From an optimization exercise on the open Yosys and OpenROAD flow, aimed at small area and a short achievable clock period; shortcuts taken in it are not production practice.
At most, simulation tests tie the RTL to the original design; equivalence was not proved.
Some runs may be left out. An edit can pass the tests and still lose a function that they never use.
Only the layout flow was run in runs 16 to 21; the RTL was not checked for function there.
Power and IR drop assume default switching activity.

==> run_1/layer_met3.png <==
Cells faint in the background.
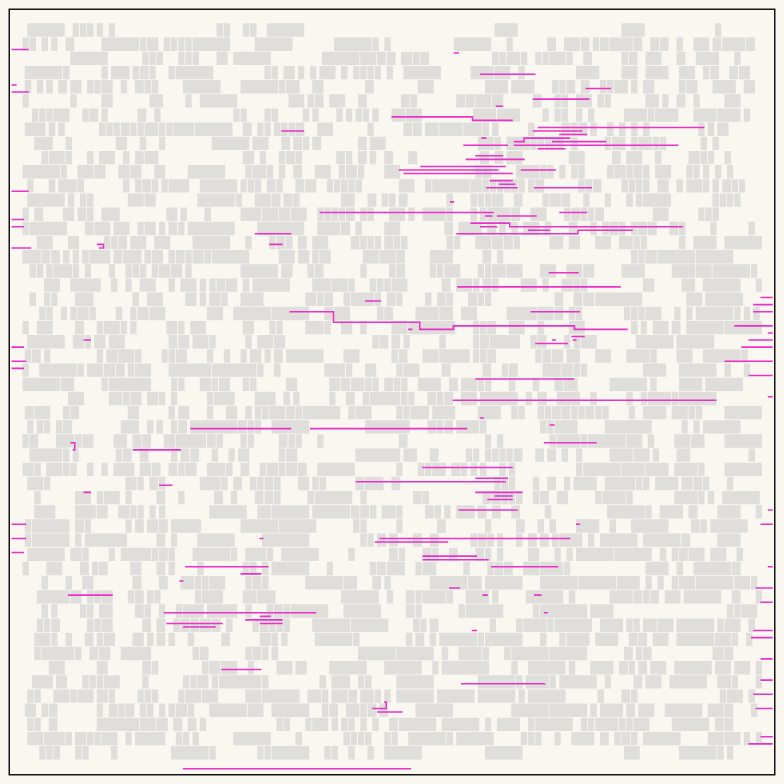
==> run_1/worst_path.png <==
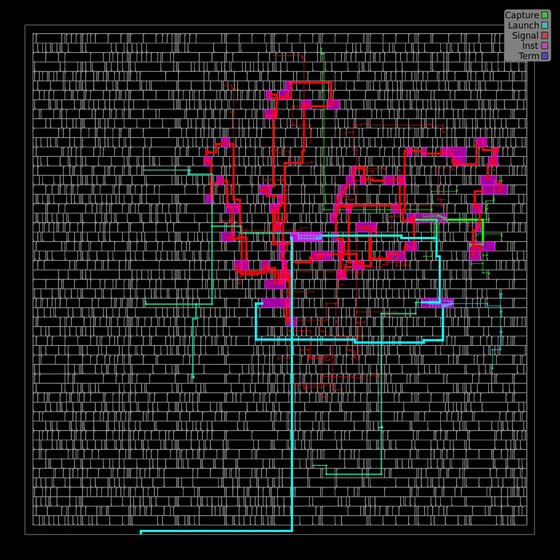
==> run_1/flops_by_reg.png <==
Scale bar: 50 um. Other sequential cells in the stronger grey, the rest of the logic in the fainter grey.
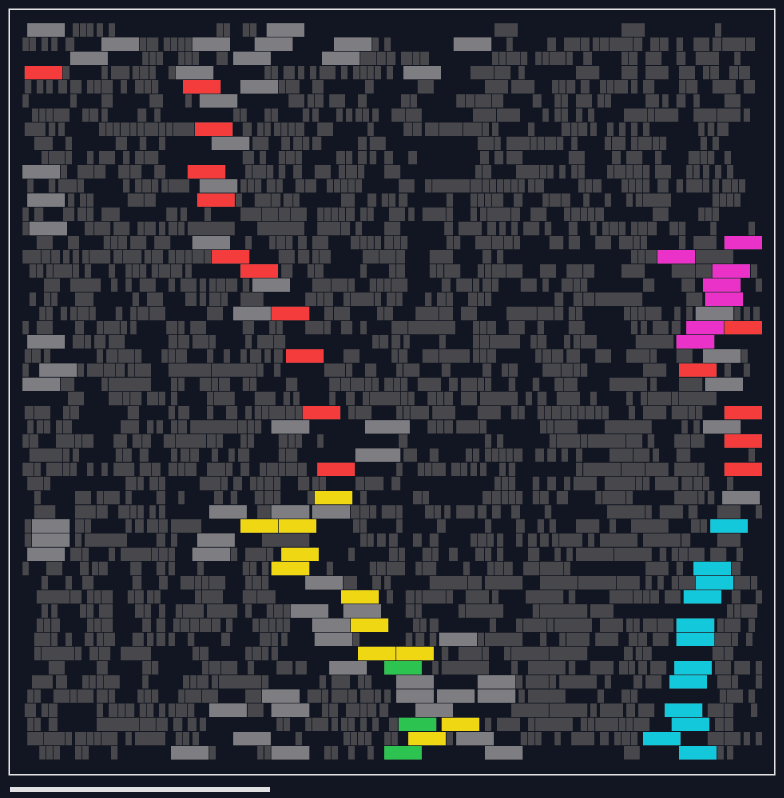
==> design.v <==
module pipeline_sum (
    input clk,
    input [15:0] a, b,
    output [31:0] r
);
  wire [0:0] s0_r15_t = a[15:15];
  wire s0_r15_hz = ~(|b[15:1]);
  wire [1:0] s0_r15_bo;
  assign s0_r15_bo[0] = 1'b0;
  assign s0_r15_bo[1] = (s0_r15_t[0] ^ b[0]) ? b[0] : s0_r15_bo[0];
  wire s0_r15_q = s0_r15_hz & ~s0_r15_bo[1];
  wire [0:0] s0_r15_d;
  assign s0_r15_d[0] = s0_r15_t[0] ^ (s0_r15_q & (b[0] ^ s0_r15_bo[0]));
  wire [15:0] s0_r15_ra = {s0_r15_d, a[14:0]};
  wire [1:0] s0_r14_t = s0_r15_ra[15:14];
  wire s0_r14_hz = ~(|b[15:2]);
  wire [2:0] s0_r14_bo;
  assign s0_r14_bo[0] = 1'b0;
  assign s0_r14_bo[1] = (s0_r14_t[0] ^ b[0]) ? b[0] : s0_r14_bo[0];
  assign s0_r14_bo[2] = (s0_r14_t[1] ^ b[1]) ? b[1] : s0_r14_bo[1];
  wire s0_r14_q = s0_r14_hz & ~s0_r14_bo[2];
  wire [1:0] s0_r14_d;
  assign s0_r14_d[0] = s0_r14_t[0] ^ (s0_r14_q & (b[0] ^ s0_r14_bo[0]));
  assign s0_r14_d[1] = s0_r14_t[1] ^ (s0_r14_q & (b[1] ^ s0_r14_bo[1]));
  wire [15:0] s0_r14_ra = {s0_r14_d, s0_r15_ra[13:0]};
  wire [2:0] s0_r13_t = s0_r14_ra[15:13];
  wire s0_r13_hz = ~(|b[15:3]);
  wire [3:0] s0_r13_bo;
  assign s0_r13_bo[0] = 1'b0;
  assign s0_r13_bo[1] = (s0_r13_t[0] ^ b[0]) ? b[0] : s0_r13_bo[0];
  assign s0_r13_bo[2] = (s0_r13_t[1] ^ b[1]) ? b[1] : s0_r13_bo[1];
  assign s0_r13_bo[3] = (s0_r13_t[2] ^ b[2]) ? b[2] : s0_r13_bo[2];
  wire s0_r13_q = s0_r13_hz & ~s0_r13_bo[3];
  wire [2:0] s0_r13_d;
  assign s0_r13_d[0] = s0_r13_t[0] ^ (s0_r13_q & (b[0] ^ s0_r13_bo[0]));
  assign s0_r13_d[1] = s0_r13_t[1] ^ (s0_r13_q & (b[1] ^ s0_r13_bo[1]));
  assign s0_r13_d[2] = s0_r13_t[2] ^ (s0_r13_q & (b[2] ^ s0_r13_bo[2]));
  wire [15:0] s0_r13_ra = {s0_r13_d, s0_r14_ra[12:0]};
  reg [15:0] ra_c1;
  reg [15:0] bb_c1;
  reg [2:0] ah_c1;
  reg q15_c1;
  reg q14_c1;
  reg q13_c1;
  always_ff @(posedge clk) begin
    ra_c1 <= s0_r13_ra;
    bb_c1 <= b;
    ah_c1 <= a[15:13];
    q15_c1 <= s0_r15_q;
    q14_c1 <= s0_r14_q;
    q13_c1 <= s0_r13_q;
  end
  wire [3:0] s1_r12_t = ra_c1[15:12];
  wire s1_r12_hz = ~(|bb_c1[15:4]);
  wire [4:0] s1_r12_bo;
  assign s1_r12_bo[0] = 1'b0;
  assign s1_r12_bo[1] = (s1_r12_t[0] ^ bb_c1[0]) ? bb_c1[0] : s1_r12_bo[0];
  assign s1_r12_bo[2] = (s1_r12_t[1] ^ bb_c1[1]) ? bb_c1[1] : s1_r12_bo[1];
  assign s1_r12_bo[3] = (s1_r12_t[2] ^ bb_c1[2]) ? bb_c1[2] : s1_r12_bo[2];
  assign s1_r12_bo[4] = (s1_r12_t[3] ^ bb_c1[3]) ? bb_c1[3] : s1_r12_bo[3];
  wire s1_r12_q = s1_r12_hz & ~s1_r12_bo[4];
  wire [3:0] s1_r12_d;
  assign s1_r12_d[0] = s1_r12_t[0] ^ (s1_r12_q & (bb_c1[0] ^ s1_r12_bo[0]));
  assign s1_r12_d[1] = s1_r12_t[1] ^ (s1_r12_q & (bb_c1[1] ^ s1_r12_bo[1]));
  assign s1_r12_d[2] = s1_r12_t[2] ^ (s1_r12_q & (bb_c1[2] ^ s1_r12_bo[2]));
  assign s1_r12_d[3] = s1_r12_t[3] ^ (s1_r12_q & (bb_c1[3] ^ s1_r12_bo[3]));
  wire [15:0] s1_r12_ra = {s1_r12_d, ra_c1[11:0]};
  wire [4:0] s1_r11_t = s1_r12_ra[15:11];
  wire s1_r11_hz = ~(|bb_c1[15:5]);
  wire [5:0] s1_r11_bo;
  assign s1_r11_bo[0] = 1'b0;
  assign s1_r11_bo[1] = (s1_r11_t[0] ^ bb_c1[0]) ? bb_c1[0] : s1_r11_bo[0];
  assign s1_r11_bo[2] = (s1_r11_t[1] ^ bb_c1[1]) ? bb_c1[1] : s1_r11_bo[1];
  assign s1_r11_bo[3] = (s1_r11_t[2] ^ bb_c1[2]) ? bb_c1[2] : s1_r11_bo[2];
  assign s1_r11_bo[4] = (s1_r11_t[3] ^ bb_c1[3]) ? bb_c1[3] : s1_r11_bo[3];
  assign s1_r11_bo[5] = (s1_r11_t[4] ^ bb_c1[4]) ? bb_c1[4] : s1_r11_bo[4];
  wire s1_r11_q = s1_r11_hz & ~s1_r11_bo[5];
  wire [4:0] s1_r11_d;
  assign s1_r11_d[0] = s1_r11_t[0] ^ (s1_r11_q & (bb_c1[0] ^ s1_r11_bo[0]));
  assign s1_r11_d[1] = s1_r11_t[1] ^ (s1_r11_q & (bb_c1[1] ^ s1_r11_bo[1]));
  assign s1_r11_d[2] = s1_r11_t[2] ^ (s1_r11_q & (bb_c1[2] ^ s1_r11_bo[2]));
  assign s1_r11_d[3] = s1_r11_t[3] ^ (s1_r11_q & (bb_c1[3] ^ s1_r11_bo[3]));
  assign s1_r11_d[4] = s1_r11_t[4] ^ (s1_r11_q & (bb_c1[4] ^ s1_r11_bo[4]));
  wire [15:0] s1_r11_ra = {s1_r11_d, s1_r12_ra[10:0]};
  wire [5:0] s1_r10_t = s1_r11_ra[15:10];
  wire s1_r10_hz = ~(|bb_c1[15:6]);
  wire [6:0] s1_r10_bo;
  assign s1_r10_bo[0] = 1'b0;
  assign s1_r10_bo[1] = (s1_r10_t[0] ^ bb_c1[0]) ? bb_c1[0] : s1_r10_bo[0];
  assign s1_r10_bo[2] = (s1_r10_t[1] ^ bb_c1[1]) ? bb_c1[1] : s1_r10_bo[1];
  assign s1_r10_bo[3] = (s1_r10_t[2] ^ bb_c1[2]) ? bb_c1[2] : s1_r10_bo[2];
  assign s1_r10_bo[4] = (s1_r10_t[3] ^ bb_c1[3]) ? bb_c1[3] : s1_r10_bo[3];
  assign s1_r10_bo[5] = (s1_r10_t[4] ^ bb_c1[4]) ? bb_c1[4] : s1_r10_bo[4];
  assign s1_r10_bo[6] = (s1_r10_t[5] ^ bb_c1[5]) ? bb_c1[5] : s1_r10_bo[5];
  wire s1_r10_q = s1_r10_hz & ~s1_r10_bo[6];
  wire [5:0] s1_r10_d;
  assign s1_r10_d[0] = s1_r10_t[0] ^ (s1_r10_q & (bb_c1[0] ^ s1_r10_bo[0]));
  assign s1_r10_d[1] = s1_r10_t[1] ^ (s1_r10_q & (bb_c1[1] ^ s1_r10_bo[1]));
  assign s1_r10_d[2] = s1_r10_t[2] ^ (s1_r10_q & (bb_c1[2] ^ s1_r10_bo[2]));
  assign s1_r10_d[3] = s1_r10_t[3] ^ (s1_r10_q & (bb_c1[3] ^ s1_r10_bo[3]));
  assign s1_r10_d[4] = s1_r10_t[4] ^ (s1_r10_q & (bb_c1[4] ^ s1_r10_bo[4]));
  assign s1_r10_d[5] = s1_r10_t[5] ^ (s1_r10_q & (bb_c1[5] ^ s1_r10_bo[5]));
  wire [15:0] s1_r10_ra = {s1_r10_d, s1_r11_ra[9:0]};
  wire [6:0] s1_r9_t = s1_r10_ra[15:9];
  wire s1_r9_hz = ~(|bb_c1[15:7]);
  wire [7:0] s1_r9_bo;
  assign s1_r9_bo[0] = 1'b0;
  assign s1_r9_bo[1] = (s1_r9_t[0] ^ bb_c1[0]) ? bb_c1[0] : s1_r9_bo[0];
  assign s1_r9_bo[2] = (s1_r9_t[1] ^ bb_c1[1]) ? bb_c1[1] : s1_r9_bo[1];
  assign s1_r9_bo[3] = (s1_r9_t[2] ^ bb_c1[2]) ? bb_c1[2] : s1_r9_bo[2];
  assign s1_r9_bo[4] = (s1_r9_t[3] ^ bb_c1[3]) ? bb_c1[3] : s1_r9_bo[3];
  assign s1_r9_bo[5] = (s1_r9_t[4] ^ bb_c1[4]) ? bb_c1[4] : s1_r9_bo[4];
  assign s1_r9_bo[6] = (s1_r9_t[5] ^ bb_c1[5]) ? bb_c1[5] : s1_r9_bo[5];
  assign s1_r9_bo[7] = (s1_r9_t[6] ^ bb_c1[6]) ? bb_c1[6] : s1_r9_bo[6];
  wire s1_r9_q = s1_r9_hz & ~s1_r9_bo[7];
  wire [6:0] s1_r9_d;
  assign s1_r9_d[0] = s1_r9_t[0] ^ (s1_r9_q & (bb_c1[0] ^ s1_r9_bo[0]));
  assign s1_r9_d[1] = s1_r9_t[1] ^ (s1_r9_q & (bb_c1[1] ^ s1_r9_bo[1]));
  assign s1_r9_d[2] = s1_r9_t[2] ^ (s1_r9_q & (bb_c1[2] ^ s1_r9_bo[2]));
  assign s1_r9_d[3] = s1_r9_t[3] ^ (s1_r9_q & (bb_c1[3] ^ s1_r9_bo[3]));
  assign s1_r9_d[4] = s1_r9_t[4] ^ (s1_r9_q & (bb_c1[4] ^ s1_r9_bo[4]));
  assign s1_r9_d[5] = s1_r9_t[5] ^ (s1_r9_q & (bb_c1[5] ^ s1_r9_bo[5]));
  assign s1_r9_d[6] = s1_r9_t[6] ^ (s1_r9_q & (bb_c1[6] ^ s1_r9_bo[6]));
  wire [15:0] s1_r9_ra = {s1_r9_d, s1_r10_ra[8:0]};
  wire [7:0] s1_r8_t = s1_r9_ra[15:8];
  wire s1_r8_hz = ~(|bb_c1[15:8]);
  wire [8:0] s1_r8_bo;
  assign s1_r8_bo[0] = 1'b0;
  assign s1_r8_bo[1] = (s1_r8_t[0] ^ bb_c1[0]) ? bb_c1[0] : s1_r8_bo[0];
  assign s1_r8_bo[2] = (s1_r8_t[1] ^ bb_c1[1]) ? bb_c1[1] : s1_r8_bo[1];
  assign s1_r8_bo[3] = (s1_r8_t[2] ^ bb_c1[2]) ? bb_c1[2] : s1_r8_bo[2];
  assign s1_r8_bo[4] = (s1_r8_t[3] ^ bb_c1[3]) ? bb_c1[3] : s1_r8_bo[3];
  assign s1_r8_bo[5] = (s1_r8_t[4] ^ bb_c1[4]) ? bb_c1[4] : s1_r8_bo[4];
  assign s1_r8_bo[6] = (s1_r8_t[5] ^ bb_c1[5]) ? bb_c1[5] : s1_r8_bo[5];
  assign s1_r8_bo[7] = (s1_r8_t[6] ^ bb_c1[6]) ? bb_c1[6] : s1_r8_bo[6];
  assign s1_r8_bo[8] = (s1_r8_t[7] ^ bb_c1[7]) ? bb_c1[7] : s1_r8_bo[7];
  wire s1_r8_q = s1_r8_hz & ~s1_r8_bo[8];
  wire [7:0] s1_r8_d;
  assign s1_r8_d[0] = s1_r8_t[0] ^ (s1_r8_q & (bb_c1[0] ^ s1_r8_bo[0]));
  assign s1_r8_d[1] = s1_r8_t[1] ^ (s1_r8_q & (bb_c1[1] ^ s1_r8_bo[1]));
  assign s1_r8_d[2] = s1_r8_t[2] ^ (s1_r8_q & (bb_c1[2] ^ s1_r8_bo[2]));
  assign s1_r8_d[3] = s1_r8_t[3] ^ (s1_r8_q & (bb_c1[3] ^ s1_r8_bo[3]));
  assign s1_r8_d[4] = s1_r8_t[4] ^ (s1_r8_q & (bb_c1[4] ^ s1_r8_bo[4]));
  assign s1_r8_d[5] = s1_r8_t[5] ^ (s1_r8_q & (bb_c1[5] ^ s1_r8_bo[5]));
  assign s1_r8_d[6] = s1_r8_t[6] ^ (s1_r8_q & (bb_c1[6] ^ s1_r8_bo[6]));
  assign s1_r8_d[7] = s1_r8_t[7] ^ (s1_r8_q & (bb_c1[7] ^ s1_r8_bo[7]));
  wire [15:0] s1_r8_ra = {s1_r8_d, s1_r9_ra[7:0]};
  wire [8:0] s1_r7_t = s1_r8_ra[15:7];
  wire s1_r7_hz = ~(|bb_c1[15:9]);
  wire [9:0] s1_r7_bo;
  assign s1_r7_bo[0] = 1'b0;
  assign s1_r7_bo[1] = (s1_r7_t[0] ^ bb_c1[0]) ? bb_c1[0] : s1_r7_bo[0];
  assign s1_r7_bo[2] = (s1_r7_t[1] ^ bb_c1[1]) ? bb_c1[1] : s1_r7_bo[1];
  assign s1_r7_bo[3] = (s1_r7_t[2] ^ bb_c1[2]) ? bb_c1[2] : s1_r7_bo[2];
  assign s1_r7_bo[4] = (s1_r7_t[3] ^ bb_c1[3]) ? bb_c1[3] : s1_r7_bo[3];
  assign s1_r7_bo[5] = (s1_r7_t[4] ^ bb_c1[4]) ? bb_c1[4] : s1_r7_bo[4];
  assign s1_r7_bo[6] = (s1_r7_t[5] ^ bb_c1[5]) ? bb_c1[5] : s1_r7_bo[5];
  assign s1_r7_bo[7] = (s1_r7_t[6] ^ bb_c1[6]) ? bb_c1[6] : s1_r7_bo[6];
  assign s1_r7_bo[8] = (s1_r7_t[7] ^ bb_c1[7]) ? bb_c1[7] : s1_r7_bo[7];
  assign s1_r7_bo[9] = (s1_r7_t[8] ^ bb_c1[8]) ? bb_c1[8] : s1_r7_bo[8];
  wire s1_r7_q = s1_r7_hz & ~s1_r7_bo[9];
  wire [8:0] s1_r7_d;
  assign s1_r7_d[0] = s1_r7_t[0] ^ (s1_r7_q & (bb_c1[0] ^ s1_r7_bo[0]));
  assign s1_r7_d[1] = s1_r7_t[1] ^ (s1_r7_q & (bb_c1[1] ^ s1_r7_bo[1]));
  assign s1_r7_d[2] = s1_r7_t[2] ^ (s1_r7_q & (bb_c1[2] ^ s1_r7_bo[2]));
  assign s1_r7_d[3] = s1_r7_t[3] ^ (s1_r7_q & (bb_c1[3] ^ s1_r7_bo[3]));
  assign s1_r7_d[4] = s1_r7_t[4] ^ (s1_r7_q & (bb_c1[4] ^ s1_r7_bo[4]));
  assign s1_r7_d[5] = s1_r7_t[5] ^ (s1_r7_q & (bb_c1[5] ^ s1_r7_bo[5]));
  assign s1_r7_d[6] = s1_r7_t[6] ^ (s1_r7_q & (bb_c1[6] ^ s1_r7_bo[6]));
  assign s1_r7_d[7] = s1_r7_t[7] ^ (s1_r7_q & (bb_c1[7] ^ s1_r7_bo[7]));
  assign s1_r7_d[8] = s1_r7_t[8] ^ (s1_r7_q & (bb_c1[8] ^ s1_r7_bo[8]));
  wire [15:0] s1_r7_ra = {s1_r7_d, s1_r8_ra[6:0]};
  wire [9:0] s1_r6_t = s1_r7_ra[15:6];
  wire s1_r6_hz = ~(|bb_c1[15:10]);
  wire [10:0] s1_r6_bo;
  assign s1_r6_bo[0] = 1'b0;
  assign s1_r6_bo[1] = (s1_r6_t[0] ^ bb_c1[0]) ? bb_c1[0] : s1_r6_bo[0];
  assign s1_r6_bo[2] = (s1_r6_t[1] ^ bb_c1[1]) ? bb_c1[1] : s1_r6_bo[1];
  assign s1_r6_bo[3] = (s1_r6_t[2] ^ bb_c1[2]) ? bb_c1[2] : s1_r6_bo[2];
  assign s1_r6_bo[4] = (s1_r6_t[3] ^ bb_c1[3]) ? bb_c1[3] : s1_r6_bo[3];
  assign s1_r6_bo[5] = (s1_r6_t[4] ^ bb_c1[4]) ? bb_c1[4] : s1_r6_bo[4];
  assign s1_r6_bo[6] = (s1_r6_t[5] ^ bb_c1[5]) ? bb_c1[5] : s1_r6_bo[5];
  assign s1_r6_bo[7] = (s1_r6_t[6] ^ bb_c1[6]) ? bb_c1[6] : s1_r6_bo[6];
  assign s1_r6_bo[8] = (s1_r6_t[7] ^ bb_c1[7]) ? bb_c1[7] : s1_r6_bo[7];
  assign s1_r6_bo[9] = (s1_r6_t[8] ^ bb_c1[8]) ? bb_c1[8] : s1_r6_bo[8];
  assign s1_r6_bo[10] = (s1_r6_t[9] ^ bb_c1[9]) ? bb_c1[9] : s1_r6_bo[9];
  wire s1_r6_q = s1_r6_hz & ~s1_r6_bo[10];
  wire [9:0] s1_r6_d;
  assign s1_r6_d[0] = s1_r6_t[0] ^ (s1_r6_q & (bb_c1[0] ^ s1_r6_bo[0]));
  assign s1_r6_d[1] = s1_r6_t[1] ^ (s1_r6_q & (bb_c1[1] ^ s1_r6_bo[1]));
  assign s1_r6_d[2] = s1_r6_t[2] ^ (s1_r6_q & (bb_c1[2] ^ s1_r6_bo[2]));
  assign s1_r6_d[3] = s1_r6_t[3] ^ (s1_r6_q & (bb_c1[3] ^ s1_r6_bo[3]));
  assign s1_r6_d[4] = s1_r6_t[4] ^ (s1_r6_q & (bb_c1[4] ^ s1_r6_bo[4]));
  assign s1_r6_d[5] = s1_r6_t[5] ^ (s1_r6_q & (bb_c1[5] ^ s1_r6_bo[5]));
  assign s1_r6_d[6] = s1_r6_t[6] ^ (s1_r6_q & (bb_c1[6] ^ s1_r6_bo[6]));
  assign s1_r6_d[7] = s1_r6_t[7] ^ (s1_r6_q & (bb_c1[7] ^ s1_r6_bo[7]));
  assign s1_r6_d[8] = s1_r6_t[8] ^ (s1_r6_q & (bb_c1[8] ^ s1_r6_bo[8]));
  assign s1_r6_d[9] = s1_r6_t[9] ^ (s1_r6_q & (bb_c1[9] ^ s1_r6_bo[9]));
  wire [15:0] s1_r6_ra = {s1_r6_d, s1_r7_ra[5:0]};
  wire [10:0] s1_r5_t = s1_r6_ra[15:5];
  wire s1_r5_hz = ~(|bb_c1[15:11]);
  wire [11:0] s1_r5_bo;
  assign s1_r5_bo[0] = 1'b0;
  assign s1_r5_bo[1] = (s1_r5_t[0] ^ bb_c1[0]) ? bb_c1[0] : s1_r5_bo[0];
  assign s1_r5_bo[2] = (s1_r5_t[1] ^ bb_c1[1]) ? bb_c1[1] : s1_r5_bo[1];
  assign s1_r5_bo[3] = (s1_r5_t[2] ^ bb_c1[2]) ? bb_c1[2] : s1_r5_bo[2];
  assign s1_r5_bo[4] = (s1_r5_t[3] ^ bb_c1[3]) ? bb_c1[3] : s1_r5_bo[3];
  assign s1_r5_bo[5] = (s1_r5_t[4] ^ bb_c1[4]) ? bb_c1[4] : s1_r5_bo[4];
  assign s1_r5_bo[6] = (s1_r5_t[5] ^ bb_c1[5]) ? bb_c1[5] : s1_r5_bo[5];
  assign s1_r5_bo[7] = (s1_r5_t[6] ^ bb_c1[6]) ? bb_c1[6] : s1_r5_bo[6];
  assign s1_r5_bo[8] = (s1_r5_t[7] ^ bb_c1[7]) ? bb_c1[7] : s1_r5_bo[7];
  assign s1_r5_bo[9] = (s1_r5_t[8] ^ bb_c1[8]) ? bb_c1[8] : s1_r5_bo[8];
  assign s1_r5_bo[10] = (s1_r5_t[9] ^ bb_c1[9]) ? bb_c1[9] : s1_r5_bo[9];
  assign s1_r5_bo[11] = (s1_r5_t[10] ^ bb_c1[10]) ? bb_c1[10] : s1_r5_bo[10];
  wire s1_r5_q = s1_r5_hz & ~s1_r5_bo[11];
  wire [10:0] s1_r5_d;
  assign s1_r5_d[0] = s1_r5_t[0] ^ (s1_r5_q & (bb_c1[0] ^ s1_r5_bo[0]));
  assign s1_r5_d[1] = s1_r5_t[1] ^ (s1_r5_q & (bb_c1[1] ^ s1_r5_bo[1]));
  assign s1_r5_d[2] = s1_r5_t[2] ^ (s1_r5_q & (bb_c1[2] ^ s1_r5_bo[2]));
  assign s1_r5_d[3] = s1_r5_t[3] ^ (s1_r5_q & (bb_c1[3] ^ s1_r5_bo[3]));
  assign s1_r5_d[4] = s1_r5_t[4] ^ (s1_r5_q & (bb_c1[4] ^ s1_r5_bo[4]));
  assign s1_r5_d[5] = s1_r5_t[5] ^ (s1_r5_q & (bb_c1[5] ^ s1_r5_bo[5]));
  assign s1_r5_d[6] = s1_r5_t[6] ^ (s1_r5_q & (bb_c1[6] ^ s1_r5_bo[6]));
  assign s1_r5_d[7] = s1_r5_t[7] ^ (s1_r5_q & (bb_c1[7] ^ s1_r5_bo[7]));
  assign s1_r5_d[8] = s1_r5_t[8] ^ (s1_r5_q & (bb_c1[8] ^ s1_r5_bo[8]));
  assign s1_r5_d[9] = s1_r5_t[9] ^ (s1_r5_q & (bb_c1[9] ^ s1_r5_bo[9]));
  assign s1_r5_d[10] = s1_r5_t[10] ^ (s1_r5_q & (bb_c1[10] ^ s1_r5_bo[10]));
  wire [15:0] s1_r5_ra = {s1_r5_d, s1_r6_ra[4:0]};
  reg [15:0] ra_c2;
  reg [15:0] bb_c2;
  reg [10:0] ah_c2;
  reg q15_c2;
  reg q14_c2;
  reg q13_c2;
  reg q12_c2;
  reg q11_c2;
  reg q10_c2;
  reg q9_c2;
  reg q8_c2;
  reg q7_c2;
  reg q6_c2;
  reg q5_c2;
  always_ff @(posedge clk) begin
    ra_c2 <= s1_r5_ra;
    bb_c2 <= bb_c1;
    ah_c2 <= {ah_c1, ra_c1[12:5]};
    q15_c2 <= q15_c1;
    q14_c2 <= q14_c1;
    q13_c2 <= q13_c1;
    q12_c2 <= s1_r12_q;
    q11_c2 <= s1_r11_q;
    q10_c2 <= s1_r10_q;
    q9_c2 <= s1_r9_q;
    q8_c2 <= s1_r8_q;
    q7_c2 <= s1_r7_q;
    q6_c2 <= s1_r6_q;
    q5_c2 <= s1_r5_q;
  end
  wire [15:0] xa = {ah_c2, ra_c2[4:0]};
  wire [15:0] sh = (bb_c2[15:4] == 12'd0) ? (xa << bb_c2[3:0]) : 16'd0;
  wire [17:0] xs = {2'b0, xa | bb_c2} + {2'b0, xa ^ bb_c2} + {2'b0, sh};
  wire [17:0] ym2 = xs + {1'b0, 1'b0, q15_c2, q14_c2, q13_c2, q12_c2, q11_c2, q10_c2, q9_c2, q8_c2, q7_c2, q6_c2, q5_c2, 1'b0, 1'b0, 1'b0, 1'b0, 1'b0};
  wire [11:0] s2_r4_t = ra_c2[15:4];
  wire s2_r4_hz = ~(|bb_c2[15:12]);
  wire [12:0] s2_r4_bo;
  assign s2_r4_bo[0] = 1'b0;
  assign s2_r4_bo[1] = (s2_r4_t[0] ^ bb_c2[0]) ? bb_c2[0] : s2_r4_bo[0];
  assign s2_r4_bo[2] = (s2_r4_t[1] ^ bb_c2[1]) ? bb_c2[1] : s2_r4_bo[1];
  assign s2_r4_bo[3] = (s2_r4_t[2] ^ bb_c2[2]) ? bb_c2[2] : s2_r4_bo[2];
  assign s2_r4_bo[4] = (s2_r4_t[3] ^ bb_c2[3]) ? bb_c2[3] : s2_r4_bo[3];
  assign s2_r4_bo[5] = (s2_r4_t[4] ^ bb_c2[4]) ? bb_c2[4] : s2_r4_bo[4];
  assign s2_r4_bo[6] = (s2_r4_t[5] ^ bb_c2[5]) ? bb_c2[5] : s2_r4_bo[5];
  assign s2_r4_bo[7] = (s2_r4_t[6] ^ bb_c2[6]) ? bb_c2[6] : s2_r4_bo[6];
  assign s2_r4_bo[8] = (s2_r4_t[7] ^ bb_c2[7]) ? bb_c2[7] : s2_r4_bo[7];
  assign s2_r4_bo[9] = (s2_r4_t[8] ^ bb_c2[8]) ? bb_c2[8] : s2_r4_bo[8];
  assign s2_r4_bo[10] = (s2_r4_t[9] ^ bb_c2[9]) ? bb_c2[9] : s2_r4_bo[9];
  assign s2_r4_bo[11] = (s2_r4_t[10] ^ bb_c2[10]) ? bb_c2[10] : s2_r4_bo[10];
  assign s2_r4_bo[12] = (s2_r4_t[11] ^ bb_c2[11]) ? bb_c2[11] : s2_r4_bo[11];
  wire [12:6] s2_r4_s_gu;
  assign s2_r4_s_gu[6] = 1'b0;
  assign s2_r4_s_gu[7] = (s2_r4_t[6] ^ bb_c2[6]) ? bb_c2[6] : s2_r4_s_gu[6];
  assign s2_r4_s_gu[8] = (s2_r4_t[7] ^ bb_c2[7]) ? bb_c2[7] : s2_r4_s_gu[7];
  assign s2_r4_s_gu[9] = (s2_r4_t[8] ^ bb_c2[8]) ? bb_c2[8] : s2_r4_s_gu[8];
  assign s2_r4_s_gu[10] = (s2_r4_t[9] ^ bb_c2[9]) ? bb_c2[9] : s2_r4_s_gu[9];
  assign s2_r4_s_gu[11] = (s2_r4_t[10] ^ bb_c2[10]) ? bb_c2[10] : s2_r4_s_gu[10];
  assign s2_r4_s_gu[12] = (s2_r4_t[11] ^ bb_c2[11]) ? bb_c2[11] : s2_r4_s_gu[11];
  wire s2_r4_s_pu = ~(|(s2_r4_t[11:6] ^ {bb_c2[11], bb_c2[10], bb_c2[9], bb_c2[8], bb_c2[7], bb_c2[6]}));
  wire s2_r4_bf = s2_r4_s_gu[12] | (s2_r4_s_pu & s2_r4_bo[6]);
  wire s2_r4_q = s2_r4_hz & ~s2_r4_bf;
  wire [11:0] s2_r4_d;
  assign s2_r4_d[0] = s2_r4_t[0] ^ (s2_r4_q & (bb_c2[0] ^ s2_r4_bo[0]));
  assign s2_r4_d[1] = s2_r4_t[1] ^ (s2_r4_q & (bb_c2[1] ^ s2_r4_bo[1]));
  assign s2_r4_d[2] = s2_r4_t[2] ^ (s2_r4_q & (bb_c2[2] ^ s2_r4_bo[2]));
  assign s2_r4_d[3] = s2_r4_t[3] ^ (s2_r4_q & (bb_c2[3] ^ s2_r4_bo[3]));
  assign s2_r4_d[4] = s2_r4_t[4] ^ (s2_r4_q & (bb_c2[4] ^ s2_r4_bo[4]));
  assign s2_r4_d[5] = s2_r4_t[5] ^ (s2_r4_q & (bb_c2[5] ^ s2_r4_bo[5]));
  assign s2_r4_d[6] = s2_r4_t[6] ^ (s2_r4_q & (bb_c2[6] ^ s2_r4_bo[6]));
  assign s2_r4_d[7] = s2_r4_t[7] ^ (s2_r4_q & (bb_c2[7] ^ s2_r4_bo[7]));
  assign s2_r4_d[8] = s2_r4_t[8] ^ (s2_r4_q & (bb_c2[8] ^ s2_r4_bo[8]));
  assign s2_r4_d[9] = s2_r4_t[9] ^ (s2_r4_q & (bb_c2[9] ^ s2_r4_bo[9]));
  assign s2_r4_d[10] = s2_r4_t[10] ^ (s2_r4_q & (bb_c2[10] ^ s2_r4_bo[10]));
  assign s2_r4_d[11] = s2_r4_t[11] ^ (s2_r4_q & (bb_c2[11] ^ s2_r4_bo[11]));
  wire [15:0] s2_r4_ra = {s2_r4_d, ra_c2[3:0]};
  wire [12:0] s2_r3_t = s2_r4_ra[15:3];
  wire s2_r3_hz = ~(|bb_c2[15:13]);
  wire [13:0] s2_r3_bo;
  assign s2_r3_bo[0] = 1'b0;
  assign s2_r3_bo[1] = (s2_r3_t[0] ^ bb_c2[0]) ? bb_c2[0] : s2_r3_bo[0];
  assign s2_r3_bo[2] = (s2_r3_t[1] ^ bb_c2[1]) ? bb_c2[1] : s2_r3_bo[1];
  assign s2_r3_bo[3] = (s2_r3_t[2] ^ bb_c2[2]) ? bb_c2[2] : s2_r3_bo[2];
  assign s2_r3_bo[4] = (s2_r3_t[3] ^ bb_c2[3]) ? bb_c2[3] : s2_r3_bo[3];
  assign s2_r3_bo[5] = (s2_r3_t[4] ^ bb_c2[4]) ? bb_c2[4] : s2_r3_bo[4];
  assign s2_r3_bo[6] = (s2_r3_t[5] ^ bb_c2[5]) ? bb_c2[5] : s2_r3_bo[5];
  assign s2_r3_bo[7] = (s2_r3_t[6] ^ bb_c2[6]) ? bb_c2[6] : s2_r3_bo[6];
  assign s2_r3_bo[8] = (s2_r3_t[7] ^ bb_c2[7]) ? bb_c2[7] : s2_r3_bo[7];
  assign s2_r3_bo[9] = (s2_r3_t[8] ^ bb_c2[8]) ? bb_c2[8] : s2_r3_bo[8];
  assign s2_r3_bo[10] = (s2_r3_t[9] ^ bb_c2[9]) ? bb_c2[9] : s2_r3_bo[9];
  assign s2_r3_bo[11] = (s2_r3_t[10] ^ bb_c2[10]) ? bb_c2[10] : s2_r3_bo[10];
  assign s2_r3_bo[12] = (s2_r3_t[11] ^ bb_c2[11]) ? bb_c2[11] : s2_r3_bo[11];
  assign s2_r3_bo[13] = (s2_r3_t[12] ^ bb_c2[12]) ? bb_c2[12] : s2_r3_bo[12];
  wire [13:6] s2_r3_s_gu;
  assign s2_r3_s_gu[6] = 1'b0;
  assign s2_r3_s_gu[7] = (s2_r3_t[6] ^ bb_c2[6]) ? bb_c2[6] : s2_r3_s_gu[6];
  assign s2_r3_s_gu[8] = (s2_r3_t[7] ^ bb_c2[7]) ? bb_c2[7] : s2_r3_s_gu[7];
  assign s2_r3_s_gu[9] = (s2_r3_t[8] ^ bb_c2[8]) ? bb_c2[8] : s2_r3_s_gu[8];
  assign s2_r3_s_gu[10] = (s2_r3_t[9] ^ bb_c2[9]) ? bb_c2[9] : s2_r3_s_gu[9];
  assign s2_r3_s_gu[11] = (s2_r3_t[10] ^ bb_c2[10]) ? bb_c2[10] : s2_r3_s_gu[10];
  assign s2_r3_s_gu[12] = (s2_r3_t[11] ^ bb_c2[11]) ? bb_c2[11] : s2_r3_s_gu[11];
  assign s2_r3_s_gu[13] = (s2_r3_t[12] ^ bb_c2[12]) ? bb_c2[12] : s2_r3_s_gu[12];
  wire s2_r3_s_pu = ~(|(s2_r3_t[12:6] ^ {bb_c2[12], bb_c2[11], bb_c2[10], bb_c2[9], bb_c2[8], bb_c2[7], bb_c2[6]}));
  wire s2_r3_bf = s2_r3_s_gu[13] | (s2_r3_s_pu & s2_r3_bo[6]);
  wire s2_r3_q = s2_r3_hz & ~s2_r3_bf;
  wire [12:0] s2_r3_d;
  assign s2_r3_d[0] = s2_r3_t[0] ^ (s2_r3_q & (bb_c2[0] ^ s2_r3_bo[0]));
  assign s2_r3_d[1] = s2_r3_t[1] ^ (s2_r3_q & (bb_c2[1] ^ s2_r3_bo[1]));
  assign s2_r3_d[2] = s2_r3_t[2] ^ (s2_r3_q & (bb_c2[2] ^ s2_r3_bo[2]));
  assign s2_r3_d[3] = s2_r3_t[3] ^ (s2_r3_q & (bb_c2[3] ^ s2_r3_bo[3]));
  assign s2_r3_d[4] = s2_r3_t[4] ^ (s2_r3_q & (bb_c2[4] ^ s2_r3_bo[4]));
  assign s2_r3_d[5] = s2_r3_t[5] ^ (s2_r3_q & (bb_c2[5] ^ s2_r3_bo[5]));
  assign s2_r3_d[6] = s2_r3_t[6] ^ (s2_r3_q & (bb_c2[6] ^ s2_r3_bo[6]));
  assign s2_r3_d[7] = s2_r3_t[7] ^ (s2_r3_q & (bb_c2[7] ^ s2_r3_bo[7]));
  assign s2_r3_d[8] = s2_r3_t[8] ^ (s2_r3_q & (bb_c2[8] ^ s2_r3_bo[8]));
  assign s2_r3_d[9] = s2_r3_t[9] ^ (s2_r3_q & (bb_c2[9] ^ s2_r3_bo[9]));
  assign s2_r3_d[10] = s2_r3_t[10] ^ (s2_r3_q & (bb_c2[10] ^ s2_r3_bo[10]));
  assign s2_r3_d[11] = s2_r3_t[11] ^ (s2_r3_q & (bb_c2[11] ^ s2_r3_bo[11]));
  assign s2_r3_d[12] = s2_r3_t[12] ^ (s2_r3_q & (bb_c2[12] ^ s2_r3_bo[12]));
  wire [15:0] s2_r3_ra = {s2_r3_d, s2_r4_ra[2:0]};
  wire [13:0] s2_r2_t = s2_r3_ra[15:2];
  wire s2_r2_hz = ~(|bb_c2[15:14]);
  wire [14:0] s2_r2_bo;
  assign s2_r2_bo[0] = 1'b0;
  assign s2_r2_bo[1] = (s2_r2_t[0] ^ bb_c2[0]) ? bb_c2[0] : s2_r2_bo[0];
  assign s2_r2_bo[2] = (s2_r2_t[1] ^ bb_c2[1]) ? bb_c2[1] : s2_r2_bo[1];
  assign s2_r2_bo[3] = (s2_r2_t[2] ^ bb_c2[2]) ? bb_c2[2] : s2_r2_bo[2];
  assign s2_r2_bo[4] = (s2_r2_t[3] ^ bb_c2[3]) ? bb_c2[3] : s2_r2_bo[3];
  assign s2_r2_bo[5] = (s2_r2_t[4] ^ bb_c2[4]) ? bb_c2[4] : s2_r2_bo[4];
  assign s2_r2_bo[6] = (s2_r2_t[5] ^ bb_c2[5]) ? bb_c2[5] : s2_r2_bo[5];
  assign s2_r2_bo[7] = (s2_r2_t[6] ^ bb_c2[6]) ? bb_c2[6] : s2_r2_bo[6];
  assign s2_r2_bo[8] = (s2_r2_t[7] ^ bb_c2[7]) ? bb_c2[7] : s2_r2_bo[7];
  assign s2_r2_bo[9] = (s2_r2_t[8] ^ bb_c2[8]) ? bb_c2[8] : s2_r2_bo[8];
  assign s2_r2_bo[10] = (s2_r2_t[9] ^ bb_c2[9]) ? bb_c2[9] : s2_r2_bo[9];
  assign s2_r2_bo[11] = (s2_r2_t[10] ^ bb_c2[10]) ? bb_c2[10] : s2_r2_bo[10];
  assign s2_r2_bo[12] = (s2_r2_t[11] ^ bb_c2[11]) ? bb_c2[11] : s2_r2_bo[11];
  assign s2_r2_bo[13] = (s2_r2_t[12] ^ bb_c2[12]) ? bb_c2[12] : s2_r2_bo[12];
  assign s2_r2_bo[14] = (s2_r2_t[13] ^ bb_c2[13]) ? bb_c2[13] : s2_r2_bo[13];
  wire [14:7] s2_r2_s_gu;
  assign s2_r2_s_gu[7] = 1'b0;
  assign s2_r2_s_gu[8] = (s2_r2_t[7] ^ bb_c2[7]) ? bb_c2[7] : s2_r2_s_gu[7];
  assign s2_r2_s_gu[9] = (s2_r2_t[8] ^ bb_c2[8]) ? bb_c2[8] : s2_r2_s_gu[8];
  assign s2_r2_s_gu[10] = (s2_r2_t[9] ^ bb_c2[9]) ? bb_c2[9] : s2_r2_s_gu[9];
  assign s2_r2_s_gu[11] = (s2_r2_t[10] ^ bb_c2[10]) ? bb_c2[10] : s2_r2_s_gu[10];
  assign s2_r2_s_gu[12] = (s2_r2_t[11] ^ bb_c2[11]) ? bb_c2[11] : s2_r2_s_gu[11];
  assign s2_r2_s_gu[13] = (s2_r2_t[12] ^ bb_c2[12]) ? bb_c2[12] : s2_r2_s_gu[12];
  assign s2_r2_s_gu[14] = (s2_r2_t[13] ^ bb_c2[13]) ? bb_c2[13] : s2_r2_s_gu[13];
  wire s2_r2_s_pu = ~(|(s2_r2_t[13:7] ^ {bb_c2[13], bb_c2[12], bb_c2[11], bb_c2[10], bb_c2[9], bb_c2[8], bb_c2[7]}));
  wire s2_r2_bf = s2_r2_s_gu[14] | (s2_r2_s_pu & s2_r2_bo[7]);
  wire s2_r2_q = s2_r2_hz & ~s2_r2_bf;
  wire [13:0] s2_r2_d;
  assign s2_r2_d[0] = s2_r2_t[0] ^ (s2_r2_q & (bb_c2[0] ^ s2_r2_bo[0]));
  assign s2_r2_d[1] = s2_r2_t[1] ^ (s2_r2_q & (bb_c2[1] ^ s2_r2_bo[1]));
  assign s2_r2_d[2] = s2_r2_t[2] ^ (s2_r2_q & (bb_c2[2] ^ s2_r2_bo[2]));
  assign s2_r2_d[3] = s2_r2_t[3] ^ (s2_r2_q & (bb_c2[3] ^ s2_r2_bo[3]));
  assign s2_r2_d[4] = s2_r2_t[4] ^ (s2_r2_q & (bb_c2[4] ^ s2_r2_bo[4]));
  assign s2_r2_d[5] = s2_r2_t[5] ^ (s2_r2_q & (bb_c2[5] ^ s2_r2_bo[5]));
  assign s2_r2_d[6] = s2_r2_t[6] ^ (s2_r2_q & (bb_c2[6] ^ s2_r2_bo[6]));
  assign s2_r2_d[7] = s2_r2_t[7] ^ (s2_r2_q & (bb_c2[7] ^ s2_r2_bo[7]));
  assign s2_r2_d[8] = s2_r2_t[8] ^ (s2_r2_q & (bb_c2[8] ^ s2_r2_bo[8]));
  assign s2_r2_d[9] = s2_r2_t[9] ^ (s2_r2_q & (bb_c2[9] ^ s2_r2_bo[9]));
  assign s2_r2_d[10] = s2_r2_t[10] ^ (s2_r2_q & (bb_c2[10] ^ s2_r2_bo[10]));
  assign s2_r2_d[11] = s2_r2_t[11] ^ (s2_r2_q & (bb_c2[11] ^ s2_r2_bo[11]));
  assign s2_r2_d[12] = s2_r2_t[12] ^ (s2_r2_q & (bb_c2[12] ^ s2_r2_bo[12]));
  assign s2_r2_d[13] = s2_r2_t[13] ^ (s2_r2_q & (bb_c2[13] ^ s2_r2_bo[13]));
  wire [15:0] s2_r2_ra = {s2_r2_d, s2_r3_ra[1:0]};
  wire [15:0] s2_x4_t = s2_r2_ra;
  wire [17:0] s2_x4_b1 = {2'b0, bb_c2};
  wire [17:0] s2_x4_b2 = {1'b0, bb_c2, 1'b0};
  wire [17:0] s2_x4_b3 = s2_x4_b1 + s2_x4_b2;
  wire [16:0] s2_x4_c1;
  assign s2_x4_c1[0] = 1'b0;
  assign s2_x4_c1[1] = (s2_x4_t[0] ^ s2_x4_b1[0]) ? s2_x4_b1[0] : s2_x4_c1[0];
  assign s2_x4_c1[2] = (s2_x4_t[1] ^ s2_x4_b1[1]) ? s2_x4_b1[1] : s2_x4_c1[1];
  assign s2_x4_c1[3] = (s2_x4_t[2] ^ s2_x4_b1[2]) ? s2_x4_b1[2] : s2_x4_c1[2];
  assign s2_x4_c1[4] = (s2_x4_t[3] ^ s2_x4_b1[3]) ? s2_x4_b1[3] : s2_x4_c1[3];
  assign s2_x4_c1[5] = (s2_x4_t[4] ^ s2_x4_b1[4]) ? s2_x4_b1[4] : s2_x4_c1[4];
  assign s2_x4_c1[6] = (s2_x4_t[5] ^ s2_x4_b1[5]) ? s2_x4_b1[5] : s2_x4_c1[5];
  assign s2_x4_c1[7] = (s2_x4_t[6] ^ s2_x4_b1[6]) ? s2_x4_b1[6] : s2_x4_c1[6];
  assign s2_x4_c1[8] = (s2_x4_t[7] ^ s2_x4_b1[7]) ? s2_x4_b1[7] : s2_x4_c1[7];
  assign s2_x4_c1[9] = (s2_x4_t[8] ^ s2_x4_b1[8]) ? s2_x4_b1[8] : s2_x4_c1[8];
  assign s2_x4_c1[10] = (s2_x4_t[9] ^ s2_x4_b1[9]) ? s2_x4_b1[9] : s2_x4_c1[9];
  assign s2_x4_c1[11] = (s2_x4_t[10] ^ s2_x4_b1[10]) ? s2_x4_b1[10] : s2_x4_c1[10];
  assign s2_x4_c1[12] = (s2_x4_t[11] ^ s2_x4_b1[11]) ? s2_x4_b1[11] : s2_x4_c1[11];
  assign s2_x4_c1[13] = (s2_x4_t[12] ^ s2_x4_b1[12]) ? s2_x4_b1[12] : s2_x4_c1[12];
  assign s2_x4_c1[14] = (s2_x4_t[13] ^ s2_x4_b1[13]) ? s2_x4_b1[13] : s2_x4_c1[13];
  assign s2_x4_c1[15] = (s2_x4_t[14] ^ s2_x4_b1[14]) ? s2_x4_b1[14] : s2_x4_c1[14];
  assign s2_x4_c1[16] = (s2_x4_t[15] ^ s2_x4_b1[15]) ? s2_x4_b1[15] : s2_x4_c1[15];
  wire [16:8] s2_x4_k1_gu;
  assign s2_x4_k1_gu[8] = 1'b0;
  assign s2_x4_k1_gu[9] = (s2_x4_t[8] ^ s2_x4_b1[8]) ? s2_x4_b1[8] : s2_x4_k1_gu[8];
  assign s2_x4_k1_gu[10] = (s2_x4_t[9] ^ s2_x4_b1[9]) ? s2_x4_b1[9] : s2_x4_k1_gu[9];
  assign s2_x4_k1_gu[11] = (s2_x4_t[10] ^ s2_x4_b1[10]) ? s2_x4_b1[10] : s2_x4_k1_gu[10];
  assign s2_x4_k1_gu[12] = (s2_x4_t[11] ^ s2_x4_b1[11]) ? s2_x4_b1[11] : s2_x4_k1_gu[11];
  assign s2_x4_k1_gu[13] = (s2_x4_t[12] ^ s2_x4_b1[12]) ? s2_x4_b1[12] : s2_x4_k1_gu[12];
  assign s2_x4_k1_gu[14] = (s2_x4_t[13] ^ s2_x4_b1[13]) ? s2_x4_b1[13] : s2_x4_k1_gu[13];
  assign s2_x4_k1_gu[15] = (s2_x4_t[14] ^ s2_x4_b1[14]) ? s2_x4_b1[14] : s2_x4_k1_gu[14];
  assign s2_x4_k1_gu[16] = (s2_x4_t[15] ^ s2_x4_b1[15]) ? s2_x4_b1[15] : s2_x4_k1_gu[15];
  wire s2_x4_k1_pu = ~(|(s2_x4_t[15:8] ^ {s2_x4_b1[15], s2_x4_b1[14], s2_x4_b1[13], s2_x4_b1[12], s2_x4_b1[11], s2_x4_b1[10], s2_x4_b1[9], s2_x4_b1[8]}));
  wire s2_x4_ge1 = ~(|s2_x4_b1[17:16]) & ~(s2_x4_k1_gu[16] | (s2_x4_k1_pu & s2_x4_c1[8]));
  wire [16:0] s2_x4_c2;
  assign s2_x4_c2[0] = 1'b0;
  assign s2_x4_c2[1] = (s2_x4_t[0] ^ s2_x4_b2[0]) ? s2_x4_b2[0] : s2_x4_c2[0];
  assign s2_x4_c2[2] = (s2_x4_t[1] ^ s2_x4_b2[1]) ? s2_x4_b2[1] : s2_x4_c2[1];
  assign s2_x4_c2[3] = (s2_x4_t[2] ^ s2_x4_b2[2]) ? s2_x4_b2[2] : s2_x4_c2[2];
  assign s2_x4_c2[4] = (s2_x4_t[3] ^ s2_x4_b2[3]) ? s2_x4_b2[3] : s2_x4_c2[3];
  assign s2_x4_c2[5] = (s2_x4_t[4] ^ s2_x4_b2[4]) ? s2_x4_b2[4] : s2_x4_c2[4];
  assign s2_x4_c2[6] = (s2_x4_t[5] ^ s2_x4_b2[5]) ? s2_x4_b2[5] : s2_x4_c2[5];
  assign s2_x4_c2[7] = (s2_x4_t[6] ^ s2_x4_b2[6]) ? s2_x4_b2[6] : s2_x4_c2[6];
  assign s2_x4_c2[8] = (s2_x4_t[7] ^ s2_x4_b2[7]) ? s2_x4_b2[7] : s2_x4_c2[7];
  assign s2_x4_c2[9] = (s2_x4_t[8] ^ s2_x4_b2[8]) ? s2_x4_b2[8] : s2_x4_c2[8];
  assign s2_x4_c2[10] = (s2_x4_t[9] ^ s2_x4_b2[9]) ? s2_x4_b2[9] : s2_x4_c2[9];
  assign s2_x4_c2[11] = (s2_x4_t[10] ^ s2_x4_b2[10]) ? s2_x4_b2[10] : s2_x4_c2[10];
  assign s2_x4_c2[12] = (s2_x4_t[11] ^ s2_x4_b2[11]) ? s2_x4_b2[11] : s2_x4_c2[11];
  assign s2_x4_c2[13] = (s2_x4_t[12] ^ s2_x4_b2[12]) ? s2_x4_b2[12] : s2_x4_c2[12];
  assign s2_x4_c2[14] = (s2_x4_t[13] ^ s2_x4_b2[13]) ? s2_x4_b2[13] : s2_x4_c2[13];
  assign s2_x4_c2[15] = (s2_x4_t[14] ^ s2_x4_b2[14]) ? s2_x4_b2[14] : s2_x4_c2[14];
  assign s2_x4_c2[16] = (s2_x4_t[15] ^ s2_x4_b2[15]) ? s2_x4_b2[15] : s2_x4_c2[15];
  wire [16:8] s2_x4_k2_gu;
  assign s2_x4_k2_gu[8] = 1'b0;
  assign s2_x4_k2_gu[9] = (s2_x4_t[8] ^ s2_x4_b2[8]) ? s2_x4_b2[8] : s2_x4_k2_gu[8];
  assign s2_x4_k2_gu[10] = (s2_x4_t[9] ^ s2_x4_b2[9]) ? s2_x4_b2[9] : s2_x4_k2_gu[9];
  assign s2_x4_k2_gu[11] = (s2_x4_t[10] ^ s2_x4_b2[10]) ? s2_x4_b2[10] : s2_x4_k2_gu[10];
  assign s2_x4_k2_gu[12] = (s2_x4_t[11] ^ s2_x4_b2[11]) ? s2_x4_b2[11] : s2_x4_k2_gu[11];
  assign s2_x4_k2_gu[13] = (s2_x4_t[12] ^ s2_x4_b2[12]) ? s2_x4_b2[12] : s2_x4_k2_gu[12];
  assign s2_x4_k2_gu[14] = (s2_x4_t[13] ^ s2_x4_b2[13]) ? s2_x4_b2[13] : s2_x4_k2_gu[13];
  assign s2_x4_k2_gu[15] = (s2_x4_t[14] ^ s2_x4_b2[14]) ? s2_x4_b2[14] : s2_x4_k2_gu[14];
  assign s2_x4_k2_gu[16] = (s2_x4_t[15] ^ s2_x4_b2[15]) ? s2_x4_b2[15] : s2_x4_k2_gu[15];
  wire s2_x4_k2_pu = ~(|(s2_x4_t[15:8] ^ {s2_x4_b2[15], s2_x4_b2[14], s2_x4_b2[13], s2_x4_b2[12], s2_x4_b2[11], s2_x4_b2[10], s2_x4_b2[9], s2_x4_b2[8]}));
  wire s2_x4_ge2 = ~(|s2_x4_b2[17:16]) & ~(s2_x4_k2_gu[16] | (s2_x4_k2_pu & s2_x4_c2[8]));
  wire [16:0] s2_x4_c3;
  assign s2_x4_c3[0] = 1'b0;
  assign s2_x4_c3[1] = (s2_x4_t[0] ^ s2_x4_b3[0]) ? s2_x4_b3[0] : s2_x4_c3[0];
  assign s2_x4_c3[2] = (s2_x4_t[1] ^ s2_x4_b3[1]) ? s2_x4_b3[1] : s2_x4_c3[1];
  assign s2_x4_c3[3] = (s2_x4_t[2] ^ s2_x4_b3[2]) ? s2_x4_b3[2] : s2_x4_c3[2];
  assign s2_x4_c3[4] = (s2_x4_t[3] ^ s2_x4_b3[3]) ? s2_x4_b3[3] : s2_x4_c3[3];
  assign s2_x4_c3[5] = (s2_x4_t[4] ^ s2_x4_b3[4]) ? s2_x4_b3[4] : s2_x4_c3[4];
  assign s2_x4_c3[6] = (s2_x4_t[5] ^ s2_x4_b3[5]) ? s2_x4_b3[5] : s2_x4_c3[5];
  assign s2_x4_c3[7] = (s2_x4_t[6] ^ s2_x4_b3[6]) ? s2_x4_b3[6] : s2_x4_c3[6];
  assign s2_x4_c3[8] = (s2_x4_t[7] ^ s2_x4_b3[7]) ? s2_x4_b3[7] : s2_x4_c3[7];
  assign s2_x4_c3[9] = (s2_x4_t[8] ^ s2_x4_b3[8]) ? s2_x4_b3[8] : s2_x4_c3[8];
  assign s2_x4_c3[10] = (s2_x4_t[9] ^ s2_x4_b3[9]) ? s2_x4_b3[9] : s2_x4_c3[9];
  assign s2_x4_c3[11] = (s2_x4_t[10] ^ s2_x4_b3[10]) ? s2_x4_b3[10] : s2_x4_c3[10];
  assign s2_x4_c3[12] = (s2_x4_t[11] ^ s2_x4_b3[11]) ? s2_x4_b3[11] : s2_x4_c3[11];
  assign s2_x4_c3[13] = (s2_x4_t[12] ^ s2_x4_b3[12]) ? s2_x4_b3[12] : s2_x4_c3[12];
  assign s2_x4_c3[14] = (s2_x4_t[13] ^ s2_x4_b3[13]) ? s2_x4_b3[13] : s2_x4_c3[13];
  assign s2_x4_c3[15] = (s2_x4_t[14] ^ s2_x4_b3[14]) ? s2_x4_b3[14] : s2_x4_c3[14];
  assign s2_x4_c3[16] = (s2_x4_t[15] ^ s2_x4_b3[15]) ? s2_x4_b3[15] : s2_x4_c3[15];
  wire [16:8] s2_x4_k3_gu;
  assign s2_x4_k3_gu[8] = 1'b0;
  assign s2_x4_k3_gu[9] = (s2_x4_t[8] ^ s2_x4_b3[8]) ? s2_x4_b3[8] : s2_x4_k3_gu[8];
  assign s2_x4_k3_gu[10] = (s2_x4_t[9] ^ s2_x4_b3[9]) ? s2_x4_b3[9] : s2_x4_k3_gu[9];
  assign s2_x4_k3_gu[11] = (s2_x4_t[10] ^ s2_x4_b3[10]) ? s2_x4_b3[10] : s2_x4_k3_gu[10];
  assign s2_x4_k3_gu[12] = (s2_x4_t[11] ^ s2_x4_b3[11]) ? s2_x4_b3[11] : s2_x4_k3_gu[11];
  assign s2_x4_k3_gu[13] = (s2_x4_t[12] ^ s2_x4_b3[12]) ? s2_x4_b3[12] : s2_x4_k3_gu[12];
  assign s2_x4_k3_gu[14] = (s2_x4_t[13] ^ s2_x4_b3[13]) ? s2_x4_b3[13] : s2_x4_k3_gu[13];
  assign s2_x4_k3_gu[15] = (s2_x4_t[14] ^ s2_x4_b3[14]) ? s2_x4_b3[14] : s2_x4_k3_gu[14];
  assign s2_x4_k3_gu[16] = (s2_x4_t[15] ^ s2_x4_b3[15]) ? s2_x4_b3[15] : s2_x4_k3_gu[15];
  wire s2_x4_k3_pu = ~(|(s2_x4_t[15:8] ^ {s2_x4_b3[15], s2_x4_b3[14], s2_x4_b3[13], s2_x4_b3[12], s2_x4_b3[11], s2_x4_b3[10], s2_x4_b3[9], s2_x4_b3[8]}));
  wire s2_x4_ge3 = ~(|s2_x4_b3[17:16]) & ~(s2_x4_k3_gu[16] | (s2_x4_k3_pu & s2_x4_c3[8]));
  wire s2_x4_q1 = s2_x4_ge2;
  wire s2_x4_q0 = s2_x4_q1 ? s2_x4_ge3 : s2_x4_ge1;
  wire [6:0] ml = {1'b0, ym2[5:0]} + {1'b0, 1'b0, s2_r4_q, s2_r3_q, s2_r2_q, 1'b0, 1'b0};
  wire lc1 = ml[0] & s2_x4_q0;
  wire lc2 = (ml[1] & s2_x4_q1) | ((ml[1] | s2_x4_q1) & lc1);
  wire [6:0] lo7;
  assign lo7[0] = ml[0] ^ s2_x4_q0;
  assign lo7[1] = ml[1] ^ s2_x4_q1 ^ lc1;
  assign lo7[2] = ml[2] ^ (lc2 & (1'b1));
  assign lo7[3] = ml[3] ^ (lc2 & (&ml[2:2]));
  assign lo7[4] = ml[4] ^ (lc2 & (&ml[3:2]));
  assign lo7[5] = ml[5] ^ (lc2 & (&ml[4:2]));
  assign lo7[6] = ml[6] ^ (lc2 & (&ml[5:2]));
  wire [11:0] h0 = ym2[17:6];
  reg [6:0] lo_c3;
  reg [11:0] hi_c3;
  always_ff @(posedge clk) begin
    lo_c3 <= lo7;
    hi_c3 <= h0;
  end
  wire [11:0] hs = hi_c3 + {11'd0, lo_c3[6]};
  assign r = {14'd0, hs, lo_c3[5:0]};
endmodule
==> flow/run.sh <==
#!/bin/bash
set -euo pipefail
MARGIN=25
bash standard.sh SETUP_SLACK_MARGIN=$MARGIN SETUP_MOVE_SEQUENCE=sizeup,swap SKIP_GATE_CLONING=1 \
  "BUFFER_PORTS_ARGS=-buffer_cell sky130_fd_sc_hd__buf_1" finish > make_finish.log 2>&1
==> standard.sh <==
#!/bin/bash
# synth_recipe.tcl (not shown) runs the flow's synth.tcl, then flattens the netlist and writes it again
# the make line also repeats each setting of config.mk as NAME=value (left out here)
make -C /OpenROAD-flow-scripts/flow DESIGN_CONFIG=/design/flow/config.mk WORK_HOME=/design/flow/orfs CLKGATE_MAP_FILE= SYNTH_SCRIPT=/design/flow/synth_recipe.tcl "${@:-finish}"
==> config.mk <==
export PLATFORM = sky130hd
export DESIGN_NAME = pipeline_sum
export DESIGN_NICKNAME = pipeline_sum
export VERILOG_FILES = /design/flow/design.v
export SDC_FILE = /design/flow/constraint.sdc
export NUM_CORES = 4
export LEC_CHECK = 0
export ABC_AREA = 1
export CAP_MARGIN = 20
export CORE_MARGIN = 2
export CORE_UTILIZATION = 55
export SLEW_MARGIN = 20
==> constraint.sdc <==
create_clock -name core_clock -period 36.0 [get_ports {clk}]
set_input_delay 7.2000 -clock core_clock [delete_from_list [all_inputs] [get_ports {clk}]]
set_output_delay 7.2000 -clock core_clock [all_outputs]
set_load 0.01 [all_outputs]
==> impl_metrics.ini, run 1 <==
[clock_tree]
htree_levels = 3
clockRootBuffer = clkbuf_16
hold_buffers = 0
cts.sink_count = 111
insertion_delay_ns = 0.37
clock_tree_from_tritoncts = yes
cts_bufs_inserted = 9
clkSlewWorstSetupHoldPaths_ns = 0.08

[power]
power_density_nw_per_um2 = 35.49
totalPowerFinal_uw = 420.7
sw_frac_of_total_pct = 40.31
p_int_uw = 251.1
p_leak_nw = 5.867
vdd.ir_drop.worst_mv = 0.02666
net-switching-power_uw = 169.6
sequentialPowerShare_pct = 36.0
logic_gate_share_of_total_power_pct = 39.9
clkPwrFrac_pct = 24.1

[synth]
synth.area.top_cells = dfxtp_1 (20%), nand2_1 (13%), xor2_1 (8.8%)
synth.yosys.warnings = 1
synth_seq_area_share_pct = 19.85
netlist_instances = 1646
postSynth.asyncResetShare_pct = 0
synth_enable_flop_cells = 0
post_synth_most_frequent_cells = nand2_1 (381), inv_1 (234), nor2_1 (124)
post_synth.cell_area_avg_um2 = 6.800
synth-seq-cells = 111
leading_area_contributor_after_synthesis = dfxtp_1
yosysUniqueCellTypes = 64
yosysMostFrequentCell = nand2_1
synth_area_um2 = 11190
yosysTopAreaCellShare_pct = 19.85
synth_flop_cell = dfxtp_1

[global_route]
grt_max_degree = 34
first_global_vias = 9353
grt-ovfl-total = 0
antenna_found_initial = 0
grt_use_total_pct = 26.66

[flow_run]
max_cap_viol_count = 0

[place]
io_buffers = 50
dpl_cell_area_um2 = 11480
placed_wire_length_estimate_after_detailed_placement_um = 22570

[final_layout]
area.growth.synth_to_final_pct = 5.903
layout.cell_area.non_filler_um2 = 11850
antenna-diode-count = 0
fillCellCount = 1980
drive_above_1_share_pct = 9.606
finalNetCount = 1808

[sta]
timing.final.hold_violations = 0
grt_setup_unrepaired = no
worst_slew_margin_rel_pct = 56.72
worstMarginPinSlew_ns = 0.6469
final-setup-viol-count = 0
max_freq_ghz = 0.1003

[detailed_routing]
drtPass1Iterations = 6
initialDrtViolationCount = 551
route.antenna.remaining_nets = 0
viasPerCell = 5.139
routedWlPerCell_um = 14.27

[min_path]
hold_path_class = reg -> reg

[die]
chipWidth_um = 146.7
die-area_um2 = 21510
pin_count = 65
placementRows = 52
coreArea_um2 = 20100
die_h_um = 146.7
initial_utilization_pct = 55.67

[critical_path]
crit_path_top_delay_cell = or4_1
crit_type = reg -> reg
worstPathBufferInverterCount = 4
critical-path-max-stage-delay_ns = 0.54
cp_data_required_time_ns = 36.26
crit_arrival_ns = 10.23
critical_path.top_delay_family = simple AND/OR/NAND/NOR gates
crit_path_end_kind = register

[outcome]
run_status = timing/DRC/antenna clean
-- layer_met3.png (at the start) --
The layer holds 4.0% of the routed length. The longest straight run is 50.4 um. The wires run mostly horizontal. The layer carries 1120 um of wire. 103 nets have wire on it.
Via Count: 10000
Routed WL: 27770 um
met3 demand-to-capacity share in global routing: 3.438%

-- worst_path.png (at the start) --
Setup WS post-layout: 26.03 ns
Period minus WS final: 9.968 ns
sum of negative setup slack: 0 ns
post-route insts no fill: 1946
Final Util: 58.96%

-- flops_by_reg.png (at the start) --
Key: ah_c1 = green [flops 3]; ra_c2 = red [flops 16]; hi_c3 = cyan [flops 12, where lower right]; ah_c2 = yellow [flops 11, where bottom centre]; lo_c3 = magenta [flops 7]
Another 62 sequential cells are not coloured.
share of cell area taken by flip-flops and latches: 18.81%
sequential standard cell area: 2230 um^2

run 1: placed cells by master (no fill, tap or decap), types with 24 or more instances in the layout:
cell,count
buf_1,50
ha_1,74
o21ai_0,76
nor2_1,124
inv_1,232
a21oi_1,61
dfxtp_1,109
fa_1,30
xor2_1,110
nand3_1,114
nand2_2,49
nand4_1,24
nand2_1,378
run 1: what timing repair did:
action                                  CTS  global route
gates resized for setup                   0            22
endpoints found under the setup margin    0             7
setup buffers                             0             0
endpoints found under the hold margin     0             0
run 1: layout make-up:
type | instances | area (um^2) | share of cell area (%)
Multi-Input combinational cell | 1234 | 7776 | 65.61
Timing Repair Buffer | 54 | 217.7 | 1.837
Inverter | 261 | 1001 | 8.445
Tap cell | 270 | 337.8 | 2.850
Clock buffer | 10 | 229.0 | 1.932
Sequential cell | 111 | 2230 | 18.81
Clock inverter | 6 | 61.31 | 0.5173
run 1: worst reg2reg max path: cells and delay by family, from the launching register on:
family,cells,cell delay (ns)
XOR/XNOR,3,0.59
AND/OR/NAND/NOR,39,4.13
adder cells (fa/ha/maj),5,1.79
buffers and inverters,4,0.89
AO/OA/AOI/OAI,13,1.97
flip-flops,1,0.49
run 1: path summary, 6_finish.rpt:
path | cells after the start | to | slack (ns) | start
worst max register to register | 64 | lo_c3[5] | 26.03 | bb_c2[2]
worst min register to register | 0 | q15_c2 | 0.33 | q15_c1
worst max-delay path | 64 | lo_c3[5] | 26.03 | bb_c2[2]
worst min-delay path | 0 | q15_c2 | 0.33 | q15_c1
run 1: logic make-up (layout without fill, tap and decap cells):
logic type      Yosys count  count (layout)  synth area share (%)
xor+xnor                144             144                 12.49
other cells               1              14               0.03351
fa+ha+maj               108             108                 14.00
buf+inv                 314             331                 11.66
flops                   111             111                 19.85
compound gates          195             195                 10.01
simple gates            771             771                 31.78
mux                       2               2                0.1789
run 1: registers in the layout (all words and copies together) (netlist names), 3 cells and up:
signal,flops
ra_c2,16
bb_c2,16
lo_c3,7
ra_c1,16
ah_c2,11
bb_c1,16
hi_c3,12
ah_c1,3
run 1: routing by layer:
layer  global-route usage (%)  routed length, um  vias up
li1                         -                  -     5228
met1                    35.23              13340     4534
met2                    44.46              12480      199
met3                    3.438               1117       39
met4                    10.24                827        0
met5                        0                  0        -
run 1: stage by stage:
step	worst slack [ns]	std cells	hold slack [ns]
6_report	26.03	1946	0.3271
5_1_grt	24.97	1946	0.3377
3_3_place_gp	25.56	1930	0.3110
3_5_place_dp	25.28	1930	0.3135
2_1_floorplan	26.93	1659	0.3096
4_1_cts	25.23	1946	0.3312
run 1: power groups by stage:
stage / clock (mW) / sequential (mW) / combinational, mW
6_report: 0.101 / 0.151 / 0.168
5_1_grt: 0.108 / 0.154 / 0.192
4_1_cts: 0.104 / 0.152 / 0.167
3_5_place_dp: 0 / 0.155 / 0.166
3_3_place_gp: 0 / 0.154 / 0.164
2_1_floorplan: 0 / 0.149 / 0.138
==> run 2, diff against run 1 <==
==> flow/run.sh (replaced) <==
#!/bin/bash
set -euo pipefail
MARGIN=26
bash standard.sh SETUP_SLACK_MARGIN=$MARGIN SETUP_MOVE_SEQUENCE=sizeup,swap SKIP_GATE_CLONING=1 \
  "BUFFER_PORTS_ARGS=-buffer_cell sky130_fd_sc_hd__buf_1" finish > make_finish.log 2>&1
==> impl_metrics.ini, run 2 <==
[final_layout]
area.growth.synth_to_final_pct = 10.98
antenna-diode-count = 0
finalNetCount = 1808
most-common-layout-cells = nand2_1 (347), inv_1 (230), nor2_1 (116), xor2_1 (102), dfxtp_1 (99)
final_common_cell = nand2_1
drive_above_1_share_pct = 15.33

[clock_tree]
cts.repair_timing.setup_buffer_count = 0
hold_buffers = 0
clockRootBuffer = clkbuf_16
cts.sink_count = 111
clkSlewWorstSetupHoldPaths_ns = 0.08
clock_tree_from_tritoncts = yes
cts_bufs_inserted = 9

[synth]
synth_flop_cell = dfxtp_1
postSynth.asyncResetShare_pct = 0
synth_enable_flop_cells = 0
synth_area_um2 = 11190
synth.yosys.warnings = 1
synth.area.top_cells = dfxtp_1 (20%), nand2_1 (13%), xor2_1 (8.8%)
synth_seq_area_share_pct = 19.85
leading_area_contributor_after_synthesis = dfxtp_1
post_synth_most_frequent_cells = nand2_1 (381), inv_1 (234), nor2_1 (124)
synth-seq-cells = 111
yosysTopAreaCellShare_pct = 19.85
post_synth.cell_area_avg_um2 = 6.800
yosysMostFrequentCell = nand2_1

[sta]
finalSetupTns_ns = 0
final-setup-viol-count = 0
worstMarginPinSlew_ns = 0.6634
worst_slew_margin_rel_pct = 55.61
grt_setup_unrepaired = yes
period_minus_slack_ns = 9.663
max_freq_ghz = 0.1035
timing.final.hold_violations = 0

[die]
coreArea_um2 = 20100
placementRows = 52
chipWidth_um = 146.7
die_h_um = 146.7
pin_count = 65
die-area_um2 = 21510

[global_route]
grt-ovfl-total = 0
antenna_found_initial = 0
grt_use_total_pct = 26.72
first_global_vias = 9383
grt_max_degree = 34

[place]
place_ws_ns = 25.28
io_buffers = 50
placed_wire_length_estimate_after_detailed_placement_um = 22570
globalplace.congestion = 0.9302

[critical_path]
worst-r2r-setup-slack_ns = 26.39
critPathLaunch = b[10]
critical_path.top_delay_family = simple AND/OR/NAND/NOR gates
crit_path_end_kind = register
crit_path_top_delay_cell = nor4_1
critical_path_depth_in_cells = 15
r2r-start = bb_c2[2]
critical-path-max-stage-delay_ns = 0.45
worstPathBufferInverterCount = 2
crit_arrival_ns = 9.92
crit_type = in -> reg
cp_data_required_time_ns = 36.25
r2r_end = lo_c3[5]
worstRegToRegCells = 64

[min_path]
hold_end = q15_c2
worstHoldPathCells = 0
hold_path_class = reg -> reg

[detailed_routing]
routed-wl-met3_um = 1098
route.antenna.remaining_nets = 0
viasPerCell = 5.194
routedWlPerCell_um = 14.64
wl_met2_um = 12960
m1WireLength_um = 13500
highest-signal-layer = met4
drtPass1Iterations = 5

[power]
vdd.ir_drop.worst_mv = 0.02623
p_leak_nw = 6.016

[outcome]
run_status = timing/DRC/antenna clean

[flow_run]
max_cap_viol_count = 0
-- run 2: cell counts after synthesis --
Identical to the previous run, type by type.
-- run 2: cell families (layout without fill, tap and decap cells) --
group,after synthesis,count (layout),share of synthesized area (%)
compound gates,195,195,10.01
xor+xnor,144,144,12.49
fa+ha+maj,108,108,14.00
buf+inv,314,331,11.66
other cells,1,14,0.03351
simple gates,771,771,31.78
mux,2,2,0.1789
flops,111,111,19.85
-- run 2: layer usage --
metal / GRT usage, % / vias to the layer above
met4: 10.39 / 0
met3: 3.125 / 49
met1: 35.56 / 4640
met5: 0 / -
li1: - / 5214
met2: 44.46 / 204
-- run 2: what timing repair did --
action / in CTS / in global routing
pin swaps: 6 / 65
setup endpoints to repair: 7 / 19
gates resized for setup: 18 / 147
-- run 2: metrics by stage --
stage | instance area (um^2) | total power [mW] | util (%) | std cells | hold slack, ns
5_1_grt | 12420 | 0.4619 | 61.78 | 1946 | 0.3378
2_1_floorplan | 11240 | 0.2871 | - | 1659 | 0.3096
6_report | 12420 | 0.4291 | 61.78 | 1946 | 0.3253
4_1_cts | 11840 | 0.4238 | 58.91 | 1946 | 0.3312
3_3_place_gp | 11480 | 0.3188 | 57.10 | 1930 | 0.3110
3_5_place_dp | 11480 | 0.3204 | 57.10 | 1930 | 0.3135
-- run 2: report_power, final --
part	internal (mW)	switching [mW]
sequential	0.138	0.0138
combinational	0.0672	0.109
clock	0.0488	0.0524
total	0.254	0.175
-- run 2: worst max path at each step --
stage | end | slack [ns]
floorplan | ra_c1[14] | 26.93
global placement | lo_c3[5] | 25.56
detailed placement | lo_c3[5] | 25.28
CTS | lo_c3[5] | 26.00
global route | lo_c3[5] | 25.58
finish | ra_c1[14] | 26.34
-- run 2: layout make-up --
class                      instances  area, um^2
clock buffer                      10       229.0
inverter                         261        1033
clock inverter                     6       61.31
multi-input combinational       1234        8280
fill                            1910        7684
timing repair buffer              54       221.5
tap                              270       337.8
sequential                       111        2257
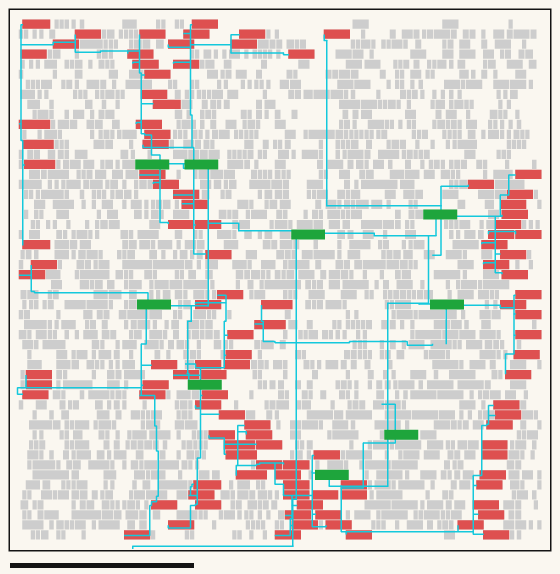
(run_2/clk_routes.png)
Scale bar: 50 um.
Key: clock wires = cyan [length 1570 um]; clock drivers = green [count 9]; flip-flops = red [count 111]
There are 10 routed clock nets.
insertion delay of the later-clocked pin in the worst-skew pair: 0.37 ns
power consumed by the clock network: 101 uW
share of total power in the clock network: 23.6%

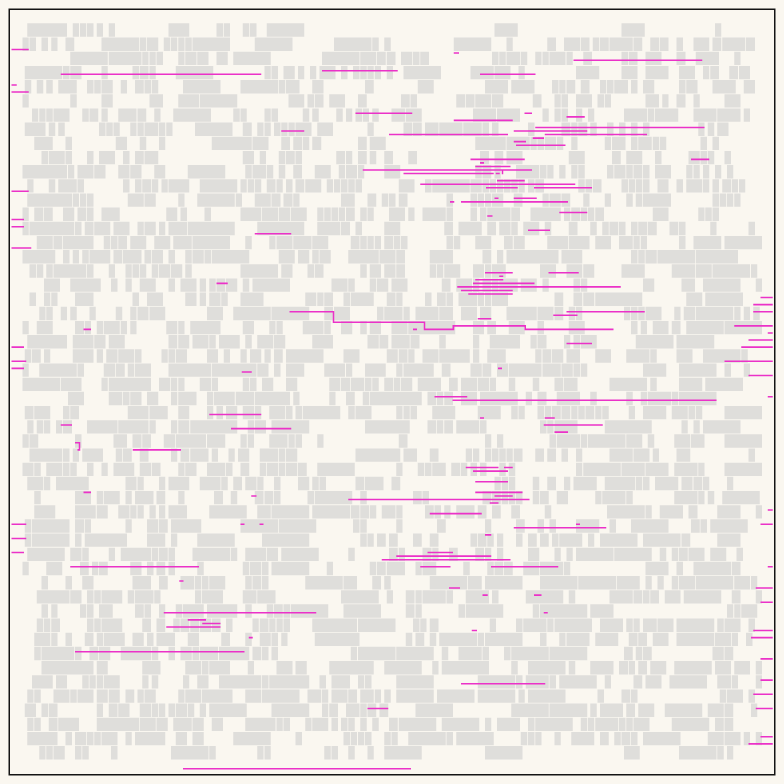
(run_2/layer_met3.png)
Cells faint in the background.
The layer holds 3.9% of the routed length. The layer carries 1100 um of wire. The longest straight run is 50.4 um. 107 nets have wire on it.
Routed WL: 28480 um
met3 demand-to-capacity share in global routing: 3.125%
Via Count: 10110

==> run 3, diff against run 2 <==
==> flow/run.sh (replaced) <==
#!/bin/bash
set -euo pipefail
MARGIN=25.5
bash standard.sh SETUP_SLACK_MARGIN=$MARGIN SETUP_MOVE_SEQUENCE=sizeup,swap SKIP_GATE_CLONING=1 \
  "BUFFER_PORTS_ARGS=-buffer_cell sky130_fd_sc_hd__buf_1" finish > make_finish.log 2>&1
==> impl_metrics.ini, run 3 <==
[place]
globalplace.congestion = 0.9302
io_buffers = 50
place_ws_ns = 25.28

[sta]
fin_worst_hold_slack_ns = 0.3271
post-route-worst-setup-slack_ns = 26.35
worst_slew_margin_rel_pct = 54.76
grt_setup_unrepaired = no
max_freq_ghz = 0.1037
finalSetupTns_ns = 0
timing.final.hold_violations = 0

[global_route]
grt-ovfl-total = 0
antenna_found_initial = 0
met3_usage_pct = 3.438
use_met2_pct = 44.46
gr-max-usage-layer = met2
grt_max_degree = 34
grt_use_total_pct = 26.66

[clock_tree]
clock_tree_from_tritoncts = yes
cts.sink_count = 111
cts_bufs_inserted = 9
hold_buffers = 0
clockRootBuffer = clkbuf_16
htree_levels = 3
insertion_delay_ns = 0.37
clkSlewWorstSetupHoldPaths_ns = 0.08

[critical_path]
critPathLaunch = b[10]
crit_path_end_kind = register
worstPathBufferInverterCount = 2
critical_path_depth_in_cells = 15
critical-path-max-stage-delay_ns = 0.45
crit_arrival_ns = 9.90
r2r_end = lo_c3[5]
r2r-start = bb_c2[2]
critical_path.top_delay_family = simple AND/OR/NAND/NOR gates
worstRegToRegCells = 66
cp_data_required_time_ns = 36.25

[flow_run]
max_cap_viol_count = 0

[power]
vdd.ir_drop.worst_mv = 0.02626
power_density_nw_per_um2 = 35.26

[min_path]
hold_path_class = reg -> reg

[synth]
synth_area_um2 = 11190
netlist_instances = 1646
synth.area.top_cells = dfxtp_1 (20%), nand2_1 (13%), xor2_1 (8.8%)
synth-seq-cells = 111
synth_seq_area_share_pct = 19.85
yosysMostFrequentCell = nand2_1
yosysUniqueCellTypes = 64
yosysTopAreaCellShare_pct = 19.85
synth_flop_cell = dfxtp_1
synth_enable_flop_cells = 0

[outcome]
run_status = timing/DRC/antenna clean

[final_layout]
most-common-layout-cells = nand2_1 (364), inv_1 (232), nor2_1 (121), xor2_1 (109), nand3_1 (107)
fillCellCount = 1947
antenna-diode-count = 0

[die]
die-area_um2 = 21510
chipWidth_um = 146.7
die_h_um = 146.7
initial_utilization_pct = 55.67

[detailed_routing]
drtPass1Iterations = 5
initialDrtViolationCount = 594
viasPerCell = 5.137
routedWlPerCell_um = 14.34
route.antenna.remaining_nets = 0
-- run 3: cell counts after synthesis --
Identical to the previous run, type by type.
-- run 3: layer usage --
metal,wire length [um],up-vias
met5,0,-
met4,882,0
met3,1194,43
met2,12580,199
met1,13260,4527
li1,-,5228
-- run 3: area by class of cell --
| cell class | instances | area [um^2] | share of cell area [%] |
|---|---|---|---|
| Timing Repair Buffer | 54 | 217.7 | 1.811 |
| Tap cell | 270 | 337.8 | 2.810 |
| Multi-Input combinational cell | 1234 | 7931 | 65.98 |
| Sequential cell | 111 | 2235 | 18.59 |
| Inverter | 261 | 1008 | 8.390 |
| Clock inverter | 6 | 61.31 | 0.5100 |
| Clock buffer | 10 | 229.0 | 1.905 |
-- run 3: worst min-delay path by stage --
stage,from,slack (ns),cells past startpoint,end
final,q15_c1,0.33,0,q15_c2
after global routing,q15_c1,0.34,0,q15_c2
after CTS,q15_c1,0.33,0,q15_c2
after detailed placement,ah_c1[2],0.31,0,ah_c2[10]
after global placement,q15_c1,0.31,0,q15_c2
after floorplan,ah_c1[2],0.31,0,ah_c2[10]
-- run 3: per-stage QoR --
step / power [mW] / area (um^2) / instances / util (%)
floorplan: 0.2871 / 11240 / 1659 / -
global placement: 0.3188 / 11480 / 1930 / 57.10
detailed placement: 0.3204 / 11480 / 1930 / 57.10
CTS: 0.4231 / 11780 / 1946 / 58.58
global route: 0.4570 / 12020 / 1946 / 59.79
finish: 0.4238 / 12020 / 1946 / 59.79
-- run 3: where the power goes --
| part | internal, mW | switching [mW] |
|---|---|---|
| combinational | 0.0652 | 0.106 |
| sequential | 0.138 | 0.0134 |
| clock | 0.0488 | 0.0525 |
| total | 0.252 | 0.171 |
-- run 3: what timing repair did --
item / in CTS / in global routing
endpoints found under the setup margin: 5 / 18
resized for setup: 3 / 65
endpoints found under the hold margin: 0 / 0
pin swaps: 0 / 24
-- run 3: worst register-to-register path, delay by kind of cell, from the launching register on --
family | cells | cell delay (ns)
DFF | 1 | 0.49
AOI/OAI and AO/OA | 14 | 1.88
adders and majority gates | 6 | 2.10
xor gates and xnor gates | 2 | 0.33
and+or+nand+nor | 41 | 3.92
buffers and inverters | 3 | 0.84
-- run 3: logic make-up (layout without fill, tap and decap cells) --
kind of cell	count (synthesis)	after routing	synth area share, %
mux	2	2	0.1789
flops	111	111	19.85
compound gates	195	195	10.01
other cells	1	14	0.03351
fa+ha+maj	108	108	14.00
buf+inv	314	331	11.66
xor+xnor	144	144	12.49
simple gates	771	771	31.78
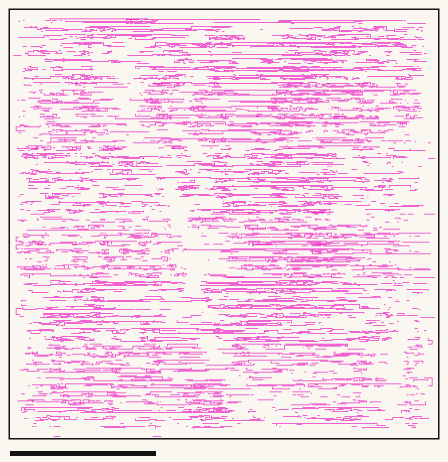
(run_3/layer_met1.png)
Scale bar: 50 um.
The wires run mostly horizontal. 1690 nets have wire on it. The layer holds 47% of the routed length. The layer carries 13300 um of wire.
Routed WL: 27910 um
Via Count: 9997
met1 layer usage reported by global route: 35.23%

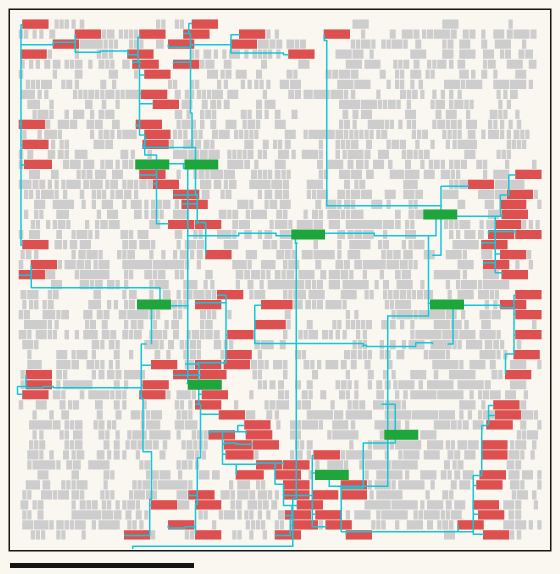
(run_3/clk_routes.png)
Scale bar: 50 um.
Key: flip-flops = red [count 111]; clock wires = cyan [length 1580 um]; clock drivers = green [count 9]
There are 10 routed clock nets.
share of total power in the clock network: 23.9%
Setup Skew: 0.01107 ns

==> run 4, diff against run 3 <==
==> flow/run.sh (replaced) <==
#!/bin/bash
set -euo pipefail
MARGIN=25.5
PLAT="$FLOW_HOME/platforms/sky130hd/config.mk"
BASE=$(sed -n '/^export DONT_USE_CELLS += /,/^#/p' "$PLAT" | grep -o 'sky130_fd_sc_hd__[a-z0-9_]*' | tr '\n' ' ')
EXTRA=""
for c in maj3_1 maj3_2 maj3_4 fa_1 fa_2 fa_4 fah_1 fahcin_1 fahcon_1 ha_1 ha_2 ha_4; do
  EXTRA="$EXTRA sky130_fd_sc_hd__$c"
done
bash standard.sh SETUP_SLACK_MARGIN=$MARGIN SETUP_MOVE_SEQUENCE=sizeup,swap SKIP_GATE_CLONING=1 \
  "BUFFER_PORTS_ARGS=-buffer_cell sky130_fd_sc_hd__buf_1" \
  "DONT_USE_CELLS=$BASE$EXTRA" finish > make_finish.log 2>&1
==> impl_metrics.ini, run 4 <==
[synth]
combinational_family_with_the_most_area_after_synthesis = simple AND/OR/NAND/NOR gates
yosys.area_share.xor_xnor_pct = 15.00
synth_area_um2 = 11160
yosysUniqueCellTypes = 64
synth-seq-cells = 111
synthSimpleGateAreaFrac_pct = 41.34
leading_area_contributor_after_synthesis = dfxtp_1
synth.area.top_cells = dfxtp_1 (20%), nand2_1 (17%), xor2_1 (9.0%)
synth.yosys.warnings = 1
yosysMostFrequentCell = nand2_1
yosysTopAreaCellShare_pct = 19.91
postSynth.asyncResetShare_pct = 0
synth_flop_cell = dfxtp_1
post_synth_most_frequent_cells = nand2_1 (494), inv_1 (217), nor2_1 (205)
synth_seq_area_share_pct = 19.91
yosys-mux-area-fraction_pct = 0.1794
synth_enable_flop_cells = 0
post_synth.cell_area_avg_um2 = 6.208
netlist_instances = 1798
synth_compound_area_share_pct = 10.31
synth_fa_ha_area_share_pct = 0

[clock_tree]
hold_buffers = 0
clkSlewWorstSetupHoldPaths_ns = 0.09
cts_bufs_inserted = 9
htree_levels = 3
clock_tree_from_tritoncts = yes
clk_path_buf_depth = 2
clockRootBuffer = clkbuf_16
cts.sink_count = 111
insertion_delay_ns = 0.37

[final_layout]
multi_input_area_um2 = 7599
antenna-diode-count = 0
drive_above_1_share_pct = 11.01
fillCellCount = 2049
area.growth.synth_to_final_pct = 4.664
finalNetCount = 1844
final_common_cell = nand2_1
most-common-layout-cells = nand2_1 (492), inv_1 (214), nor2_1 (202), nand3_1 (141), xor2_1 (110)
post_layout_nonfiller_instances = 2086
area.sequential_um2 = 2241

[min_path]
hold_path_class = reg -> reg
hold_start = ah_c1[1]
worstHoldPathCells = 0
hold_end = ah_c2[9]

[critical_path]
worst-r2r-setup-slack_ns = 26.67
cp_data_required_time_ns = 36.26
r2r_end = lo_c3[3]
crit_type = in -> reg
r2r-start = bb_c2[1]
critical_path.top_delay_family = simple AND/OR/NAND/NOR gates
crit_path_top_delay_cell = nor4_1
crit_arrival_ns = 10.05
worstRegToRegCells = 71
crit_path_end_kind = register
path_cells = buf_1 -> nor4_1 -> nand4_1 -> nor2_1 -> nand2_1 -> o21ai_0 -> inv_1 -> nor2_1 -> nor2_1 -> nand2_1 -> nand2_1 -> a21oi_1 -> inv_1 -> or2_2 -> a21boi_0 -> nand3b_1 -> xor2_1
worstPathBufferInverterCount = 3
critical-path-max-stage-delay_ns = 0.60

[die]
pin_count = 65
chipWidth_um = 146.5
die-area_um2 = 21450
initial_utilization_pct = 55.52
placementRows = 52
die_h_um = 146.5
coreArea_um2 = 20100

[global_route]
grt_max_degree = 25
first_global_vias = 9143
grt_pass1_wl_um = 43390
grt-ovfl-total = 0
antenna_found_initial = 0
grt_use_total_pct = 24.73

[place]
dpl.cell_count = 2070
place_ws_ns = 25.77
io_buffers = 50
placed_wire_length_estimate_after_detailed_placement_um = 21680
globalplace.congestion = 0.9237

[sta]
timing.final.hold_violations = 0
finalSetupTns_ns = 0
max_freq_ghz = 0.1021
period_minus_slack_ns = 9.799
clock_skew_ns = 0.01434
worst_slew_margin_rel_pct = 47.47
period_share_pct = 27.22
grt_setup_unrepaired = yes
worstMarginPinSlew_ns = 0.7850
post-route-worst-setup-slack_ns = 26.20
final-setup-viol-count = 0

[outcome]
run_status = timing/DRC/antenna clean

[detailed_routing]
initialDrtViolationCount = 665
route.antenna.remaining_nets = 0
drtPass1Iterations = 5
drt_drc_violations_left = 0
viasPerCell = 5.016
routedWlPerCell_um = 12.67

[power]
power_density_nw_per_um2 = 34.05
p_leak_nw = 5.854
vdd.ir_drop.worst_mv = 0.02202

[flow_run]
max_cap_viol_count = 0
==> run 4: changes by cell type after synthesis, sizes merged, moves of 8 or more <==
cell / before / now
nand2: 438 / 545
nor2: 130 / 216
ha: 74 / 0
fa: 30 / 0
nand3: 130 / 160
xnor2: 18 / 40
a21oi: 63 / 48
inv: 252 / 240
or2: 22 / 33
clkbuf: 18 / 26
o21ai: 80 / 72
==> run 4: layer usage <==
| layer | global-route usage, % | up-vias | part of all wire [%] |
|---|---|---|---|
| met5 | 0 | - | 0 |
| li1 | - | 5643 | - |
| met2 | 41.53 | 187 | 46 |
| met1 | 33.13 | 4608 | 48 |
| met3 | 3.031 | 26 | 3.7 |
| met4 | 7.913 | 0 | 2.7 |
==> run 4: logic make-up (layout without fill, tap and decap cells) <==
| group | count (synthesis) | count (layout) |
|---|---|---|
| AOI/OAI and AO/OA | 183 | 183 |
| xor gates and xnor gates | 170 | 170 |
| buffers and inverters | 314 | 319 |
| DFF | 111 | 111 |
| muxes | 2 | 2 |
| other | 1 | 14 |
| and+or+nand+nor | 1017 | 1017 |
==> run 4: per-stage QoR <==
| step | instance area (um^2) | total power, mW | hold WS [ns] |
|---|---|---|---|
| finish | 11680 | 0.3978 | 0.3326 |
| floorplan | 11210 | 0.2697 | 0.3096 |
| global route | 11680 | 0.4268 | 0.3409 |
| detailed placement | 11230 | 0.2918 | 0.3121 |
| CTS | 11560 | 0.3991 | 0.3328 |
| global placement | 11230 | 0.2899 | 0.3113 |
==> run 4: layout make-up <==
| class | instances | area share (%) |
|---|---|---|
| Multi-Input combinational cell | 1386 | 65.04 |
| Sequential cell | 111 | 19.18 |
| Inverter | 249 | 8.257 |
| Tap cell | 270 | 2.892 |
| Clock buffer | 9 | 1.928 |
| Timing Repair Buffer | 54 | 1.864 |
| Clock inverter | 7 | 0.8354 |
==> run 4: what timing repair did <==
action                                  CTS  global route
endpoints found under the setup margin    0            19
setup buffers                             0             0
hold endpoints to repair                  0             0
resized for setup                         0            34
==> run 4: how the worst max path moves through the flow <==
stage	from	to	slack (ns)	cells past startpoint
after floorplan	b[10]	ra_c1[14]	26.75	16
after global placement	b[10]	ra_c1[14]	25.81	17
after detailed placement	b[10]	ra_c1[14]	25.77	17
after CTS	bb_c2[0]	lo_c3[3]	25.80	71
after global routing	bb_c2[1]	lo_c3[3]	25.49	70
final	b[10]	ra_c1[14]	26.20	17
==> run 4: worst register-to-register path, delay by kind of cell (launching register included) <==
family,cells,cell delay (ns)
compound gates,21,2.87
simple gates,41,4.55
xor+xnor,2,0.32
flops,1,0.49
buf+inv,7,1.00
==> run 4: power breakdown <==
group / switching [mW] / internal, mW
sequential: 0.0132 / 0.135
clock: 0.0557 / 0.0515
combinational: 0.0887 / 0.0533
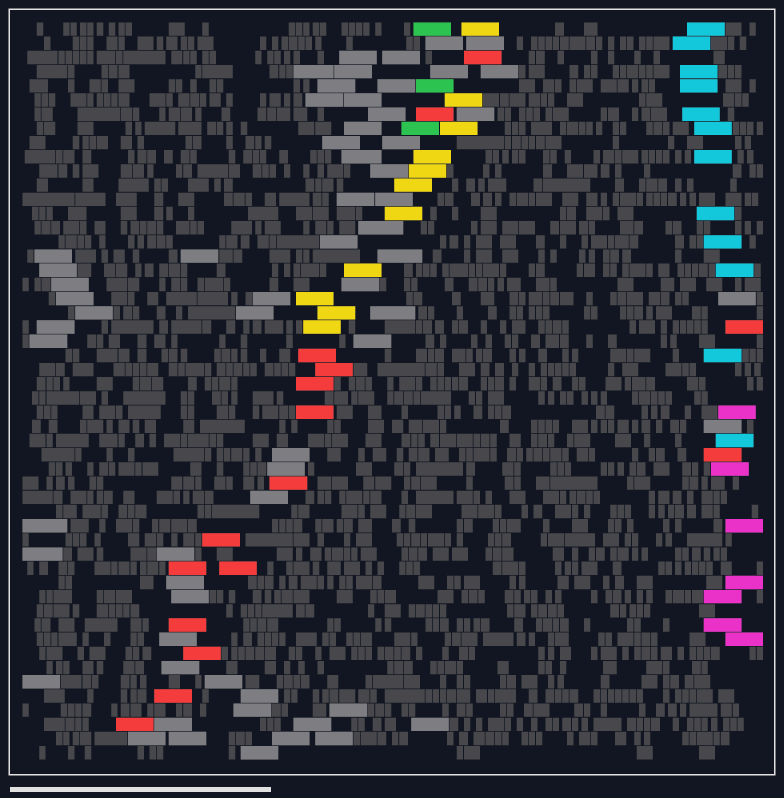
(run_4/flops_by_reg.png)
Scale bar: 50 um. Other sequential cells in the stronger grey, the rest of the logic in the fainter grey.
Key: ra_c2 = red [flops 16]; ah_c1 = green [flops 3]; hi_c3 = cyan [flops 12, where upper right]; lo_c3 = magenta [flops 7, where lower right]; ah_c2 = yellow [flops 11, where top centre]
Another 62 sequential cells are not coloured.
share of cell area taken by flip-flops and latches: 19.18%
Final Util: 58.11%

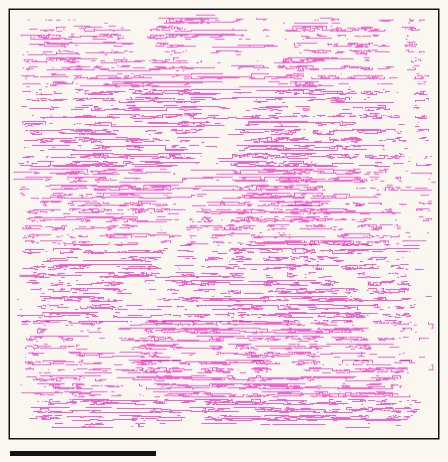
(run_4/layer_met1.png)
Scale bar: 50 um.
1723 nets have wire on it. The layer carries 12700 um of wire. The longest straight run is 37.3 um.
Routed WL: 26420 um
Via Count: 10460
met1 layer usage reported by global route: 33.13%

==> run 5, diff against run 4 <==
--- a/design.v
+++ b/design.v
@@ -487,10 +487,10 @@
   wire s2_x4_ge3 = ~(|s2_x4_b3[17:16]) & ~(s2_x4_k3_gu[16] | (s2_x4_k3_pu & s2_x4_c3[8]));
   wire s2_x4_q1 = s2_x4_ge2;
   wire s2_x4_q0 = s2_x4_q1 ? s2_x4_ge3 : s2_x4_ge1;
-  wire [6:0] ml = {1'b0, ym2[5:0]} + {1'b0, 1'b0, s2_r4_q, s2_r3_q, s2_r2_q, 1'b0, 1'b0};
+  wire [8:0] ml = {1'b0, ym2[7:0]} + {1'b0, 1'b0, 1'b0, 1'b0, s2_r4_q, s2_r3_q, s2_r2_q, 1'b0, 1'b0};
   wire lc1 = ml[0] & s2_x4_q0;
   wire lc2 = (ml[1] & s2_x4_q1) | ((ml[1] | s2_x4_q1) & lc1);
-  wire [6:0] lo7;
+  wire [8:0] lo7;
   assign lo7[0] = ml[0] ^ s2_x4_q0;
   assign lo7[1] = ml[1] ^ s2_x4_q1 ^ lc1;
   assign lo7[2] = ml[2] ^ (lc2 & (1'b1));
@@ -498,13 +498,15 @@
   assign lo7[4] = ml[4] ^ (lc2 & (&ml[3:2]));
   assign lo7[5] = ml[5] ^ (lc2 & (&ml[4:2]));
   assign lo7[6] = ml[6] ^ (lc2 & (&ml[5:2]));
-  wire [11:0] h0 = ym2[17:6];
-  reg [6:0] lo_c3;
-  reg [11:0] hi_c3;
+  assign lo7[7] = ml[7] ^ (lc2 & (&ml[6:2]));
+  assign lo7[8] = ml[8] ^ (lc2 & (&ml[7:2]));
+  wire [9:0] h0 = ym2[17:8];
+  reg [8:0] lo_c3;
+  reg [9:0] hi_c3;
   always_ff @(posedge clk) begin
     lo_c3 <= lo7;
     hi_c3 <= h0;
   end
-  wire [11:0] hs = hi_c3 + {11'd0, lo_c3[6]};
-  assign r = {14'd0, hs, lo_c3[5:0]};
+  wire [9:0] hs = hi_c3 + {9'd0, lo_c3[8]};
+  assign r = {14'd0, hs, lo_c3[7:0]};
 endmodule
==> impl_metrics.ini, run 5 <==
[critical_path]
crit_path_end_kind = register
critical_path.startpoint_type = input pin
worst-r2r-setup-slack_ns = 26.50
cp_data_required_time_ns = 36.25
crit_type = in -> reg
crit_arrival_ns = 9.87
r2r-start = bb_c1[0]
critPathLaunch = b[10]
timing.critical_path.fanout_max = 3

[synth]
post_synth.cell_area_avg_um2 = 6.156
synth.area.top_cells = dfxtp_1 (20%), nand2_1 (17%), xor2_1 (8.7%)
leading_area_contributor_after_synthesis = dfxtp_1
synth_area_um2 = 11170
synth_flop_cell = dfxtp_1
yosysMostFrequentCell = nand2_1
synth.yosys.warnings = 1
yosysUniqueCellTypes = 65
synth_enable_flop_cells = 0
yosysTopAreaCellShare_pct = 19.90
postSynth.asyncResetShare_pct = 0
synth-seq-cells = 111
post_synth_most_frequent_cells = nand2_1 (503), inv_1 (213), nor2_1 (194)
synth_seq_area_share_pct = 19.90
netlist_instances = 1814

[sta]
report.final.slew_viol_count = 0
max_freq_ghz = 0.1040
period_share_pct = 26.72
fin_worst_hold_slack_ns = 0.3307
timing.final.hold_violations = 0
final-setup-viol-count = 0
worstMarginPinSlew_ns = 0.8033
finalSetupTns_ns = 0
grt_setup_unrepaired = no
clock_skew_ns = 0.01300
worst_slew_margin_rel_pct = 46.37

[outcome]
run_status = timing/DRC/antenna clean

[place]
io_buffers = 50
place_ws_ns = 26.00
globalplace.congestion = 0.9194
dpl.cell_count = 2088
placed_wire_length_estimate_after_detailed_placement_um = 23010
dpl_cell_area_um2 = 11380

[power]
vdd.ir_drop.worst_mv = 0.02430
totalPowerFinal_uw = 409.6
p_leak_nw = 5.902
power_density_nw_per_um2 = 34.88

[final_layout]
final_common_cell = nand2_1
drive_above_1_share_pct = 10.31
antenna-diode-count = 0
finalNetCount = 1862
area.growth.synth_to_final_pct = 5.143
most-common-layout-cells = nand2_1 (503), inv_1 (212), nor2_1 (194), nand3_1 (151), xor2_1 (111)
layout.cell_area.non_filler_um2 = 11740

[clock_tree]
cts.repair_timing.setup_buffer_count = 0
hold_buffers = 0
cts_bufs_inserted = 9
htree_levels = 3
insertion_delay_ns = 0.36
clock_tree_from_tritoncts = yes
cts.sink_count = 111
clkSlewWorstSetupHoldPaths_ns = 0.08
cts.repair.resized = 0
clockRootBuffer = clkbuf_16
clk_path_buf_depth = 2

[die]
chipWidth_um = 146.5
coreArea_um2 = 20100
initial_utilization_pct = 55.55
pin_count = 65
die_h_um = 146.5
placementRows = 52
die-area_um2 = 21460

[detailed_routing]
routedWlPerCell_um = 13.34
initialDrtViolationCount = 669
wirelength_um = 28060
drtPass1Iterations = 5
route.antenna.remaining_nets = 0
viasPerCell = 5.131
drt_drc_violations_left = 0

[global_route]
grt_pass1_wl_um = 46510
grt-ovfl-total = 0
antenna_found_initial = 0
grt_use_total_pct = 26.47
first_global_vias = 9682
grt_max_degree = 27

[min_path]
hold_path_class = reg -> reg
hold_start = ah_c1[2]

[flow_run]
max_cap_viol_count = 0
-- run 5: cell count changes in the layout (fill, tap and decap cells not counted), sizes merged, moves of 3 or more --
cell / previous run / this run
nand2: 545 / 559
xnor2: 40 / 44
xor2: 124 / 120
o211ai: 4 / 13
clkinv: 10 / 5
inv: 242 / 248
o21ai: 72 / 69
nor3: 19 / 14
or2: 33 / 29
a211oi: 0 / 4
o221ai: 14 / 8
nand3: 160 / 169
nor2: 216 / 204
-- run 5: final timing paths --
kind	endpoint	cells past startpoint
worst max register to register	ra_c2[12]	86
worst max-delay path	ra_c1[14]	15
worst min register to register	ah_c2[10]	0
worst min-delay path	ah_c2[10]	0
-- run 5: report_power, final --
part           switching [mW]  leakage (nW)  internal [mW]
clock network          0.0500         0.164         0.0630
registers              0.0120         0.931          0.135
logic                  0.0952          4.81         0.0541
total                   0.157          5.90          0.252
-- run 5: cells by family after synthesis --
kind of cell | Yosys count | synth area share [%]
mux | 2 | 0.1793
buf+inv | 316 | 12.29
compound gates | 198 | 10.98
flops | 111 | 19.90
simple gates | 1016 | 41.93
xor+xnor | 170 | 14.69
other cells | 1 | 0.03358
-- run 5: worst max-delay path: stages --
cell      delay (ns)
buf_1           0.09
nor4_1          0.64
nand4_1         0.29
nor2_1          0.21
nand2_1         0.08
o21ai_0         0.20
a21boi_0        0.15
nand2_1         0.08
nand2_1         0.07
a21oi_1         0.13
inv_1           0.06
a21o_1          0.16
o21ba_2         0.25
nand3b_1        0.09
xor2_1          0.15
-- run 5: area by class of cell --
type                       instances  area (um^2)
fill                            2064         8363
multi-input combinational       1400         7630
sequential                       111         2233
inverter                         251        970.9
tap                              270        337.8
timing repair buffer              56        232.7
clock buffer                      10        229.0
clock inverter                     6        107.6
-- run 5: layer usage --
metal	GRT usage, %	up-vias	routed length [um]
li1	-	5734	-
met5	0	-	0
met4	8.301	0	641
met3	3.188	36	1234
met1	35.36	4781	13250
met2	44.72	245	12940
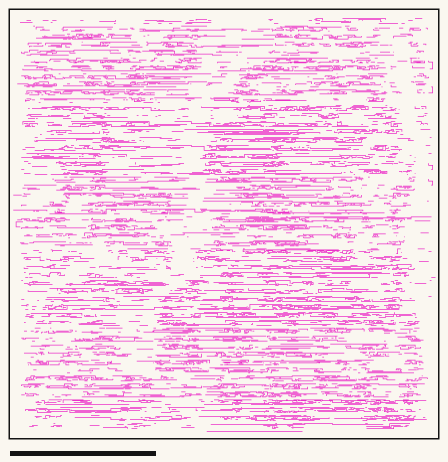
(run_5/layer_met1.png)
Scale bar: 50 um.
The longest straight run is 36.8 um. The wires run mostly horizontal. The layer holds 47% of the routed length.
Via Count: 10800
met1 layer usage reported by global route: 35.36%

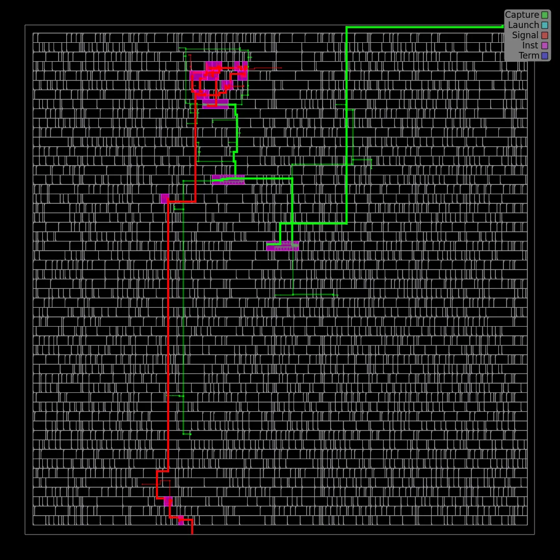
(run_5/worst_path.png)
Period minus WS final: 9.619 ns
Final Util: 58.40%
Setup WS post-layout: 26.38 ns
post-route insts no fill: 2104

==> run 6, diff against run 5 <==
--- a/flow/run.sh
+++ b/flow/run.sh
@@ -1,6 +1,6 @@
 #!/bin/bash
 set -euo pipefail
-MARGIN=25.5
+MARGIN=26
 PLAT="$FLOW_HOME/platforms/sky130hd/config.mk"
 BASE=$(sed -n '/^export DONT_USE_CELLS += /,/^#/p' "$PLAT" | grep -o 'sky130_fd_sc_hd__[a-z0-9_]*' | tr '\n' ' ')
 EXTRA=""
==> impl_metrics.ini, run 6 <==
[die]
die_h_um = 146.5
coreArea_um2 = 20100
pin_count = 65
die-area_um2 = 21460
placementRows = 52
initial_utilization_pct = 55.55
chipWidth_um = 146.5

[global_route]
grt_pass1_wl_um = 46510
grt-ovfl-total = 0
antenna_found_initial = 0
first_global_vias = 9682
grt_max_degree = 27
grt_use_total_pct = 26.47

[synth]
synth_enable_flop_cells = 0
synth_area_um2 = 11170
synth.yosys.warnings = 1
yosysMostFrequentCell = nand2_1
post_synth.cell_area_avg_um2 = 6.156
yosysUniqueCellTypes = 65
synth-seq-cells = 111
synth.area.top_cells = dfxtp_1 (20%), nand2_1 (17%), xor2_1 (8.7%)
synth_seq_area_share_pct = 19.90
synth_flop_cell = dfxtp_1
netlist_instances = 1814
leading_area_contributor_after_synthesis = dfxtp_1
postSynth.asyncResetShare_pct = 0
post_synth_most_frequent_cells = nand2_1 (503), inv_1 (213), nor2_1 (194)
yosysTopAreaCellShare_pct = 19.90

[place]
place_ws_ns = 26.00
placed_wire_length_estimate_after_detailed_placement_um = 23010
io_buffers = 50
globalplace.congestion = 0.9194

[detailed_routing]
routedWlPerCell_um = 13.44
route.antenna.remaining_nets = 0
drtPass1Iterations = 5
viasPerCell = 5.152
drt_drc_violations_left = 0
initialDrtViolationCount = 632

[clock_tree]
cts_bufs_inserted = 9
cts.repair_timing.setup_buffer_count = 0
cts.sink_count = 111
clock_tree_from_tritoncts = yes
clkSlewWorstSetupHoldPaths_ns = 0.08
cts.repair.resized = 0
htree_levels = 3
hold_buffers = 0
clockRootBuffer = clkbuf_16
clk_path_buf_depth = 2

[sta]
worstMarginPinSlew_ns = 0.7754
report.final.slew_viol_count = 0
period_minus_slack_ns = 9.617
final-setup-viol-count = 0
post-route-worst-setup-slack_ns = 26.38
max_freq_ghz = 0.1040
period_share_pct = 26.72
timing.final.hold_violations = 0
worst_slew_margin_rel_pct = 48.12
grt_setup_unrepaired = yes
finalSetupTns_ns = 0
fin_worst_hold_slack_ns = 0.3299

[min_path]
hold_start = ah_c1[0]
hold_path_class = reg -> reg
worstHoldPathCells = 0
hold_end = ah_c2[8]

[critical_path]
crit_arrival_ns = 9.86
r2r-start = bb_c1[8]
crit_path_top_delay_cell = nor4_1
timing.critical_path.fanout_max = 3
critical_path.startpoint_type = input pin
path_cells = buf_1 -> nor4_1 -> nand4_1 -> nor2_1 -> nand2_1 -> o21ai_0 -> a21boi_0 -> nand2_1 -> nand2_1 -> a21oi_1 -> inv_1 -> a21o_1 -> o21ba_2 -> nand3b_1 -> xor2_1
cpMostUsedCell = nand2_1
worst-r2r-setup-slack_ns = 26.93
critical-path-max-stage-delay_ns = 0.64
worstRegToRegCells = 87
crit_type = in -> reg
worstPathBufferInverterCount = 2
crit_path_end_kind = register
r2r_end = ra_c2[11]
critical_path.top_delay_family = simple AND/OR/NAND/NOR gates
cp_data_required_time_ns = 36.25

[final_layout]
most-common-layout-cells = nand2_1 (497), inv_1 (212), nor2_1 (187), nand3_1 (148), xor2_1 (104)
final_common_cell = nand2_1
fillCellCount = 2044
drive_above_1_share_pct = 12.43
multi_input_area_um2 = 7781
antenna-diode-count = 0
area.sequential_um2 = 2256
finalNetCount = 1862
area.growth.synth_to_final_pct = 6.924

[outcome]
run_status = timing/DRC/antenna clean

[power]
power_density_nw_per_um2 = 34.49
vdd.ir_drop.worst_mv = 0.02457
totalPowerFinal_uw = 411.8
p_leak_nw = 5.931

[flow_run]
max_cap_viol_count = 0
[run 6: cell counts after synthesis]
Identical to the previous run, type by type.
[run 6: report_power, final]
| part | internal [mW] | switching, mW | leakage (nW) |
|---|---|---|---|
| registers | 0.135 | 0.0122 | 0.933 |
| clock network | 0.0629 | 0.0496 | 0.164 |
| logic | 0.0551 | 0.0967 | 4.83 |
| total | 0.253 | 0.159 | 5.93 |
[run 6: final cells by class]
class                   count  area share [%]
well taps                 270           2.829
clock inverters             6          0.9012
inverters                 251           8.310
repair buffers             56           1.981
multi-input cells        1400           65.17
flip-flops and latches    111           18.89
clock buffers              10           1.918
[run 6: how the worst max path moves through the flow]
stage                      to  startpoint  cells after the start  slack, ns
CTS                 ra_c2[11]    bb_c1[2]                     84      26.27
finish              ra_c1[14]       b[10]                     15      26.38
detailed placement  ra_c1[14]       b[10]                     15      26.00
global placement    ra_c1[14]       b[10]                     15      26.01
global route         lo_c3[7]    bb_c2[1]                     66      25.89
floorplan           ra_c1[14]       b[10]                     14      26.93
[run 6: kinds of logic (layout without fill, tap and decap cells)]
kind of cell	after synthesis	count (layout)	synth area share [%]
other	1	14	0.03358
flip-flops	111	111	19.90
AO/OA/AOI/OAI	198	198	10.98
AND/OR/NAND/NOR	1016	1016	41.93
multiplexers	2	2	0.1793
buffers and inverters	316	323	12.29
XOR/XNOR	170	170	14.69
[run 6: through the flow]
| stage | utilization (%) | instances | instance area (um^2) |
|---|---|---|---|
| after CTS | 58.26 | 2104 | 11710 |
| after global routing | 59.39 | 2104 | 11940 |
| final | 59.39 | 2104 | 11940 |
| after global placement | 56.59 | 2088 | 11380 |
| after floorplan | - | 1827 | 11220 |
| after detailed placement | 56.59 | 2088 | 11380 |
[run 6: worst register-to-register path: cells and delay by family (launching register included)]
kind / cells / cell delay (ns)
flip-flops: 1 / 0.38
AO/OA/AOI/OAI: 1 / 0.15
XOR/XNOR: 6 / 1.46
buffers and inverters: 3 / 0.19
AND/OR/NAND/NOR: 77 / 6.76
[run 6: routing by layer]
metal	share of wire, %	track usage, %
met1	47	35.36
met2	46	44.72
met3	4.4	3.188
met4	2.4	8.301
met5	0	0
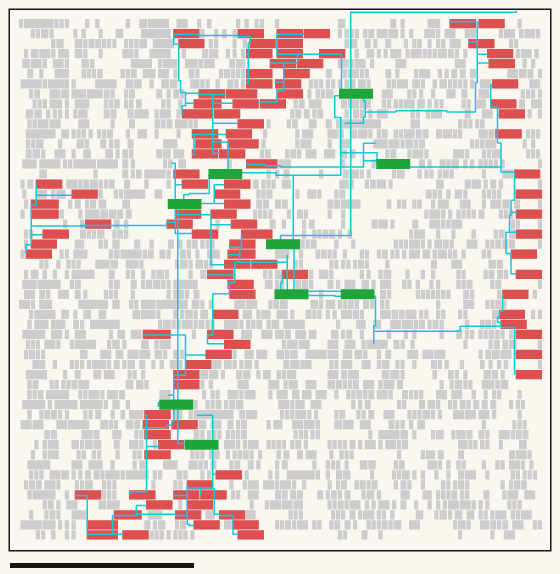
(run_6/clk_routes.png)
Scale bar: 50 um.
Key: clock drivers = green [count 9]; clock wires = cyan [length 1360 um]; flip-flops = red [count 111]
Position of the flops: all over the die.
insertion delay of the later-clocked pin in the worst-skew pair: 0.36 ns
power consumed by the clock network: 113 uW
share of total power in the clock network: 27.3%
Setup Skew: 0.01166 ns

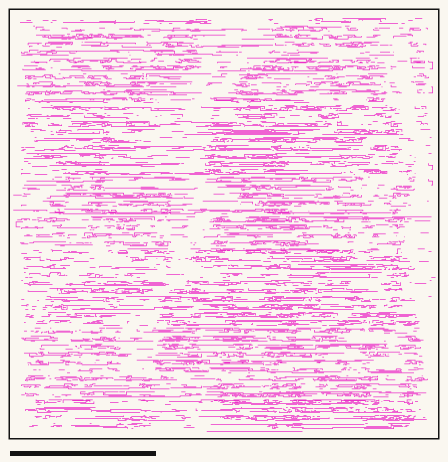
(run_6/layer_met1.png)
Scale bar: 50 um.
The layer holds 47% of the routed length. The longest straight run is 52.4 um.
Routed WL: 28270 um
Via Count: 10840

==> run 7, diff against run 6 <==
--- a/flow/run.sh
+++ b/flow/run.sh
@@ -1,6 +1,6 @@
 #!/bin/bash
 set -euo pipefail
-MARGIN=26
+MARGIN=25
 PLAT="$FLOW_HOME/platforms/sky130hd/config.mk"
 BASE=$(sed -n '/^export DONT_USE_CELLS += /,/^#/p' "$PLAT" | grep -o 'sky130_fd_sc_hd__[a-z0-9_]*' | tr '\n' ' ')
 EXTRA=""
==> impl_metrics.ini, run 7 <==
[outcome]
run_status = timing/DRC/antenna clean

[sta]
clock_skew_ns = 0.01282
grt_setup_unrepaired = no
worst_slew_margin_rel_pct = 44.89

[synth]
yosysMostFrequentCell = nand2_1
synth.yosys.warnings = 1
synth_flop_cell = dfxtp_1
synthSimpleGateAreaFrac_pct = 41.93
synth_seq_area_share_pct = 19.90
yosysTopAreaCellShare_pct = 19.90
synth_fa_ha_area_share_pct = 0
post_synth.cell_area_avg_um2 = 6.156
synth-seq-cells = 111
netlist_instances = 1814
combinational_family_with_the_most_area_after_synthesis = simple AND/OR/NAND/NOR gates
synth_compound_area_share_pct = 10.98
yosys.area_share.xor_xnor_pct = 14.69
synth_enable_flop_cells = 0
leading_area_contributor_after_synthesis = dfxtp_1
yosysUniqueCellTypes = 65
synth.area.top_cells = dfxtp_1 (20%), nand2_1 (17%), xor2_1 (8.7%)

[final_layout]
most-common-layout-cells = nand2_1 (503), inv_1 (213), nor2_1 (194), nand3_1 (151), xor2_1 (111)
post_layout_nonfiller_instances = 2104
antenna-diode-count = 0
fillCellCount = 2065
final_common_cell = nand2_1
area.growth.synth_to_final_pct = 4.952
drive_above_1_share_pct = 10.09

[clock_tree]
hold_buffers = 0
htree_levels = 3
clk_path_buf_depth = 2
clockRootBuffer = clkbuf_16
cts.sink_count = 111

[critical_path]
critPathLaunch = bb_c1[2]
crit_path_top_delay_cell = dfxtp_1
crit_arrival_ns = 9.84
r2r-start = bb_c1[2]
critical_path.startpoint_type = register
cpMostUsedCell = nand2_2
crit_path_end_kind = register
cp_data_required_time_ns = 36.24

[die]
die-area_um2 = 21460
chipWidth_um = 146.5
placementRows = 52
coreArea_um2 = 20100
initial_utilization_pct = 55.55

[detailed_routing]
drtPass1Iterations = 5
route.antenna.remaining_nets = 0
drt_drc_violations_left = 0
viasPerCell = 5.127

[global_route]
met3_usage_pct = 3.188
first_global_vias = 9682
antenna_found_initial = 0
gr-max-usage-layer = met2
met1_usage_pct = 35.36
use_met2_pct = 44.72

[power]
p_leak_nw = 5.905
power_density_nw_per_um2 = 34.88

[flow_run]
max_cap_viol_count = 0

[place]
dpl.cell_count = 2088

[min_path]
hold_path_class = reg -> reg
run 7: cell counts after synthesis:
No cell type changed its count.
run 7: layout make-up:
| type | instances | area [um^2] | area share [%] |
|---|---|---|---|
| inverter | 251 | 967.2 | 8.252 |
| multi-input combinational | 1400 | 7621 | 65.03 |
| sequential | 111 | 2225 | 18.98 |
| clock buffer | 10 | 229.0 | 1.954 |
| timing repair buffer | 56 | 232.7 | 1.986 |
| clock inverter | 6 | 107.6 | 0.9181 |
| tap | 270 | 337.8 | 2.882 |
run 7: final timing paths:
check                            endpoint  slack, ns  depth (start not counted)
worst max-delay path            ra_c2[12]      26.40                         84
worst min-delay path             ah_c2[9]       0.33                          0
worst max register to register  ra_c2[12]      26.40                         84
worst min register to register   ah_c2[9]       0.33                          0
run 7: per-layer routing:
layer | vias up | wire length [um]
met2 | 250 | 12820
met1 | 4773 | 13430
li1 | 5735 | -
met4 | 0 | 620
met5 | - | 0
met3 | 30 | 1181
run 7: cells by family (layout without fill, tap and decap cells):
| kind of cell | Yosys count | in the layout |
|---|---|---|
| AOI/OAI and AO/OA | 198 | 198 |
| and+or+nand+nor | 1016 | 1016 |
| xor gates and xnor gates | 170 | 170 |
| DFF | 111 | 111 |
| other | 1 | 14 |
| muxes | 2 | 2 |
| buffers and inverters | 316 | 323 |
run 7: power breakdown:
part	total (mW)	internal (mW)	leakage (nW)	switching [mW]
Clock	0.112	0.0629	0.164	0.0492
Sequential	0.147	0.135	0.931	0.0120
Combinational	0.149	0.0540	4.81	0.0952
Total	0.409	0.252	5.91	0.156
run 7: timing repair:
item / in CTS / in global routing
hold endpoints to repair: 0 / 0
resized for setup: 0 / 3
setup endpoints to repair: 0 / 7
run 7: per-stage QoR:
stage	total power, mW	setup slack [ns]	area, um^2
2_1_floorplan	0.2732	26.93	11220
3_3_place_gp	0.2973	26.01	11380
3_5_place_dp	0.2984	26.00	11380
4_1_cts	0.4100	26.27	11710
5_1_grt	0.4387	25.15	11720
6_report	0.4088	26.40	11720
run 7: worst max-delay path: cells and delay by family (launching register included):
family                    cells  cell delay, ns
AOI/OAI and AO/OA             1            0.17
and+or+nand+nor              70            6.19
xor gates and xnor gates      6            1.62
buffers and inverters         7            0.80
DFF                           1            0.66
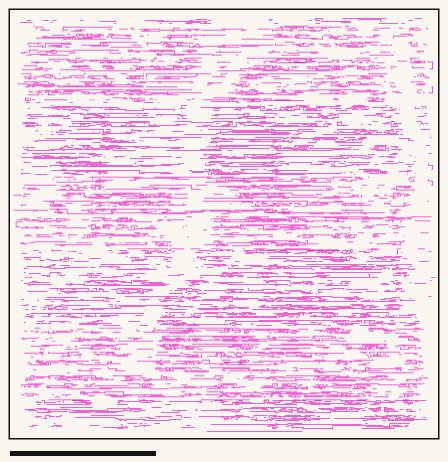
(run_7/layer_met1.png)
Scale bar: 50 um.
The layer carries 13400 um of wire. 1721 nets have wire on it. The wires run mostly horizontal.
Via Count: 10790
Routed WL: 28050 um

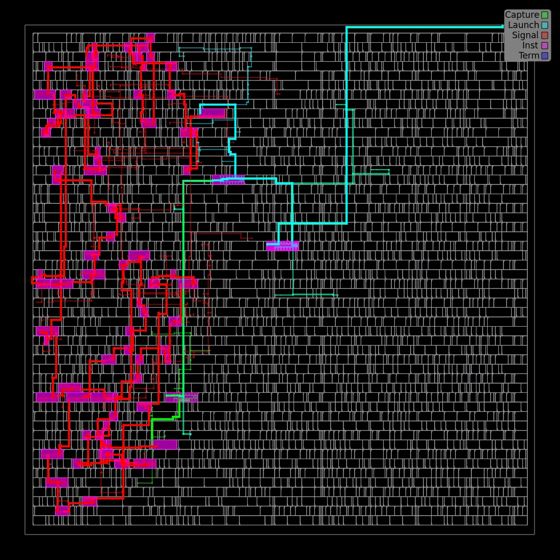
(run_7/worst_path.png)
Period minus WS final: 9.597 ns
Final Util: 58.30%
Setup WS post-layout: 26.40 ns

==> run 8, diff against run 7 <==
--- a/flow/run.sh
+++ b/flow/run.sh
@@ -1,6 +1,6 @@
 #!/bin/bash
 set -euo pipefail
-MARGIN=25
+MARGIN=25.5
 PLAT="$FLOW_HOME/platforms/sky130hd/config.mk"
 BASE=$(sed -n '/^export DONT_USE_CELLS += /,/^#/p' "$PLAT" | grep -o 'sky130_fd_sc_hd__[a-z0-9_]*' | tr '\n' ' ')
 EXTRA=""
--- a/config.mk
+++ b/config.mk
@@ -8,5 +8,5 @@
 export ABC_AREA = 1
 export CAP_MARGIN = 20
 export CORE_MARGIN = 2
-export CORE_UTILIZATION = 55
+export CORE_UTILIZATION = 65
 export SLEW_MARGIN = 20
==> impl_metrics.ini, run 8 <==
[detailed_routing]
viasPerCell = 5.340
routedWlPerCell_um = 13.44
drt_drc_violations_left = 0
route.antenna.remaining_nets = 0
wirelength_um = 27590
initialDrtViolationCount = 660

[final_layout]
area.sequential_um2 = 2233
multi_input_area_um2 = 7637
final_common_cell = nand2_1
area.growth.synth_to_final_pct = 4.526
finalNetCount = 1860
final_core_util_pct = 69.89
most-common-layout-cells = nand2_1 (503), inv_1 (212), nor2_1 (194), nand3_1 (151), xor2_1 (111)
antenna-diode-count = 0
fillCellCount = 1553

[synth]
yosys-mux-area-fraction_pct = 0.1793
synth_enable_flop_cells = 0
synth_seq_area_share_pct = 19.90
synth_fa_ha_area_share_pct = 0
post_synth.cell_area_avg_um2 = 6.156
synth.yosys.warnings = 1
post_synth_most_frequent_cells = nand2_1 (503), inv_1 (213), nor2_1 (194)
synthSimpleGateAreaFrac_pct = 41.93
synth_compound_area_share_pct = 10.98
yosys.area_share.xor_xnor_pct = 14.69
postSynth.asyncResetShare_pct = 0
synth.area.top_cells = dfxtp_1 (20%), nand2_1 (17%), xor2_1 (8.7%)
combinational_family_with_the_most_area_after_synthesis = simple AND/OR/NAND/NOR gates
leading_area_contributor_after_synthesis = dfxtp_1
yosysTopAreaCellShare_pct = 19.90
synth-seq-cells = 111
synth_flop_cell = dfxtp_1
netlist_instances = 1814

[sta]
worst_slew_margin_rel_pct = 46.96
report.final.slew_viol_count = 0
period_share_pct = 26.79
fin_worst_hold_slack_ns = 0.3209
grt_setup_unrepaired = no
worstMarginPinSlew_ns = 0.7946
max_freq_ghz = 0.1037
period_minus_slack_ns = 9.643
finalSetupTns_ns = 0
timing.final.hold_violations = 0

[clock_tree]
insertion_delay_ns = 0.36
clk_path_buf_depth = 2
cts.sink_count = 111
cts.repair_timing.setup_buffer_count = 0
cts_bufs_inserted = 9
hold_buffers = 0
cts.repair.resized = 0
clockRootBuffer = clkbuf_16

[power]
vdd.ir_drop.worst_mv = 0.02233
power_density_nw_per_um2 = 34.93
p_leak_nw = 5.893

[min_path]
hold_path_class = reg -> reg

[global_route]
grt_max_degree = 27
grt_pass1_wl_um = 45240
grt_use_total_pct = 30.54
first_global_vias = 9768

[critical_path]
crit_path_end_kind = register
crit_path_top_delay_cell = nor4_1
critical-path-max-stage-delay_ns = 0.62
critical_path.startpoint_type = input pin
path_cells = buf_1 -> nor4_1 -> nand4_1 -> nor2_1 -> nand2_1 -> o21ai_0 -> a21boi_0 -> nand2_1 -> nand2_1 -> a21oi_1 -> inv_1 -> a21o_1 -> o21ba_2 -> nand3b_1 -> xor2_1
cpMostUsedCell = nand2_1
crit_type = in -> reg
timing.critical_path.fanout_max = 3
critical_path.top_delay_family = simple AND/OR/NAND/NOR gates
crit_arrival_ns = 9.90
worstPathBufferInverterCount = 2

[die]
placementRows = 47
pin_count = 65
initial_utilization_pct = 66.86
die-area_um2 = 18240
chipWidth_um = 135.1
coreArea_um2 = 16700
die_h_um = 135.1

[outcome]
run_status = timing/DRC/antenna clean

[place]
globalplace.congestion = 0.9985
io_buffers = 50
placed_wire_length_estimate_after_detailed_placement_um = 22100

[flow_run]
max_cap_viol_count = 0
[run 8: cell counts after synthesis]
Identical to the previous run, type by type.
[run 8: power breakdown]
| group | internal, mW | switching, mW | total (mW) | leakage, nW |
|---|---|---|---|---|
| sequential | 0.135 | 0.0126 | 0.148 | 0.931 |
| clock | 0.0587 | 0.0519 | 0.111 | 0.163 |
| combinational | 0.0540 | 0.0950 | 0.149 | 4.80 |
| total | 0.248 | 0.160 | 0.408 | 5.89 |
[run 8: cells by family (layout without fill, tap and decap cells)]
| logic type | after synthesis | after routing |
|---|---|---|
| muxes | 2 | 2 |
| other | 1 | 14 |
| AOI/OAI and AO/OA | 198 | 198 |
| xor gates and xnor gates | 170 | 170 |
| DFF | 111 | 111 |
| buffers and inverters | 316 | 321 |
| and+or+nand+nor | 1016 | 1016 |
[run 8: area by class of cell]
class	instances	area share, %
flip-flops and latches	111	19.13
clock buffers	10	2.047
inverters	251	8.318
repair buffers	54	1.865
well taps	220	2.358
clock inverters	6	0.8468
multi-input cells	1400	65.43
[run 8: final timing paths]
kind         startpoint  depth (start not counted)         to  slack [ns]
min reg2reg    ra_c1[2]                          0   ra_c2[2]        0.32
max                b[9]                         15  ra_c1[14]       26.36
min            ra_c1[2]                          0   ra_c2[2]        0.32
max reg2reg    bb_c1[3]                         85  ra_c2[14]       26.41
[run 8: layer usage]
layer	part of all wire (%)	vias to the layer above	global-route usage [%]	wire length, um
met5	0	-	0	0
met4	3.7	0	13.02	1024
met3	6.0	54	3.303	1662
met2	46	342	51.02	12600
met1	45	4847	40.13	12310
li1	-	5714	-	-
[run 8: per-stage QoR]
stage	instances	cell area, um^2	setup slack [ns]	power (mW)
after detailed placement	2036	11300	26.10	0.2976
final	2052	11670	26.36	0.4078
after global routing	2052	11670	25.50	0.4355
after floorplan	1827	11220	26.93	0.2732
after CTS	2052	11640	26.17	0.4068
after global placement	2036	11300	26.18	0.2949
[run 8: worst register-to-register path, delay by kind of cell, from the launching register on]
| kind | cells | cell delay [ns] |
|---|---|---|
| DFF | 1 | 0.31 |
| xor gates and xnor gates | 6 | 1.69 |
| AOI/OAI and AO/OA | 1 | 0.19 |
| and+or+nand+nor | 70 | 6.26 |
| buffers and inverters | 8 | 0.98 |
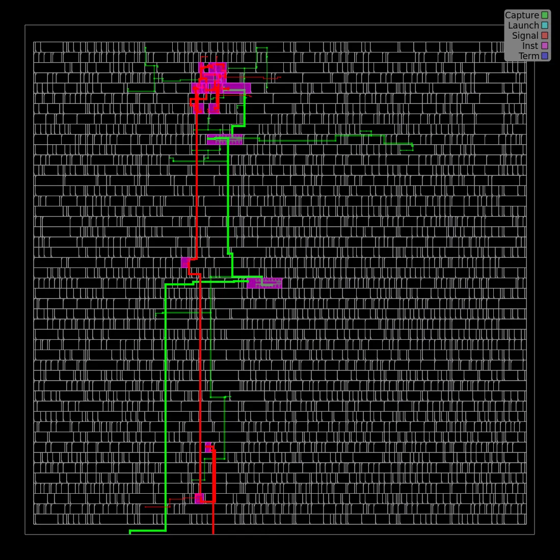
(run_8/worst_path.png)
post-route insts no fill: 2052
Setup WS post-layout: 26.36 ns

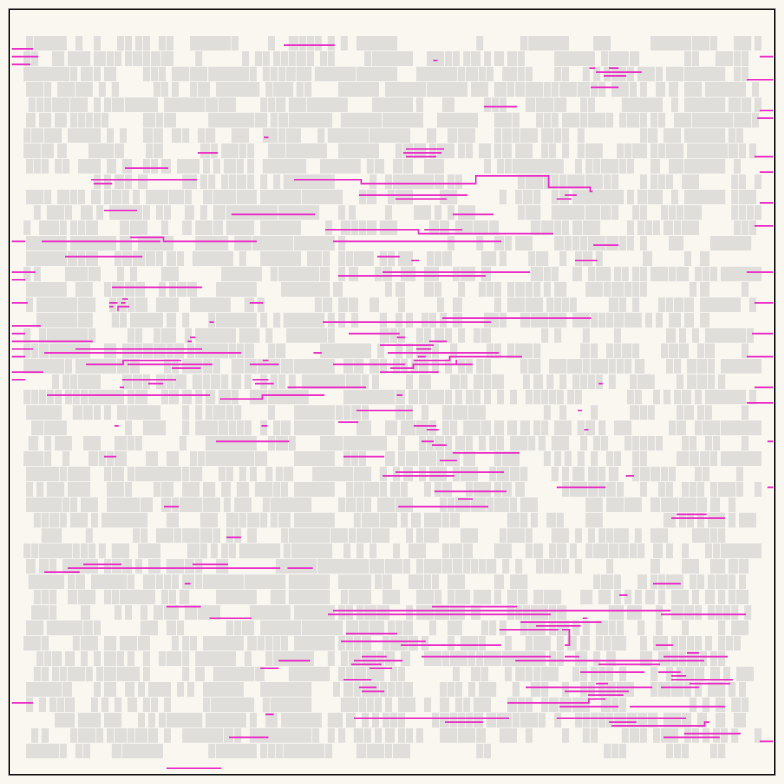
(run_8/layer_met3.png)
Cells faint in the background.
The layer holds 6.0% of the routed length. The layer carries 1660 um of wire. 149 nets have wire on it. The longest straight run is 59.3 um. The wires run mostly horizontal.
Via Count: 10960
met3 demand-to-capacity share in global routing: 3.303%

==> run 9, diff against run 8 <==
--- a/config.mk
+++ b/config.mk
@@ -8,5 +8,5 @@
 export ABC_AREA = 1
 export CAP_MARGIN = 20
 export CORE_MARGIN = 2
-export CORE_UTILIZATION = 65
+export CORE_UTILIZATION = 45
 export SLEW_MARGIN = 20
==> impl_metrics.ini, run 9 <==
[final_layout]
final_common_cell = nand2_1
most-common-layout-cells = nand2_1 (503), inv_1 (212), nor2_1 (194), nand3_1 (151), xor2_1 (109)
finalNetCount = 1862
multi_input_area_um2 = 7636
drive_above_1_share_pct = 10.47
fillCellCount = 2565
antenna-diode-count = 0
area.growth.synth_to_final_pct = 5.591
area.sequential_um2 = 2231

[clock_tree]
clkSlewWorstSetupHoldPaths_ns = 0.08
htree_levels = 3
cts.repair_timing.setup_buffer_count = 0
clockRootBuffer = clkbuf_16
cts_bufs_inserted = 9
clock_tree_from_tritoncts = yes
cts.sink_count = 111
clk_path_buf_depth = 2

[power]
p_leak_nw = 5.892
p_int_uw = 245.2
net-switching-power_uw = 159.8
sw_frac_of_total_pct = 39.46
totalPowerFinal_uw = 405.0
power_density_nw_per_um2 = 34.35
vdd.ir_drop.worst_mv = 0.02170
sequentialPowerShare_pct = 36.4
logic_gate_share_of_total_power_pct = 36.9

[synth]
yosys-mux-area-fraction_pct = 0.1793
postSynth.asyncResetShare_pct = 0
synth_fa_ha_area_share_pct = 0
netlist_instances = 1814
synth_compound_area_share_pct = 10.98
combinational_family_with_the_most_area_after_synthesis = simple AND/OR/NAND/NOR gates
synthSimpleGateAreaFrac_pct = 41.93
yosys.area_share.xor_xnor_pct = 14.69
synth_seq_area_share_pct = 19.90
synth.yosys.warnings = 1
yosysTopAreaCellShare_pct = 19.90
post_synth_most_frequent_cells = nand2_1 (503), inv_1 (213), nor2_1 (194)
leading_area_contributor_after_synthesis = dfxtp_1
yosysMostFrequentCell = nand2_1
synth_enable_flop_cells = 0
synth_area_um2 = 11170
yosysUniqueCellTypes = 65
synth.area.top_cells = dfxtp_1 (20%), nand2_1 (17%), xor2_1 (8.7%)
synth-seq-cells = 111
synth_flop_cell = dfxtp_1
post_synth.cell_area_avg_um2 = 6.156

[sta]
grt_setup_unrepaired = no
timing.final.hold_violations = 0
period_minus_slack_ns = 9.486
report.final.slew_viol_count = 0
max_freq_ghz = 0.1054
fin_worst_hold_slack_ns = 0.3308
worst_slew_margin_rel_pct = 43.83
worstMarginPinSlew_ns = 0.8394
final-setup-viol-count = 0
period_share_pct = 26.35
finalSetupTns_ns = 0

[detailed_routing]
route.antenna.remaining_nets = 0
viasPerCell = 4.990
routedWlPerCell_um = 13.37
drtPass1Iterations = 7
initialDrtViolationCount = 731
drt_drc_violations_left = 0

[critical_path]
critical_path.startpoint_type = input pin
crit_path_top_delay_cell = nor4_1
worstRegToRegCells = 88
critical_path.top_delay_family = simple AND/OR/NAND/NOR gates
crit_type = in -> reg
worstPathBufferInverterCount = 2
critical_path_depth_in_cells = 15
worst-r2r-setup-slack_ns = 26.62
cp_data_required_time_ns = 36.27
path_cells = buf_1 -> nor4_1 -> nand4_1 -> nor2_1 -> nand2_1 -> o21ai_0 -> a21boi_0 -> nand2_1 -> nand2_1 -> a21oi_1 -> inv_1 -> a21o_1 -> o21ba_2 -> nand3b_1 -> xor2_1
cpMostUsedCell = nand2_1
crit_arrival_ns = 9.75
critical-path-max-stage-delay_ns = 0.52
crit_path_end_kind = register
timing.critical_path.fanout_max = 3

[outcome]
run_status = timing/DRC/antenna clean

[die]
die_h_um = 161.5
pin_count = 65
die-area_um2 = 26090
coreArea_um2 = 24320
initial_utilization_pct = 45.92
chipWidth_um = 161.5
placementRows = 57

[min_path]
hold_path_class = reg -> reg
worstHoldPathCells = 0

[place]
io_buffers = 50
placed_wire_length_estimate_after_detailed_placement_um = 23530
globalplace.congestion = 0.9394

[global_route]
first_global_vias = 9644
grt_pass1_wl_um = 47380
grt-ovfl-total = 0
grt_use_total_pct = 22.42
antenna_found_initial = 0
grt_max_degree = 27

[flow_run]
max_cap_viol_count = 0
[run 9: layout make-up]
cell class                      count  area share (%)
Multi-Input combinational cell   1400           64.76
Clock buffer                        9           1.910
Tap cell                          324           3.438
Clock inverter                      7          0.7640
Sequential cell                   111           18.92
Timing Repair Buffer               56           1.974
Inverter                          251           8.234
[run 9: timing repair]
action                     in CTS  in global routing
resized for setup               0                 10
hold buffers                    0                  0
setup endpoints to repair       0                 21
[run 9: power by group through the flow]
stage               sequential [mW]  clock [mW]  combinational, mW
detailed placement            0.150           0              0.149
CTS                           0.147       0.110              0.150
global route                  0.149       0.116              0.170
finish                        0.148       0.108              0.150
floorplan                     0.144           0              0.129
global placement              0.150           0              0.148
[run 9: per-layer routing]
metal | part of all wire (%) | GRT usage, %
met1 | 48 | 30.22
met2 | 46 | 37.41
met3 | 4.4 | 2.696
met4 | 2.5 | 7.021
met5 | 0 | 0
[run 9: path summary, 6_finish.rpt]
path / to / from
min: ah_c2[9] / ah_c1[1]
min reg2reg: ah_c2[9] / ah_c1[1]
max reg2reg: ra_c2[13] / bb_c1[6]
max: ra_c1[14] / b[10]
[run 9: logic make-up (layout without fill, tap and decap cells)]
family | after synthesis | in the layout
DFF | 111 | 111
buffers and inverters | 316 | 323
AOI/OAI and AO/OA | 198 | 198
xor gates and xnor gates | 170 | 170
other | 1 | 14
muxes | 2 | 2
and+or+nand+nor | 1016 | 1016
[run 9: stage by stage]
step | cell area, um^2 | setup slack (ns) | instances | utilization (%)
final | 11790 | 26.51 | 2158 | 48.48
after global routing | 11790 | 25.51 | 2158 | 48.48
after CTS | 11760 | 26.24 | 2158 | 48.36
after detailed placement | 11440 | 26.04 | 2142 | 47.06
after global placement | 11440 | 26.09 | 2142 | 47.06
after floorplan | 11220 | 26.93 | 1827 | -
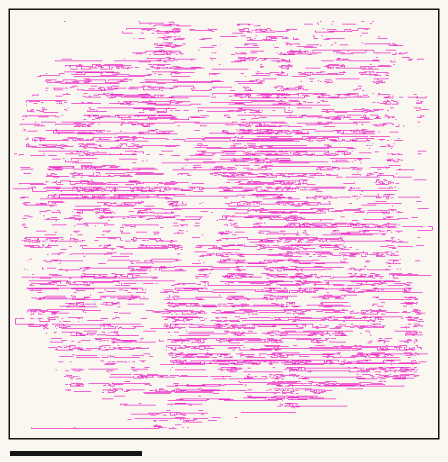
(run_9/layer_met1.png)
Scale bar: 50 um.
The layer carries 13700 um of wire. 1759 nets have wire on it. The longest straight run is 48.3 um.
Via Count: 10770
met1 layer usage reported by global route: 30.22%
Routed WL: 28860 um

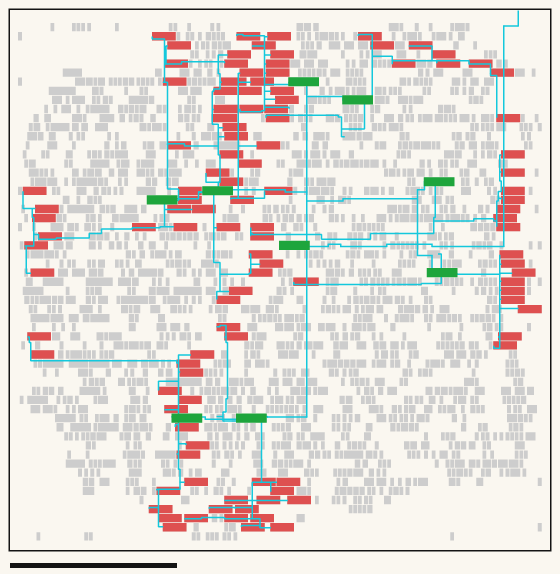
(run_9/clk_routes.png)
Scale bar: 50 um.
Key: flip-flops = red [count 111]; clock drivers = green [count 9]; clock wires = cyan [length 1560 um]
Position of the flops: all over the die.
insertion delay of the later-clocked pin in the worst-skew pair: 0.37 ns
power consumed by the clock network: 108 uW
share of total power in the clock network: 26.7%
Setup Skew: 0.006433 ns

==> run 10, diff against run 9 <==
==> flow/run.sh (replaced) <==
#!/bin/bash
set -euo pipefail
MARGIN=25.5
bash standard.sh SETUP_SLACK_MARGIN=$MARGIN SETUP_MOVE_SEQUENCE=sizeup,swap SKIP_GATE_CLONING=1 \
  "BUFFER_PORTS_ARGS=-buffer_cell sky130_fd_sc_hd__buf_1" finish > make_finish.log 2>&1
--- a/config.mk
+++ b/config.mk
@@ -8,5 +8,5 @@
 export ABC_AREA = 1
 export CAP_MARGIN = 20
 export CORE_MARGIN = 2
-export CORE_UTILIZATION = 45
+export CORE_UTILIZATION = 55
 export SLEW_MARGIN = 20
==> impl_metrics.ini, run 10 <==
[outcome]
run_status = timing/DRC/antenna clean

[detailed_routing]
viasPerCell = 5.205
routedWlPerCell_um = 14.25
drtPass1Iterations = 5
initialDrtViolationCount = 462
route.antenna.remaining_nets = 0
drt_drc_violations_left = 0

[critical_path]
critical-path-max-stage-delay_ns = 0.54
cp_data_required_time_ns = 36.30
crit_path_end_kind = register
timing.critical_path.fanout_max = 24
crit_path_top_delay_cell = dfxtp_4
r2r-start = bb_c2[2]
cpMostUsedCell = nand2_2
crit_arrival_ns = 10.12
crit_type = reg -> reg
worst-r2r-setup-slack_ns = 26.18
r2r_end = lo_c3[7]
worstRegToRegCells = 61
critical_path.startpoint_type = register

[clock_tree]
clock_tree_from_tritoncts = yes
clockRootBuffer = clkbuf_16
htree_levels = 3
insertion_delay_ns = 0.37
cts.sink_count = 111
clkSlewWorstSetupHoldPaths_ns = 0.10
clk_path_buf_depth = 2
hold_buffers = 0
cts_bufs_inserted = 9

[sta]
grt_setup_unrepaired = yes
finalSetupTns_ns = 0
max_freq_ghz = 0.1019
period_minus_slack_ns = 9.818
worst_slew_margin_rel_pct = 52.36
period_share_pct = 27.27
worstMarginPinSlew_ns = 0.7146
fin_worst_hold_slack_ns = 0.3230
timing.final.hold_violations = 0
clock_skew_ns = 0.02090
final-setup-viol-count = 0
report.final.slew_viol_count = 0

[global_route]
gr-max-usage-layer = met2
grt_max_degree = 30
first_global_vias = 9435
met3_usage_pct = 3.385
use_met2_pct = 44.77
antenna_found_initial = 1
grt_pass1_wl_um = 45240
grt_use_total_pct = 25.96
met1_usage_pct = 33.17
grt-ovfl-total = 0

[synth]
leading_area_contributor_after_synthesis = dfxtp_1
yosys.area_share.xor_xnor_pct = 12.13
synth_seq_area_share_pct = 19.68
yosysUniqueCellTypes = 64
synth_fa_ha_area_share_pct = 13.96
postSynth.asyncResetShare_pct = 0
yosysTopAreaCellShare_pct = 19.68
post_synth_most_frequent_cells = nand2_1 (388), inv_1 (230), nand3_1 (124)
synth_compound_area_share_pct = 10.78
synth_enable_flop_cells = 0
synth_flop_cell = dfxtp_1
synth.area.top_cells = dfxtp_1 (20%), nand2_1 (13%), xor2_1 (8.4%)
synthSimpleGateAreaFrac_pct = 31.13
yosys-mux-area-fraction_pct = 0.1773
yosysMostFrequentCell = nand2_1
synth_area_um2 = 11290
post_synth.cell_area_avg_um2 = 6.810
synth.yosys.warnings = 1
combinational_family_with_the_most_area_after_synthesis = simple AND/OR/NAND/NOR gates
netlist_instances = 1658
synth-seq-cells = 111

[min_path]
hold_path_class = reg -> reg
worstHoldPathCells = 0
hold_end = ra_c2[1]
hold_start = ra_c1[1]

[place]
place_ws_ns = 24.85
placed_wire_length_estimate_after_detailed_placement_um = 22540
io_buffers = 50
globalplace.congestion = 0.8978

[die]
die-area_um2 = 21690
die_h_um = 147.3
pin_count = 65
initial_utilization_pct = 55.98
placementRows = 52
chipWidth_um = 147.3
coreArea_um2 = 20170

[power]
vdd.ir_drop.worst_mv = 0.02275
totalPowerFinal_uw = 434.9
power_density_nw_per_um2 = 35.75
p_leak_nw = 5.930

[final_layout]
final_core_util_pct = 60.32
antenna-diode-count = 0
area.sequential_um2 = 2231
most-common-layout-cells = nand2_1 (369), inv_1 (226), nor2_1 (114), nand3_1 (114), dfxtp_1 (106)
finalNetCount = 1819
area.growth.synth_to_final_pct = 7.757
multi_input_area_um2 = 7995
fillCellCount = 1978
drive_above_1_share_pct = 11.97
final_common_cell = nand2_1

[flow_run]
max_cap_viol_count = 0
## run 10: cell families after synthesis
kind of cell,count (synthesis)
and+or+nand+nor,762
buffers and inverters,323
AOI/OAI and AO/OA,210
xor gates and xnor gates,140
DFF,111
adders and majority gates,109
muxes,2
other,1
## run 10: critical path: cells and delay by family, from the launching register on
family | cells | cell delay, ns
AOI/OAI and AO/OA | 11 | 1.90
xor gates and xnor gates | 4 | 0.58
adders and majority gates | 7 | 2.12
buffers and inverters | 6 | 1.12
DFF | 1 | 0.54
and+or+nand+nor | 33 | 3.46
## run 10: worst max-delay path by stage
stage	start	end	cells after the start
finish	bb_c2[2]	lo_c3[7]	61
global route	bb_c2[2]	lo_c3[7]	69
CTS	bb_c2[1]	lo_c3[7]	65
detailed placement	bb_c2[2]	lo_c3[7]	62
global placement	bb_c2[2]	lo_c3[7]	61
floorplan	b[9]	ra_c1[14]	14
## run 10: report_power, final
group | internal, mW | switching (mW)
combinational | 0.0658 | 0.109
sequential | 0.138 | 0.0115
clock | 0.0525 | 0.0581
## run 10: what timing repair did
| action | CTS | global route |
|---|---|---|
| pin swaps | 0 | 27 |
| gates resized for setup | 7 | 74 |
| setup endpoints to repair | 8 | 21 |
| endpoints found under the hold margin | 0 | 0 |
| setup buffers | 0 | 0 |
## run 10: metrics by stage
| stage | instance area (um^2) | instances |
|---|---|---|
| 3_5_place_dp | 11560 | 1941 |
| 6_report | 12170 | 1957 |
| 4_1_cts | 11910 | 1957 |
| 5_1_grt | 12170 | 1957 |
| 3_3_place_gp | 11560 | 1941 |
| 2_1_floorplan | 11340 | 1671 |
## run 10: layout make-up
class	count	area share, %
clock buffer	9	1.851
clock inverter	7	0.9255
inverter	268	8.546
multi-input combinational	1237	65.71
sequential	111	18.34
tap	270	2.777
timing repair buffer	55	1.851
## run 10: metal layers
| layer | vias up | wire [um] |
|---|---|---|
| met5 | - | 12 |
| met4 | 2 | 1028 |
| met3 | 55 | 1027 |
| met2 | 180 | 13070 |
| met1 | 4654 | 12750 |
| li1 | 5295 | - |
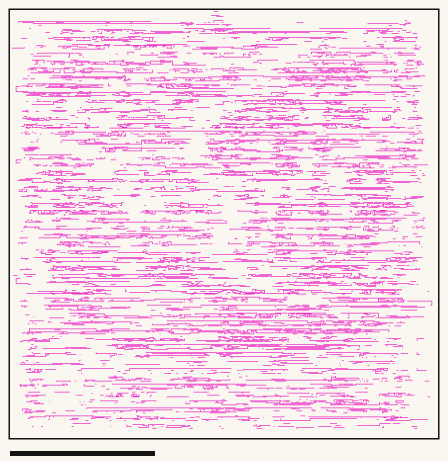
(run_10/layer_met1.png)
Scale bar: 50 um.
The layer holds 46% of the routed length. The longest straight run is 55.2 um. The wires run mostly horizontal. 1679 nets have wire on it.
Via Count: 10190
Routed WL: 27890 um

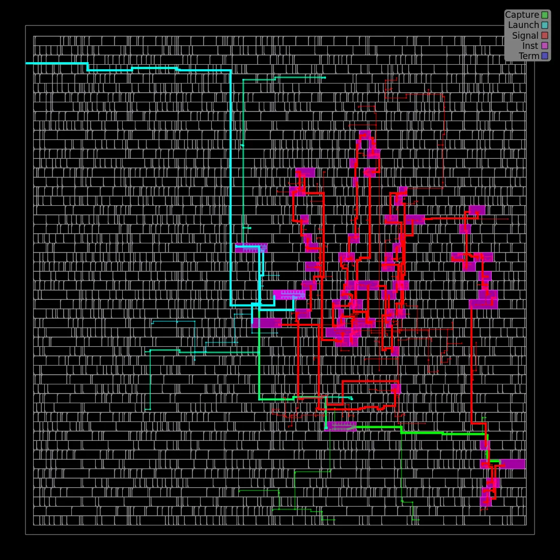
(run_10/worst_path.png)
post-route insts no fill: 1957
Setup WS post-layout: 26.18 ns

==> run 11, diff against run 10 <==
--- a/design.v
+++ b/design.v
@@ -487,10 +487,10 @@
   wire s2_x4_ge3 = ~(|s2_x4_b3[17:16]) & ~(s2_x4_k3_gu[16] | (s2_x4_k3_pu & s2_x4_c3[8]));
   wire s2_x4_q1 = s2_x4_ge2;
   wire s2_x4_q0 = s2_x4_q1 ? s2_x4_ge3 : s2_x4_ge1;
-  wire [8:0] ml = {1'b0, ym2[7:0]} + {1'b0, 1'b0, 1'b0, 1'b0, s2_r4_q, s2_r3_q, s2_r2_q, 1'b0, 1'b0};
+  wire [10:0] ml = {1'b0, ym2[9:0]} + {1'b0, 1'b0, 1'b0, 1'b0, 1'b0, 1'b0, s2_r4_q, s2_r3_q, s2_r2_q, 1'b0, 1'b0};
   wire lc1 = ml[0] & s2_x4_q0;
   wire lc2 = (ml[1] & s2_x4_q1) | ((ml[1] | s2_x4_q1) & lc1);
-  wire [8:0] lo7;
+  wire [10:0] lo7;
   assign lo7[0] = ml[0] ^ s2_x4_q0;
   assign lo7[1] = ml[1] ^ s2_x4_q1 ^ lc1;
   assign lo7[2] = ml[2] ^ (lc2 & (1'b1));
@@ -500,13 +500,15 @@
   assign lo7[6] = ml[6] ^ (lc2 & (&ml[5:2]));
   assign lo7[7] = ml[7] ^ (lc2 & (&ml[6:2]));
   assign lo7[8] = ml[8] ^ (lc2 & (&ml[7:2]));
-  wire [9:0] h0 = ym2[17:8];
-  reg [8:0] lo_c3;
-  reg [9:0] hi_c3;
+  assign lo7[9] = ml[9] ^ (lc2 & (&ml[8:2]));
+  assign lo7[10] = ml[10] ^ (lc2 & (&ml[9:2]));
+  wire [7:0] h0 = ym2[17:10];
+  reg [10:0] lo_c3;
+  reg [7:0] hi_c3;
   always_ff @(posedge clk) begin
     lo_c3 <= lo7;
     hi_c3 <= h0;
   end
-  wire [9:0] hs = hi_c3 + {9'd0, lo_c3[8]};
-  assign r = {14'd0, hs, lo_c3[7:0]};
+  wire [7:0] hs = hi_c3 + {7'd0, lo_c3[10]};
+  assign r = {14'd0, hs, lo_c3[9:0]};
 endmodule
==> flow/run.sh (replaced) <==
#!/bin/bash
set -euo pipefail
MARGIN=25.5
PLAT="$FLOW_HOME/platforms/sky130hd/config.mk"
BASE=$(sed -n '/^export DONT_USE_CELLS += /,/^#/p' "$PLAT" | grep -o 'sky130_fd_sc_hd__[a-z0-9_]*' | tr '\n' ' ')
EXTRA=""
for c in maj3_1 maj3_2 maj3_4 fa_1 fa_2 fa_4 fah_1 fahcin_1 fahcon_1 ha_1 ha_2 ha_4; do
  EXTRA="$EXTRA sky130_fd_sc_hd__$c"
done
bash standard.sh SETUP_SLACK_MARGIN=$MARGIN SETUP_MOVE_SEQUENCE=sizeup,swap SKIP_GATE_CLONING=1 \
  "BUFFER_PORTS_ARGS=-buffer_cell sky130_fd_sc_hd__buf_1" \
  "DONT_USE_CELLS=$BASE$EXTRA" finish > make_finish.log 2>&1
==> impl_metrics.ini, run 11 <==
[outcome]
run_status = timing/DRC/antenna clean

[sta]
clock_skew_ns = 0.01722
timing.final.hold_violations = 0
period_share_pct = 26.16
grt_setup_unrepaired = no
worst_slew_margin_rel_pct = 46.99
worstMarginPinSlew_ns = 0.7940
period_minus_slack_ns = 9.416
finalSetupTns_ns = 0
max_freq_ghz = 0.1062
report.final.slew_viol_count = 0
final-setup-viol-count = 0
post-route-worst-setup-slack_ns = 26.58

[clock_tree]
clock_tree_from_tritoncts = yes
clkSlewWorstSetupHoldPaths_ns = 0.09
cts.repair_timing.setup_buffer_count = 0
htree_levels = 3
clockRootBuffer = clkbuf_16
insertion_delay_ns = 0.36
cts.sink_count = 111
cts.repair.resized = 0
clk_path_buf_depth = 2
cts_bufs_inserted = 9
hold_buffers = 0

[detailed_routing]
initialDrtViolationCount = 608
route.antenna.remaining_nets = 0
drt_drc_violations_left = 0
viasPerCell = 5.090
routedWlPerCell_um = 13.01
drtPass1Iterations = 5

[synth]
post_synth_most_frequent_cells = nand2_1 (493), inv_1 (216), nor2_1 (208)
synth.area.top_cells = dfxtp_1 (20%), nand2_1 (17%), xor2_1 (8.8%)
synth_area_um2 = 11210
synth.yosys.warnings = 1
netlist_instances = 1824
leading_area_contributor_after_synthesis = dfxtp_1
synth_enable_flop_cells = 0
yosysMostFrequentCell = nand2_1
postSynth.asyncResetShare_pct = 0
synth-seq-cells = 111
post_synth.cell_area_avg_um2 = 6.148
yosysUniqueCellTypes = 71
yosysTopAreaCellShare_pct = 19.82
synth_flop_cell = dfxtp_1
synth_seq_area_share_pct = 19.82

[min_path]
hold_path_class = reg -> reg
hold_start = q14_c1

[power]
sequentialPowerShare_pct = 36.8
sw_frac_of_total_pct = 39.94
clkPwrFrac_pct = 25.5
power_density_nw_per_um2 = 34.00
logic_gate_share_of_total_power_pct = 37.8
p_leak_nw = 5.908
net-switching-power_uw = 159.9
p_int_uw = 240.4
vdd.ir_drop.worst_mv = 0.02348

[global_route]
grt_use_total_pct = 25.85
grt_pass1_wl_um = 45800
grt-ovfl-total = 0
grt_max_degree = 28
gr-max-usage-layer = met2
met1_usage_pct = 33.43
first_global_vias = 9600
antenna_found_initial = 0
use_met2_pct = 45.70

[final_layout]
area.growth.synth_to_final_pct = 5.021
drive_above_1_share_pct = 10.48
final_common_cell = nand2_1
antenna-diode-count = 0
most-common-layout-cells = nand2_1 (491), inv_1 (215), nor2_1 (208), nand3_1 (145), xor2_1 (111)
final_core_util_pct = 58.58
fillCellCount = 2056
finalNetCount = 1870

[die]
placementRows = 52
die_h_um = 146.8
pin_count = 65
die-area_um2 = 21550
initial_utilization_pct = 55.78
chipWidth_um = 146.8
coreArea_um2 = 20100

[critical_path]
cp_data_required_time_ns = 36.26
r2r-start = bb_c1[6]
crit_arrival_ns = 9.68
crit_path_end_kind = register
critPathLaunch = b[9]
crit_type = in -> reg
critical_path.startpoint_type = input pin
timing.critical_path.fanout_max = 3

[place]
placed_wire_length_estimate_after_detailed_placement_um = 22380
globalplace.congestion = 0.9257
io_buffers = 50
place_ws_ns = 26.03

[flow_run]
max_cap_viol_count = 0
==> run 11: cell count changes in the layout (fill, tap and decap cells not counted), moves of 12 or more <==
| cell | delta |
|---|---|
| a21oi_1 | -12 |
| nor2_1 | +94 |
| nand2_1 | +122 |
| o21ai_0 | -14 |
| nand3_1 | +31 |
| xnor2_1 | +17 |
| ha_1 | -73 |
| fa_1 | -29 |
==> run 11: critical path: stages <==
cell      delay (ns)
buf_1           0.08
nor4_1          0.34
nand4_1         0.38
nor2_1          0.27
nand2_1         0.09
o21ai_0         0.20
a21boi_0        0.14
nand2_1         0.08
nand2_1         0.07
a21oi_1         0.12
inv_1           0.07
a21o_1          0.16
o21ba_2         0.25
nand3b_1        0.09
xor2_1          0.15
==> run 11: final timing paths <==
kind               endpoint  slack (ns)  cells after the start
setup / recovery  ra_c1[14]       26.58                     15
hold / removal       q14_c2        0.33                      0
setup reg to reg  ra_c2[13]       26.63                     86
hold reg to reg      q14_c2        0.33                      0
==> run 11: metrics by stage <==
stage / instances / area, um^2 / hold WS [ns] / power (mW)
floorplan: 1837 / 11260 / 0.3096 / 0.2758
global placement: 2096 / 11410 / 0.3097 / 0.2981
detailed placement: 2096 / 11410 / 0.3121 / 0.3000
CTS: 2112 / 11720 / 0.3336 / 0.4023
global route: 2112 / 11780 / 0.3373 / 0.4307
finish: 2112 / 11780 / 0.3319 / 0.4003
==> run 11: power groups by stage <==
stage	clock [mW]	sequential (mW)	combinational (mW)
detailed placement	0	0.150	0.150
global route	0.109	0.149	0.173
global placement	0	0.150	0.148
CTS	0.105	0.147	0.151
floorplan	0	0.144	0.132
finish	0.102	0.147	0.151
==> run 11: cell type report <==
cell class | instances | area (um^2) | share of cell area [%]
Clock buffer | 9 | 225.2 | 1.912
Clock inverter | 7 | 91.34 | 0.7756
Inverter | 247 | 948.4 | 8.054
Multi-Input combinational cell | 1408 | 7680 | 65.21
Sequential cell | 111 | 2231 | 18.94
Tap cell | 270 | 337.8 | 2.869
Timing Repair Buffer | 60 | 262.8 | 2.231
==> run 11: per-layer routing <==
metal | part of all wire, % | vias up
met5 | 0 | -
met4 | 2.2 | 0
met3 | 3.6 | 33
met2 | 48 | 203
met1 | 46 | 4740
li1 | - | 5774
==> run 11: cells by family after synthesis <==
kind of cell / count (synthesis) / synth area share, %
AND/OR/NAND/NOR: 1028 / 42.12
multiplexers: 2 / 0.1785
flip-flops: 111 / 19.82
buffers and inverters: 318 / 12.45
other: 1 / 0.03344
XOR/XNOR: 163 / 14.22
AO/OA/AOI/OAI: 201 / 11.18
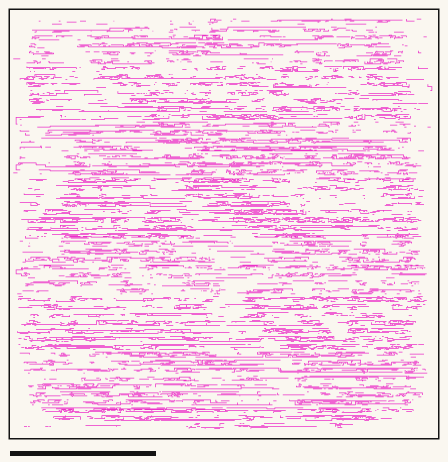
(run_11/layer_met1.png)
Scale bar: 50 um.
The layer carries 12800 um of wire. The layer holds 46% of the routed length. 1759 nets have wire on it.
Via Count: 10750
Routed WL: 27480 um

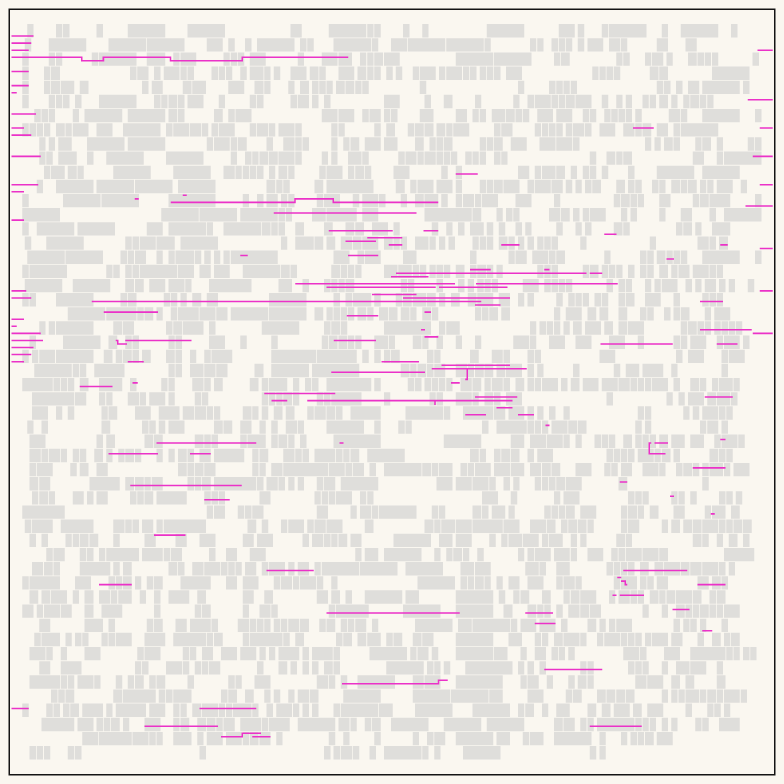
(run_11/layer_met3.png)
Cells faint in the background.
The layer carries 1000 um of wire. The wires run mostly horizontal. 93 nets have wire on it. The layer holds 3.6% of the routed length. The longest straight run is 74.5 um.
met3 demand-to-capacity share in global routing: 2.950%

==> run 12, diff against run 11 <==
--- a/flow/run.sh
+++ b/flow/run.sh
@@ -1,6 +1,6 @@
 #!/bin/bash
 set -euo pipefail
-MARGIN=25.5
+MARGIN=26
 PLAT="$FLOW_HOME/platforms/sky130hd/config.mk"
 BASE=$(sed -n '/^export DONT_USE_CELLS += /,/^#/p' "$PLAT" | grep -o 'sky130_fd_sc_hd__[a-z0-9_]*' | tr '\n' ' ')
 EXTRA=""
==> impl_metrics.ini, run 12 <==
[global_route]
gr-max-usage-layer = met2
met3_usage_pct = 2.950
use_met2_pct = 45.70
antenna_found_initial = 0
grt_max_degree = 28
grt_pass1_wl_um = 45800
met1_usage_pct = 33.43
grt-ovfl-total = 0
first_global_vias = 9600
grt_use_total_pct = 25.85

[final_layout]
multi_input_area_um2 = 7814
drive_above_1_share_pct = 12.11
area.sequential_um2 = 2246
finalNetCount = 1870
fillCellCount = 2024
final_core_util_pct = 59.40
layout.cell_area.non_filler_um2 = 11940
most-common-layout-cells = nand2_1 (489), inv_1 (215), nor2_1 (203), nand3_1 (143), xor2_1 (107)
antenna-diode-count = 0
area.growth.synth_to_final_pct = 6.495
final_common_cell = nand2_1

[critical_path]
crit_path_top_delay_cell = nand4_1
timing.critical_path.fanout_max = 3
crit_arrival_ns = 9.68
crit_type = in -> reg
cp_data_required_time_ns = 36.26
path_cells = buf_1 -> nor4_1 -> nand4_1 -> nor2_1 -> nand2_1 -> o21ai_0 -> a21boi_0 -> nand2_1 -> nand2_1 -> a21oi_1 -> inv_1 -> a21o_1 -> o21ba_2 -> nand3b_1 -> xor2_1
crit_path_end_kind = register
critical-path-max-stage-delay_ns = 0.38
critical_path.startpoint_type = input pin
critPathLaunch = b[9]
critical_path.top_delay_family = simple AND/OR/NAND/NOR gates
worst-r2r-setup-slack_ns = 26.91
worstPathBufferInverterCount = 2
r2r-start = bb_c1[6]
cpMostUsedCell = nand2_1

[synth]
synth-seq-cells = 111
yosysMostFrequentCell = nand2_1
synth_enable_flop_cells = 0
synth.area.top_cells = dfxtp_1 (20%), nand2_1 (17%), xor2_1 (8.8%)
postSynth.asyncResetShare_pct = 0
post_synth_most_frequent_cells = nand2_1 (493), inv_1 (216), nor2_1 (208)
netlist_instances = 1824
synth.yosys.warnings = 1
yosysTopAreaCellShare_pct = 19.82
synth_seq_area_share_pct = 19.82
synth_flop_cell = dfxtp_1
post_synth.cell_area_avg_um2 = 6.148
synth_area_um2 = 11210
leading_area_contributor_after_synthesis = dfxtp_1
yosysUniqueCellTypes = 71

[sta]
grt_setup_unrepaired = no
period_share_pct = 26.14
report.final.slew_viol_count = 0
timing.final.hold_violations = 0
max_freq_ghz = 0.1063
worst_slew_margin_rel_pct = 48.43
final-setup-viol-count = 0
worstMarginPinSlew_ns = 0.7708
period_minus_slack_ns = 9.412
finalSetupTns_ns = 0
post-route-worst-setup-slack_ns = 26.59

[place]
globalplace.congestion = 0.9257
place_ws_ns = 26.03
dpl_cell_area_um2 = 11410
placed_wire_length_estimate_after_detailed_placement_um = 22380
io_buffers = 50

[clock_tree]
hold_buffers = 0
htree_levels = 3
clock_tree_from_tritoncts = yes
cts_bufs_inserted = 9
clkSlewWorstSetupHoldPaths_ns = 0.09
clk_path_buf_depth = 2
clockRootBuffer = clkbuf_16
cts.sink_count = 111

[detailed_routing]
routedWlPerCell_um = 13.08
route.antenna.remaining_nets = 0
viasPerCell = 5.085
drt_drc_violations_left = 0
drtPass1Iterations = 5
initialDrtViolationCount = 570

[die]
coreArea_um2 = 20100
placementRows = 52
die_h_um = 146.8
die-area_um2 = 21550
initial_utilization_pct = 55.78
chipWidth_um = 146.8
pin_count = 65

[outcome]
run_status = timing/DRC/antenna clean

[flow_run]
max_cap_viol_count = 0

[min_path]
hold_start = q14_c1
hold_path_class = reg -> reg

[power]
vdd.ir_drop.worst_mv = 0.02349
p_leak_nw = 5.937
power_density_nw_per_um2 = 33.69
-- run 12: layer usage --
| layer | share of wire (%) | vias to the layer above |
|---|---|---|
| met5 | 0 | - |
| met2 | 48 | 185 |
| met4 | 2.2 | 0 |
| met1 | 46 | 4753 |
| li1 | - | 5767 |
| met3 | 3.8 | 34 |
-- run 12: kinds of logic after synthesis --
logic type	count (synthesis)	synth area share, %
multiplexers	2	0.1785
buffers and inverters	318	12.45
AO/OA/AOI/OAI	201	11.18
XOR/XNOR	163	14.22
other	1	0.03344
flip-flops	111	19.82
AND/OR/NAND/NOR	1028	42.12
-- run 12: worst paths after layout --
kind | to | depth (start not counted)
max reg2reg | ra_c2[13] | 84
min reg2reg | q14_c2 | 0
min | q14_c2 | 0
max | ra_c1[14] | 15
-- run 12: timing repair --
action                     CTS  global route
setup endpoints to repair    0            23
buffers inserted             0             0
gates resized for setup      0            58
-- run 12: layout make-up --
class                           count  share of cell area (%)
Clock buffer                        9                   1.886
Clock inverter                      7                  0.7649
Inverter                          247                   8.015
Multi-Input combinational cell   1408                   65.43
Sequential cell                   111                   18.81
Tap cell                          270                   2.829
Timing Repair Buffer               60                   2.263
-- run 12: metrics by stage --
step	hold slack, ns	cells	total power [mW]
floorplan	0.3096	1837	0.2758
global placement	0.3097	2096	0.2981
detailed placement	0.3121	2096	0.3000
CTS	0.3336	2112	0.4023
global route	0.3373	2112	0.4328
finish	0.3321	2112	0.4023
-- run 12: report_power, final --
part	switching (mW)	internal (mW)
clock network	0.0518	0.0503
logic	0.0974	0.0555
registers	0.0118	0.135
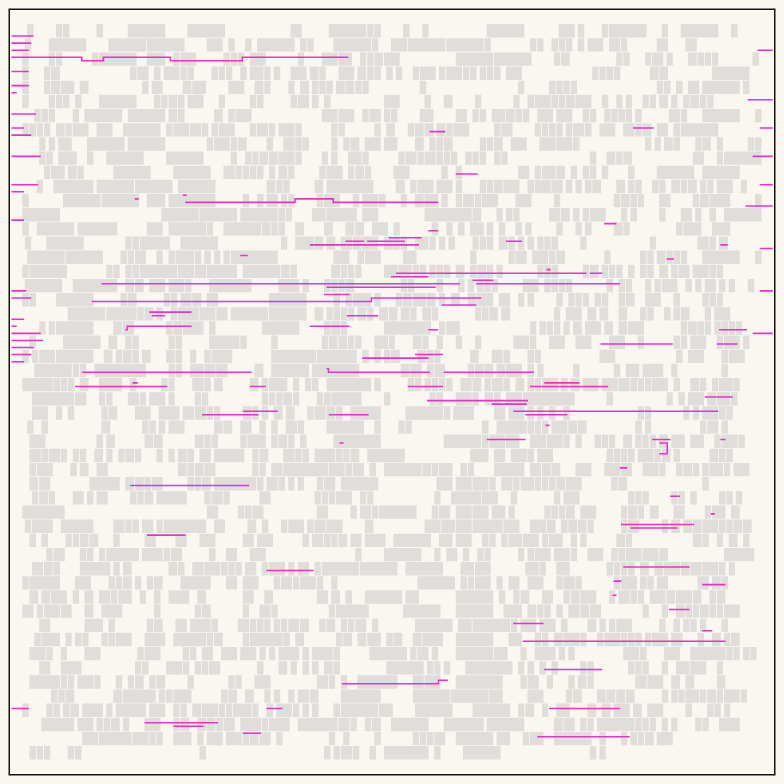
(run_12/layer_met3.png)
Cells faint in the background.
The layer carries 1060 um of wire. The wires run mostly horizontal. The layer holds 3.8% of the routed length. The longest straight run is 68.5 um.
Via Count: 10740
Routed WL: 27620 um

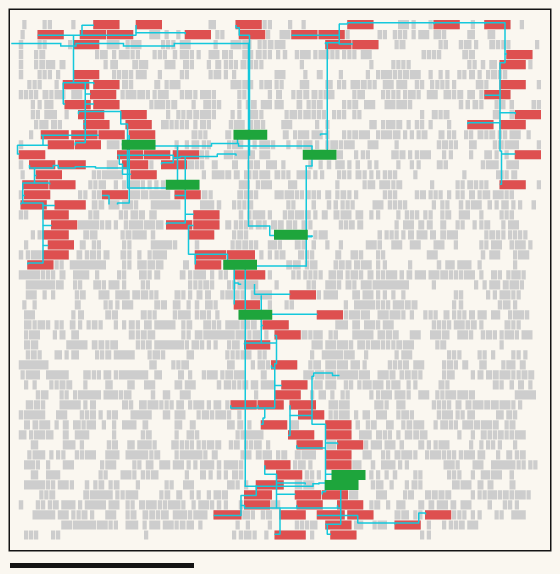
(run_12/clk_routes.png)
Scale bar: 50 um.
Key: clock wires = cyan [length 1290 um]; flip-flops = red [count 111]; clock drivers = green [count 9]
There are 10 routed clock nets.
Setup Skew: 0.01777 ns
insertion delay of the later-clocked pin in the worst-skew pair: 0.36 ns
power consumed by the clock network: 102 uW

==> run 13, diff against run 12 <==
==> flow/run.sh (replaced) <==
#!/bin/bash
set -euo pipefail
MARGIN=25.5
PLAT="$FLOW_HOME/platforms/sky130hd/config.mk"
BASE=$(sed -n '/^export DONT_USE_CELLS += /,/^#/p' "$PLAT" | grep -o 'sky130_fd_sc_hd__[a-z0-9_]*' | tr '\n' ' ')
EXTRA=""
for c in xor3_1 xor3_2 xor3_4 xnor3_1 xnor3_2 xnor3_4 maj3_1 maj3_2 maj3_4 fa_1 fa_2 fa_4 fah_1 fahcin_1 fahcon_1 ha_1 ha_2 ha_4; do
  EXTRA="$EXTRA sky130_fd_sc_hd__$c"
done
bash standard.sh SETUP_SLACK_MARGIN=$MARGIN SETUP_MOVE_SEQUENCE=sizeup,swap SKIP_GATE_CLONING=1 \
  "BUFFER_PORTS_ARGS=-buffer_cell sky130_fd_sc_hd__buf_1" \
  "DONT_USE_CELLS=$BASE$EXTRA" finish > make_finish.log 2>&1
==> impl_metrics.ini, run 13 <==
[critical_path]
critical-path-max-stage-delay_ns = 0.40
crit_path_end_kind = register
crit_path_top_delay_cell = nand4_1
critical_path.top_delay_family = simple AND/OR/NAND/NOR gates
critPathLaunch = b[12]
path_cells = buf_1 -> nor4_1 -> nand4_1 -> nor2_1 -> nand2_1 -> o21ai_0 -> a21boi_0 -> nand2_1 -> nand2_1 -> a21oi_1 -> inv_1 -> a21o_1 -> o21ba_2 -> nand3b_1 -> xor2_1
cpMostUsedCell = nand2_1
worstPathBufferInverterCount = 2
timing.critical_path.fanout_max = 3
cp_data_required_time_ns = 36.26
worstRegToRegCells = 70
crit_type = in -> reg
r2r-start = bb_c2[2]
worst-r2r-setup-slack_ns = 26.69
r2r_end = lo_c3[9]
crit_arrival_ns = 9.73
critical_path.startpoint_type = input pin

[synth]
synth_flop_cell = dfxtp_1
post_synth.cell_area_avg_um2 = 6.112
yosysUniqueCellTypes = 70
synth.area.top_cells = dfxtp_1 (20%), nand2_1 (17%), xor2_1 (8.9%)
netlist_instances = 1836
synth_area_um2 = 11220
synth_enable_flop_cells = 0
postSynth.asyncResetShare_pct = 0
leading_area_contributor_after_synthesis = dfxtp_1
synth_seq_area_share_pct = 19.80
post_synth_most_frequent_cells = nand2_1 (514), inv_1 (228), nor2_1 (208)
yosysTopAreaCellShare_pct = 19.80
yosysMostFrequentCell = nand2_1
synth.yosys.warnings = 1
synth-seq-cells = 111

[sta]
timing.final.hold_violations = 0
max_freq_ghz = 0.1056
final-setup-viol-count = 0
period_minus_slack_ns = 9.465
finalSetupTns_ns = 0
period_share_pct = 26.29
worstMarginPinSlew_ns = 0.7795
grt_setup_unrepaired = no
report.final.slew_viol_count = 0
worst_slew_margin_rel_pct = 47.84

[clock_tree]
clkSlewWorstSetupHoldPaths_ns = 0.08
clk_path_buf_depth = 2
cts.sink_count = 111
clock_tree_from_tritoncts = yes
htree_levels = 3
cts_bufs_inserted = 9
insertion_delay_ns = 0.36
clockRootBuffer = clkbuf_16

[min_path]
hold_start = ah_c1[2]
hold_end = ah_c2[10]
worstHoldPathCells = 0
hold_path_class = reg -> reg

[die]
placementRows = 52
chipWidth_um = 146.8
pin_count = 65
die-area_um2 = 21560
coreArea_um2 = 20100
die_h_um = 146.8
initial_utilization_pct = 55.81

[detailed_routing]
route.vias.total = 10770
viasPerCell = 5.067
routedWlPerCell_um = 13.06
route.antenna.remaining_nets = 0
drt_drc_violations_left = 0
wirelength_um = 27750
initialDrtViolationCount = 493
drtPass1Iterations = 6

[flow_run]
max_cap_viol_count = 0

[global_route]
grt-ovfl-total = 0
antenna_found_initial = 0
grt_use_total_pct = 26.00
grt_pass1_wl_um = 45900
first_global_vias = 9594
grt_max_degree = 28

[final_layout]
drive_above_1_share_pct = 10.67
most-common-layout-cells = nand2_1 (510), inv_1 (225), nor2_1 (208), nand3_1 (144), xor2_1 (108)
finalNetCount = 1883
post_layout_nonfiller_instances = 2125
layout.cell_area.non_filler_um2 = 11730
fillCellCount = 2068
antenna-diode-count = 0
final_common_cell = nand2_1
area.growth.synth_to_final_pct = 4.527

[place]
dpl_cell_area_um2 = 11270
io_buffers = 50
globalplace.congestion = 0.9468
placed_wire_length_estimate_after_detailed_placement_um = 22620
dpl.cell_count = 2109

[outcome]
run_status = timing/DRC/antenna clean

[power]
vdd.ir_drop.worst_mv = 0.02334
power_density_nw_per_um2 = 34.12
p_leak_nw = 5.855
==> run 13: cell count changes after synthesis, sizes merged, moves of 6 or more <==
cell | previous run | this run
inv | 236 | 242
xnor2 | 36 | 42
o21ai | 74 | 80
buf | 53 | 41
clkbuf | 18 | 30
xor2 | 121 | 114
nand2 | 551 | 565
==> run 13: layout make-up <==
class	count	area, um^2	share of cell area [%]
Timing Repair Buffer	62	277.8	2.368
Multi-Input combinational cell	1418	7597	64.78
Sequential cell	111	2245	19.14
Clock buffer	9	225.2	1.920
Inverter	248	954.7	8.140
Clock inverter	7	91.34	0.7788
Tap cell	270	337.8	2.880
==> run 13: cell families (layout without fill, tap and decap cells) <==
kind of cell | after synthesis | after routing | synth area share, %
buffers and inverters | 320 | 326 | 13.88
multiplexers | 2 | 2 | 0.1784
AND/OR/NAND/NOR | 1037 | 1037 | 41.93
flip-flops | 111 | 111 | 19.80
AO/OA/AOI/OAI | 209 | 209 | 11.73
other | 1 | 14 | 0.03342
XOR/XNOR | 156 | 156 | 12.44
==> run 13: layer usage <==
metal | vias up | track usage [%] | part of all wire, %
li1 | 5794 | - | -
met1 | 4745 | 33.53 | 47
met2 | 190 | 45.00 | 47
met3 | 38 | 2.640 | 3.6
met4 | 0 | 9.660 | 3.2
met5 | - | 0 | 0
==> run 13: stage by stage <==
step	power (mW)	setup WS (ns)	utilization, %	hold WS [ns]
2_1_floorplan	0.2758	26.92	-	0.3096
3_3_place_gp	0.2960	26.17	56.04	0.3117
3_5_place_dp	0.2975	25.97	56.04	0.3121
4_1_cts	0.4009	25.91	57.61	0.3331
5_1_grt	0.4316	25.44	58.34	0.3407
6_report	0.4002	26.53	58.34	0.3326
==> run 13: worst max path at each step <==
| stage | to | cells past startpoint |
|---|---|---|
| 6_report | ra_c1[14] | 15 |
| 5_1_grt | lo_c3[2] | 72 |
| 4_1_cts | lo_c3[10] | 70 |
| 3_5_place_dp | lo_c3[1] | 68 |
| 3_3_place_gp | ra_c1[14] | 15 |
| 2_1_floorplan | ra_c1[14] | 14 |
==> run 13: what timing repair did <==
item / 4_1_cts / 5_1_grt
gates resized for setup: 0 / 42
hold buffers: 0 / 0
setup endpoints to repair: 0 / 23
buffers inserted: 0 / 0
==> run 13: where the power goes <==
group | total, mW | internal (mW) | switching (mW)
registers | 0.146 | 0.135 | 0.0108
clock network | 0.104 | 0.0504 | 0.0533
logic | 0.150 | 0.0539 | 0.0962
total | 0.400 | 0.240 | 0.160
==> run 13: worst register-to-register path, delay by kind of cell, from the launching register on <==
kind,cells,cell delay [ns]
and+or+nand+nor,37,3.89
AOI/OAI and AO/OA,24,3.29
buffers and inverters,6,1.01
xor gates and xnor gates,3,0.55
DFF,1,0.51
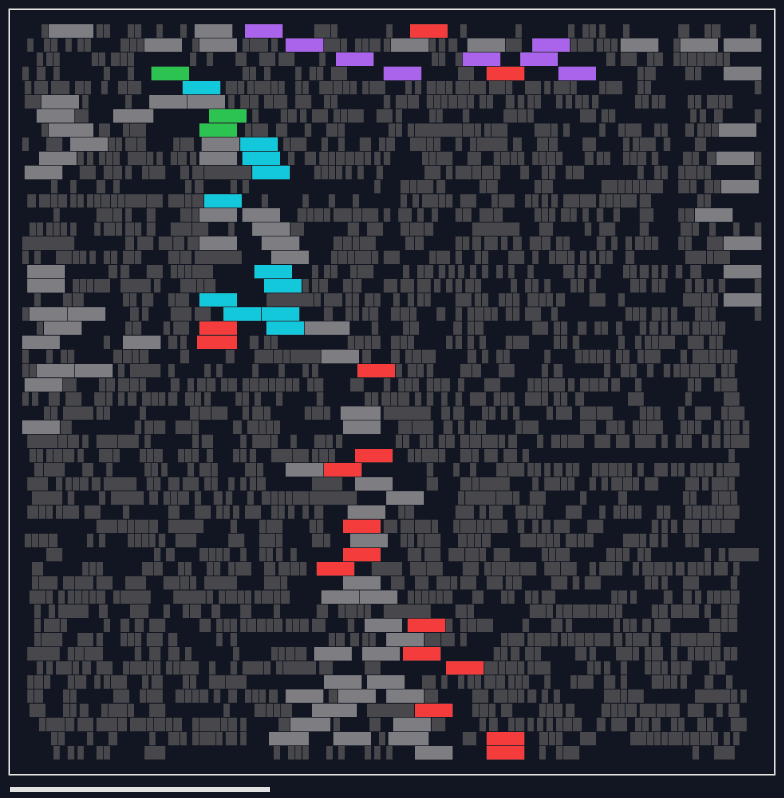
(run_13/flops_by_reg.png)
Scale bar: 50 um. Other sequential cells in the stronger grey, the rest of the logic in the fainter grey.
Key: ah_c1 = green [flops 3]; ah_c2 = cyan [flops 11]; hi_c3 = purple [flops 8]; ra_c2 = red [flops 16]
Another 73 sequential cells are not coloured.
Flop+latch power: 146 uW
Final Util: 58.34%
share of cell area taken by flip-flops and latches: 19.14%
sequential standard cell area: 2245 um^2

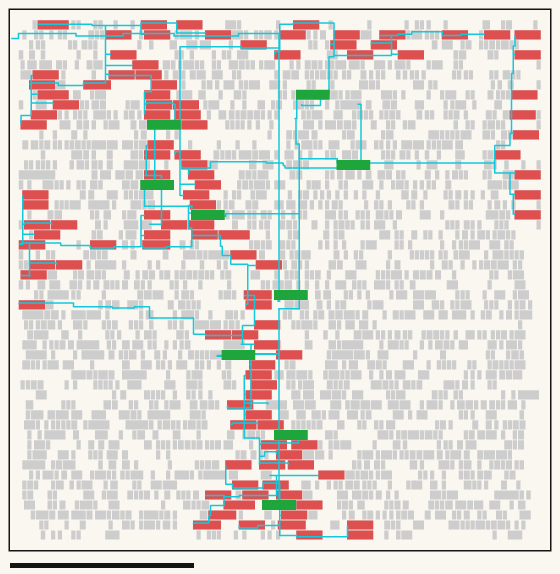
(run_13/clk_routes.png)
Scale bar: 50 um.
Key: clock wires = cyan [length 1420 um]; clock drivers = green [count 9]; flip-flops = red [count 111]
Position of the flops: all over the die. There are 10 routed clock nets.
Setup Skew: 0.01596 ns
share of total power in the clock network: 25.9%
power consumed by the clock network: 104 uW

==> run 14, diff against run 13 <==
--- a/config.mk
+++ b/config.mk
@@ -8,5 +8,5 @@
 export ABC_AREA = 1
 export CAP_MARGIN = 20
 export CORE_MARGIN = 2
-export CORE_UTILIZATION = 55
+export CORE_UTILIZATION = 60
 export SLEW_MARGIN = 20
==> impl_metrics.ini, run 14 <==
[critical_path]
cp_data_required_time_ns = 36.26
path_cells = buf_1 -> nor2_1 -> nand4_1 -> nor2_1 -> nand2_1 -> o21ai_0 -> a21boi_0 -> nand2_1 -> nand2_1 -> a21oi_1 -> inv_1 -> a21o_1 -> o21ba_2 -> nand3b_1 -> xor2_1
r2r_end = ra_c2[12]
r2r-start = bb_c1[8]
worst-r2r-setup-slack_ns = 26.57
crit_type = in -> reg
critical-path-max-stage-delay_ns = 0.38
critical_path.top_delay_family = simple AND/OR/NAND/NOR gates
worstRegToRegCells = 93
crit_path_top_delay_cell = nand4_1
critical_path.startpoint_type = input pin
timing.critical_path.fanout_max = 3
worstPathBufferInverterCount = 2
cpMostUsedCell = nand2_1
crit_arrival_ns = 9.69
crit_path_end_kind = register

[synth]
synth.yosys.warnings = 1
netlist_instances = 1836
yosysTopAreaCellShare_pct = 19.80
synth_area_um2 = 11220
yosysMostFrequentCell = nand2_1
leading_area_contributor_after_synthesis = dfxtp_1
postSynth.asyncResetShare_pct = 0
yosysUniqueCellTypes = 70
synth_flop_cell = dfxtp_1
synth-seq-cells = 111
synth_seq_area_share_pct = 19.80
synth.area.top_cells = dfxtp_1 (20%), nand2_1 (17%), xor2_1 (8.9%)
post_synth_most_frequent_cells = nand2_1 (514), inv_1 (228), nor2_1 (208)
synth_enable_flop_cells = 0
post_synth.cell_area_avg_um2 = 6.112

[global_route]
grt_use_total_pct = 28.51
antenna_found_initial = 0
first_global_vias = 9491
grt-ovfl-total = 0
grt_pass1_wl_um = 46260
grt_max_degree = 28

[final_layout]
final_common_cell = nand2_1
multi_input_area_um2 = 7602
finalNetCount = 1881
antenna-diode-count = 0
layout.cell_area.non_filler_um2 = 11670
drive_above_1_share_pct = 10.42
area.sequential_um2 = 2243
most-common-layout-cells = nand2_1 (511), inv_1 (226), nor2_1 (208), nand3_1 (144), xor2_1 (109)
fillCellCount = 1869
area.growth.synth_to_final_pct = 4.025

[sta]
grt_setup_unrepaired = no
period_share_pct = 26.21
finalSetupTns_ns = 0
report.final.slew_viol_count = 0
worstMarginPinSlew_ns = 0.8033
max_freq_ghz = 0.1060
period_minus_slack_ns = 9.434
timing.final.hold_violations = 0
worst_slew_margin_rel_pct = 46.25
final-setup-viol-count = 0

[power]
p_leak_nw = 5.841
vdd.ir_drop.worst_mv = 0.03459
power_density_nw_per_um2 = 34.52

[die]
die_h_um = 140.8
initial_utilization_pct = 60.59
chipWidth_um = 140.8
pin_count = 65
placementRows = 50
coreArea_um2 = 18520
die-area_um2 = 19810

[clock_tree]
clock_tree_from_tritoncts = yes
clk_path_buf_depth = 2
clockRootBuffer = clkbuf_16
clkSlewWorstSetupHoldPaths_ns = 0.08
hold_buffers = 0
htree_levels = 3
cts_bufs_inserted = 9
cts.sink_count = 111

[detailed_routing]
drt_drc_violations_left = 0
drtPass1Iterations = 5
route.antenna.remaining_nets = 0
initialDrtViolationCount = 570
routedWlPerCell_um = 13.34
viasPerCell = 5.157

[place]
placed_wire_length_estimate_after_detailed_placement_um = 22510
dpl_cell_area_um2 = 11210
globalplace.congestion = 0.9449
io_buffers = 50

[min_path]
hold_start = q14_c1
hold_path_class = reg -> reg
hold_end = q14_c2
worstHoldPathCells = 0

[outcome]
run_status = timing/DRC/antenna clean

[flow_run]
max_cap_viol_count = 0
run 14: layer usage:
layer  GRT usage [%]  vias up  wire length [um]
li1                -     5805                 -
met1           37.98     4737             13160
met2           49.83      183             13370
met3           2.038       37               731
met4           8.053        0               574
met5               0        -                 0
run 14: what timing repair did:
| action | in CTS | in global routing |
|---|---|---|
| gates resized for setup | 0 | 38 |
| setup buffers | 0 | 0 |
| setup endpoints to repair | 0 | 23 |
run 14: how the worst max path moves through the flow:
stage          slack, ns     start  cells after the start        end
6_report           26.57      b[4]                     15  ra_c1[14]
5_1_grt            25.42  bb_c2[3]                     67  lo_c3[10]
4_1_cts            25.84  bb_c2[2]                     66   lo_c3[1]
3_5_place_dp       25.86  bb_c2[2]                     66   lo_c3[1]
3_3_place_gp       26.17      b[9]                     15  ra_c1[14]
2_1_floorplan      26.92      b[9]                     14  ra_c1[14]
run 14: cell type report:
class                           instances  area share, %
Clock buffer                            9          1.929
Clock inverter                          7         0.7825
Inverter                              248          8.179
Multi-Input combinational cell       1418          65.13
Sequential cell                       111          19.22
Tap cell                              234          2.508
Timing Repair Buffer                   60          2.251
run 14: worst reg2reg max path: cells and delay by family (launching register included):
kind | cells | cell delay, ns
buffers and inverters | 6 | 0.43
AND/OR/NAND/NOR | 82 | 7.27
AO/OA/AOI/OAI | 1 | 0.20
XOR/XNOR | 4 | 0.97
flip-flops | 1 | 0.42
run 14: metrics by stage:
step | hold slack [ns] | total power, mW | worst slack (ns) | cells | util (%)
global route | 0.3358 | 0.4332 | 25.42 | 2087 | 63.03
finish | 0.3319 | 0.4030 | 26.57 | 2087 | 63.03
global placement | 0.3105 | 0.2954 | 26.17 | 2071 | 60.51
CTS | 0.3343 | 0.4027 | 25.84 | 2087 | 62.22
detailed placement | 0.3128 | 0.2975 | 25.86 | 2071 | 60.51
floorplan | 0.3096 | 0.2758 | 26.92 | 1849 | -
run 14: logic make-up (layout without fill, tap and decap cells):
family	after synthesis	in the layout	share of synthesized area (%)
other	1	14	0.03342
buffers and inverters	320	324	13.88
XOR/XNOR	156	156	12.44
multiplexers	2	2	0.1784
flip-flops	111	111	19.80
AND/OR/NAND/NOR	1037	1037	41.93
AO/OA/AOI/OAI	209	209	11.73
run 14: where the power goes:
part	internal, mW	leakage [nW]	switching, mW
clock network	0.0509	0.153	0.0550
logic	0.0538	4.76	0.0959
registers	0.135	0.932	0.0119
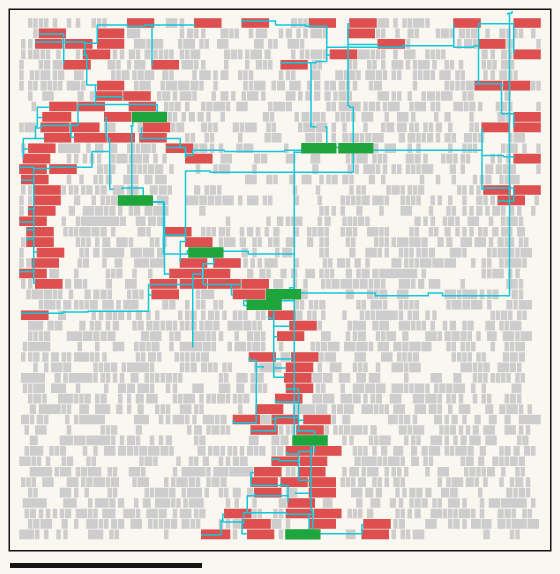
(run_14/clk_routes.png)
Scale bar: 50 um.
Key: flip-flops = red [count 111]; clock drivers = green [count 9]; clock wires = cyan [length 1450 um]
There are 10 routed clock nets.
insertion delay of the later-clocked pin in the worst-skew pair: 0.38 ns
power consumed by the clock network: 106 uW
share of total power in the clock network: 26.3%
Setup Skew: 0.02423 ns

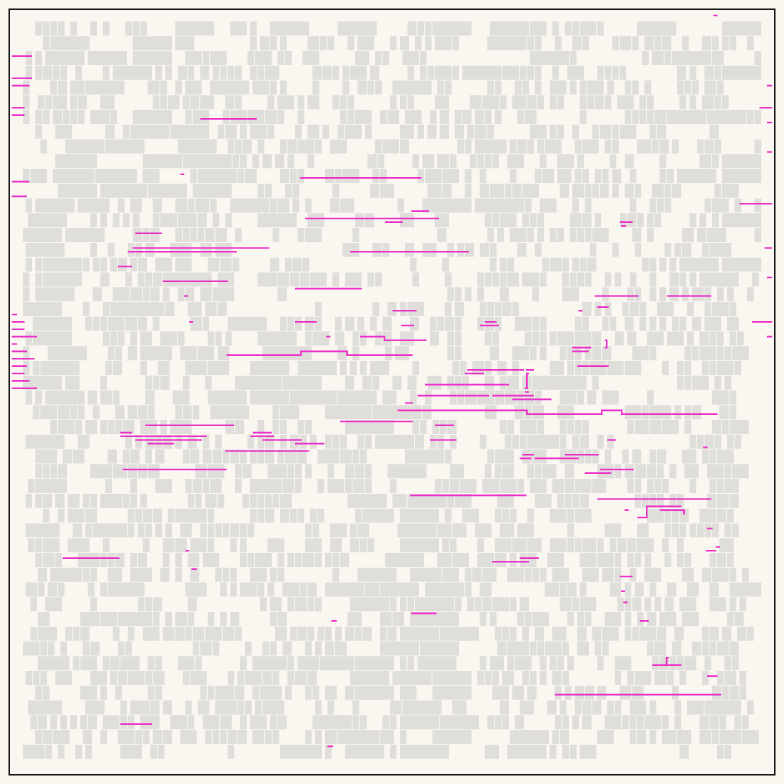
(run_14/layer_met3.png)
Cells faint in the background.
90 nets have wire on it. The wires run mostly horizontal. The layer holds 2.6% of the routed length.
Via Count: 10760
Routed WL: 27840 um
met3 demand-to-capacity share in global routing: 2.038%

==> run 15, diff against run 14 <==
==> flow/run.sh (replaced) <==
#!/bin/bash
set -euo pipefail
MARGIN=25.5
PLAT="$FLOW_HOME/platforms/sky130hd/config.mk"
BASE=$(sed -n '/^export DONT_USE_CELLS += /,/^#/p' "$PLAT" | grep -o 'sky130_fd_sc_hd__[a-z0-9_]*' | tr '\n' ' ')
EXTRA=""
for c in  maj3_1 maj3_2 maj3_4 fa_1 fa_2 fa_4 fah_1 fahcin_1 fahcon_1 ha_1 ha_2 ha_4; do
  EXTRA="$EXTRA sky130_fd_sc_hd__$c"
done
bash standard.sh SETUP_SLACK_MARGIN=$MARGIN SETUP_MOVE_SEQUENCE=sizeup,swap SKIP_GATE_CLONING=1 \
  "BUFFER_PORTS_ARGS=-buffer_cell sky130_fd_sc_hd__buf_1" \
  "DONT_USE_CELLS=$BASE$EXTRA" finish > make_finish.log 2>&1
--- a/config.mk
+++ b/config.mk
@@ -8,5 +8,6 @@
 export ABC_AREA = 1
 export CAP_MARGIN = 20
 export CORE_MARGIN = 2
-export CORE_UTILIZATION = 60
+export CORE_UTILIZATION = 55
+export CTS_BUF_LIST = sky130_fd_sc_hd__clkbuf_8 sky130_fd_sc_hd__clkbuf_16
 export SLEW_MARGIN = 20
==> impl_metrics.ini, run 15 <==
[outcome]
run_status = timing/DRC/antenna clean

[detailed_routing]
drtPass1Iterations = 5
initialDrtViolationCount = 608
wirelength_um = 27480
viasPerCell = 5.090
drt_drc_violations_left = 0
routedWlPerCell_um = 13.01
route.vias.total = 10750
route.antenna.remaining_nets = 0

[sta]
final-setup-viol-count = 0
finalSetupTns_ns = 0
period_minus_slack_ns = 9.416
worst_slew_margin_rel_pct = 46.99
period_share_pct = 26.16
fin_worst_hold_slack_ns = 0.3319
worstMarginPinSlew_ns = 0.7940
clock_skew_ns = 0.01722
grt_setup_unrepaired = no
timing.final.hold_violations = 0
max_freq_ghz = 0.1062
report.final.slew_viol_count = 0

[global_route]
grt-ovfl-total = 0
grt_pass1_wl_um = 45800
grt_use_total_pct = 25.85
gr-max-usage-layer = met2
met1_usage_pct = 33.43
first_global_vias = 9600
antenna_found_initial = 0
met3_usage_pct = 2.950
use_met2_pct = 45.70
grt_max_degree = 28

[power]
vdd.ir_drop.worst_mv = 0.02348
power_density_nw_per_um2 = 34.00
p_leak_nw = 5.908
totalPowerFinal_uw = 400.3

[synth]
synth_seq_area_share_pct = 19.82
synth.area.top_cells = dfxtp_1 (20%), nand2_1 (17%), xor2_1 (8.8%)
leading_area_contributor_after_synthesis = dfxtp_1
synth_area_um2 = 11210
postSynth.asyncResetShare_pct = 0
netlist_instances = 1824
post_synth_most_frequent_cells = nand2_1 (493), inv_1 (216), nor2_1 (208)
yosysMostFrequentCell = nand2_1
synth_enable_flop_cells = 0
yosysTopAreaCellShare_pct = 19.82
synth.yosys.warnings = 1
post_synth.cell_area_avg_um2 = 6.148
synth_flop_cell = dfxtp_1
synth-seq-cells = 111
yosysUniqueCellTypes = 71

[min_path]
hold_end = q14_c2
hold_start = q14_c1
hold_path_class = reg -> reg
worstHoldPathCells = 0

[clock_tree]
clkSlewWorstSetupHoldPaths_ns = 0.09
cts_bufs_inserted = 9
hold_buffers = 0
cts.repair.resized = 0
cts.sink_count = 111
clk_path_buf_depth = 2
clockRootBuffer = clkbuf_16
insertion_delay_ns = 0.36
cts.repair_timing.setup_buffer_count = 0
htree_levels = 3
clock_tree_from_tritoncts = yes

[final_layout]
finalNetCount = 1870
final_common_cell = nand2_1
most-common-layout-cells = nand2_1 (491), inv_1 (215), nor2_1 (208), nand3_1 (145), xor2_1 (111)
fillCellCount = 2056
drive_above_1_share_pct = 10.48
multi_input_area_um2 = 7680
antenna-diode-count = 0
area.growth.synth_to_final_pct = 5.021

[die]
die-area_um2 = 21550
initial_utilization_pct = 55.78
placementRows = 52
die_h_um = 146.8
coreArea_um2 = 20100
pin_count = 65
chipWidth_um = 146.8

[critical_path]
worstRegToRegCells = 86
cp_data_required_time_ns = 36.26
critical_path.startpoint_type = input pin
crit_path_end_kind = register
r2r_end = ra_c2[13]
r2r-start = bb_c1[6]
crit_type = in -> reg
worst-r2r-setup-slack_ns = 26.63
crit_arrival_ns = 9.68
timing.critical_path.fanout_max = 3

[place]
io_buffers = 50
globalplace.congestion = 0.9257
placed_wire_length_estimate_after_detailed_placement_um = 22380
place_ws_ns = 26.03

[flow_run]
max_cap_viol_count = 0
==> run 15: how the worst max path moves through the flow <==
stage                  start        end  slack [ns]  depth (start not counted)
global route        bb_c2[0]   lo_c3[8]       25.48                         74
global placement        b[9]  ra_c1[14]       26.17                         15
finish                  b[9]  ra_c1[14]       26.58                         15
floorplan               b[9]  ra_c1[14]       26.92                         14
detailed placement  bb_c2[1]   lo_c3[1]       26.03                         69
CTS                 bb_c2[1]   lo_c3[1]       26.02                         69
==> run 15: per-layer routing <==
layer  wire length, um  vias to the layer above
met3               999                       33
met2             13110                      203
met1             12770                     4740
met4               592                        0
li1                  -                     5774
met5                 0                        -
==> run 15: cell type report <==
type / count / area share, %
Clock inverter: 7 / 0.7756
Multi-Input combinational cell: 1408 / 65.21
Tap cell: 270 / 2.869
Inverter: 247 / 8.054
Timing Repair Buffer: 60 / 2.231
Clock buffer: 9 / 1.912
Sequential cell: 111 / 18.94
==> run 15: cells by family after synthesis <==
kind of cell              Yosys count  synth area share [%]
DFF                               111                 19.82
other                               1               0.03344
muxes                               2                0.1785
and+or+nand+nor                  1028                 42.12
AOI/OAI and AO/OA                 201                 11.18
xor gates and xnor gates          163                 14.22
buffers and inverters             318                 12.45
==> run 15: through the flow <==
step	cell area, um^2	cells
after floorplan	11260	1837
after global routing	11780	2112
after global placement	11410	2096
after detailed placement	11410	2096
after CTS	11720	2112
final	11780	2112
==> run 15: critical path, cell delays in order <==
cell,delay [ns]
buf_1,0.08
nor4_1,0.34
nand4_1,0.38
nor2_1,0.27
nand2_1,0.09
o21ai_0,0.20
a21boi_0,0.14
nand2_1,0.08
nand2_1,0.07
a21oi_1,0.12
inv_1,0.07
a21o_1,0.16
o21ba_2,0.25
nand3b_1,0.09
xor2_1,0.15
==> run 15: power breakdown <==
group,internal [mW],switching [mW]
combinational,0.0547,0.0965
sequential,0.135,0.0117
clock,0.0503,0.0517
total,0.240,0.160
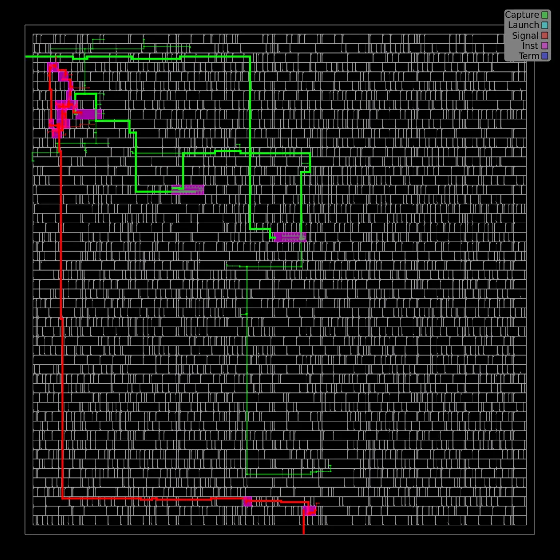
(run_15/worst_path.png)
Final Util: 58.58%
Setup WS post-layout: 26.58 ns

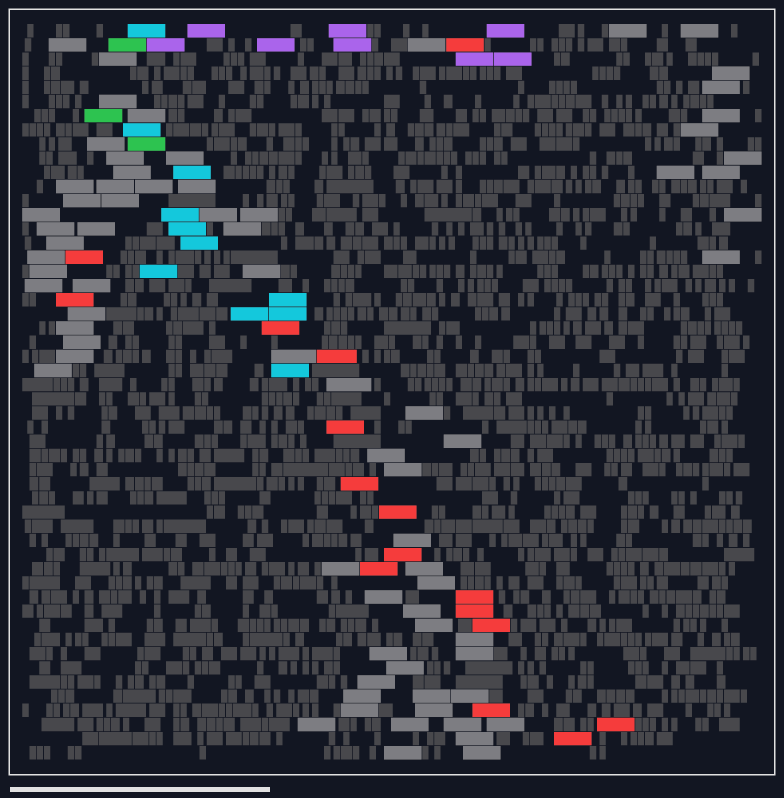
(run_15/flops_by_reg.png)
Scale bar: 50 um. Other sequential cells in the stronger grey, the rest of the logic in the fainter grey.
Key: ah_c2 = cyan [flops 11]; hi_c3 = purple [flops 8]; ra_c2 = red [flops 16]; ah_c1 = green [flops 3]
sequential standard cell area: 2231 um^2
share of cell area taken by flip-flops and latches: 18.94%
Flop+latch power: 147 uW

==> run 16, diff against run 15 <==
--- a/design.v
+++ b/design.v
@@ -487,10 +487,10 @@
   wire s2_x4_ge3 = ~(|s2_x4_b3[17:16]) & ~(s2_x4_k3_gu[16] | (s2_x4_k3_pu & s2_x4_c3[8]));
   wire s2_x4_q1 = s2_x4_ge2;
   wire s2_x4_q0 = s2_x4_q1 ? s2_x4_ge3 : s2_x4_ge1;
-  wire [10:0] ml = {1'b0, ym2[9:0]} + {1'b0, 1'b0, 1'b0, 1'b0, 1'b0, 1'b0, s2_r4_q, s2_r3_q, s2_r2_q, 1'b0, 1'b0};
+  wire [12:0] ml = {1'b0, ym2[11:0]} + {1'b0, 1'b0, 1'b0, 1'b0, 1'b0, 1'b0, 1'b0, 1'b0, s2_r4_q, s2_r3_q, s2_r2_q, 1'b0, 1'b0};
   wire lc1 = ml[0] & s2_x4_q0;
   wire lc2 = (ml[1] & s2_x4_q1) | ((ml[1] | s2_x4_q1) & lc1);
-  wire [10:0] lo7;
+  wire [12:0] lo7;
   assign lo7[0] = ml[0] ^ s2_x4_q0;
   assign lo7[1] = ml[1] ^ s2_x4_q1 ^ lc1;
   assign lo7[2] = ml[2] ^ (lc2 & (1'b1));
@@ -502,13 +502,15 @@
   assign lo7[8] = ml[8] ^ (lc2 & (&ml[7:2]));
   assign lo7[9] = ml[9] ^ (lc2 & (&ml[8:2]));
   assign lo7[10] = ml[10] ^ (lc2 & (&ml[9:2]));
-  wire [7:0] h0 = ym2[17:10];
-  reg [10:0] lo_c3;
-  reg [7:0] hi_c3;
+  assign lo7[11] = ml[11] ^ (lc2 & (&ml[10:2]));
+  assign lo7[12] = ml[12] ^ (lc2 & (&ml[11:2]));
+  wire [5:0] h0 = ym2[17:12];
+  reg [12:0] lo_c3;
+  reg [5:0] hi_c3;
   always_ff @(posedge clk) begin
     lo_c3 <= lo7;
     hi_c3 <= h0;
   end
-  wire [7:0] hs = hi_c3 + {7'd0, lo_c3[10]};
-  assign r = {14'd0, hs, lo_c3[9:0]};
+  wire [5:0] hs = hi_c3 + {5'd0, lo_c3[12]};
+  assign r = {14'd0, hs, lo_c3[11:0]};
 endmodule
--- a/flow/run.sh
+++ b/flow/run.sh
@@ -4,7 +4,7 @@
 PLAT="$FLOW_HOME/platforms/sky130hd/config.mk"
 BASE=$(sed -n '/^export DONT_USE_CELLS += /,/^#/p' "$PLAT" | grep -o 'sky130_fd_sc_hd__[a-z0-9_]*' | tr '\n' ' ')
 EXTRA=""
-for c in  maj3_1 maj3_2 maj3_4 fa_1 fa_2 fa_4 fah_1 fahcin_1 fahcon_1 ha_1 ha_2 ha_4; do
+for c in maj3_1 maj3_2 maj3_4 fa_1 fa_2 fa_4 fah_1 fahcin_1 fahcon_1 ha_1 ha_2 ha_4; do
   EXTRA="$EXTRA sky130_fd_sc_hd__$c"
 done
 bash standard.sh SETUP_SLACK_MARGIN=$MARGIN SETUP_MOVE_SEQUENCE=sizeup,swap SKIP_GATE_CLONING=1 \
--- a/config.mk
+++ b/config.mk
@@ -9,5 +9,4 @@
 export CAP_MARGIN = 20
 export CORE_MARGIN = 2
 export CORE_UTILIZATION = 55
-export CTS_BUF_LIST = sky130_fd_sc_hd__clkbuf_8 sky130_fd_sc_hd__clkbuf_16
 export SLEW_MARGIN = 20
==> impl_metrics.ini, run 16 <==
[critical_path]
crit_type = in -> reg
critical-path-max-stage-delay_ns = 0.34
crit_path_top_delay_cell = nor4_1
crit_arrival_ns = 9.81
critical_path.startpoint_type = input pin
timing.critical_path.fanout_max = 3
cp_data_required_time_ns = 36.28
cpMostUsedCell = nand2_1
path_cells = buf_1 -> nor4_1 -> nand4_1 -> nor2_1 -> nand2_1 -> o21ai_0 -> inv_1 -> nor2_1 -> nor2_1 -> nand2_1 -> nand2_1 -> a21oi_1 -> inv_1 -> or2_2 -> a21boi_0 -> nand2_1 -> xnor2_1
crit_path_end_kind = register

[clock_tree]
insertion_delay_ns = 0.37
htree_levels = 3
clock_tree_from_tritoncts = yes
clkSlewWorstSetupHoldPaths_ns = 0.08
clockRootBuffer = clkbuf_16
cts.repair_timing.setup_buffer_count = 0
cts_bufs_inserted = 9
hold_buffers = 0
cts.sink_count = 111
clk_path_buf_depth = 2

[synth]
synth.yosys.warnings = 1
postSynth.asyncResetShare_pct = 0
synth_enable_flop_cells = 0
netlist_instances = 1867
synth_seq_area_share_pct = 19.50
synth.area.top_cells = dfxtp_1 (20%), nand2_1 (18%), xor2_1 (8.8%)
synth-seq-cells = 111
synth_area_um2 = 11390
yosysTopAreaCellShare_pct = 19.50
leading_area_contributor_after_synthesis = dfxtp_1
yosysMostFrequentCell = nand2_1
post_synth_most_frequent_cells = nand2_1 (534), inv_1 (219), nor2_1 (205)

[power]
net-switching-power_uw = 161.8
vdd.ir_drop.worst_mv = 0.02127
p_leak_nw = 5.988
sequentialPowerShare_pct = 36.5
power_density_nw_per_um2 = 33.92
clkPwrFrac_pct = 25.8

[final_layout]
fillCellCount = 2053
most-common-layout-cells = nand2_1 (534), inv_1 (218), nor2_1 (205), nand3_1 (138), xor2_1 (113)
antenna-diode-count = 0
finalNetCount = 1906
area.growth.synth_to_final_pct = 4.172
layout.cell_area.non_filler_um2 = 11870
drive_above_1_share_pct = 11.08
area.sequential_um2 = 2227
multi_input_area_um2 = 7782
final_common_cell = nand2_1

[detailed_routing]
drt_drc_violations_left = 0
drtPass1Iterations = 7
route.antenna.remaining_nets = 0
viasPerCell = 5.065
routedWlPerCell_um = 13.29

[global_route]
grt-ovfl-total = 0
first_global_vias = 9650
antenna_found_initial = 0
grt_max_degree = 30
grt_pass1_wl_um = 46480

[outcome]
run_status = timing/DRC/antenna clean

[sta]
period_share_pct = 26.47
clock_skew_ns = 0.01009
worst_slew_margin_rel_pct = 40.31
timing.final.hold_violations = 0
final-setup-viol-count = 0
grt_setup_unrepaired = no
max_freq_ghz = 0.1049
finalSetupTns_ns = 0
report.final.slew_viol_count = 0

[place]
placed_wire_length_estimate_after_detailed_placement_um = 23180
dpl_cell_area_um2 = 11520
globalplace.congestion = 0.9450

[die]
placementRows = 52
chipWidth_um = 147.9
coreArea_um2 = 20300
die-area_um2 = 21880
pin_count = 65
initial_utilization_pct = 56.13

[min_path]
hold_path_class = reg -> reg

[flow_run]
max_cap_viol_count = 0
## run 16: cell types whose count changed in the layout (fill, tap and decap cells not counted), sizes merged, moves of 4 or more
cell	previous run	this run
a21oi	52	47
clkinv	14	10
inv	238	251
nand2	551	587
nand4	28	23
o211ai	9	13
o21ai	74	83
o221ai	13	6
or2	33	38
xor2	121	126
## run 16: final cells by class
| class | instances | share of cell area [%] |
|---|---|---|
| multi-input cells | 1438 | 65.56 |
| inverters | 256 | 8.243 |
| clock buffers | 10 | 2.013 |
| repair buffers | 57 | 2.024 |
| well taps | 270 | 2.846 |
| flip-flops and latches | 111 | 18.76 |
| clock inverters | 6 | 0.5481 |
## run 16: routing by layer
layer  wire length (um)  vias up  global-route usage, %
li1                   -     5835                      -
met1              13220     4763                  34.29
met2              13210      239                  45.14
met3               1425       42                  3.735
met4                680        0                  8.095
met5                  0        -                      0
## run 16: worst max-delay path, delay by kind of cell
family                    cells  cell delay (ns)
xor gates and xnor gates      1             0.21
buffers and inverters         3             0.20
and+or+nand+nor              10             1.60
AOI/OAI and AO/OA             3             0.60
## run 16: what timing repair did
| item | in CTS | in global routing |
|---|---|---|
| endpoints found under the hold margin | 0 | 0 |
| gates resized for setup | 0 | 10 |
| setup endpoints to repair | 0 | 22 |
## run 16: worst paths after layout
path	start	endpoint	slack (ns)	depth (start not counted)
worst max register to register	bb_c1[7]	ra_c2[5]	26.52	86
worst max-delay path	b[9]	ra_c1[13]	26.47	17
worst min register to register	ra_c1[0]	ra_c2[0]	0.33	0
worst min-delay path	ra_c1[0]	ra_c2[0]	0.33	0
## run 16: cells by family (layout without fill, tap and decap cells)
group           after synthesis  in the layout  share of synthesized area, %
simple gates               1059           1059                         42.19
buf+inv                     331            329                         12.96
compound gates              198            198                         10.71
xor+xnor                    166            166                         14.53
flops                       111            111                         19.50
other cells                   1             14                       0.03291
mux                           1              1                       0.08785
## run 16: stage by stage
stage	worst slack [ns]	util [%]	std cells	total power, mW	hold slack [ns]
after global placement	26.09	56.75	2132	0.2992	0.3101
final	26.47	58.48	2148	0.4027	0.3286
after floorplan	26.74	-	1880	0.2777	0.3096
after detailed placement	26.05	56.75	2132	0.3003	0.3121
after CTS	26.09	58.25	2148	0.4043	0.3313
after global routing	25.54	58.48	2148	0.4337	0.3377
## run 16: power groups by stage
stage               sequential [mW]  clock, mW  combinational [mW]
floorplan                     0.143          0               0.135
global placement              0.149          0               0.150
detailed placement            0.150          0               0.151
CTS                           0.147      0.106               0.151
global route                  0.149      0.111               0.174
finish                        0.147      0.104               0.152
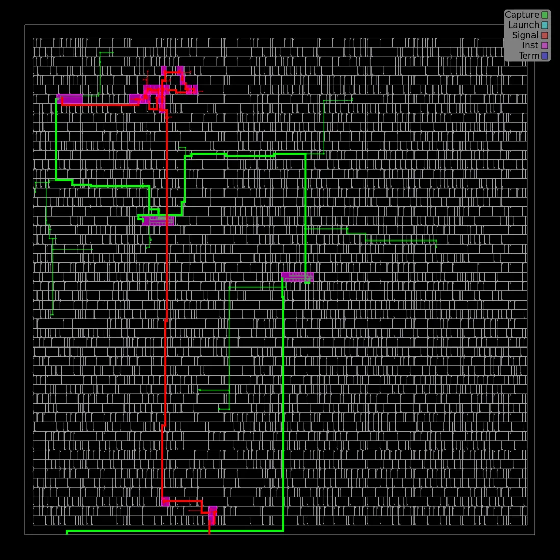
(run_16/worst_path.png)
Period minus WS final: 9.530 ns
Final Util: 58.48%
Setup WS post-layout: 26.47 ns
post-route insts no fill: 2148

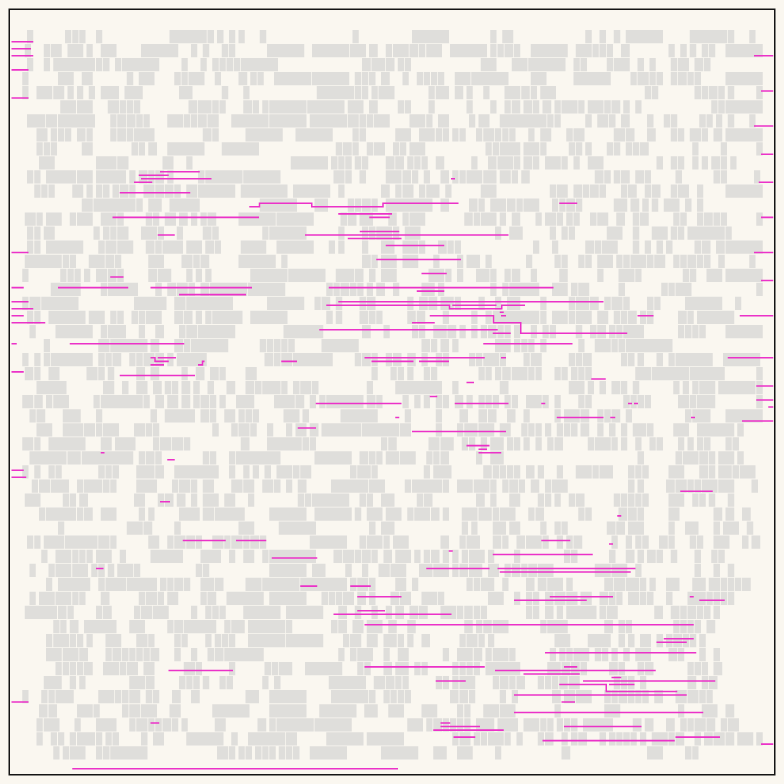
(run_16/layer_met3.png)
Cells faint in the background.
The longest straight run is 63.5 um. The layer carries 1430 um of wire. The layer holds 5.0% of the routed length.
met3 demand-to-capacity share in global routing: 3.735%
Routed WL: 28540 um
Via Count: 10880

==> run 17, diff against run 16 <==
--- a/design.v
+++ b/design.v
@@ -212,7 +212,17 @@
   assign s1_r5_bo[9] = (s1_r5_t[8] ^ bb_c1[8]) ? bb_c1[8] : s1_r5_bo[8];
   assign s1_r5_bo[10] = (s1_r5_t[9] ^ bb_c1[9]) ? bb_c1[9] : s1_r5_bo[9];
   assign s1_r5_bo[11] = (s1_r5_t[10] ^ bb_c1[10]) ? bb_c1[10] : s1_r5_bo[10];
-  wire s1_r5_q = s1_r5_hz & ~s1_r5_bo[11];
+  wire [11:5] s1_r5_s_gu;
+  assign s1_r5_s_gu[5] = 1'b0;
+  assign s1_r5_s_gu[6] = (s1_r5_t[5] ^ bb_c1[5]) ? bb_c1[5] : s1_r5_s_gu[5];
+  assign s1_r5_s_gu[7] = (s1_r5_t[6] ^ bb_c1[6]) ? bb_c1[6] : s1_r5_s_gu[6];
+  assign s1_r5_s_gu[8] = (s1_r5_t[7] ^ bb_c1[7]) ? bb_c1[7] : s1_r5_s_gu[7];
+  assign s1_r5_s_gu[9] = (s1_r5_t[8] ^ bb_c1[8]) ? bb_c1[8] : s1_r5_s_gu[8];
+  assign s1_r5_s_gu[10] = (s1_r5_t[9] ^ bb_c1[9]) ? bb_c1[9] : s1_r5_s_gu[9];
+  assign s1_r5_s_gu[11] = (s1_r5_t[10] ^ bb_c1[10]) ? bb_c1[10] : s1_r5_s_gu[10];
+  wire s1_r5_s_pu = ~(|(s1_r5_t[10:5] ^ {bb_c1[10], bb_c1[9], bb_c1[8], bb_c1[7], bb_c1[6], bb_c1[5]}));
+  wire s1_r5_bf = s1_r5_s_gu[11] | (s1_r5_s_pu & s1_r5_bo[5]);
+  wire s1_r5_q = s1_r5_hz & ~s1_r5_bf;
   wire [10:0] s1_r5_d;
   assign s1_r5_d[0] = s1_r5_t[0] ^ (s1_r5_q & (bb_c1[0] ^ s1_r5_bo[0]));
   assign s1_r5_d[1] = s1_r5_t[1] ^ (s1_r5_q & (bb_c1[1] ^ s1_r5_bo[1]));
@@ -487,10 +497,10 @@
   wire s2_x4_ge3 = ~(|s2_x4_b3[17:16]) & ~(s2_x4_k3_gu[16] | (s2_x4_k3_pu & s2_x4_c3[8]));
   wire s2_x4_q1 = s2_x4_ge2;
   wire s2_x4_q0 = s2_x4_q1 ? s2_x4_ge3 : s2_x4_ge1;
-  wire [12:0] ml = {1'b0, ym2[11:0]} + {1'b0, 1'b0, 1'b0, 1'b0, 1'b0, 1'b0, 1'b0, 1'b0, s2_r4_q, s2_r3_q, s2_r2_q, 1'b0, 1'b0};
+  wire [10:0] ml = {1'b0, ym2[9:0]} + {1'b0, 1'b0, 1'b0, 1'b0, 1'b0, 1'b0, s2_r4_q, s2_r3_q, s2_r2_q, 1'b0, 1'b0};
   wire lc1 = ml[0] & s2_x4_q0;
   wire lc2 = (ml[1] & s2_x4_q1) | ((ml[1] | s2_x4_q1) & lc1);
-  wire [12:0] lo7;
+  wire [10:0] lo7;
   assign lo7[0] = ml[0] ^ s2_x4_q0;
   assign lo7[1] = ml[1] ^ s2_x4_q1 ^ lc1;
   assign lo7[2] = ml[2] ^ (lc2 & (1'b1));
@@ -502,15 +512,13 @@
   assign lo7[8] = ml[8] ^ (lc2 & (&ml[7:2]));
   assign lo7[9] = ml[9] ^ (lc2 & (&ml[8:2]));
   assign lo7[10] = ml[10] ^ (lc2 & (&ml[9:2]));
-  assign lo7[11] = ml[11] ^ (lc2 & (&ml[10:2]));
-  assign lo7[12] = ml[12] ^ (lc2 & (&ml[11:2]));
-  wire [5:0] h0 = ym2[17:12];
-  reg [12:0] lo_c3;
-  reg [5:0] hi_c3;
+  wire [7:0] h0 = ym2[17:10];
+  reg [10:0] lo_c3;
+  reg [7:0] hi_c3;
   always_ff @(posedge clk) begin
     lo_c3 <= lo7;
     hi_c3 <= h0;
   end
-  wire [5:0] hs = hi_c3 + {5'd0, lo_c3[12]};
-  assign r = {14'd0, hs, lo_c3[11:0]};
+  wire [7:0] hs = hi_c3 + {7'd0, lo_c3[10]};
+  assign r = {14'd0, hs, lo_c3[9:0]};
 endmodule
==> impl_metrics.ini, run 17 <==
[outcome]
run_status = timing/DRC/antenna clean

[critical_path]
critPathLaunch = b[4]
crit_path_end_kind = register
r2r-start = bb_c1[6]
critical_path.top_delay_family = simple AND/OR/NAND/NOR gates
critical_path_depth_in_cells = 15
cpMostUsedCell = nand2_1
timing.critical_path.fanout_max = 3
crit_type = in -> reg
cp_data_required_time_ns = 36.26

[synth]
yosysTopAreaCellShare_pct = 20.09
synth_flop_cell = dfxtp_1
post_synth.cell_area_avg_um2 = 6.037
synth_seq_area_share_pct = 20.09
synth-seq-cells = 111
synth_area_um2 = 11060
post_synth_most_frequent_cells = nand2_1 (515), nor2_1 (218), inv_1 (209)
leading_area_contributor_after_synthesis = dfxtp_1
postSynth.asyncResetShare_pct = 0
netlist_instances = 1832

[global_route]
first_global_vias = 9766
grt_max_degree = 24
grt_pass1_wl_um = 46180
grt-ovfl-total = 0
grt_use_total_pct = 26.42
antenna_found_initial = 0

[power]
logic_gate_share_of_total_power_pct = 37.2
power_density_nw_per_um2 = 34.79
p_int_uw = 247.0
vdd.ir_drop.worst_mv = 0.02193
net-switching-power_uw = 157.8

[detailed_routing]
routedWlPerCell_um = 13.56
initialDrtViolationCount = 559
drt_drc_violations_left = 0

[clock_tree]
clockRootBuffer = clkbuf_16
clkSlewWorstSetupHoldPaths_ns = 0.08
hold_buffers = 0
cts_bufs_inserted = 9

[place]
io_buffers = 50
placed_wire_length_estimate_after_detailed_placement_um = 23500
globalplace.congestion = 0.9780
place_ws_ns = 25.99

[die]
die-area_um2 = 21260
initial_utilization_pct = 56.45
pin_count = 65
placementRows = 51
die_h_um = 145.8
coreArea_um2 = 19590

[sta]
worst_slew_margin_rel_pct = 41.29
post-route-worst-setup-slack_ns = 26.32
clock_skew_ns = 0.01256
grt_setup_unrepaired = no
period_minus_slack_ns = 9.676
fin_worst_hold_slack_ns = 0.3296
timing.final.hold_violations = 0
finalSetupTns_ns = 0

[final_layout]
antenna-diode-count = 0
fillCellCount = 2025
most-common-layout-cells = nand2_1 (515), nor2_1 (218), inv_1 (208), nand3_1 (153), xor2_1 (120)
area.growth.synth_to_final_pct = 5.204
drive_above_1_share_pct = 9.336

[flow_run]
max_cap_viol_count = 0
run 17: cell types whose count changed in the layout (fill, tap and decap cells not counted), moves of 6 or more:
cell,delta
nand2_1,-19
o21ai_0,-16
nand3_1,+15
nor2_1,+13
inv_1,-10
nand2_2,-9
inv_2,+7
or2_2,-7
xor2_1,+7
o21ai_1,+6
o22ai_1,+6
run 17: repair_timing:
action,in CTS,in global routing
gates resized for setup,0,4
endpoints found under the setup margin,0,11
endpoints found under the hold margin,0,0
run 17: metal layers:
metal  track usage [%]  wire, um
met1             33.25     12900
met5                 0         0
met2             45.28     13350
met4             10.20       978
met3             4.263      1495
run 17: cell type report:
type | instances | area, um^2 | area share [%]
multi-input cells | 1419 | 7560 | 64.97
flip-flops and latches | 111 | 2225 | 19.12
inverters | 251 | 960.9 | 8.259
well taps | 265 | 331.6 | 2.850
clock buffers | 10 | 239.0 | 2.054
repair buffers | 56 | 232.7 | 2.000
clock inverters | 6 | 86.33 | 0.7420
run 17: worst min path at each step:
| stage | end | slack, ns | depth (start not counted) |
|---|---|---|---|
| after floorplan | ah_c2[10] | 0.31 | 0 |
| after global placement | q15_c2 | 0.31 | 0 |
| after detailed placement | ah_c2[10] | 0.31 | 0 |
| after CTS | ra_c2[0] | 0.33 | 0 |
| after global routing | ra_c2[2] | 0.33 | 0 |
| final | ra_c2[0] | 0.33 | 0 |
run 17: kinds of logic after synthesis:
kind of cell | Yosys count | share of synthesized area (%)
DFF | 111 | 20.09
xor gates and xnor gates | 172 | 15.06
other | 1 | 0.03391
buffers and inverters | 315 | 12.07
muxes | 1 | 0.09051
AOI/OAI and AO/OA | 195 | 10.91
and+or+nand+nor | 1037 | 41.75
run 17: power groups by stage:
stage / Sequential [mW] / Combinational [mW] / Clock [mW]
2_1_floorplan: 0.144 / 0.130 / 0
3_3_place_gp: 0.151 / 0.148 / 0
3_5_place_dp: 0.150 / 0.149 / 0
4_1_cts: 0.148 / 0.150 / 0.109
5_1_grt: 0.149 / 0.171 / 0.113
6_report: 0.148 / 0.151 / 0.106
run 17: stage by stage:
| step | area [um^2] | utilization [%] | std cells | power [mW] |
|---|---|---|---|---|
| 6_report | 11630 | 59.39 | 2118 | 0.4048 |
| 4_1_cts | 11620 | 59.32 | 2118 | 0.4062 |
| 2_1_floorplan | 11110 | - | 1845 | 0.2736 |
| 5_1_grt | 11630 | 59.39 | 2118 | 0.4333 |
| 3_5_place_dp | 11290 | 57.65 | 2102 | 0.2998 |
| 3_3_place_gp | 11290 | 57.65 | 2102 | 0.2986 |
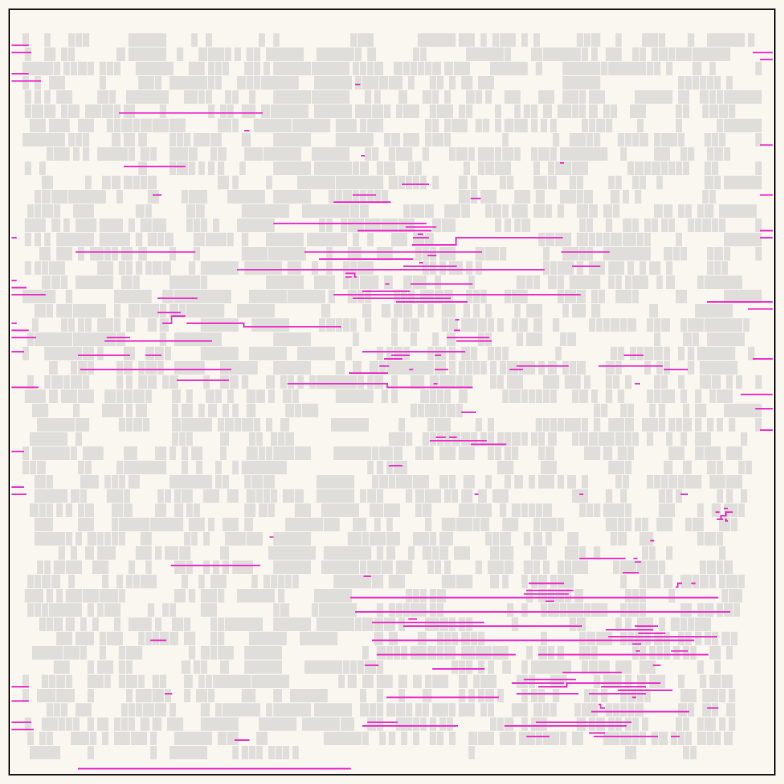
(run_17/layer_met3.png)
Cells faint in the background.
The layer carries 1500 um of wire. The wires run mostly horizontal. The longest straight run is 71.3 um.
Routed WL: 28720 um
met3 demand-to-capacity share in global routing: 4.263%
Via Count: 10890

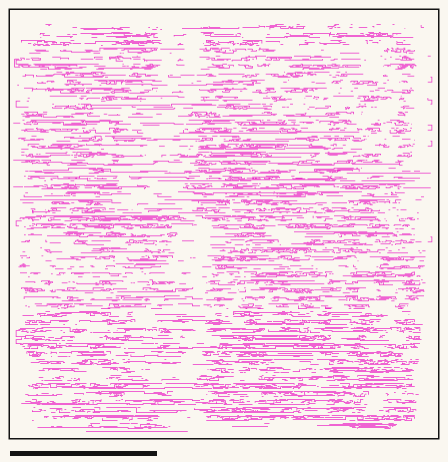
(run_17/layer_met1.png)
Scale bar: 50 um.
The longest straight run is 46.5 um. The layer carries 12900 um of wire.
met1 layer usage reported by global route: 33.25%

==> run 18, diff against run 17 <==
--- a/flow/run.sh
+++ b/flow/run.sh
@@ -4,7 +4,7 @@
 PLAT="$FLOW_HOME/platforms/sky130hd/config.mk"
 BASE=$(sed -n '/^export DONT_USE_CELLS += /,/^#/p' "$PLAT" | grep -o 'sky130_fd_sc_hd__[a-z0-9_]*' | tr '\n' ' ')
 EXTRA=""
-for c in maj3_1 maj3_2 maj3_4 fa_1 fa_2 fa_4 fah_1 fahcin_1 fahcon_1 ha_1 ha_2 ha_4; do
+for c in xor3_1 xor3_2 xor3_4 xnor3_1 xnor3_2 xnor3_4 maj3_1 maj3_2 maj3_4 fa_1 fa_2 fa_4 fah_1 fahcin_1 fahcon_1 ha_1 ha_2 ha_4; do
   EXTRA="$EXTRA sky130_fd_sc_hd__$c"
 done
 bash standard.sh SETUP_SLACK_MARGIN=$MARGIN SETUP_MOVE_SEQUENCE=sizeup,swap SKIP_GATE_CLONING=1 \
==> impl_metrics.ini, run 18 <==
[synth]
synth.yosys.warnings = 1
netlist_instances = 1851
synth_flop_cell = dfxtp_1
postSynth.asyncResetShare_pct = 0
yosysUniqueCellTypes = 68
yosysMostFrequentCell = nand2_1
synth_area_um2 = 10980
synth.area.top_cells = dfxtp_1 (20%), nand2_1 (18%), xor2_1 (9.3%)
yosysTopAreaCellShare_pct = 20.24
leading_area_contributor_after_synthesis = dfxtp_1
post_synth_most_frequent_cells = nand2_1 (538), inv_1 (225), nor2_1 (216)
synth_enable_flop_cells = 0
synth_seq_area_share_pct = 20.24
post_synth.cell_area_avg_um2 = 5.931
synth-seq-cells = 111

[power]
p_leak_nw = 5.847
vdd.ir_drop.worst_mv = 0.02710
totalPowerFinal_uw = 404.7
power_density_nw_per_um2 = 34.55

[global_route]
first_global_vias = 9972
antenna_found_initial = 0
grt_max_degree = 25
grt-ovfl-total = 0
grt_use_total_pct = 27.90
grt_pass1_wl_um = 48480

[final_layout]
most-common-layout-cells = nand2_1 (532), inv_1 (222), nor2_1 (215), nand3_1 (155), xor2_1 (108)
final_common_cell = nand2_1
layout.cell_area.non_filler_um2 = 11710
area.growth.synth_to_final_pct = 6.690
finalNetCount = 1902
antenna-diode-count = 0
drive_above_1_share_pct = 9.765
post_layout_nonfiller_instances = 2139

[critical_path]
critical_path.startpoint_type = input pin
critical_path.top_delay_family = simple AND/OR/NAND/NOR gates
worst-r2r-setup-slack_ns = 26.56
crit_arrival_ns = 9.95
crit_path_end_kind = register
worstRegToRegCells = 89
critPathLaunch = b[4]
crit_path_top_delay_cell = nor3_1
r2r-start = bb_c1[3]
worst_setup_path_endpoint = ra_c1[14]
path_cells = buf_1 -> nor3_1 -> nand4_1 -> nor2_1 -> nand2_1 -> o21ai_0 -> a21boi_0 -> nand2_1 -> nand2_1 -> a21oi_1 -> inv_1 -> a21o_1 -> o21ba_2 -> nand3b_1 -> xor2_1
cp_data_required_time_ns = 36.26
worstPathBufferInverterCount = 2
cpMostUsedCell = nand2_1
critical-path-max-stage-delay_ns = 0.54
critical_path_depth_in_cells = 15
timing.critical_path.fanout_max = 3
crit_type = in -> reg
r2r_end = ra_c2[12]

[detailed_routing]
routedWlPerCell_um = 13.96
viasPerCell = 5.154
drt_drc_violations_left = 0
route.antenna.remaining_nets = 0
drtPass1Iterations = 5
initialDrtViolationCount = 677

[clock_tree]
cts.sink_count = 111
insertion_delay_ns = 0.37
hold_buffers = 0
htree_levels = 3
clock_tree_from_tritoncts = yes
clkSlewWorstSetupHoldPaths_ns = 0.09
cts_bufs_inserted = 9
clockRootBuffer = clkbuf_16
clk_path_buf_depth = 2

[outcome]
run_status = timing/DRC/antenna clean

[sta]
report.final.slew_viol_count = 0
worstMarginPinSlew_ns = 0.9527
clock_skew_ns = 0.01696
final-setup-viol-count = 0
period_share_pct = 26.92
grt_setup_unrepaired = no
finalSetupTns_ns = 0
timing.final.hold_violations = 0
period_minus_slack_ns = 9.692
worst_slew_margin_rel_pct = 36.25
max_freq_ghz = 0.1032

[die]
die-area_um2 = 21110
coreArea_um2 = 19530
chipWidth_um = 145.3
placementRows = 51
die_h_um = 145.3
pin_count = 65
initial_utilization_pct = 56.22

[place]
placed_wire_length_estimate_after_detailed_placement_um = 23760
io_buffers = 50
globalplace.congestion = 0.9692
dpl_cell_area_um2 = 11200
dpl.cell_count = 2123

[min_path]
hold_path_class = reg -> reg

[flow_run]
max_cap_viol_count = 0
run 18: layout make-up:
cell class / instances / area (um^2)
Fill cell: 1958 / 7814
Multi-Input combinational cell: 1435 / 7584
Sequential cell: 111 / 2238
Inverter: 255 / 994.7
Tap cell: 265 / 331.6
Timing Repair Buffer: 57 / 240.2
Clock buffer: 9 / 225.2
Clock inverter: 7 / 98.84
run 18: worst min path at each step:
stage                     startpoint   endpoint  slack, ns  depth (start not counted)
after floorplan             ah_c1[2]  ah_c2[10]       0.31                          0
after global placement      ra_c1[1]   ra_c2[1]       0.31                          0
after detailed placement    ah_c1[1]   ah_c2[9]       0.31                          0
after CTS                   ra_c1[1]   ra_c2[1]       0.33                          0
after global routing        ra_c1[3]   ra_c2[3]       0.34                          0
final                       ra_c1[1]   ra_c2[1]       0.33                          0
run 18: kinds of logic (layout without fill, tap and decap cells):
| family | count (synthesis) | after routing | synth area share [%] |
|---|---|---|---|
| buffers and inverters | 318 | 328 | 12.56 |
| other | 1 | 14 | 0.03416 |
| AND/OR/NAND/NOR | 1053 | 1053 | 41.98 |
| AO/OA/AOI/OAI | 203 | 203 | 11.50 |
| XOR/XNOR | 164 | 164 | 13.60 |
| flip-flops | 111 | 111 | 20.24 |
| multiplexers | 1 | 1 | 0.09118 |
run 18: timing repair:
| action | CTS | global route |
|---|---|---|
| endpoints found under the setup margin | 0 | 23 |
| buffers inserted | 0 | 0 |
| endpoints found under the hold margin | 0 | 0 |
| resized for setup | 0 | 42 |
run 18: stage by stage:
stage / hold WS [ns] / setup WS [ns]
after floorplan: 0.3096 / 26.93
after global placement: 0.3106 / 25.88
after detailed placement: 0.3121 / 25.76
after CTS: 0.3341 / 25.69
after global routing: 0.3388 / 25.44
final: 0.3323 / 26.31
run 18: layer usage:
metal / share of wire [%] / global-route usage [%] / routed length [um] / vias to the layer above
met5: 0 / 0 / 0 / -
met4: 1.8 / 6.863 / 544 / 0
met3: 4.3 / 3.333 / 1276 / 38
met2: 48 / 50.00 / 14410 / 265
met1: 46 / 35.56 / 13640 / 4889
li1: - / - / - / 5833
run 18: power breakdown:
group          internal, mW  switching, mW
Combinational        0.0527         0.0984
Sequential            0.136         0.0125
Clock                0.0512         0.0544
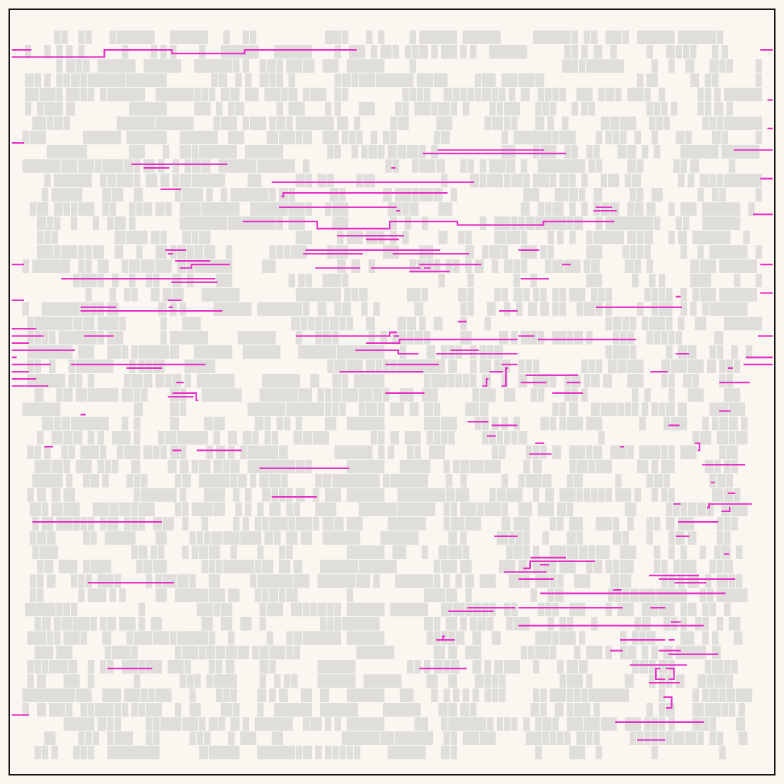
(run_18/layer_met3.png)
Cells faint in the background.
113 nets have wire on it. The layer holds 4.3% of the routed length. The longest straight run is 38.2 um.
Routed WL: 29870 um
met3 demand-to-capacity share in global routing: 3.333%
Via Count: 11030

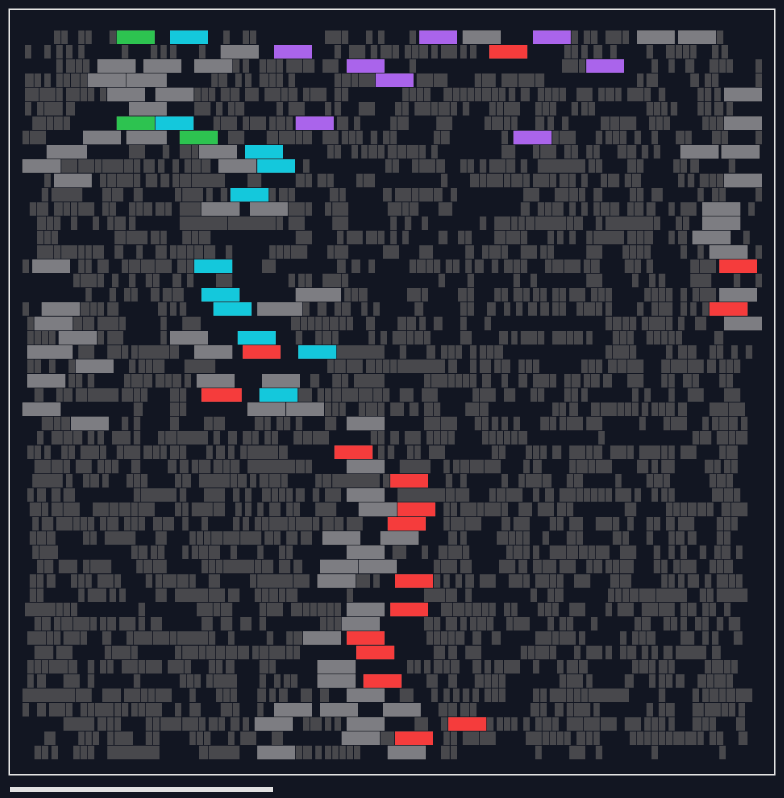
(run_18/flops_by_reg.png)
Scale bar: 50 um. Other sequential cells in the stronger grey, the rest of the logic in the fainter grey.
Key: ah_c1 = green [flops 3]; ah_c2 = cyan [flops 11]; ra_c2 = red [flops 16]; hi_c3 = purple [flops 8, where top centre]
share of cell area taken by flip-flops and latches: 19.11%
Final Util: 59.98%
sequential standard cell area: 2238 um^2
Flop+latch power: 148 uW

==> run 19, diff against run 18 <==
--- a/design.v
+++ b/design.v
@@ -497,10 +497,10 @@
   wire s2_x4_ge3 = ~(|s2_x4_b3[17:16]) & ~(s2_x4_k3_gu[16] | (s2_x4_k3_pu & s2_x4_c3[8]));
   wire s2_x4_q1 = s2_x4_ge2;
   wire s2_x4_q0 = s2_x4_q1 ? s2_x4_ge3 : s2_x4_ge1;
-  wire [10:0] ml = {1'b0, ym2[9:0]} + {1'b0, 1'b0, 1'b0, 1'b0, 1'b0, 1'b0, s2_r4_q, s2_r3_q, s2_r2_q, 1'b0, 1'b0};
+  wire [8:0] ml = {1'b0, ym2[7:0]} + {1'b0, 1'b0, 1'b0, 1'b0, s2_r4_q, s2_r3_q, s2_r2_q, 1'b0, 1'b0};
   wire lc1 = ml[0] & s2_x4_q0;
   wire lc2 = (ml[1] & s2_x4_q1) | ((ml[1] | s2_x4_q1) & lc1);
-  wire [10:0] lo7;
+  wire [8:0] lo7;
   assign lo7[0] = ml[0] ^ s2_x4_q0;
   assign lo7[1] = ml[1] ^ s2_x4_q1 ^ lc1;
   assign lo7[2] = ml[2] ^ (lc2 & (1'b1));
@@ -510,15 +510,13 @@
   assign lo7[6] = ml[6] ^ (lc2 & (&ml[5:2]));
   assign lo7[7] = ml[7] ^ (lc2 & (&ml[6:2]));
   assign lo7[8] = ml[8] ^ (lc2 & (&ml[7:2]));
-  assign lo7[9] = ml[9] ^ (lc2 & (&ml[8:2]));
-  assign lo7[10] = ml[10] ^ (lc2 & (&ml[9:2]));
-  wire [7:0] h0 = ym2[17:10];
-  reg [10:0] lo_c3;
-  reg [7:0] hi_c3;
+  wire [9:0] h0 = ym2[17:8];
+  reg [8:0] lo_c3;
+  reg [9:0] hi_c3;
   always_ff @(posedge clk) begin
     lo_c3 <= lo7;
     hi_c3 <= h0;
   end
-  wire [7:0] hs = hi_c3 + {7'd0, lo_c3[10]};
-  assign r = {14'd0, hs, lo_c3[9:0]};
+  wire [9:0] hs = hi_c3 + {9'd0, lo_c3[8]};
+  assign r = {14'd0, hs, lo_c3[7:0]};
 endmodule
==> flow/run.sh (replaced) <==
#!/bin/bash
set -euo pipefail
MARGIN=25.5
PLAT="$FLOW_HOME/platforms/sky130hd/config.mk"
BASE=$(sed -n '/^export DONT_USE_CELLS += /,/^#/p' "$PLAT" | grep -o 'sky130_fd_sc_hd__[a-z0-9_]*' | tr '\n' ' ')
EXTRA=""
for c in maj3_1 maj3_2 maj3_4 fa_1 fa_2 fa_4 fah_1 fahcin_1 fahcon_1 ha_1 ha_2 ha_4; do
  EXTRA="$EXTRA sky130_fd_sc_hd__$c"
done
bash standard.sh SETUP_SLACK_MARGIN=$MARGIN SETUP_MOVE_SEQUENCE=sizeup,swap SKIP_GATE_CLONING=1 \
  "BUFFER_PORTS_ARGS=-buffer_cell sky130_fd_sc_hd__buf_1" \
  "DONT_USE_CELLS=$BASE$EXTRA" finish > make_finish.log 2>&1
==> impl_metrics.ini, run 19 <==
[critical_path]
crit_type = reg -> out
r2r-start = bb_c1[8]
worst-r2r-setup-slack_ns = 26.68
critPathLaunch = lo_c3[8]
worstRegToRegCells = 79
critical_path.startpoint_type = register
crit_path_end_kind = primary output
critical-path-max-stage-delay_ns = 0.33
worst_setup_path_endpoint = r[17]
timing.critical_path.fanout_max = 4
path_cells = nand2_1 -> nor2_1 -> nand2_1 -> inv_1 -> nand2_1 -> inv_1 -> nand2_1 -> nor2_1 -> and2_1 -> nand2_1 -> nor2_1 -> xor2_1 -> buf_1
cp_data_required_time_ns = 28.80
crit_path_top_delay_cell = dfxtp_1
r2r_end = ra_c2[11]
cpMostUsedCell = nand2_1

[global_route]
grt_max_degree = 25
antenna_found_initial = 0
first_global_vias = 9384
grt-ovfl-total = 0
grt_use_total_pct = 26.38

[die]
pin_count = 65
die_h_um = 146.6
placementRows = 52
chipWidth_um = 146.6
die-area_um2 = 21490

[clock_tree]
htree_levels = 3
clockRootBuffer = clkbuf_16
insertion_delay_ns = 0.36
clock_tree_from_tritoncts = yes
hold_buffers = 0
cts_bufs_inserted = 9
clk_path_buf_depth = 2
cts.sink_count = 111
clkSlewWorstSetupHoldPaths_ns = 0.08

[sta]
period_share_pct = 26.05
max_freq_ghz = 0.1066
finalSetupTns_ns = 0
grt_setup_unrepaired = no
worstMarginPinSlew_ns = 0.8517
final-setup-viol-count = 0
report.final.slew_viol_count = 0
clock_skew_ns = 0.009384
worst_slew_margin_rel_pct = 43.14

[power]
power_density_nw_per_um2 = 35.10
p_leak_nw = 5.873
vdd.ir_drop.worst_mv = 0.02537

[place]
place_ws_ns = 26.24
io_buffers = 50
dpl.cell_count = 2084
globalplace.congestion = 0.9227
placed_wire_length_estimate_after_detailed_placement_um = 23000

[synth]
yosysUniqueCellTypes = 71
synth_area_um2 = 11180
post_synth_most_frequent_cells = nand2_1 (501), nor2_1 (222), inv_1 (211)
yosysMostFrequentCell = nand2_1
postSynth.asyncResetShare_pct = 0
synth_flop_cell = dfxtp_1
yosysTopAreaCellShare_pct = 19.87
netlist_instances = 1813
synth-seq-cells = 111
synth_seq_area_share_pct = 19.87
post_synth.cell_area_avg_um2 = 6.167
synth.area.top_cells = dfxtp_1 (20%), nand2_1 (17%), xor2_1 (9.4%)
leading_area_contributor_after_synthesis = dfxtp_1
synth_enable_flop_cells = 0

[final_layout]
finalNetCount = 1858
most-common-layout-cells = nand2_1 (501), nor2_1 (222), inv_1 (211), nand3_1 (154), xor2_1 (118)
drive_above_1_share_pct = 10.33
layout.cell_area.non_filler_um2 = 11610
area.growth.synth_to_final_pct = 3.872
final_common_cell = nand2_1

[detailed_routing]
route.antenna.remaining_nets = 0
m1WireLength_um = 13270
viasPerCell = 5.064
drt_drc_violations_left = 0
drtPass1Iterations = 5
highest-signal-layer = met4
routedWlPerCell_um = 13.43

[min_path]
hold_path_class = reg -> reg

[outcome]
run_status = timing/DRC/antenna clean

[flow_run]
max_cap_viol_count = 0
[run 19: cell count changes in the layout (fill, tap and decap cells not counted), sizes merged, moves of 5 or more]
cell / delta
nand2: -34
nor2: +10
xor2: +8
o21ai: -7
nand4: -6
nor3: -5
xnor3: +5
[run 19: report_power, final]
| group | switching [mW] | leakage (nW) | internal, mW |
|---|---|---|---|
| Clock | 0.0511 | 0.164 | 0.0630 |
| Combinational | 0.0920 | 4.78 | 0.0533 |
| Sequential | 0.0128 | 0.931 | 0.135 |
| Total | 0.156 | 5.87 | 0.252 |
[run 19: what timing repair did]
item / in CTS / in global routing
setup endpoints to repair: 0 / 21
resized for setup: 0 / 14
setup buffers: 0 / 0
[run 19: metrics by stage]
| step | hold slack, ns | power (mW) | util (%) |
|---|---|---|---|
| after floorplan | 0.3096 | 0.2716 | - |
| after global placement | 0.3106 | 0.2938 | 55.89 |
| after detailed placement | 0.3121 | 0.2952 | 55.89 |
| after CTS | 0.3308 | 0.4086 | 57.56 |
| after global routing | 0.3367 | 0.4362 | 57.77 |
| final | 0.3296 | 0.4076 | 57.77 |
[run 19: worst min path at each step]
stage	from	end	slack, ns	cells after the start
after floorplan	ah_c1[2]	ah_c2[10]	0.31	0
after global placement	ra_c1[1]	ra_c2[1]	0.31	0
after detailed placement	ra_c1[2]	ra_c2[2]	0.31	0
after CTS	ra_c1[2]	ra_c2[2]	0.33	0
after global routing	ra_c1[4]	ra_c2[4]	0.34	0
final	q14_c1	q14_c2	0.33	0
[run 19: logic make-up after synthesis]
family | after synthesis | synth area share [%]
and+or+nand+nor | 1024 | 40.69
buffers and inverters | 313 | 13.29
AOI/OAI and AO/OA | 187 | 10.79
xor gates and xnor gates | 174 | 15.05
DFF | 111 | 19.87
muxes | 3 | 0.2686
other | 1 | 0.03354
[run 19: layout make-up]
cell class / count / area, um^2
clock buffers: 10 / 229.0
clock inverters: 6 / 107.6
fillers: 2054 / 8491
inverters: 247 / 943.4
multi-input cells: 1402 / 7545
flip-flops and latches: 111 / 2233
well taps: 270 / 337.8
repair buffers: 54 / 217.7
[run 19: layer usage]
layer  up-vias  track usage [%]
li1       5694                -
met3        34            3.531
met2       257            43.64
met5         -                0
met1      4649            35.79
met4         0            8.155
[run 19: worst max-delay path: cells and delay by family, from the launching register on]
kind	cells	cell delay (ns)
AND/OR/NAND/NOR	9	1.02
flip-flops	1	0.33
buffers and inverters	3	0.32
XOR/XNOR	1	0.15
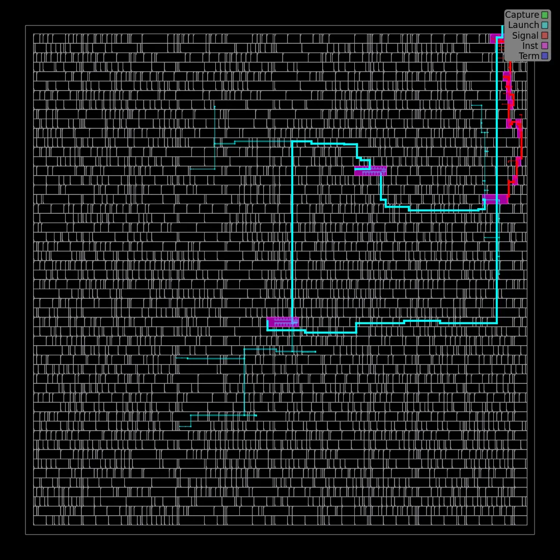
(run_19/worst_path.png)
Setup WS post-layout: 26.62 ns
post-route insts no fill: 2100
Final Util: 57.77%
Period minus WS final: 9.379 ns

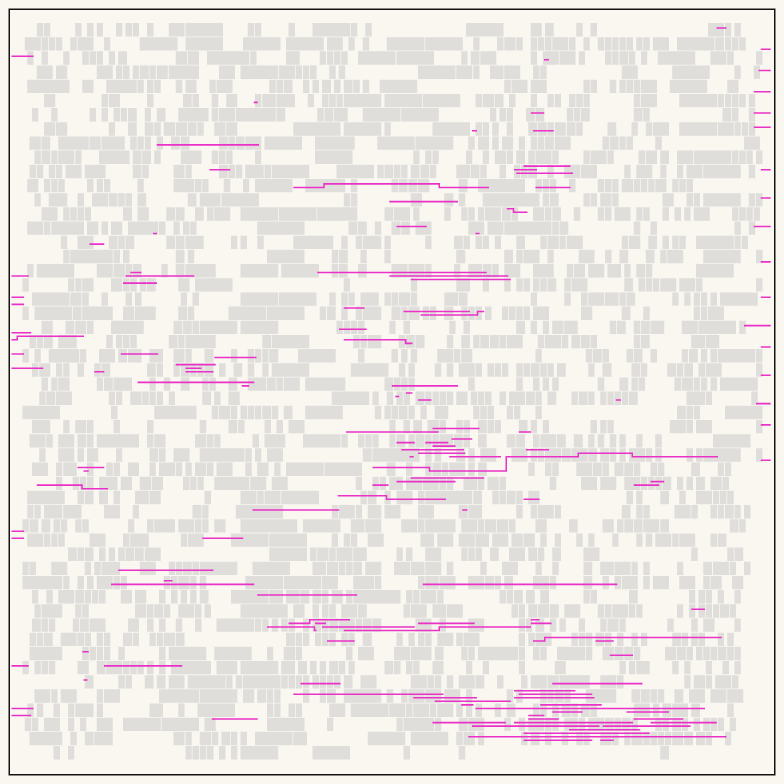
(run_19/layer_met3.png)
Cells faint in the background.
111 nets have wire on it. The layer holds 4.8% of the routed length. The wires run mostly horizontal.
Routed WL: 28200 um
Via Count: 10630
met3 demand-to-capacity share in global routing: 3.531%

==> run 20, diff against run 19 <==
--- a/design.v
+++ b/design.v
@@ -497,10 +497,10 @@
   wire s2_x4_ge3 = ~(|s2_x4_b3[17:16]) & ~(s2_x4_k3_gu[16] | (s2_x4_k3_pu & s2_x4_c3[8]));
   wire s2_x4_q1 = s2_x4_ge2;
   wire s2_x4_q0 = s2_x4_q1 ? s2_x4_ge3 : s2_x4_ge1;
-  wire [8:0] ml = {1'b0, ym2[7:0]} + {1'b0, 1'b0, 1'b0, 1'b0, s2_r4_q, s2_r3_q, s2_r2_q, 1'b0, 1'b0};
+  wire [6:0] ml = {1'b0, ym2[5:0]} + {1'b0, 1'b0, s2_r4_q, s2_r3_q, s2_r2_q, 1'b0, 1'b0};
   wire lc1 = ml[0] & s2_x4_q0;
   wire lc2 = (ml[1] & s2_x4_q1) | ((ml[1] | s2_x4_q1) & lc1);
-  wire [8:0] lo7;
+  wire [6:0] lo7;
   assign lo7[0] = ml[0] ^ s2_x4_q0;
   assign lo7[1] = ml[1] ^ s2_x4_q1 ^ lc1;
   assign lo7[2] = ml[2] ^ (lc2 & (1'b1));
@@ -508,15 +508,13 @@
   assign lo7[4] = ml[4] ^ (lc2 & (&ml[3:2]));
   assign lo7[5] = ml[5] ^ (lc2 & (&ml[4:2]));
   assign lo7[6] = ml[6] ^ (lc2 & (&ml[5:2]));
-  assign lo7[7] = ml[7] ^ (lc2 & (&ml[6:2]));
-  assign lo7[8] = ml[8] ^ (lc2 & (&ml[7:2]));
-  wire [9:0] h0 = ym2[17:8];
-  reg [8:0] lo_c3;
-  reg [9:0] hi_c3;
+  wire [11:0] h0 = ym2[17:6];
+  reg [6:0] lo_c3;
+  reg [11:0] hi_c3;
   always_ff @(posedge clk) begin
     lo_c3 <= lo7;
     hi_c3 <= h0;
   end
-  wire [9:0] hs = hi_c3 + {9'd0, lo_c3[8]};
-  assign r = {14'd0, hs, lo_c3[7:0]};
+  wire [11:0] hs = hi_c3 + {11'd0, lo_c3[6]};
+  assign r = {14'd0, hs, lo_c3[5:0]};
 endmodule
==> flow/run.sh (replaced) <==
#!/bin/bash
set -euo pipefail
MARGIN=25.5
bash standard.sh SETUP_SLACK_MARGIN=$MARGIN SETUP_MOVE_SEQUENCE=sizeup,swap SKIP_GATE_CLONING=1 \
  "BUFFER_PORTS_ARGS=-buffer_cell sky130_fd_sc_hd__buf_1" finish > make_finish.log 2>&1
==> impl_metrics.ini, run 20 <==
[sta]
max_freq_ghz = 0.1045
timing.final.hold_violations = 0
worstMarginPinSlew_ns = 0.8674
report.final.slew_viol_count = 0
grt_setup_unrepaired = no
worst_slew_margin_rel_pct = 41.96
period_minus_slack_ns = 9.572
final-setup-viol-count = 0
period_share_pct = 26.59
fin_worst_hold_slack_ns = 0.3345
post-route-worst-setup-slack_ns = 26.43
finalSetupTns_ns = 0

[synth]
post_synth.cell_area_avg_um2 = 6.968
yosysTopAreaCellShare_pct = 19.48
yosysUniqueCellTypes = 67
yosysMostFrequentCell = nand2_1
synth_seq_area_share_pct = 19.48
leading_area_contributor_after_synthesis = dfxtp_1
post_synth_most_frequent_cells = nand2_1 (355), inv_1 (232), nand3_1 (128)
synth_flop_cell = dfxtp_1
netlist_instances = 1637
synth.area.top_cells = dfxtp_1 (19%), nand2_1 (12%), xor2_1 (8.4%)
synth-seq-cells = 111
postSynth.asyncResetShare_pct = 0
synth.yosys.warnings = 1
synth_area_um2 = 11410
synth_enable_flop_cells = 0

[critical_path]
worstPathBufferInverterCount = 7
critical_path.startpoint_type = register
crit_type = reg -> reg
crit_path_end_kind = register
critical_path.top_delay_family = compound AO/OA/AOI/OAI gates
timing.critical_path.fanout_max = 23
cp_data_required_time_ns = 36.25
worst-r2r-setup-slack_ns = 26.43
crit_path_top_delay_cell = a21boi_4
cpMostUsedCell = nand2_1
critical-path-max-stage-delay_ns = 0.41
crit_arrival_ns = 9.82

[outcome]
run_status = timing/DRC/antenna clean

[detailed_routing]
route.antenna.remaining_nets = 0
initialDrtViolationCount = 647
route.vias.total = 10010
drt_drc_violations_left = 0
wirelength_um = 27810
drtPass1Iterations = 5
routedWlPerCell_um = 14.34
viasPerCell = 5.157

[global_route]
grt_pass1_wl_um = 45580
grt_max_degree = 31
antenna_found_initial = 1
grt_use_total_pct = 25.86
first_global_vias = 9313
grt-ovfl-total = 0

[clock_tree]
clkSlewWorstSetupHoldPaths_ns = 0.09
cts_bufs_inserted = 9
clk_path_buf_depth = 2
cts.sink_count = 111
htree_levels = 3
hold_buffers = 0
clock_tree_from_tritoncts = yes
clockRootBuffer = clkbuf_16

[power]
vdd.ir_drop.worst_mv = 0.02284
power_density_nw_per_um2 = 35.47
p_leak_nw = 5.882

[final_layout]
fillCellCount = 1984
area.growth.synth_to_final_pct = 6.702
most-common-layout-cells = nand2_1 (353), inv_1 (231), nand3_1 (128), nor2_1 (119), dfxtp_1 (106)
layout.cell_area.non_filler_um2 = 12170
drive_above_1_share_pct = 11.26
final_common_cell = nand2_1
multi_input_area_um2 = 7995
finalNetCount = 1802

[die]
chipWidth_um = 148.0
pin_count = 65
placementRows = 52
die-area_um2 = 21910
initial_utilization_pct = 56.19
coreArea_um2 = 20300
die_h_um = 148.0

[place]
dpl_cell_area_um2 = 11650
placed_wire_length_estimate_after_detailed_placement_um = 22490
io_buffers = 50
globalplace.congestion = 0.9142
place_ws_ns = 24.40

[min_path]
hold_path_class = reg -> reg

[flow_run]
max_cap_viol_count = 0
run 20: cell count changes after synthesis, sizes merged, moves of 11 or more:
cell / previous run / this run
nor2: 231 / 130
nand2: 542 / 392
a21oi: 49 / 63
nand3: 171 / 160
xnor2: 40 / 22
fa: 0 / 30
ha: 0 / 75
o21ai: 70 / 85
inv: 238 / 253
run 20: final timing paths:
| kind | startpoint | end | cells past startpoint |
|---|---|---|---|
| worst max-delay path | bb_c2[1] | lo_c3[5] | 59 |
| worst min-delay path | ra_c1[0] | ra_c2[0] | 0 |
| worst max register to register | bb_c2[1] | lo_c3[5] | 59 |
| worst min register to register | ra_c1[0] | ra_c2[0] | 0 |
run 20: final cells by class:
type | instances | area share (%)
Sequential cell | 111 | 18.33
Clock inverter | 7 | 0.8943
Timing Repair Buffer | 54 | 1.891
Tap cell | 270 | 2.775
Multi-Input combinational cell | 1222 | 65.69
Antenna cell | 1 | 0.02056
Inverter | 266 | 8.553
Clock buffer | 9 | 1.850
run 20: what timing repair did:
action / CTS / global route
pin swaps: 0 / 6
resized for setup: 4 / 42
buffers inserted: 0 / 0
endpoints found under the setup margin: 7 / 17
run 20: logic make-up (layout without fill, tap and decap cells):
family,after synthesis,in the layout,share of synthesized area [%]
simple gates,749,749,31.12
flops,111,111,19.48
other cells,1,15,0.03287
buf+inv,317,336,12.19
compound gates,199,199,10.08
fa+ha+maj,110,110,13.93
xor+xnor,148,148,13.00
mux,2,2,0.1755
run 20: report_power, final:
part | switching (mW) | internal, mW
Combinational | 0.106 | 0.0654
Sequential | 0.0131 | 0.138
Clock | 0.0570 | 0.0518
Total | 0.176 | 0.255
run 20: per-stage QoR:
step	util, %	std cells	power (mW)
6_report	59.96	1940	0.4318
5_1_grt	59.95	1939	0.4658
4_1_cts	59.09	1939	0.4313
3_5_place_dp	57.40	1923	0.3213
3_3_place_gp	57.40	1923	0.3203
2_1_floorplan	-	1650	0.2886
run 20: layer usage:
layer | track usage [%] | vias to the layer above | share of wire, %
met2 | 45.19 | 241 | 48
li1 | - | 5220 | -
met5 | 0 | - | 0
met3 | 4.198 | 49 | 4.6
met4 | 7.333 | 0 | 2.5
met1 | 32.96 | 4495 | 45
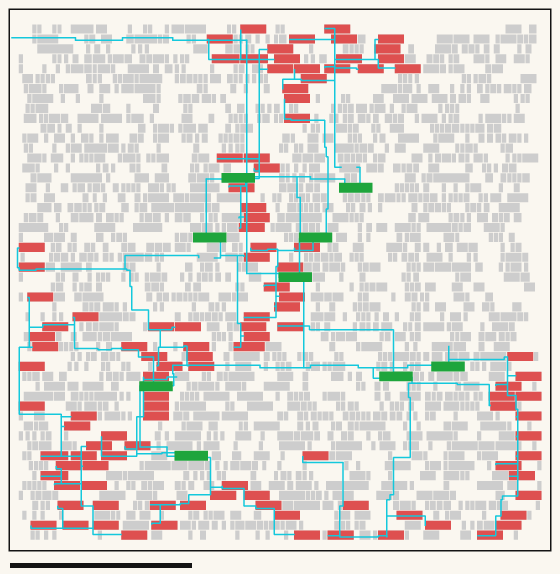
(run_20/clk_routes.png)
Scale bar: 50 um.
Key: clock wires = cyan [length 1520 um]; flip-flops = red [count 111]; clock drivers = green [count 9]
There are 10 routed clock nets.
Setup Skew: 0.01833 ns
insertion delay of the later-clocked pin in the worst-skew pair: 0.37 ns
power consumed by the clock network: 109 uW
share of total power in the clock network: 25.2%

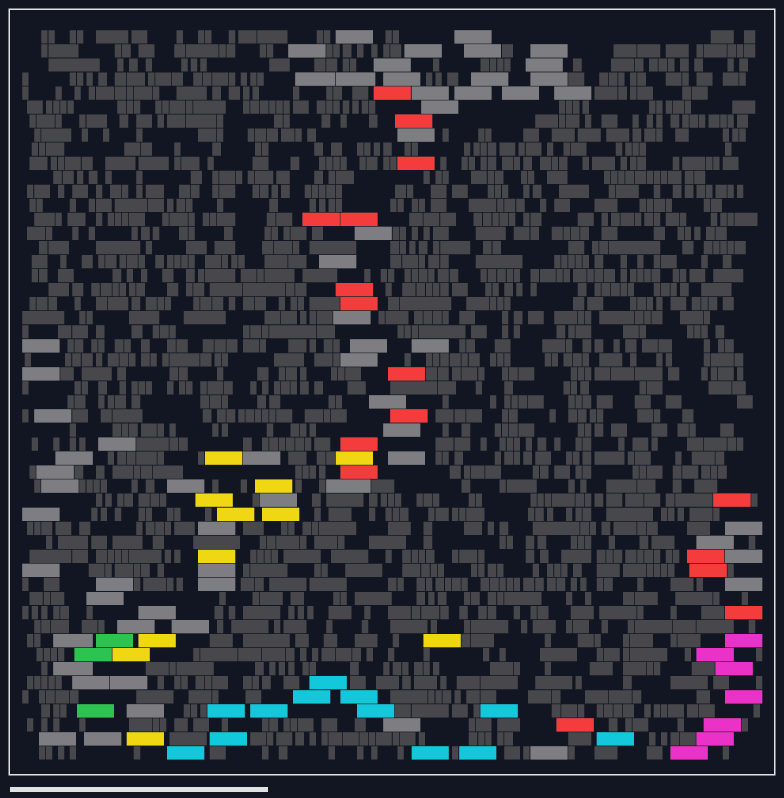
(run_20/flops_by_reg.png)
Scale bar: 50 um. Other sequential cells in the stronger grey, the rest of the logic in the fainter grey.
Key: lo_c3 = magenta [flops 7, where lower right]; ra_c2 = red [flops 16]; hi_c3 = cyan [flops 12]; ah_c1 = green [flops 3]; ah_c2 = yellow [flops 11]
Another 62 sequential cells are not coloured.
Final Util: 59.96%
sequential standard cell area: 2231 um^2
Flop+latch power: 151 uW
share of cell area taken by flip-flops and latches: 18.33%

==> run 21, diff against run 20 <==
--- a/design.v
+++ b/design.v
@@ -134,7 +134,15 @@
   assign s1_r8_bo[6] = (s1_r8_t[5] ^ bb_c1[5]) ? bb_c1[5] : s1_r8_bo[5];
   assign s1_r8_bo[7] = (s1_r8_t[6] ^ bb_c1[6]) ? bb_c1[6] : s1_r8_bo[6];
   assign s1_r8_bo[8] = (s1_r8_t[7] ^ bb_c1[7]) ? bb_c1[7] : s1_r8_bo[7];
-  wire s1_r8_q = s1_r8_hz & ~s1_r8_bo[8];
+  wire [8:4] s1_r8_s_gu;
+  assign s1_r8_s_gu[4] = 1'b0;
+  assign s1_r8_s_gu[5] = (s1_r8_t[4] ^ bb_c1[4]) ? bb_c1[4] : s1_r8_s_gu[4];
+  assign s1_r8_s_gu[6] = (s1_r8_t[5] ^ bb_c1[5]) ? bb_c1[5] : s1_r8_s_gu[5];
+  assign s1_r8_s_gu[7] = (s1_r8_t[6] ^ bb_c1[6]) ? bb_c1[6] : s1_r8_s_gu[6];
+  assign s1_r8_s_gu[8] = (s1_r8_t[7] ^ bb_c1[7]) ? bb_c1[7] : s1_r8_s_gu[7];
+  wire s1_r8_s_pu = ~(|(s1_r8_t[7:4] ^ {bb_c1[7], bb_c1[6], bb_c1[5], bb_c1[4]}));
+  wire s1_r8_bf = s1_r8_s_gu[8] | (s1_r8_s_pu & s1_r8_bo[4]);
+  wire s1_r8_q = s1_r8_hz & ~s1_r8_bf;
   wire [7:0] s1_r8_d;
   assign s1_r8_d[0] = s1_r8_t[0] ^ (s1_r8_q & (bb_c1[0] ^ s1_r8_bo[0]));
   assign s1_r8_d[1] = s1_r8_t[1] ^ (s1_r8_q & (bb_c1[1] ^ s1_r8_bo[1]));
@@ -158,7 +166,16 @@
   assign s1_r7_bo[7] = (s1_r7_t[6] ^ bb_c1[6]) ? bb_c1[6] : s1_r7_bo[6];
   assign s1_r7_bo[8] = (s1_r7_t[7] ^ bb_c1[7]) ? bb_c1[7] : s1_r7_bo[7];
   assign s1_r7_bo[9] = (s1_r7_t[8] ^ bb_c1[8]) ? bb_c1[8] : s1_r7_bo[8];
-  wire s1_r7_q = s1_r7_hz & ~s1_r7_bo[9];
+  wire [9:4] s1_r7_s_gu;
+  assign s1_r7_s_gu[4] = 1'b0;
+  assign s1_r7_s_gu[5] = (s1_r7_t[4] ^ bb_c1[4]) ? bb_c1[4] : s1_r7_s_gu[4];
+  assign s1_r7_s_gu[6] = (s1_r7_t[5] ^ bb_c1[5]) ? bb_c1[5] : s1_r7_s_gu[5];
+  assign s1_r7_s_gu[7] = (s1_r7_t[6] ^ bb_c1[6]) ? bb_c1[6] : s1_r7_s_gu[6];
+  assign s1_r7_s_gu[8] = (s1_r7_t[7] ^ bb_c1[7]) ? bb_c1[7] : s1_r7_s_gu[7];
+  assign s1_r7_s_gu[9] = (s1_r7_t[8] ^ bb_c1[8]) ? bb_c1[8] : s1_r7_s_gu[8];
+  wire s1_r7_s_pu = ~(|(s1_r7_t[8:4] ^ {bb_c1[8], bb_c1[7], bb_c1[6], bb_c1[5], bb_c1[4]}));
+  wire s1_r7_bf = s1_r7_s_gu[9] | (s1_r7_s_pu & s1_r7_bo[4]);
+  wire s1_r7_q = s1_r7_hz & ~s1_r7_bf;
   wire [8:0] s1_r7_d;
   assign s1_r7_d[0] = s1_r7_t[0] ^ (s1_r7_q & (bb_c1[0] ^ s1_r7_bo[0]));
   assign s1_r7_d[1] = s1_r7_t[1] ^ (s1_r7_q & (bb_c1[1] ^ s1_r7_bo[1]));
@@ -184,7 +201,16 @@
   assign s1_r6_bo[8] = (s1_r6_t[7] ^ bb_c1[7]) ? bb_c1[7] : s1_r6_bo[7];
   assign s1_r6_bo[9] = (s1_r6_t[8] ^ bb_c1[8]) ? bb_c1[8] : s1_r6_bo[8];
   assign s1_r6_bo[10] = (s1_r6_t[9] ^ bb_c1[9]) ? bb_c1[9] : s1_r6_bo[9];
-  wire s1_r6_q = s1_r6_hz & ~s1_r6_bo[10];
+  wire [10:5] s1_r6_s_gu;
+  assign s1_r6_s_gu[5] = 1'b0;
+  assign s1_r6_s_gu[6] = (s1_r6_t[5] ^ bb_c1[5]) ? bb_c1[5] : s1_r6_s_gu[5];
+  assign s1_r6_s_gu[7] = (s1_r6_t[6] ^ bb_c1[6]) ? bb_c1[6] : s1_r6_s_gu[6];
+  assign s1_r6_s_gu[8] = (s1_r6_t[7] ^ bb_c1[7]) ? bb_c1[7] : s1_r6_s_gu[7];
+  assign s1_r6_s_gu[9] = (s1_r6_t[8] ^ bb_c1[8]) ? bb_c1[8] : s1_r6_s_gu[8];
+  assign s1_r6_s_gu[10] = (s1_r6_t[9] ^ bb_c1[9]) ? bb_c1[9] : s1_r6_s_gu[9];
+  wire s1_r6_s_pu = ~(|(s1_r6_t[9:5] ^ {bb_c1[9], bb_c1[8], bb_c1[7], bb_c1[6], bb_c1[5]}));
+  wire s1_r6_bf = s1_r6_s_gu[10] | (s1_r6_s_pu & s1_r6_bo[5]);
+  wire s1_r6_q = s1_r6_hz & ~s1_r6_bf;
   wire [9:0] s1_r6_d;
   assign s1_r6_d[0] = s1_r6_t[0] ^ (s1_r6_q & (bb_c1[0] ^ s1_r6_bo[0]));
   assign s1_r6_d[1] = s1_r6_t[1] ^ (s1_r6_q & (bb_c1[1] ^ s1_r6_bo[1]));
==> flow/run.sh (replaced) <==
#!/bin/bash
set -euo pipefail
MARGIN=25
bash standard.sh SETUP_SLACK_MARGIN=$MARGIN SETUP_MOVE_SEQUENCE=sizeup,swap SKIP_GATE_CLONING=1 \
  "BUFFER_PORTS_ARGS=-buffer_cell sky130_fd_sc_hd__buf_1" finish > make_finish.log 2>&1
==> impl_metrics.ini, run 21 <==
[synth]
synthSimpleGateAreaFrac_pct = 38.07
yosysUniqueCellTypes = 72
synth.area.top_cells = dfxtp_1 (18%), nand2_1 (15%), inv_1 (8.2%)
leading_area_contributor_after_synthesis = dfxtp_1
synth_enable_flop_cells = 0
yosysTopAreaCellShare_pct = 17.91
yosys.area_share.xor_xnor_pct = 9.228
combinational_family_with_the_most_area_after_synthesis = simple AND/OR/NAND/NOR gates
synth_flop_cell = dfxtp_1
yosys-mux-area-fraction_pct = 0.1614
postSynth.asyncResetShare_pct = 0
synth-seq-cells = 111
synth_area_um2 = 12410
netlist_instances = 1887
post_synth.cell_area_avg_um2 = 6.575
synth.yosys.warnings = 1
yosysMostFrequentCell = nand2_1
synth_compound_area_share_pct = 8.794
synth_seq_area_share_pct = 17.91
post_synth_most_frequent_cells = nand2_1 (482), inv_1 (270), nand3_1 (184)
synth_fa_ha_area_share_pct = 13.03

[detailed_routing]
route.antenna.remaining_nets = 0
viasPerCell = 5.240
wirelength_um = 31660
drtPass1Iterations = 7
drt_drc_violations_left = 0
routedWlPerCell_um = 14.45
initialDrtViolationCount = 648

[global_route]
antenna_found_initial = 0
grt_use_total_pct = 27.21
grt_pass1_wl_um = 52640
grt-ovfl-total = 0
first_global_vias = 10730
grt_max_degree = 30

[sta]
period_share_pct = 27.53
report.final.slew_viol_count = 0
clock_skew_ns = 0.02226
timing.final.hold_violations = 0
finalSetupTns_ns = 0
worst_slew_margin_rel_pct = 49.81
final-setup-viol-count = 0
worstMarginPinSlew_ns = 0.7501
grt_setup_unrepaired = no
max_freq_ghz = 0.1009

[critical_path]
cp_data_required_time_ns = 36.23
critical-path-max-stage-delay_ns = 0.51
crit_arrival_ns = 10.15
timing.critical_path.fanout_max = 21
cpMostUsedCell = nand2_1
crit_path_end_kind = register
r2r-start = bb_c2[1]
worstRegToRegCells = 66
worst-r2r-setup-slack_ns = 26.09
critical_path.startpoint_type = register
r2r_end = lo_c3[5]
crit_path_top_delay_cell = dfxtp_4
crit_type = reg -> reg

[die]
placementRows = 54
initial_utilization_pct = 56.50
die-area_um2 = 23780
coreArea_um2 = 21960
chipWidth_um = 154.2
pin_count = 65
die_h_um = 154.2

[min_path]
hold_start = q13_c1
worstHoldPathCells = 0
hold_path_class = reg -> reg
hold_end = q13_c2

[clock_tree]
clockRootBuffer = clkbuf_16
cts.sink_count = 111
insertion_delay_ns = 0.37
clock_tree_from_tritoncts = yes
hold_buffers = 0
cts.repair_timing.setup_buffer_count = 0
cts_bufs_inserted = 9
clkSlewWorstSetupHoldPaths_ns = 0.10
htree_levels = 3
clk_path_buf_depth = 2

[final_layout]
final_common_cell = nand2_1
antenna-diode-count = 0
layout.cell_area.non_filler_um2 = 12970
area.growth.synth_to_final_pct = 4.568
drive_above_1_share_pct = 11.25
finalNetCount = 2047
most-common-layout-cells = nand2_1 (482), inv_1 (267), nand3_1 (183), nor2_1 (114), dfxtp_1 (104)

[power]
power_density_nw_per_um2 = 33.53
totalPowerFinal_uw = 435.0
p_leak_nw = 6.628
vdd.ir_drop.worst_mv = 0.02078

[place]
placed_wire_length_estimate_after_detailed_placement_um = 25600
dpl_cell_area_um2 = 12600
dpl.cell_count = 2175
io_buffers = 50
globalplace.congestion = 0.9271

[outcome]
run_status = timing/DRC/antenna clean

[flow_run]
max_cap_viol_count = 0
[run 21: metal layers]
metal / vias up / GRT usage, % / routed length [um]
met5: - / 0 / 0
met4: 0 / 8.812 / 815
met3: 32 / 2.606 / 1445
met2: 267 / 46.21 / 14640
met1: 5199 / 36.55 / 14760
li1: 5983 / - / -
[run 21: worst max-delay path by stage]
| stage | startpoint | to | slack [ns] | cells after the start |
|---|---|---|---|---|
| floorplan | b[10] | ra_c1[14] | 26.93 | 14 |
| global route | bb_c2[1] | lo_c3[5] | 25.01 | 70 |
| detailed placement | bb_c2[1] | lo_c3[6] | 25.08 | 68 |
| finish | bb_c2[1] | lo_c3[5] | 26.09 | 66 |
| global placement | bb_c2[1] | lo_c3[6] | 25.22 | 68 |
| CTS | bb_c2[1] | lo_c3[6] | 25.32 | 68 |
[run 21: layout make-up]
| cell class | instances | area [um^2] |
|---|---|---|
| sequential | 111 | 2236 |
| fill | 2191 | 8985 |
| inverter | 303 | 1180 |
| multi-input combinational | 1427 | 8701 |
| timing repair buffer | 54 | 217.7 |
| tap | 280 | 350.3 |
| clock buffer | 10 | 229.0 |
| clock inverter | 6 | 60.06 |
[run 21: critical path, delay by kind of cell, from the launching register on]
kind | cells | cell delay (ns)
buffers and inverters | 6 | 1.09
xor gates and xnor gates | 2 | 0.39
and+or+nand+nor | 45 | 4.82
AOI/OAI and AO/OA | 8 | 1.23
adders and majority gates | 5 | 1.70
DFF | 1 | 0.51
[run 21: cells by family after synthesis]
group / count (synthesis)
DFF: 111
other: 1
AOI/OAI and AO/OA: 189
xor gates and xnor gates: 120
buffers and inverters: 362
and+or+nand+nor: 990
adders and majority gates: 112
muxes: 2
[run 21: what timing repair did]
item	CTS	global route
resized for setup	1	25
pin swaps	0	3
endpoints found under the setup margin	1	19
[run 21: power breakdown]
group	switching [mW]	internal, mW
sequential	0.0132	0.138
combinational	0.114	0.0675
clock	0.0530	0.0491
[run 21: through the flow]
stage | hold WS, ns | worst slack [ns]
after floorplan | 0.3096 | 26.93
after global placement | 0.3114 | 25.22
after detailed placement | 0.3121 | 25.08
after CTS | 0.3273 | 25.32
after global routing | 0.3322 | 25.01
final | 0.3290 | 26.09
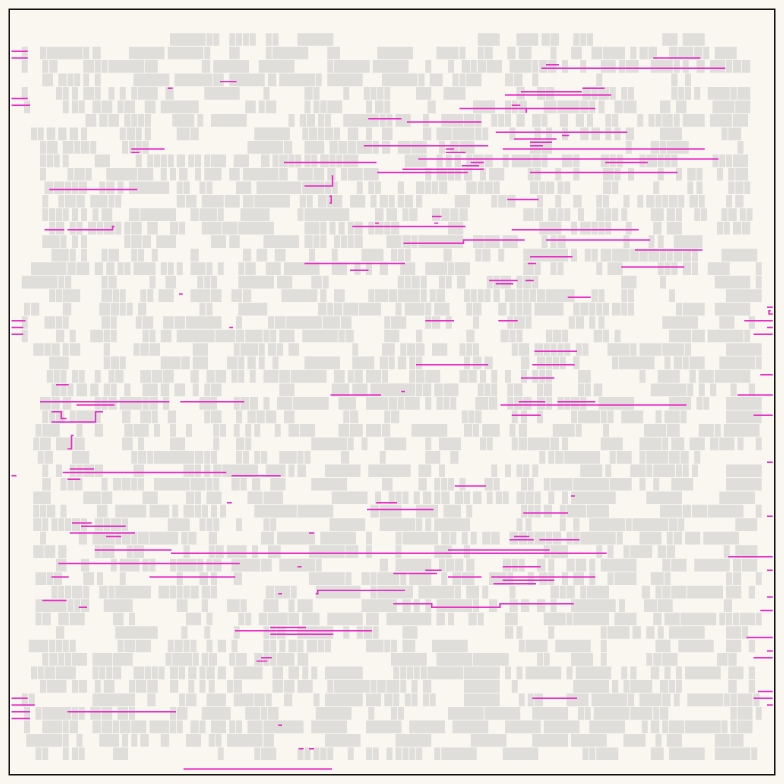
(run_21/layer_met3.png)
Cells faint in the background.
The longest straight run is 87.6 um. The layer holds 4.6% of the routed length. The wires run mostly horizontal. The layer carries 1450 um of wire.
Via Count: 11480
met3 demand-to-capacity share in global routing: 2.606%

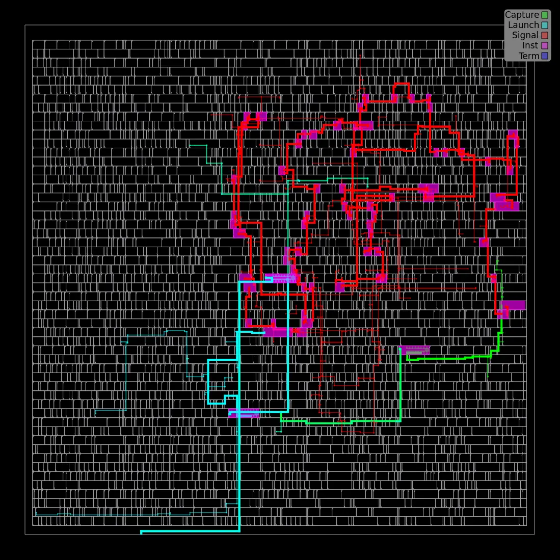
(run_21/worst_path.png)
Final Util: 59.08%
Period minus WS final: 9.912 ns
post-route insts no fill: 2191
Setup WS post-layout: 26.09 ns


## Gallery

Routed clock nets over the placement.
Scale bar: 50 um.
image #1
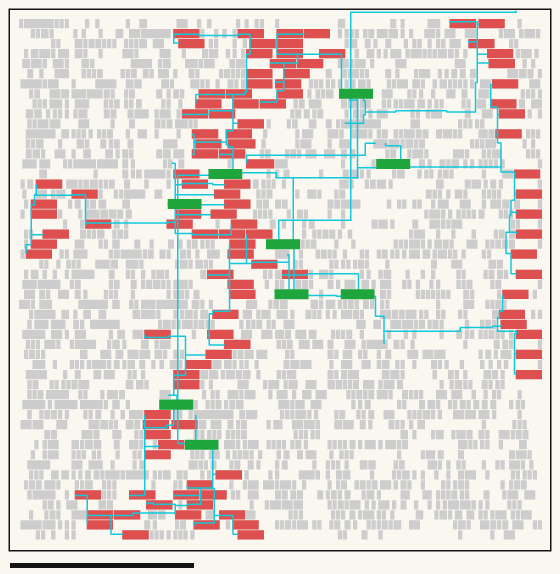
image #2
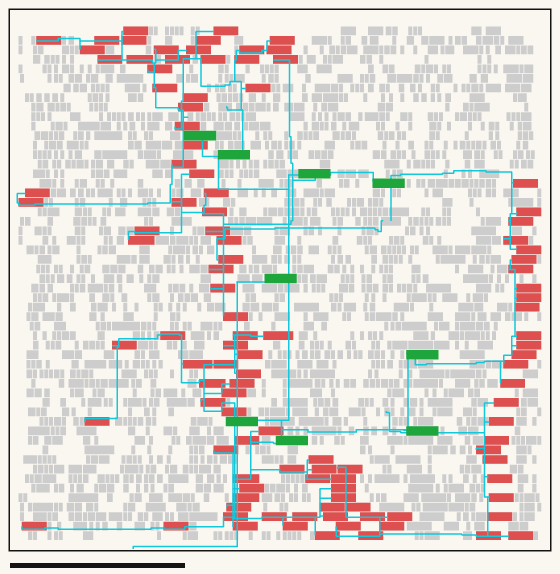
image #3
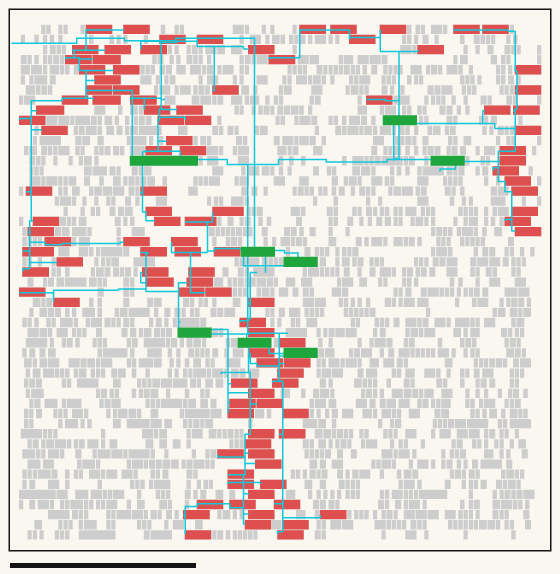
image #4
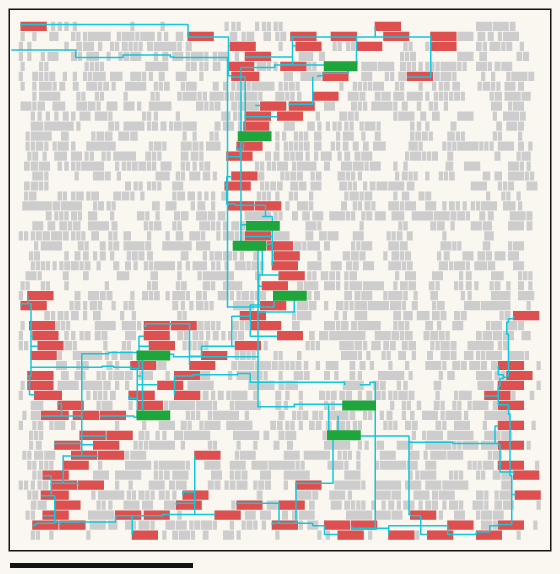
image #5
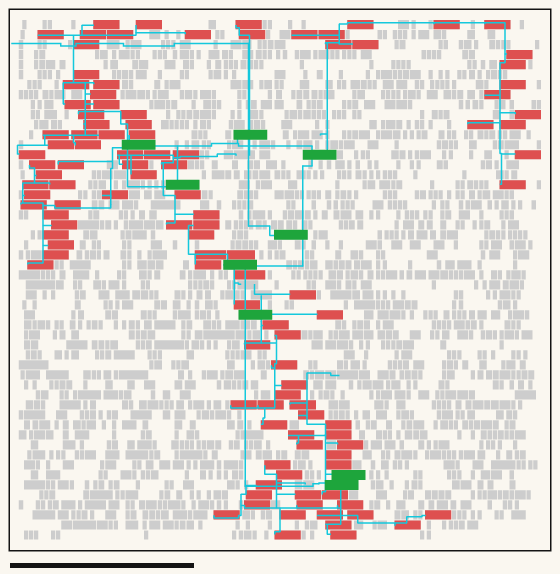
image #6
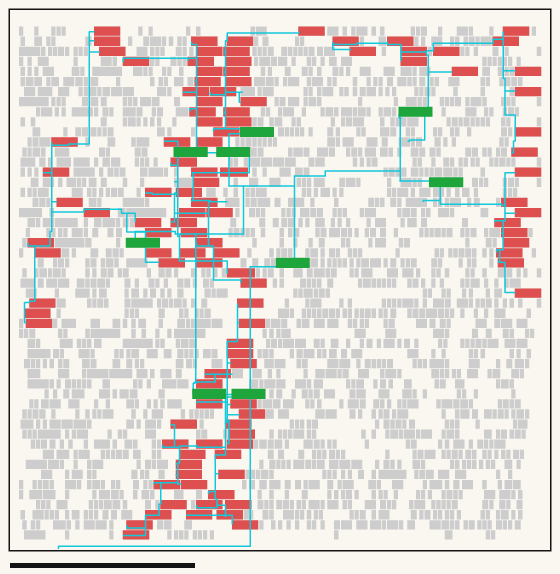
Run 17 is image #6.
Run 10 is image #4.
Run 18 is image #3.
Run 21 is image #2.
Run 7 is image #1.
Run 15 is image #5.


## Gallery

Sequential cells coloured by netlist name.
Scale bar: 50 um. Other sequential cells in the stronger grey, the rest of the logic in the fainter grey.
picture 1
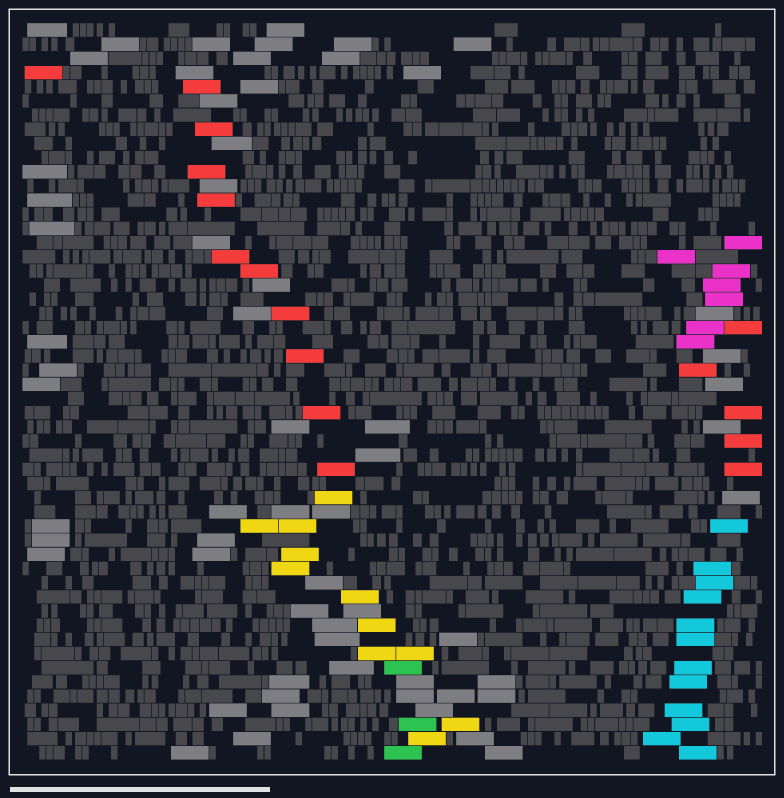
picture 2
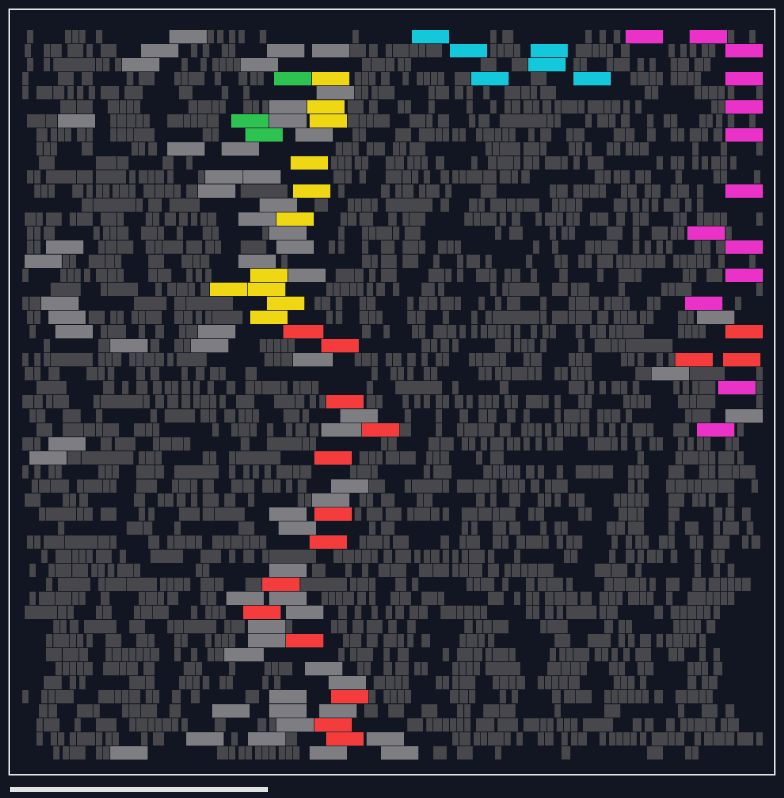
| from | picture |
|---|---|
| run 16 | picture 2 |
| run 2 | picture 1 |

Key to picture 1:
Key: lo_c3 = magenta [flops 7]; ah_c2 = yellow [flops 11, where bottom centre]; hi_c3 = cyan [flops 12, where lower right]; ah_c1 = green [flops 3]; ra_c2 = red [flops 16]
Another 62 sequential cells are not coloured.

Setup slack of run 21, layout unchanged: 26.088 ns with ideal ports, 26.088 ns with driving cells assumed (clock clkbuf_16, inputs buf_2), 25.900 ns with port delays also shifted by the 0.397 ns mid clock arrival.
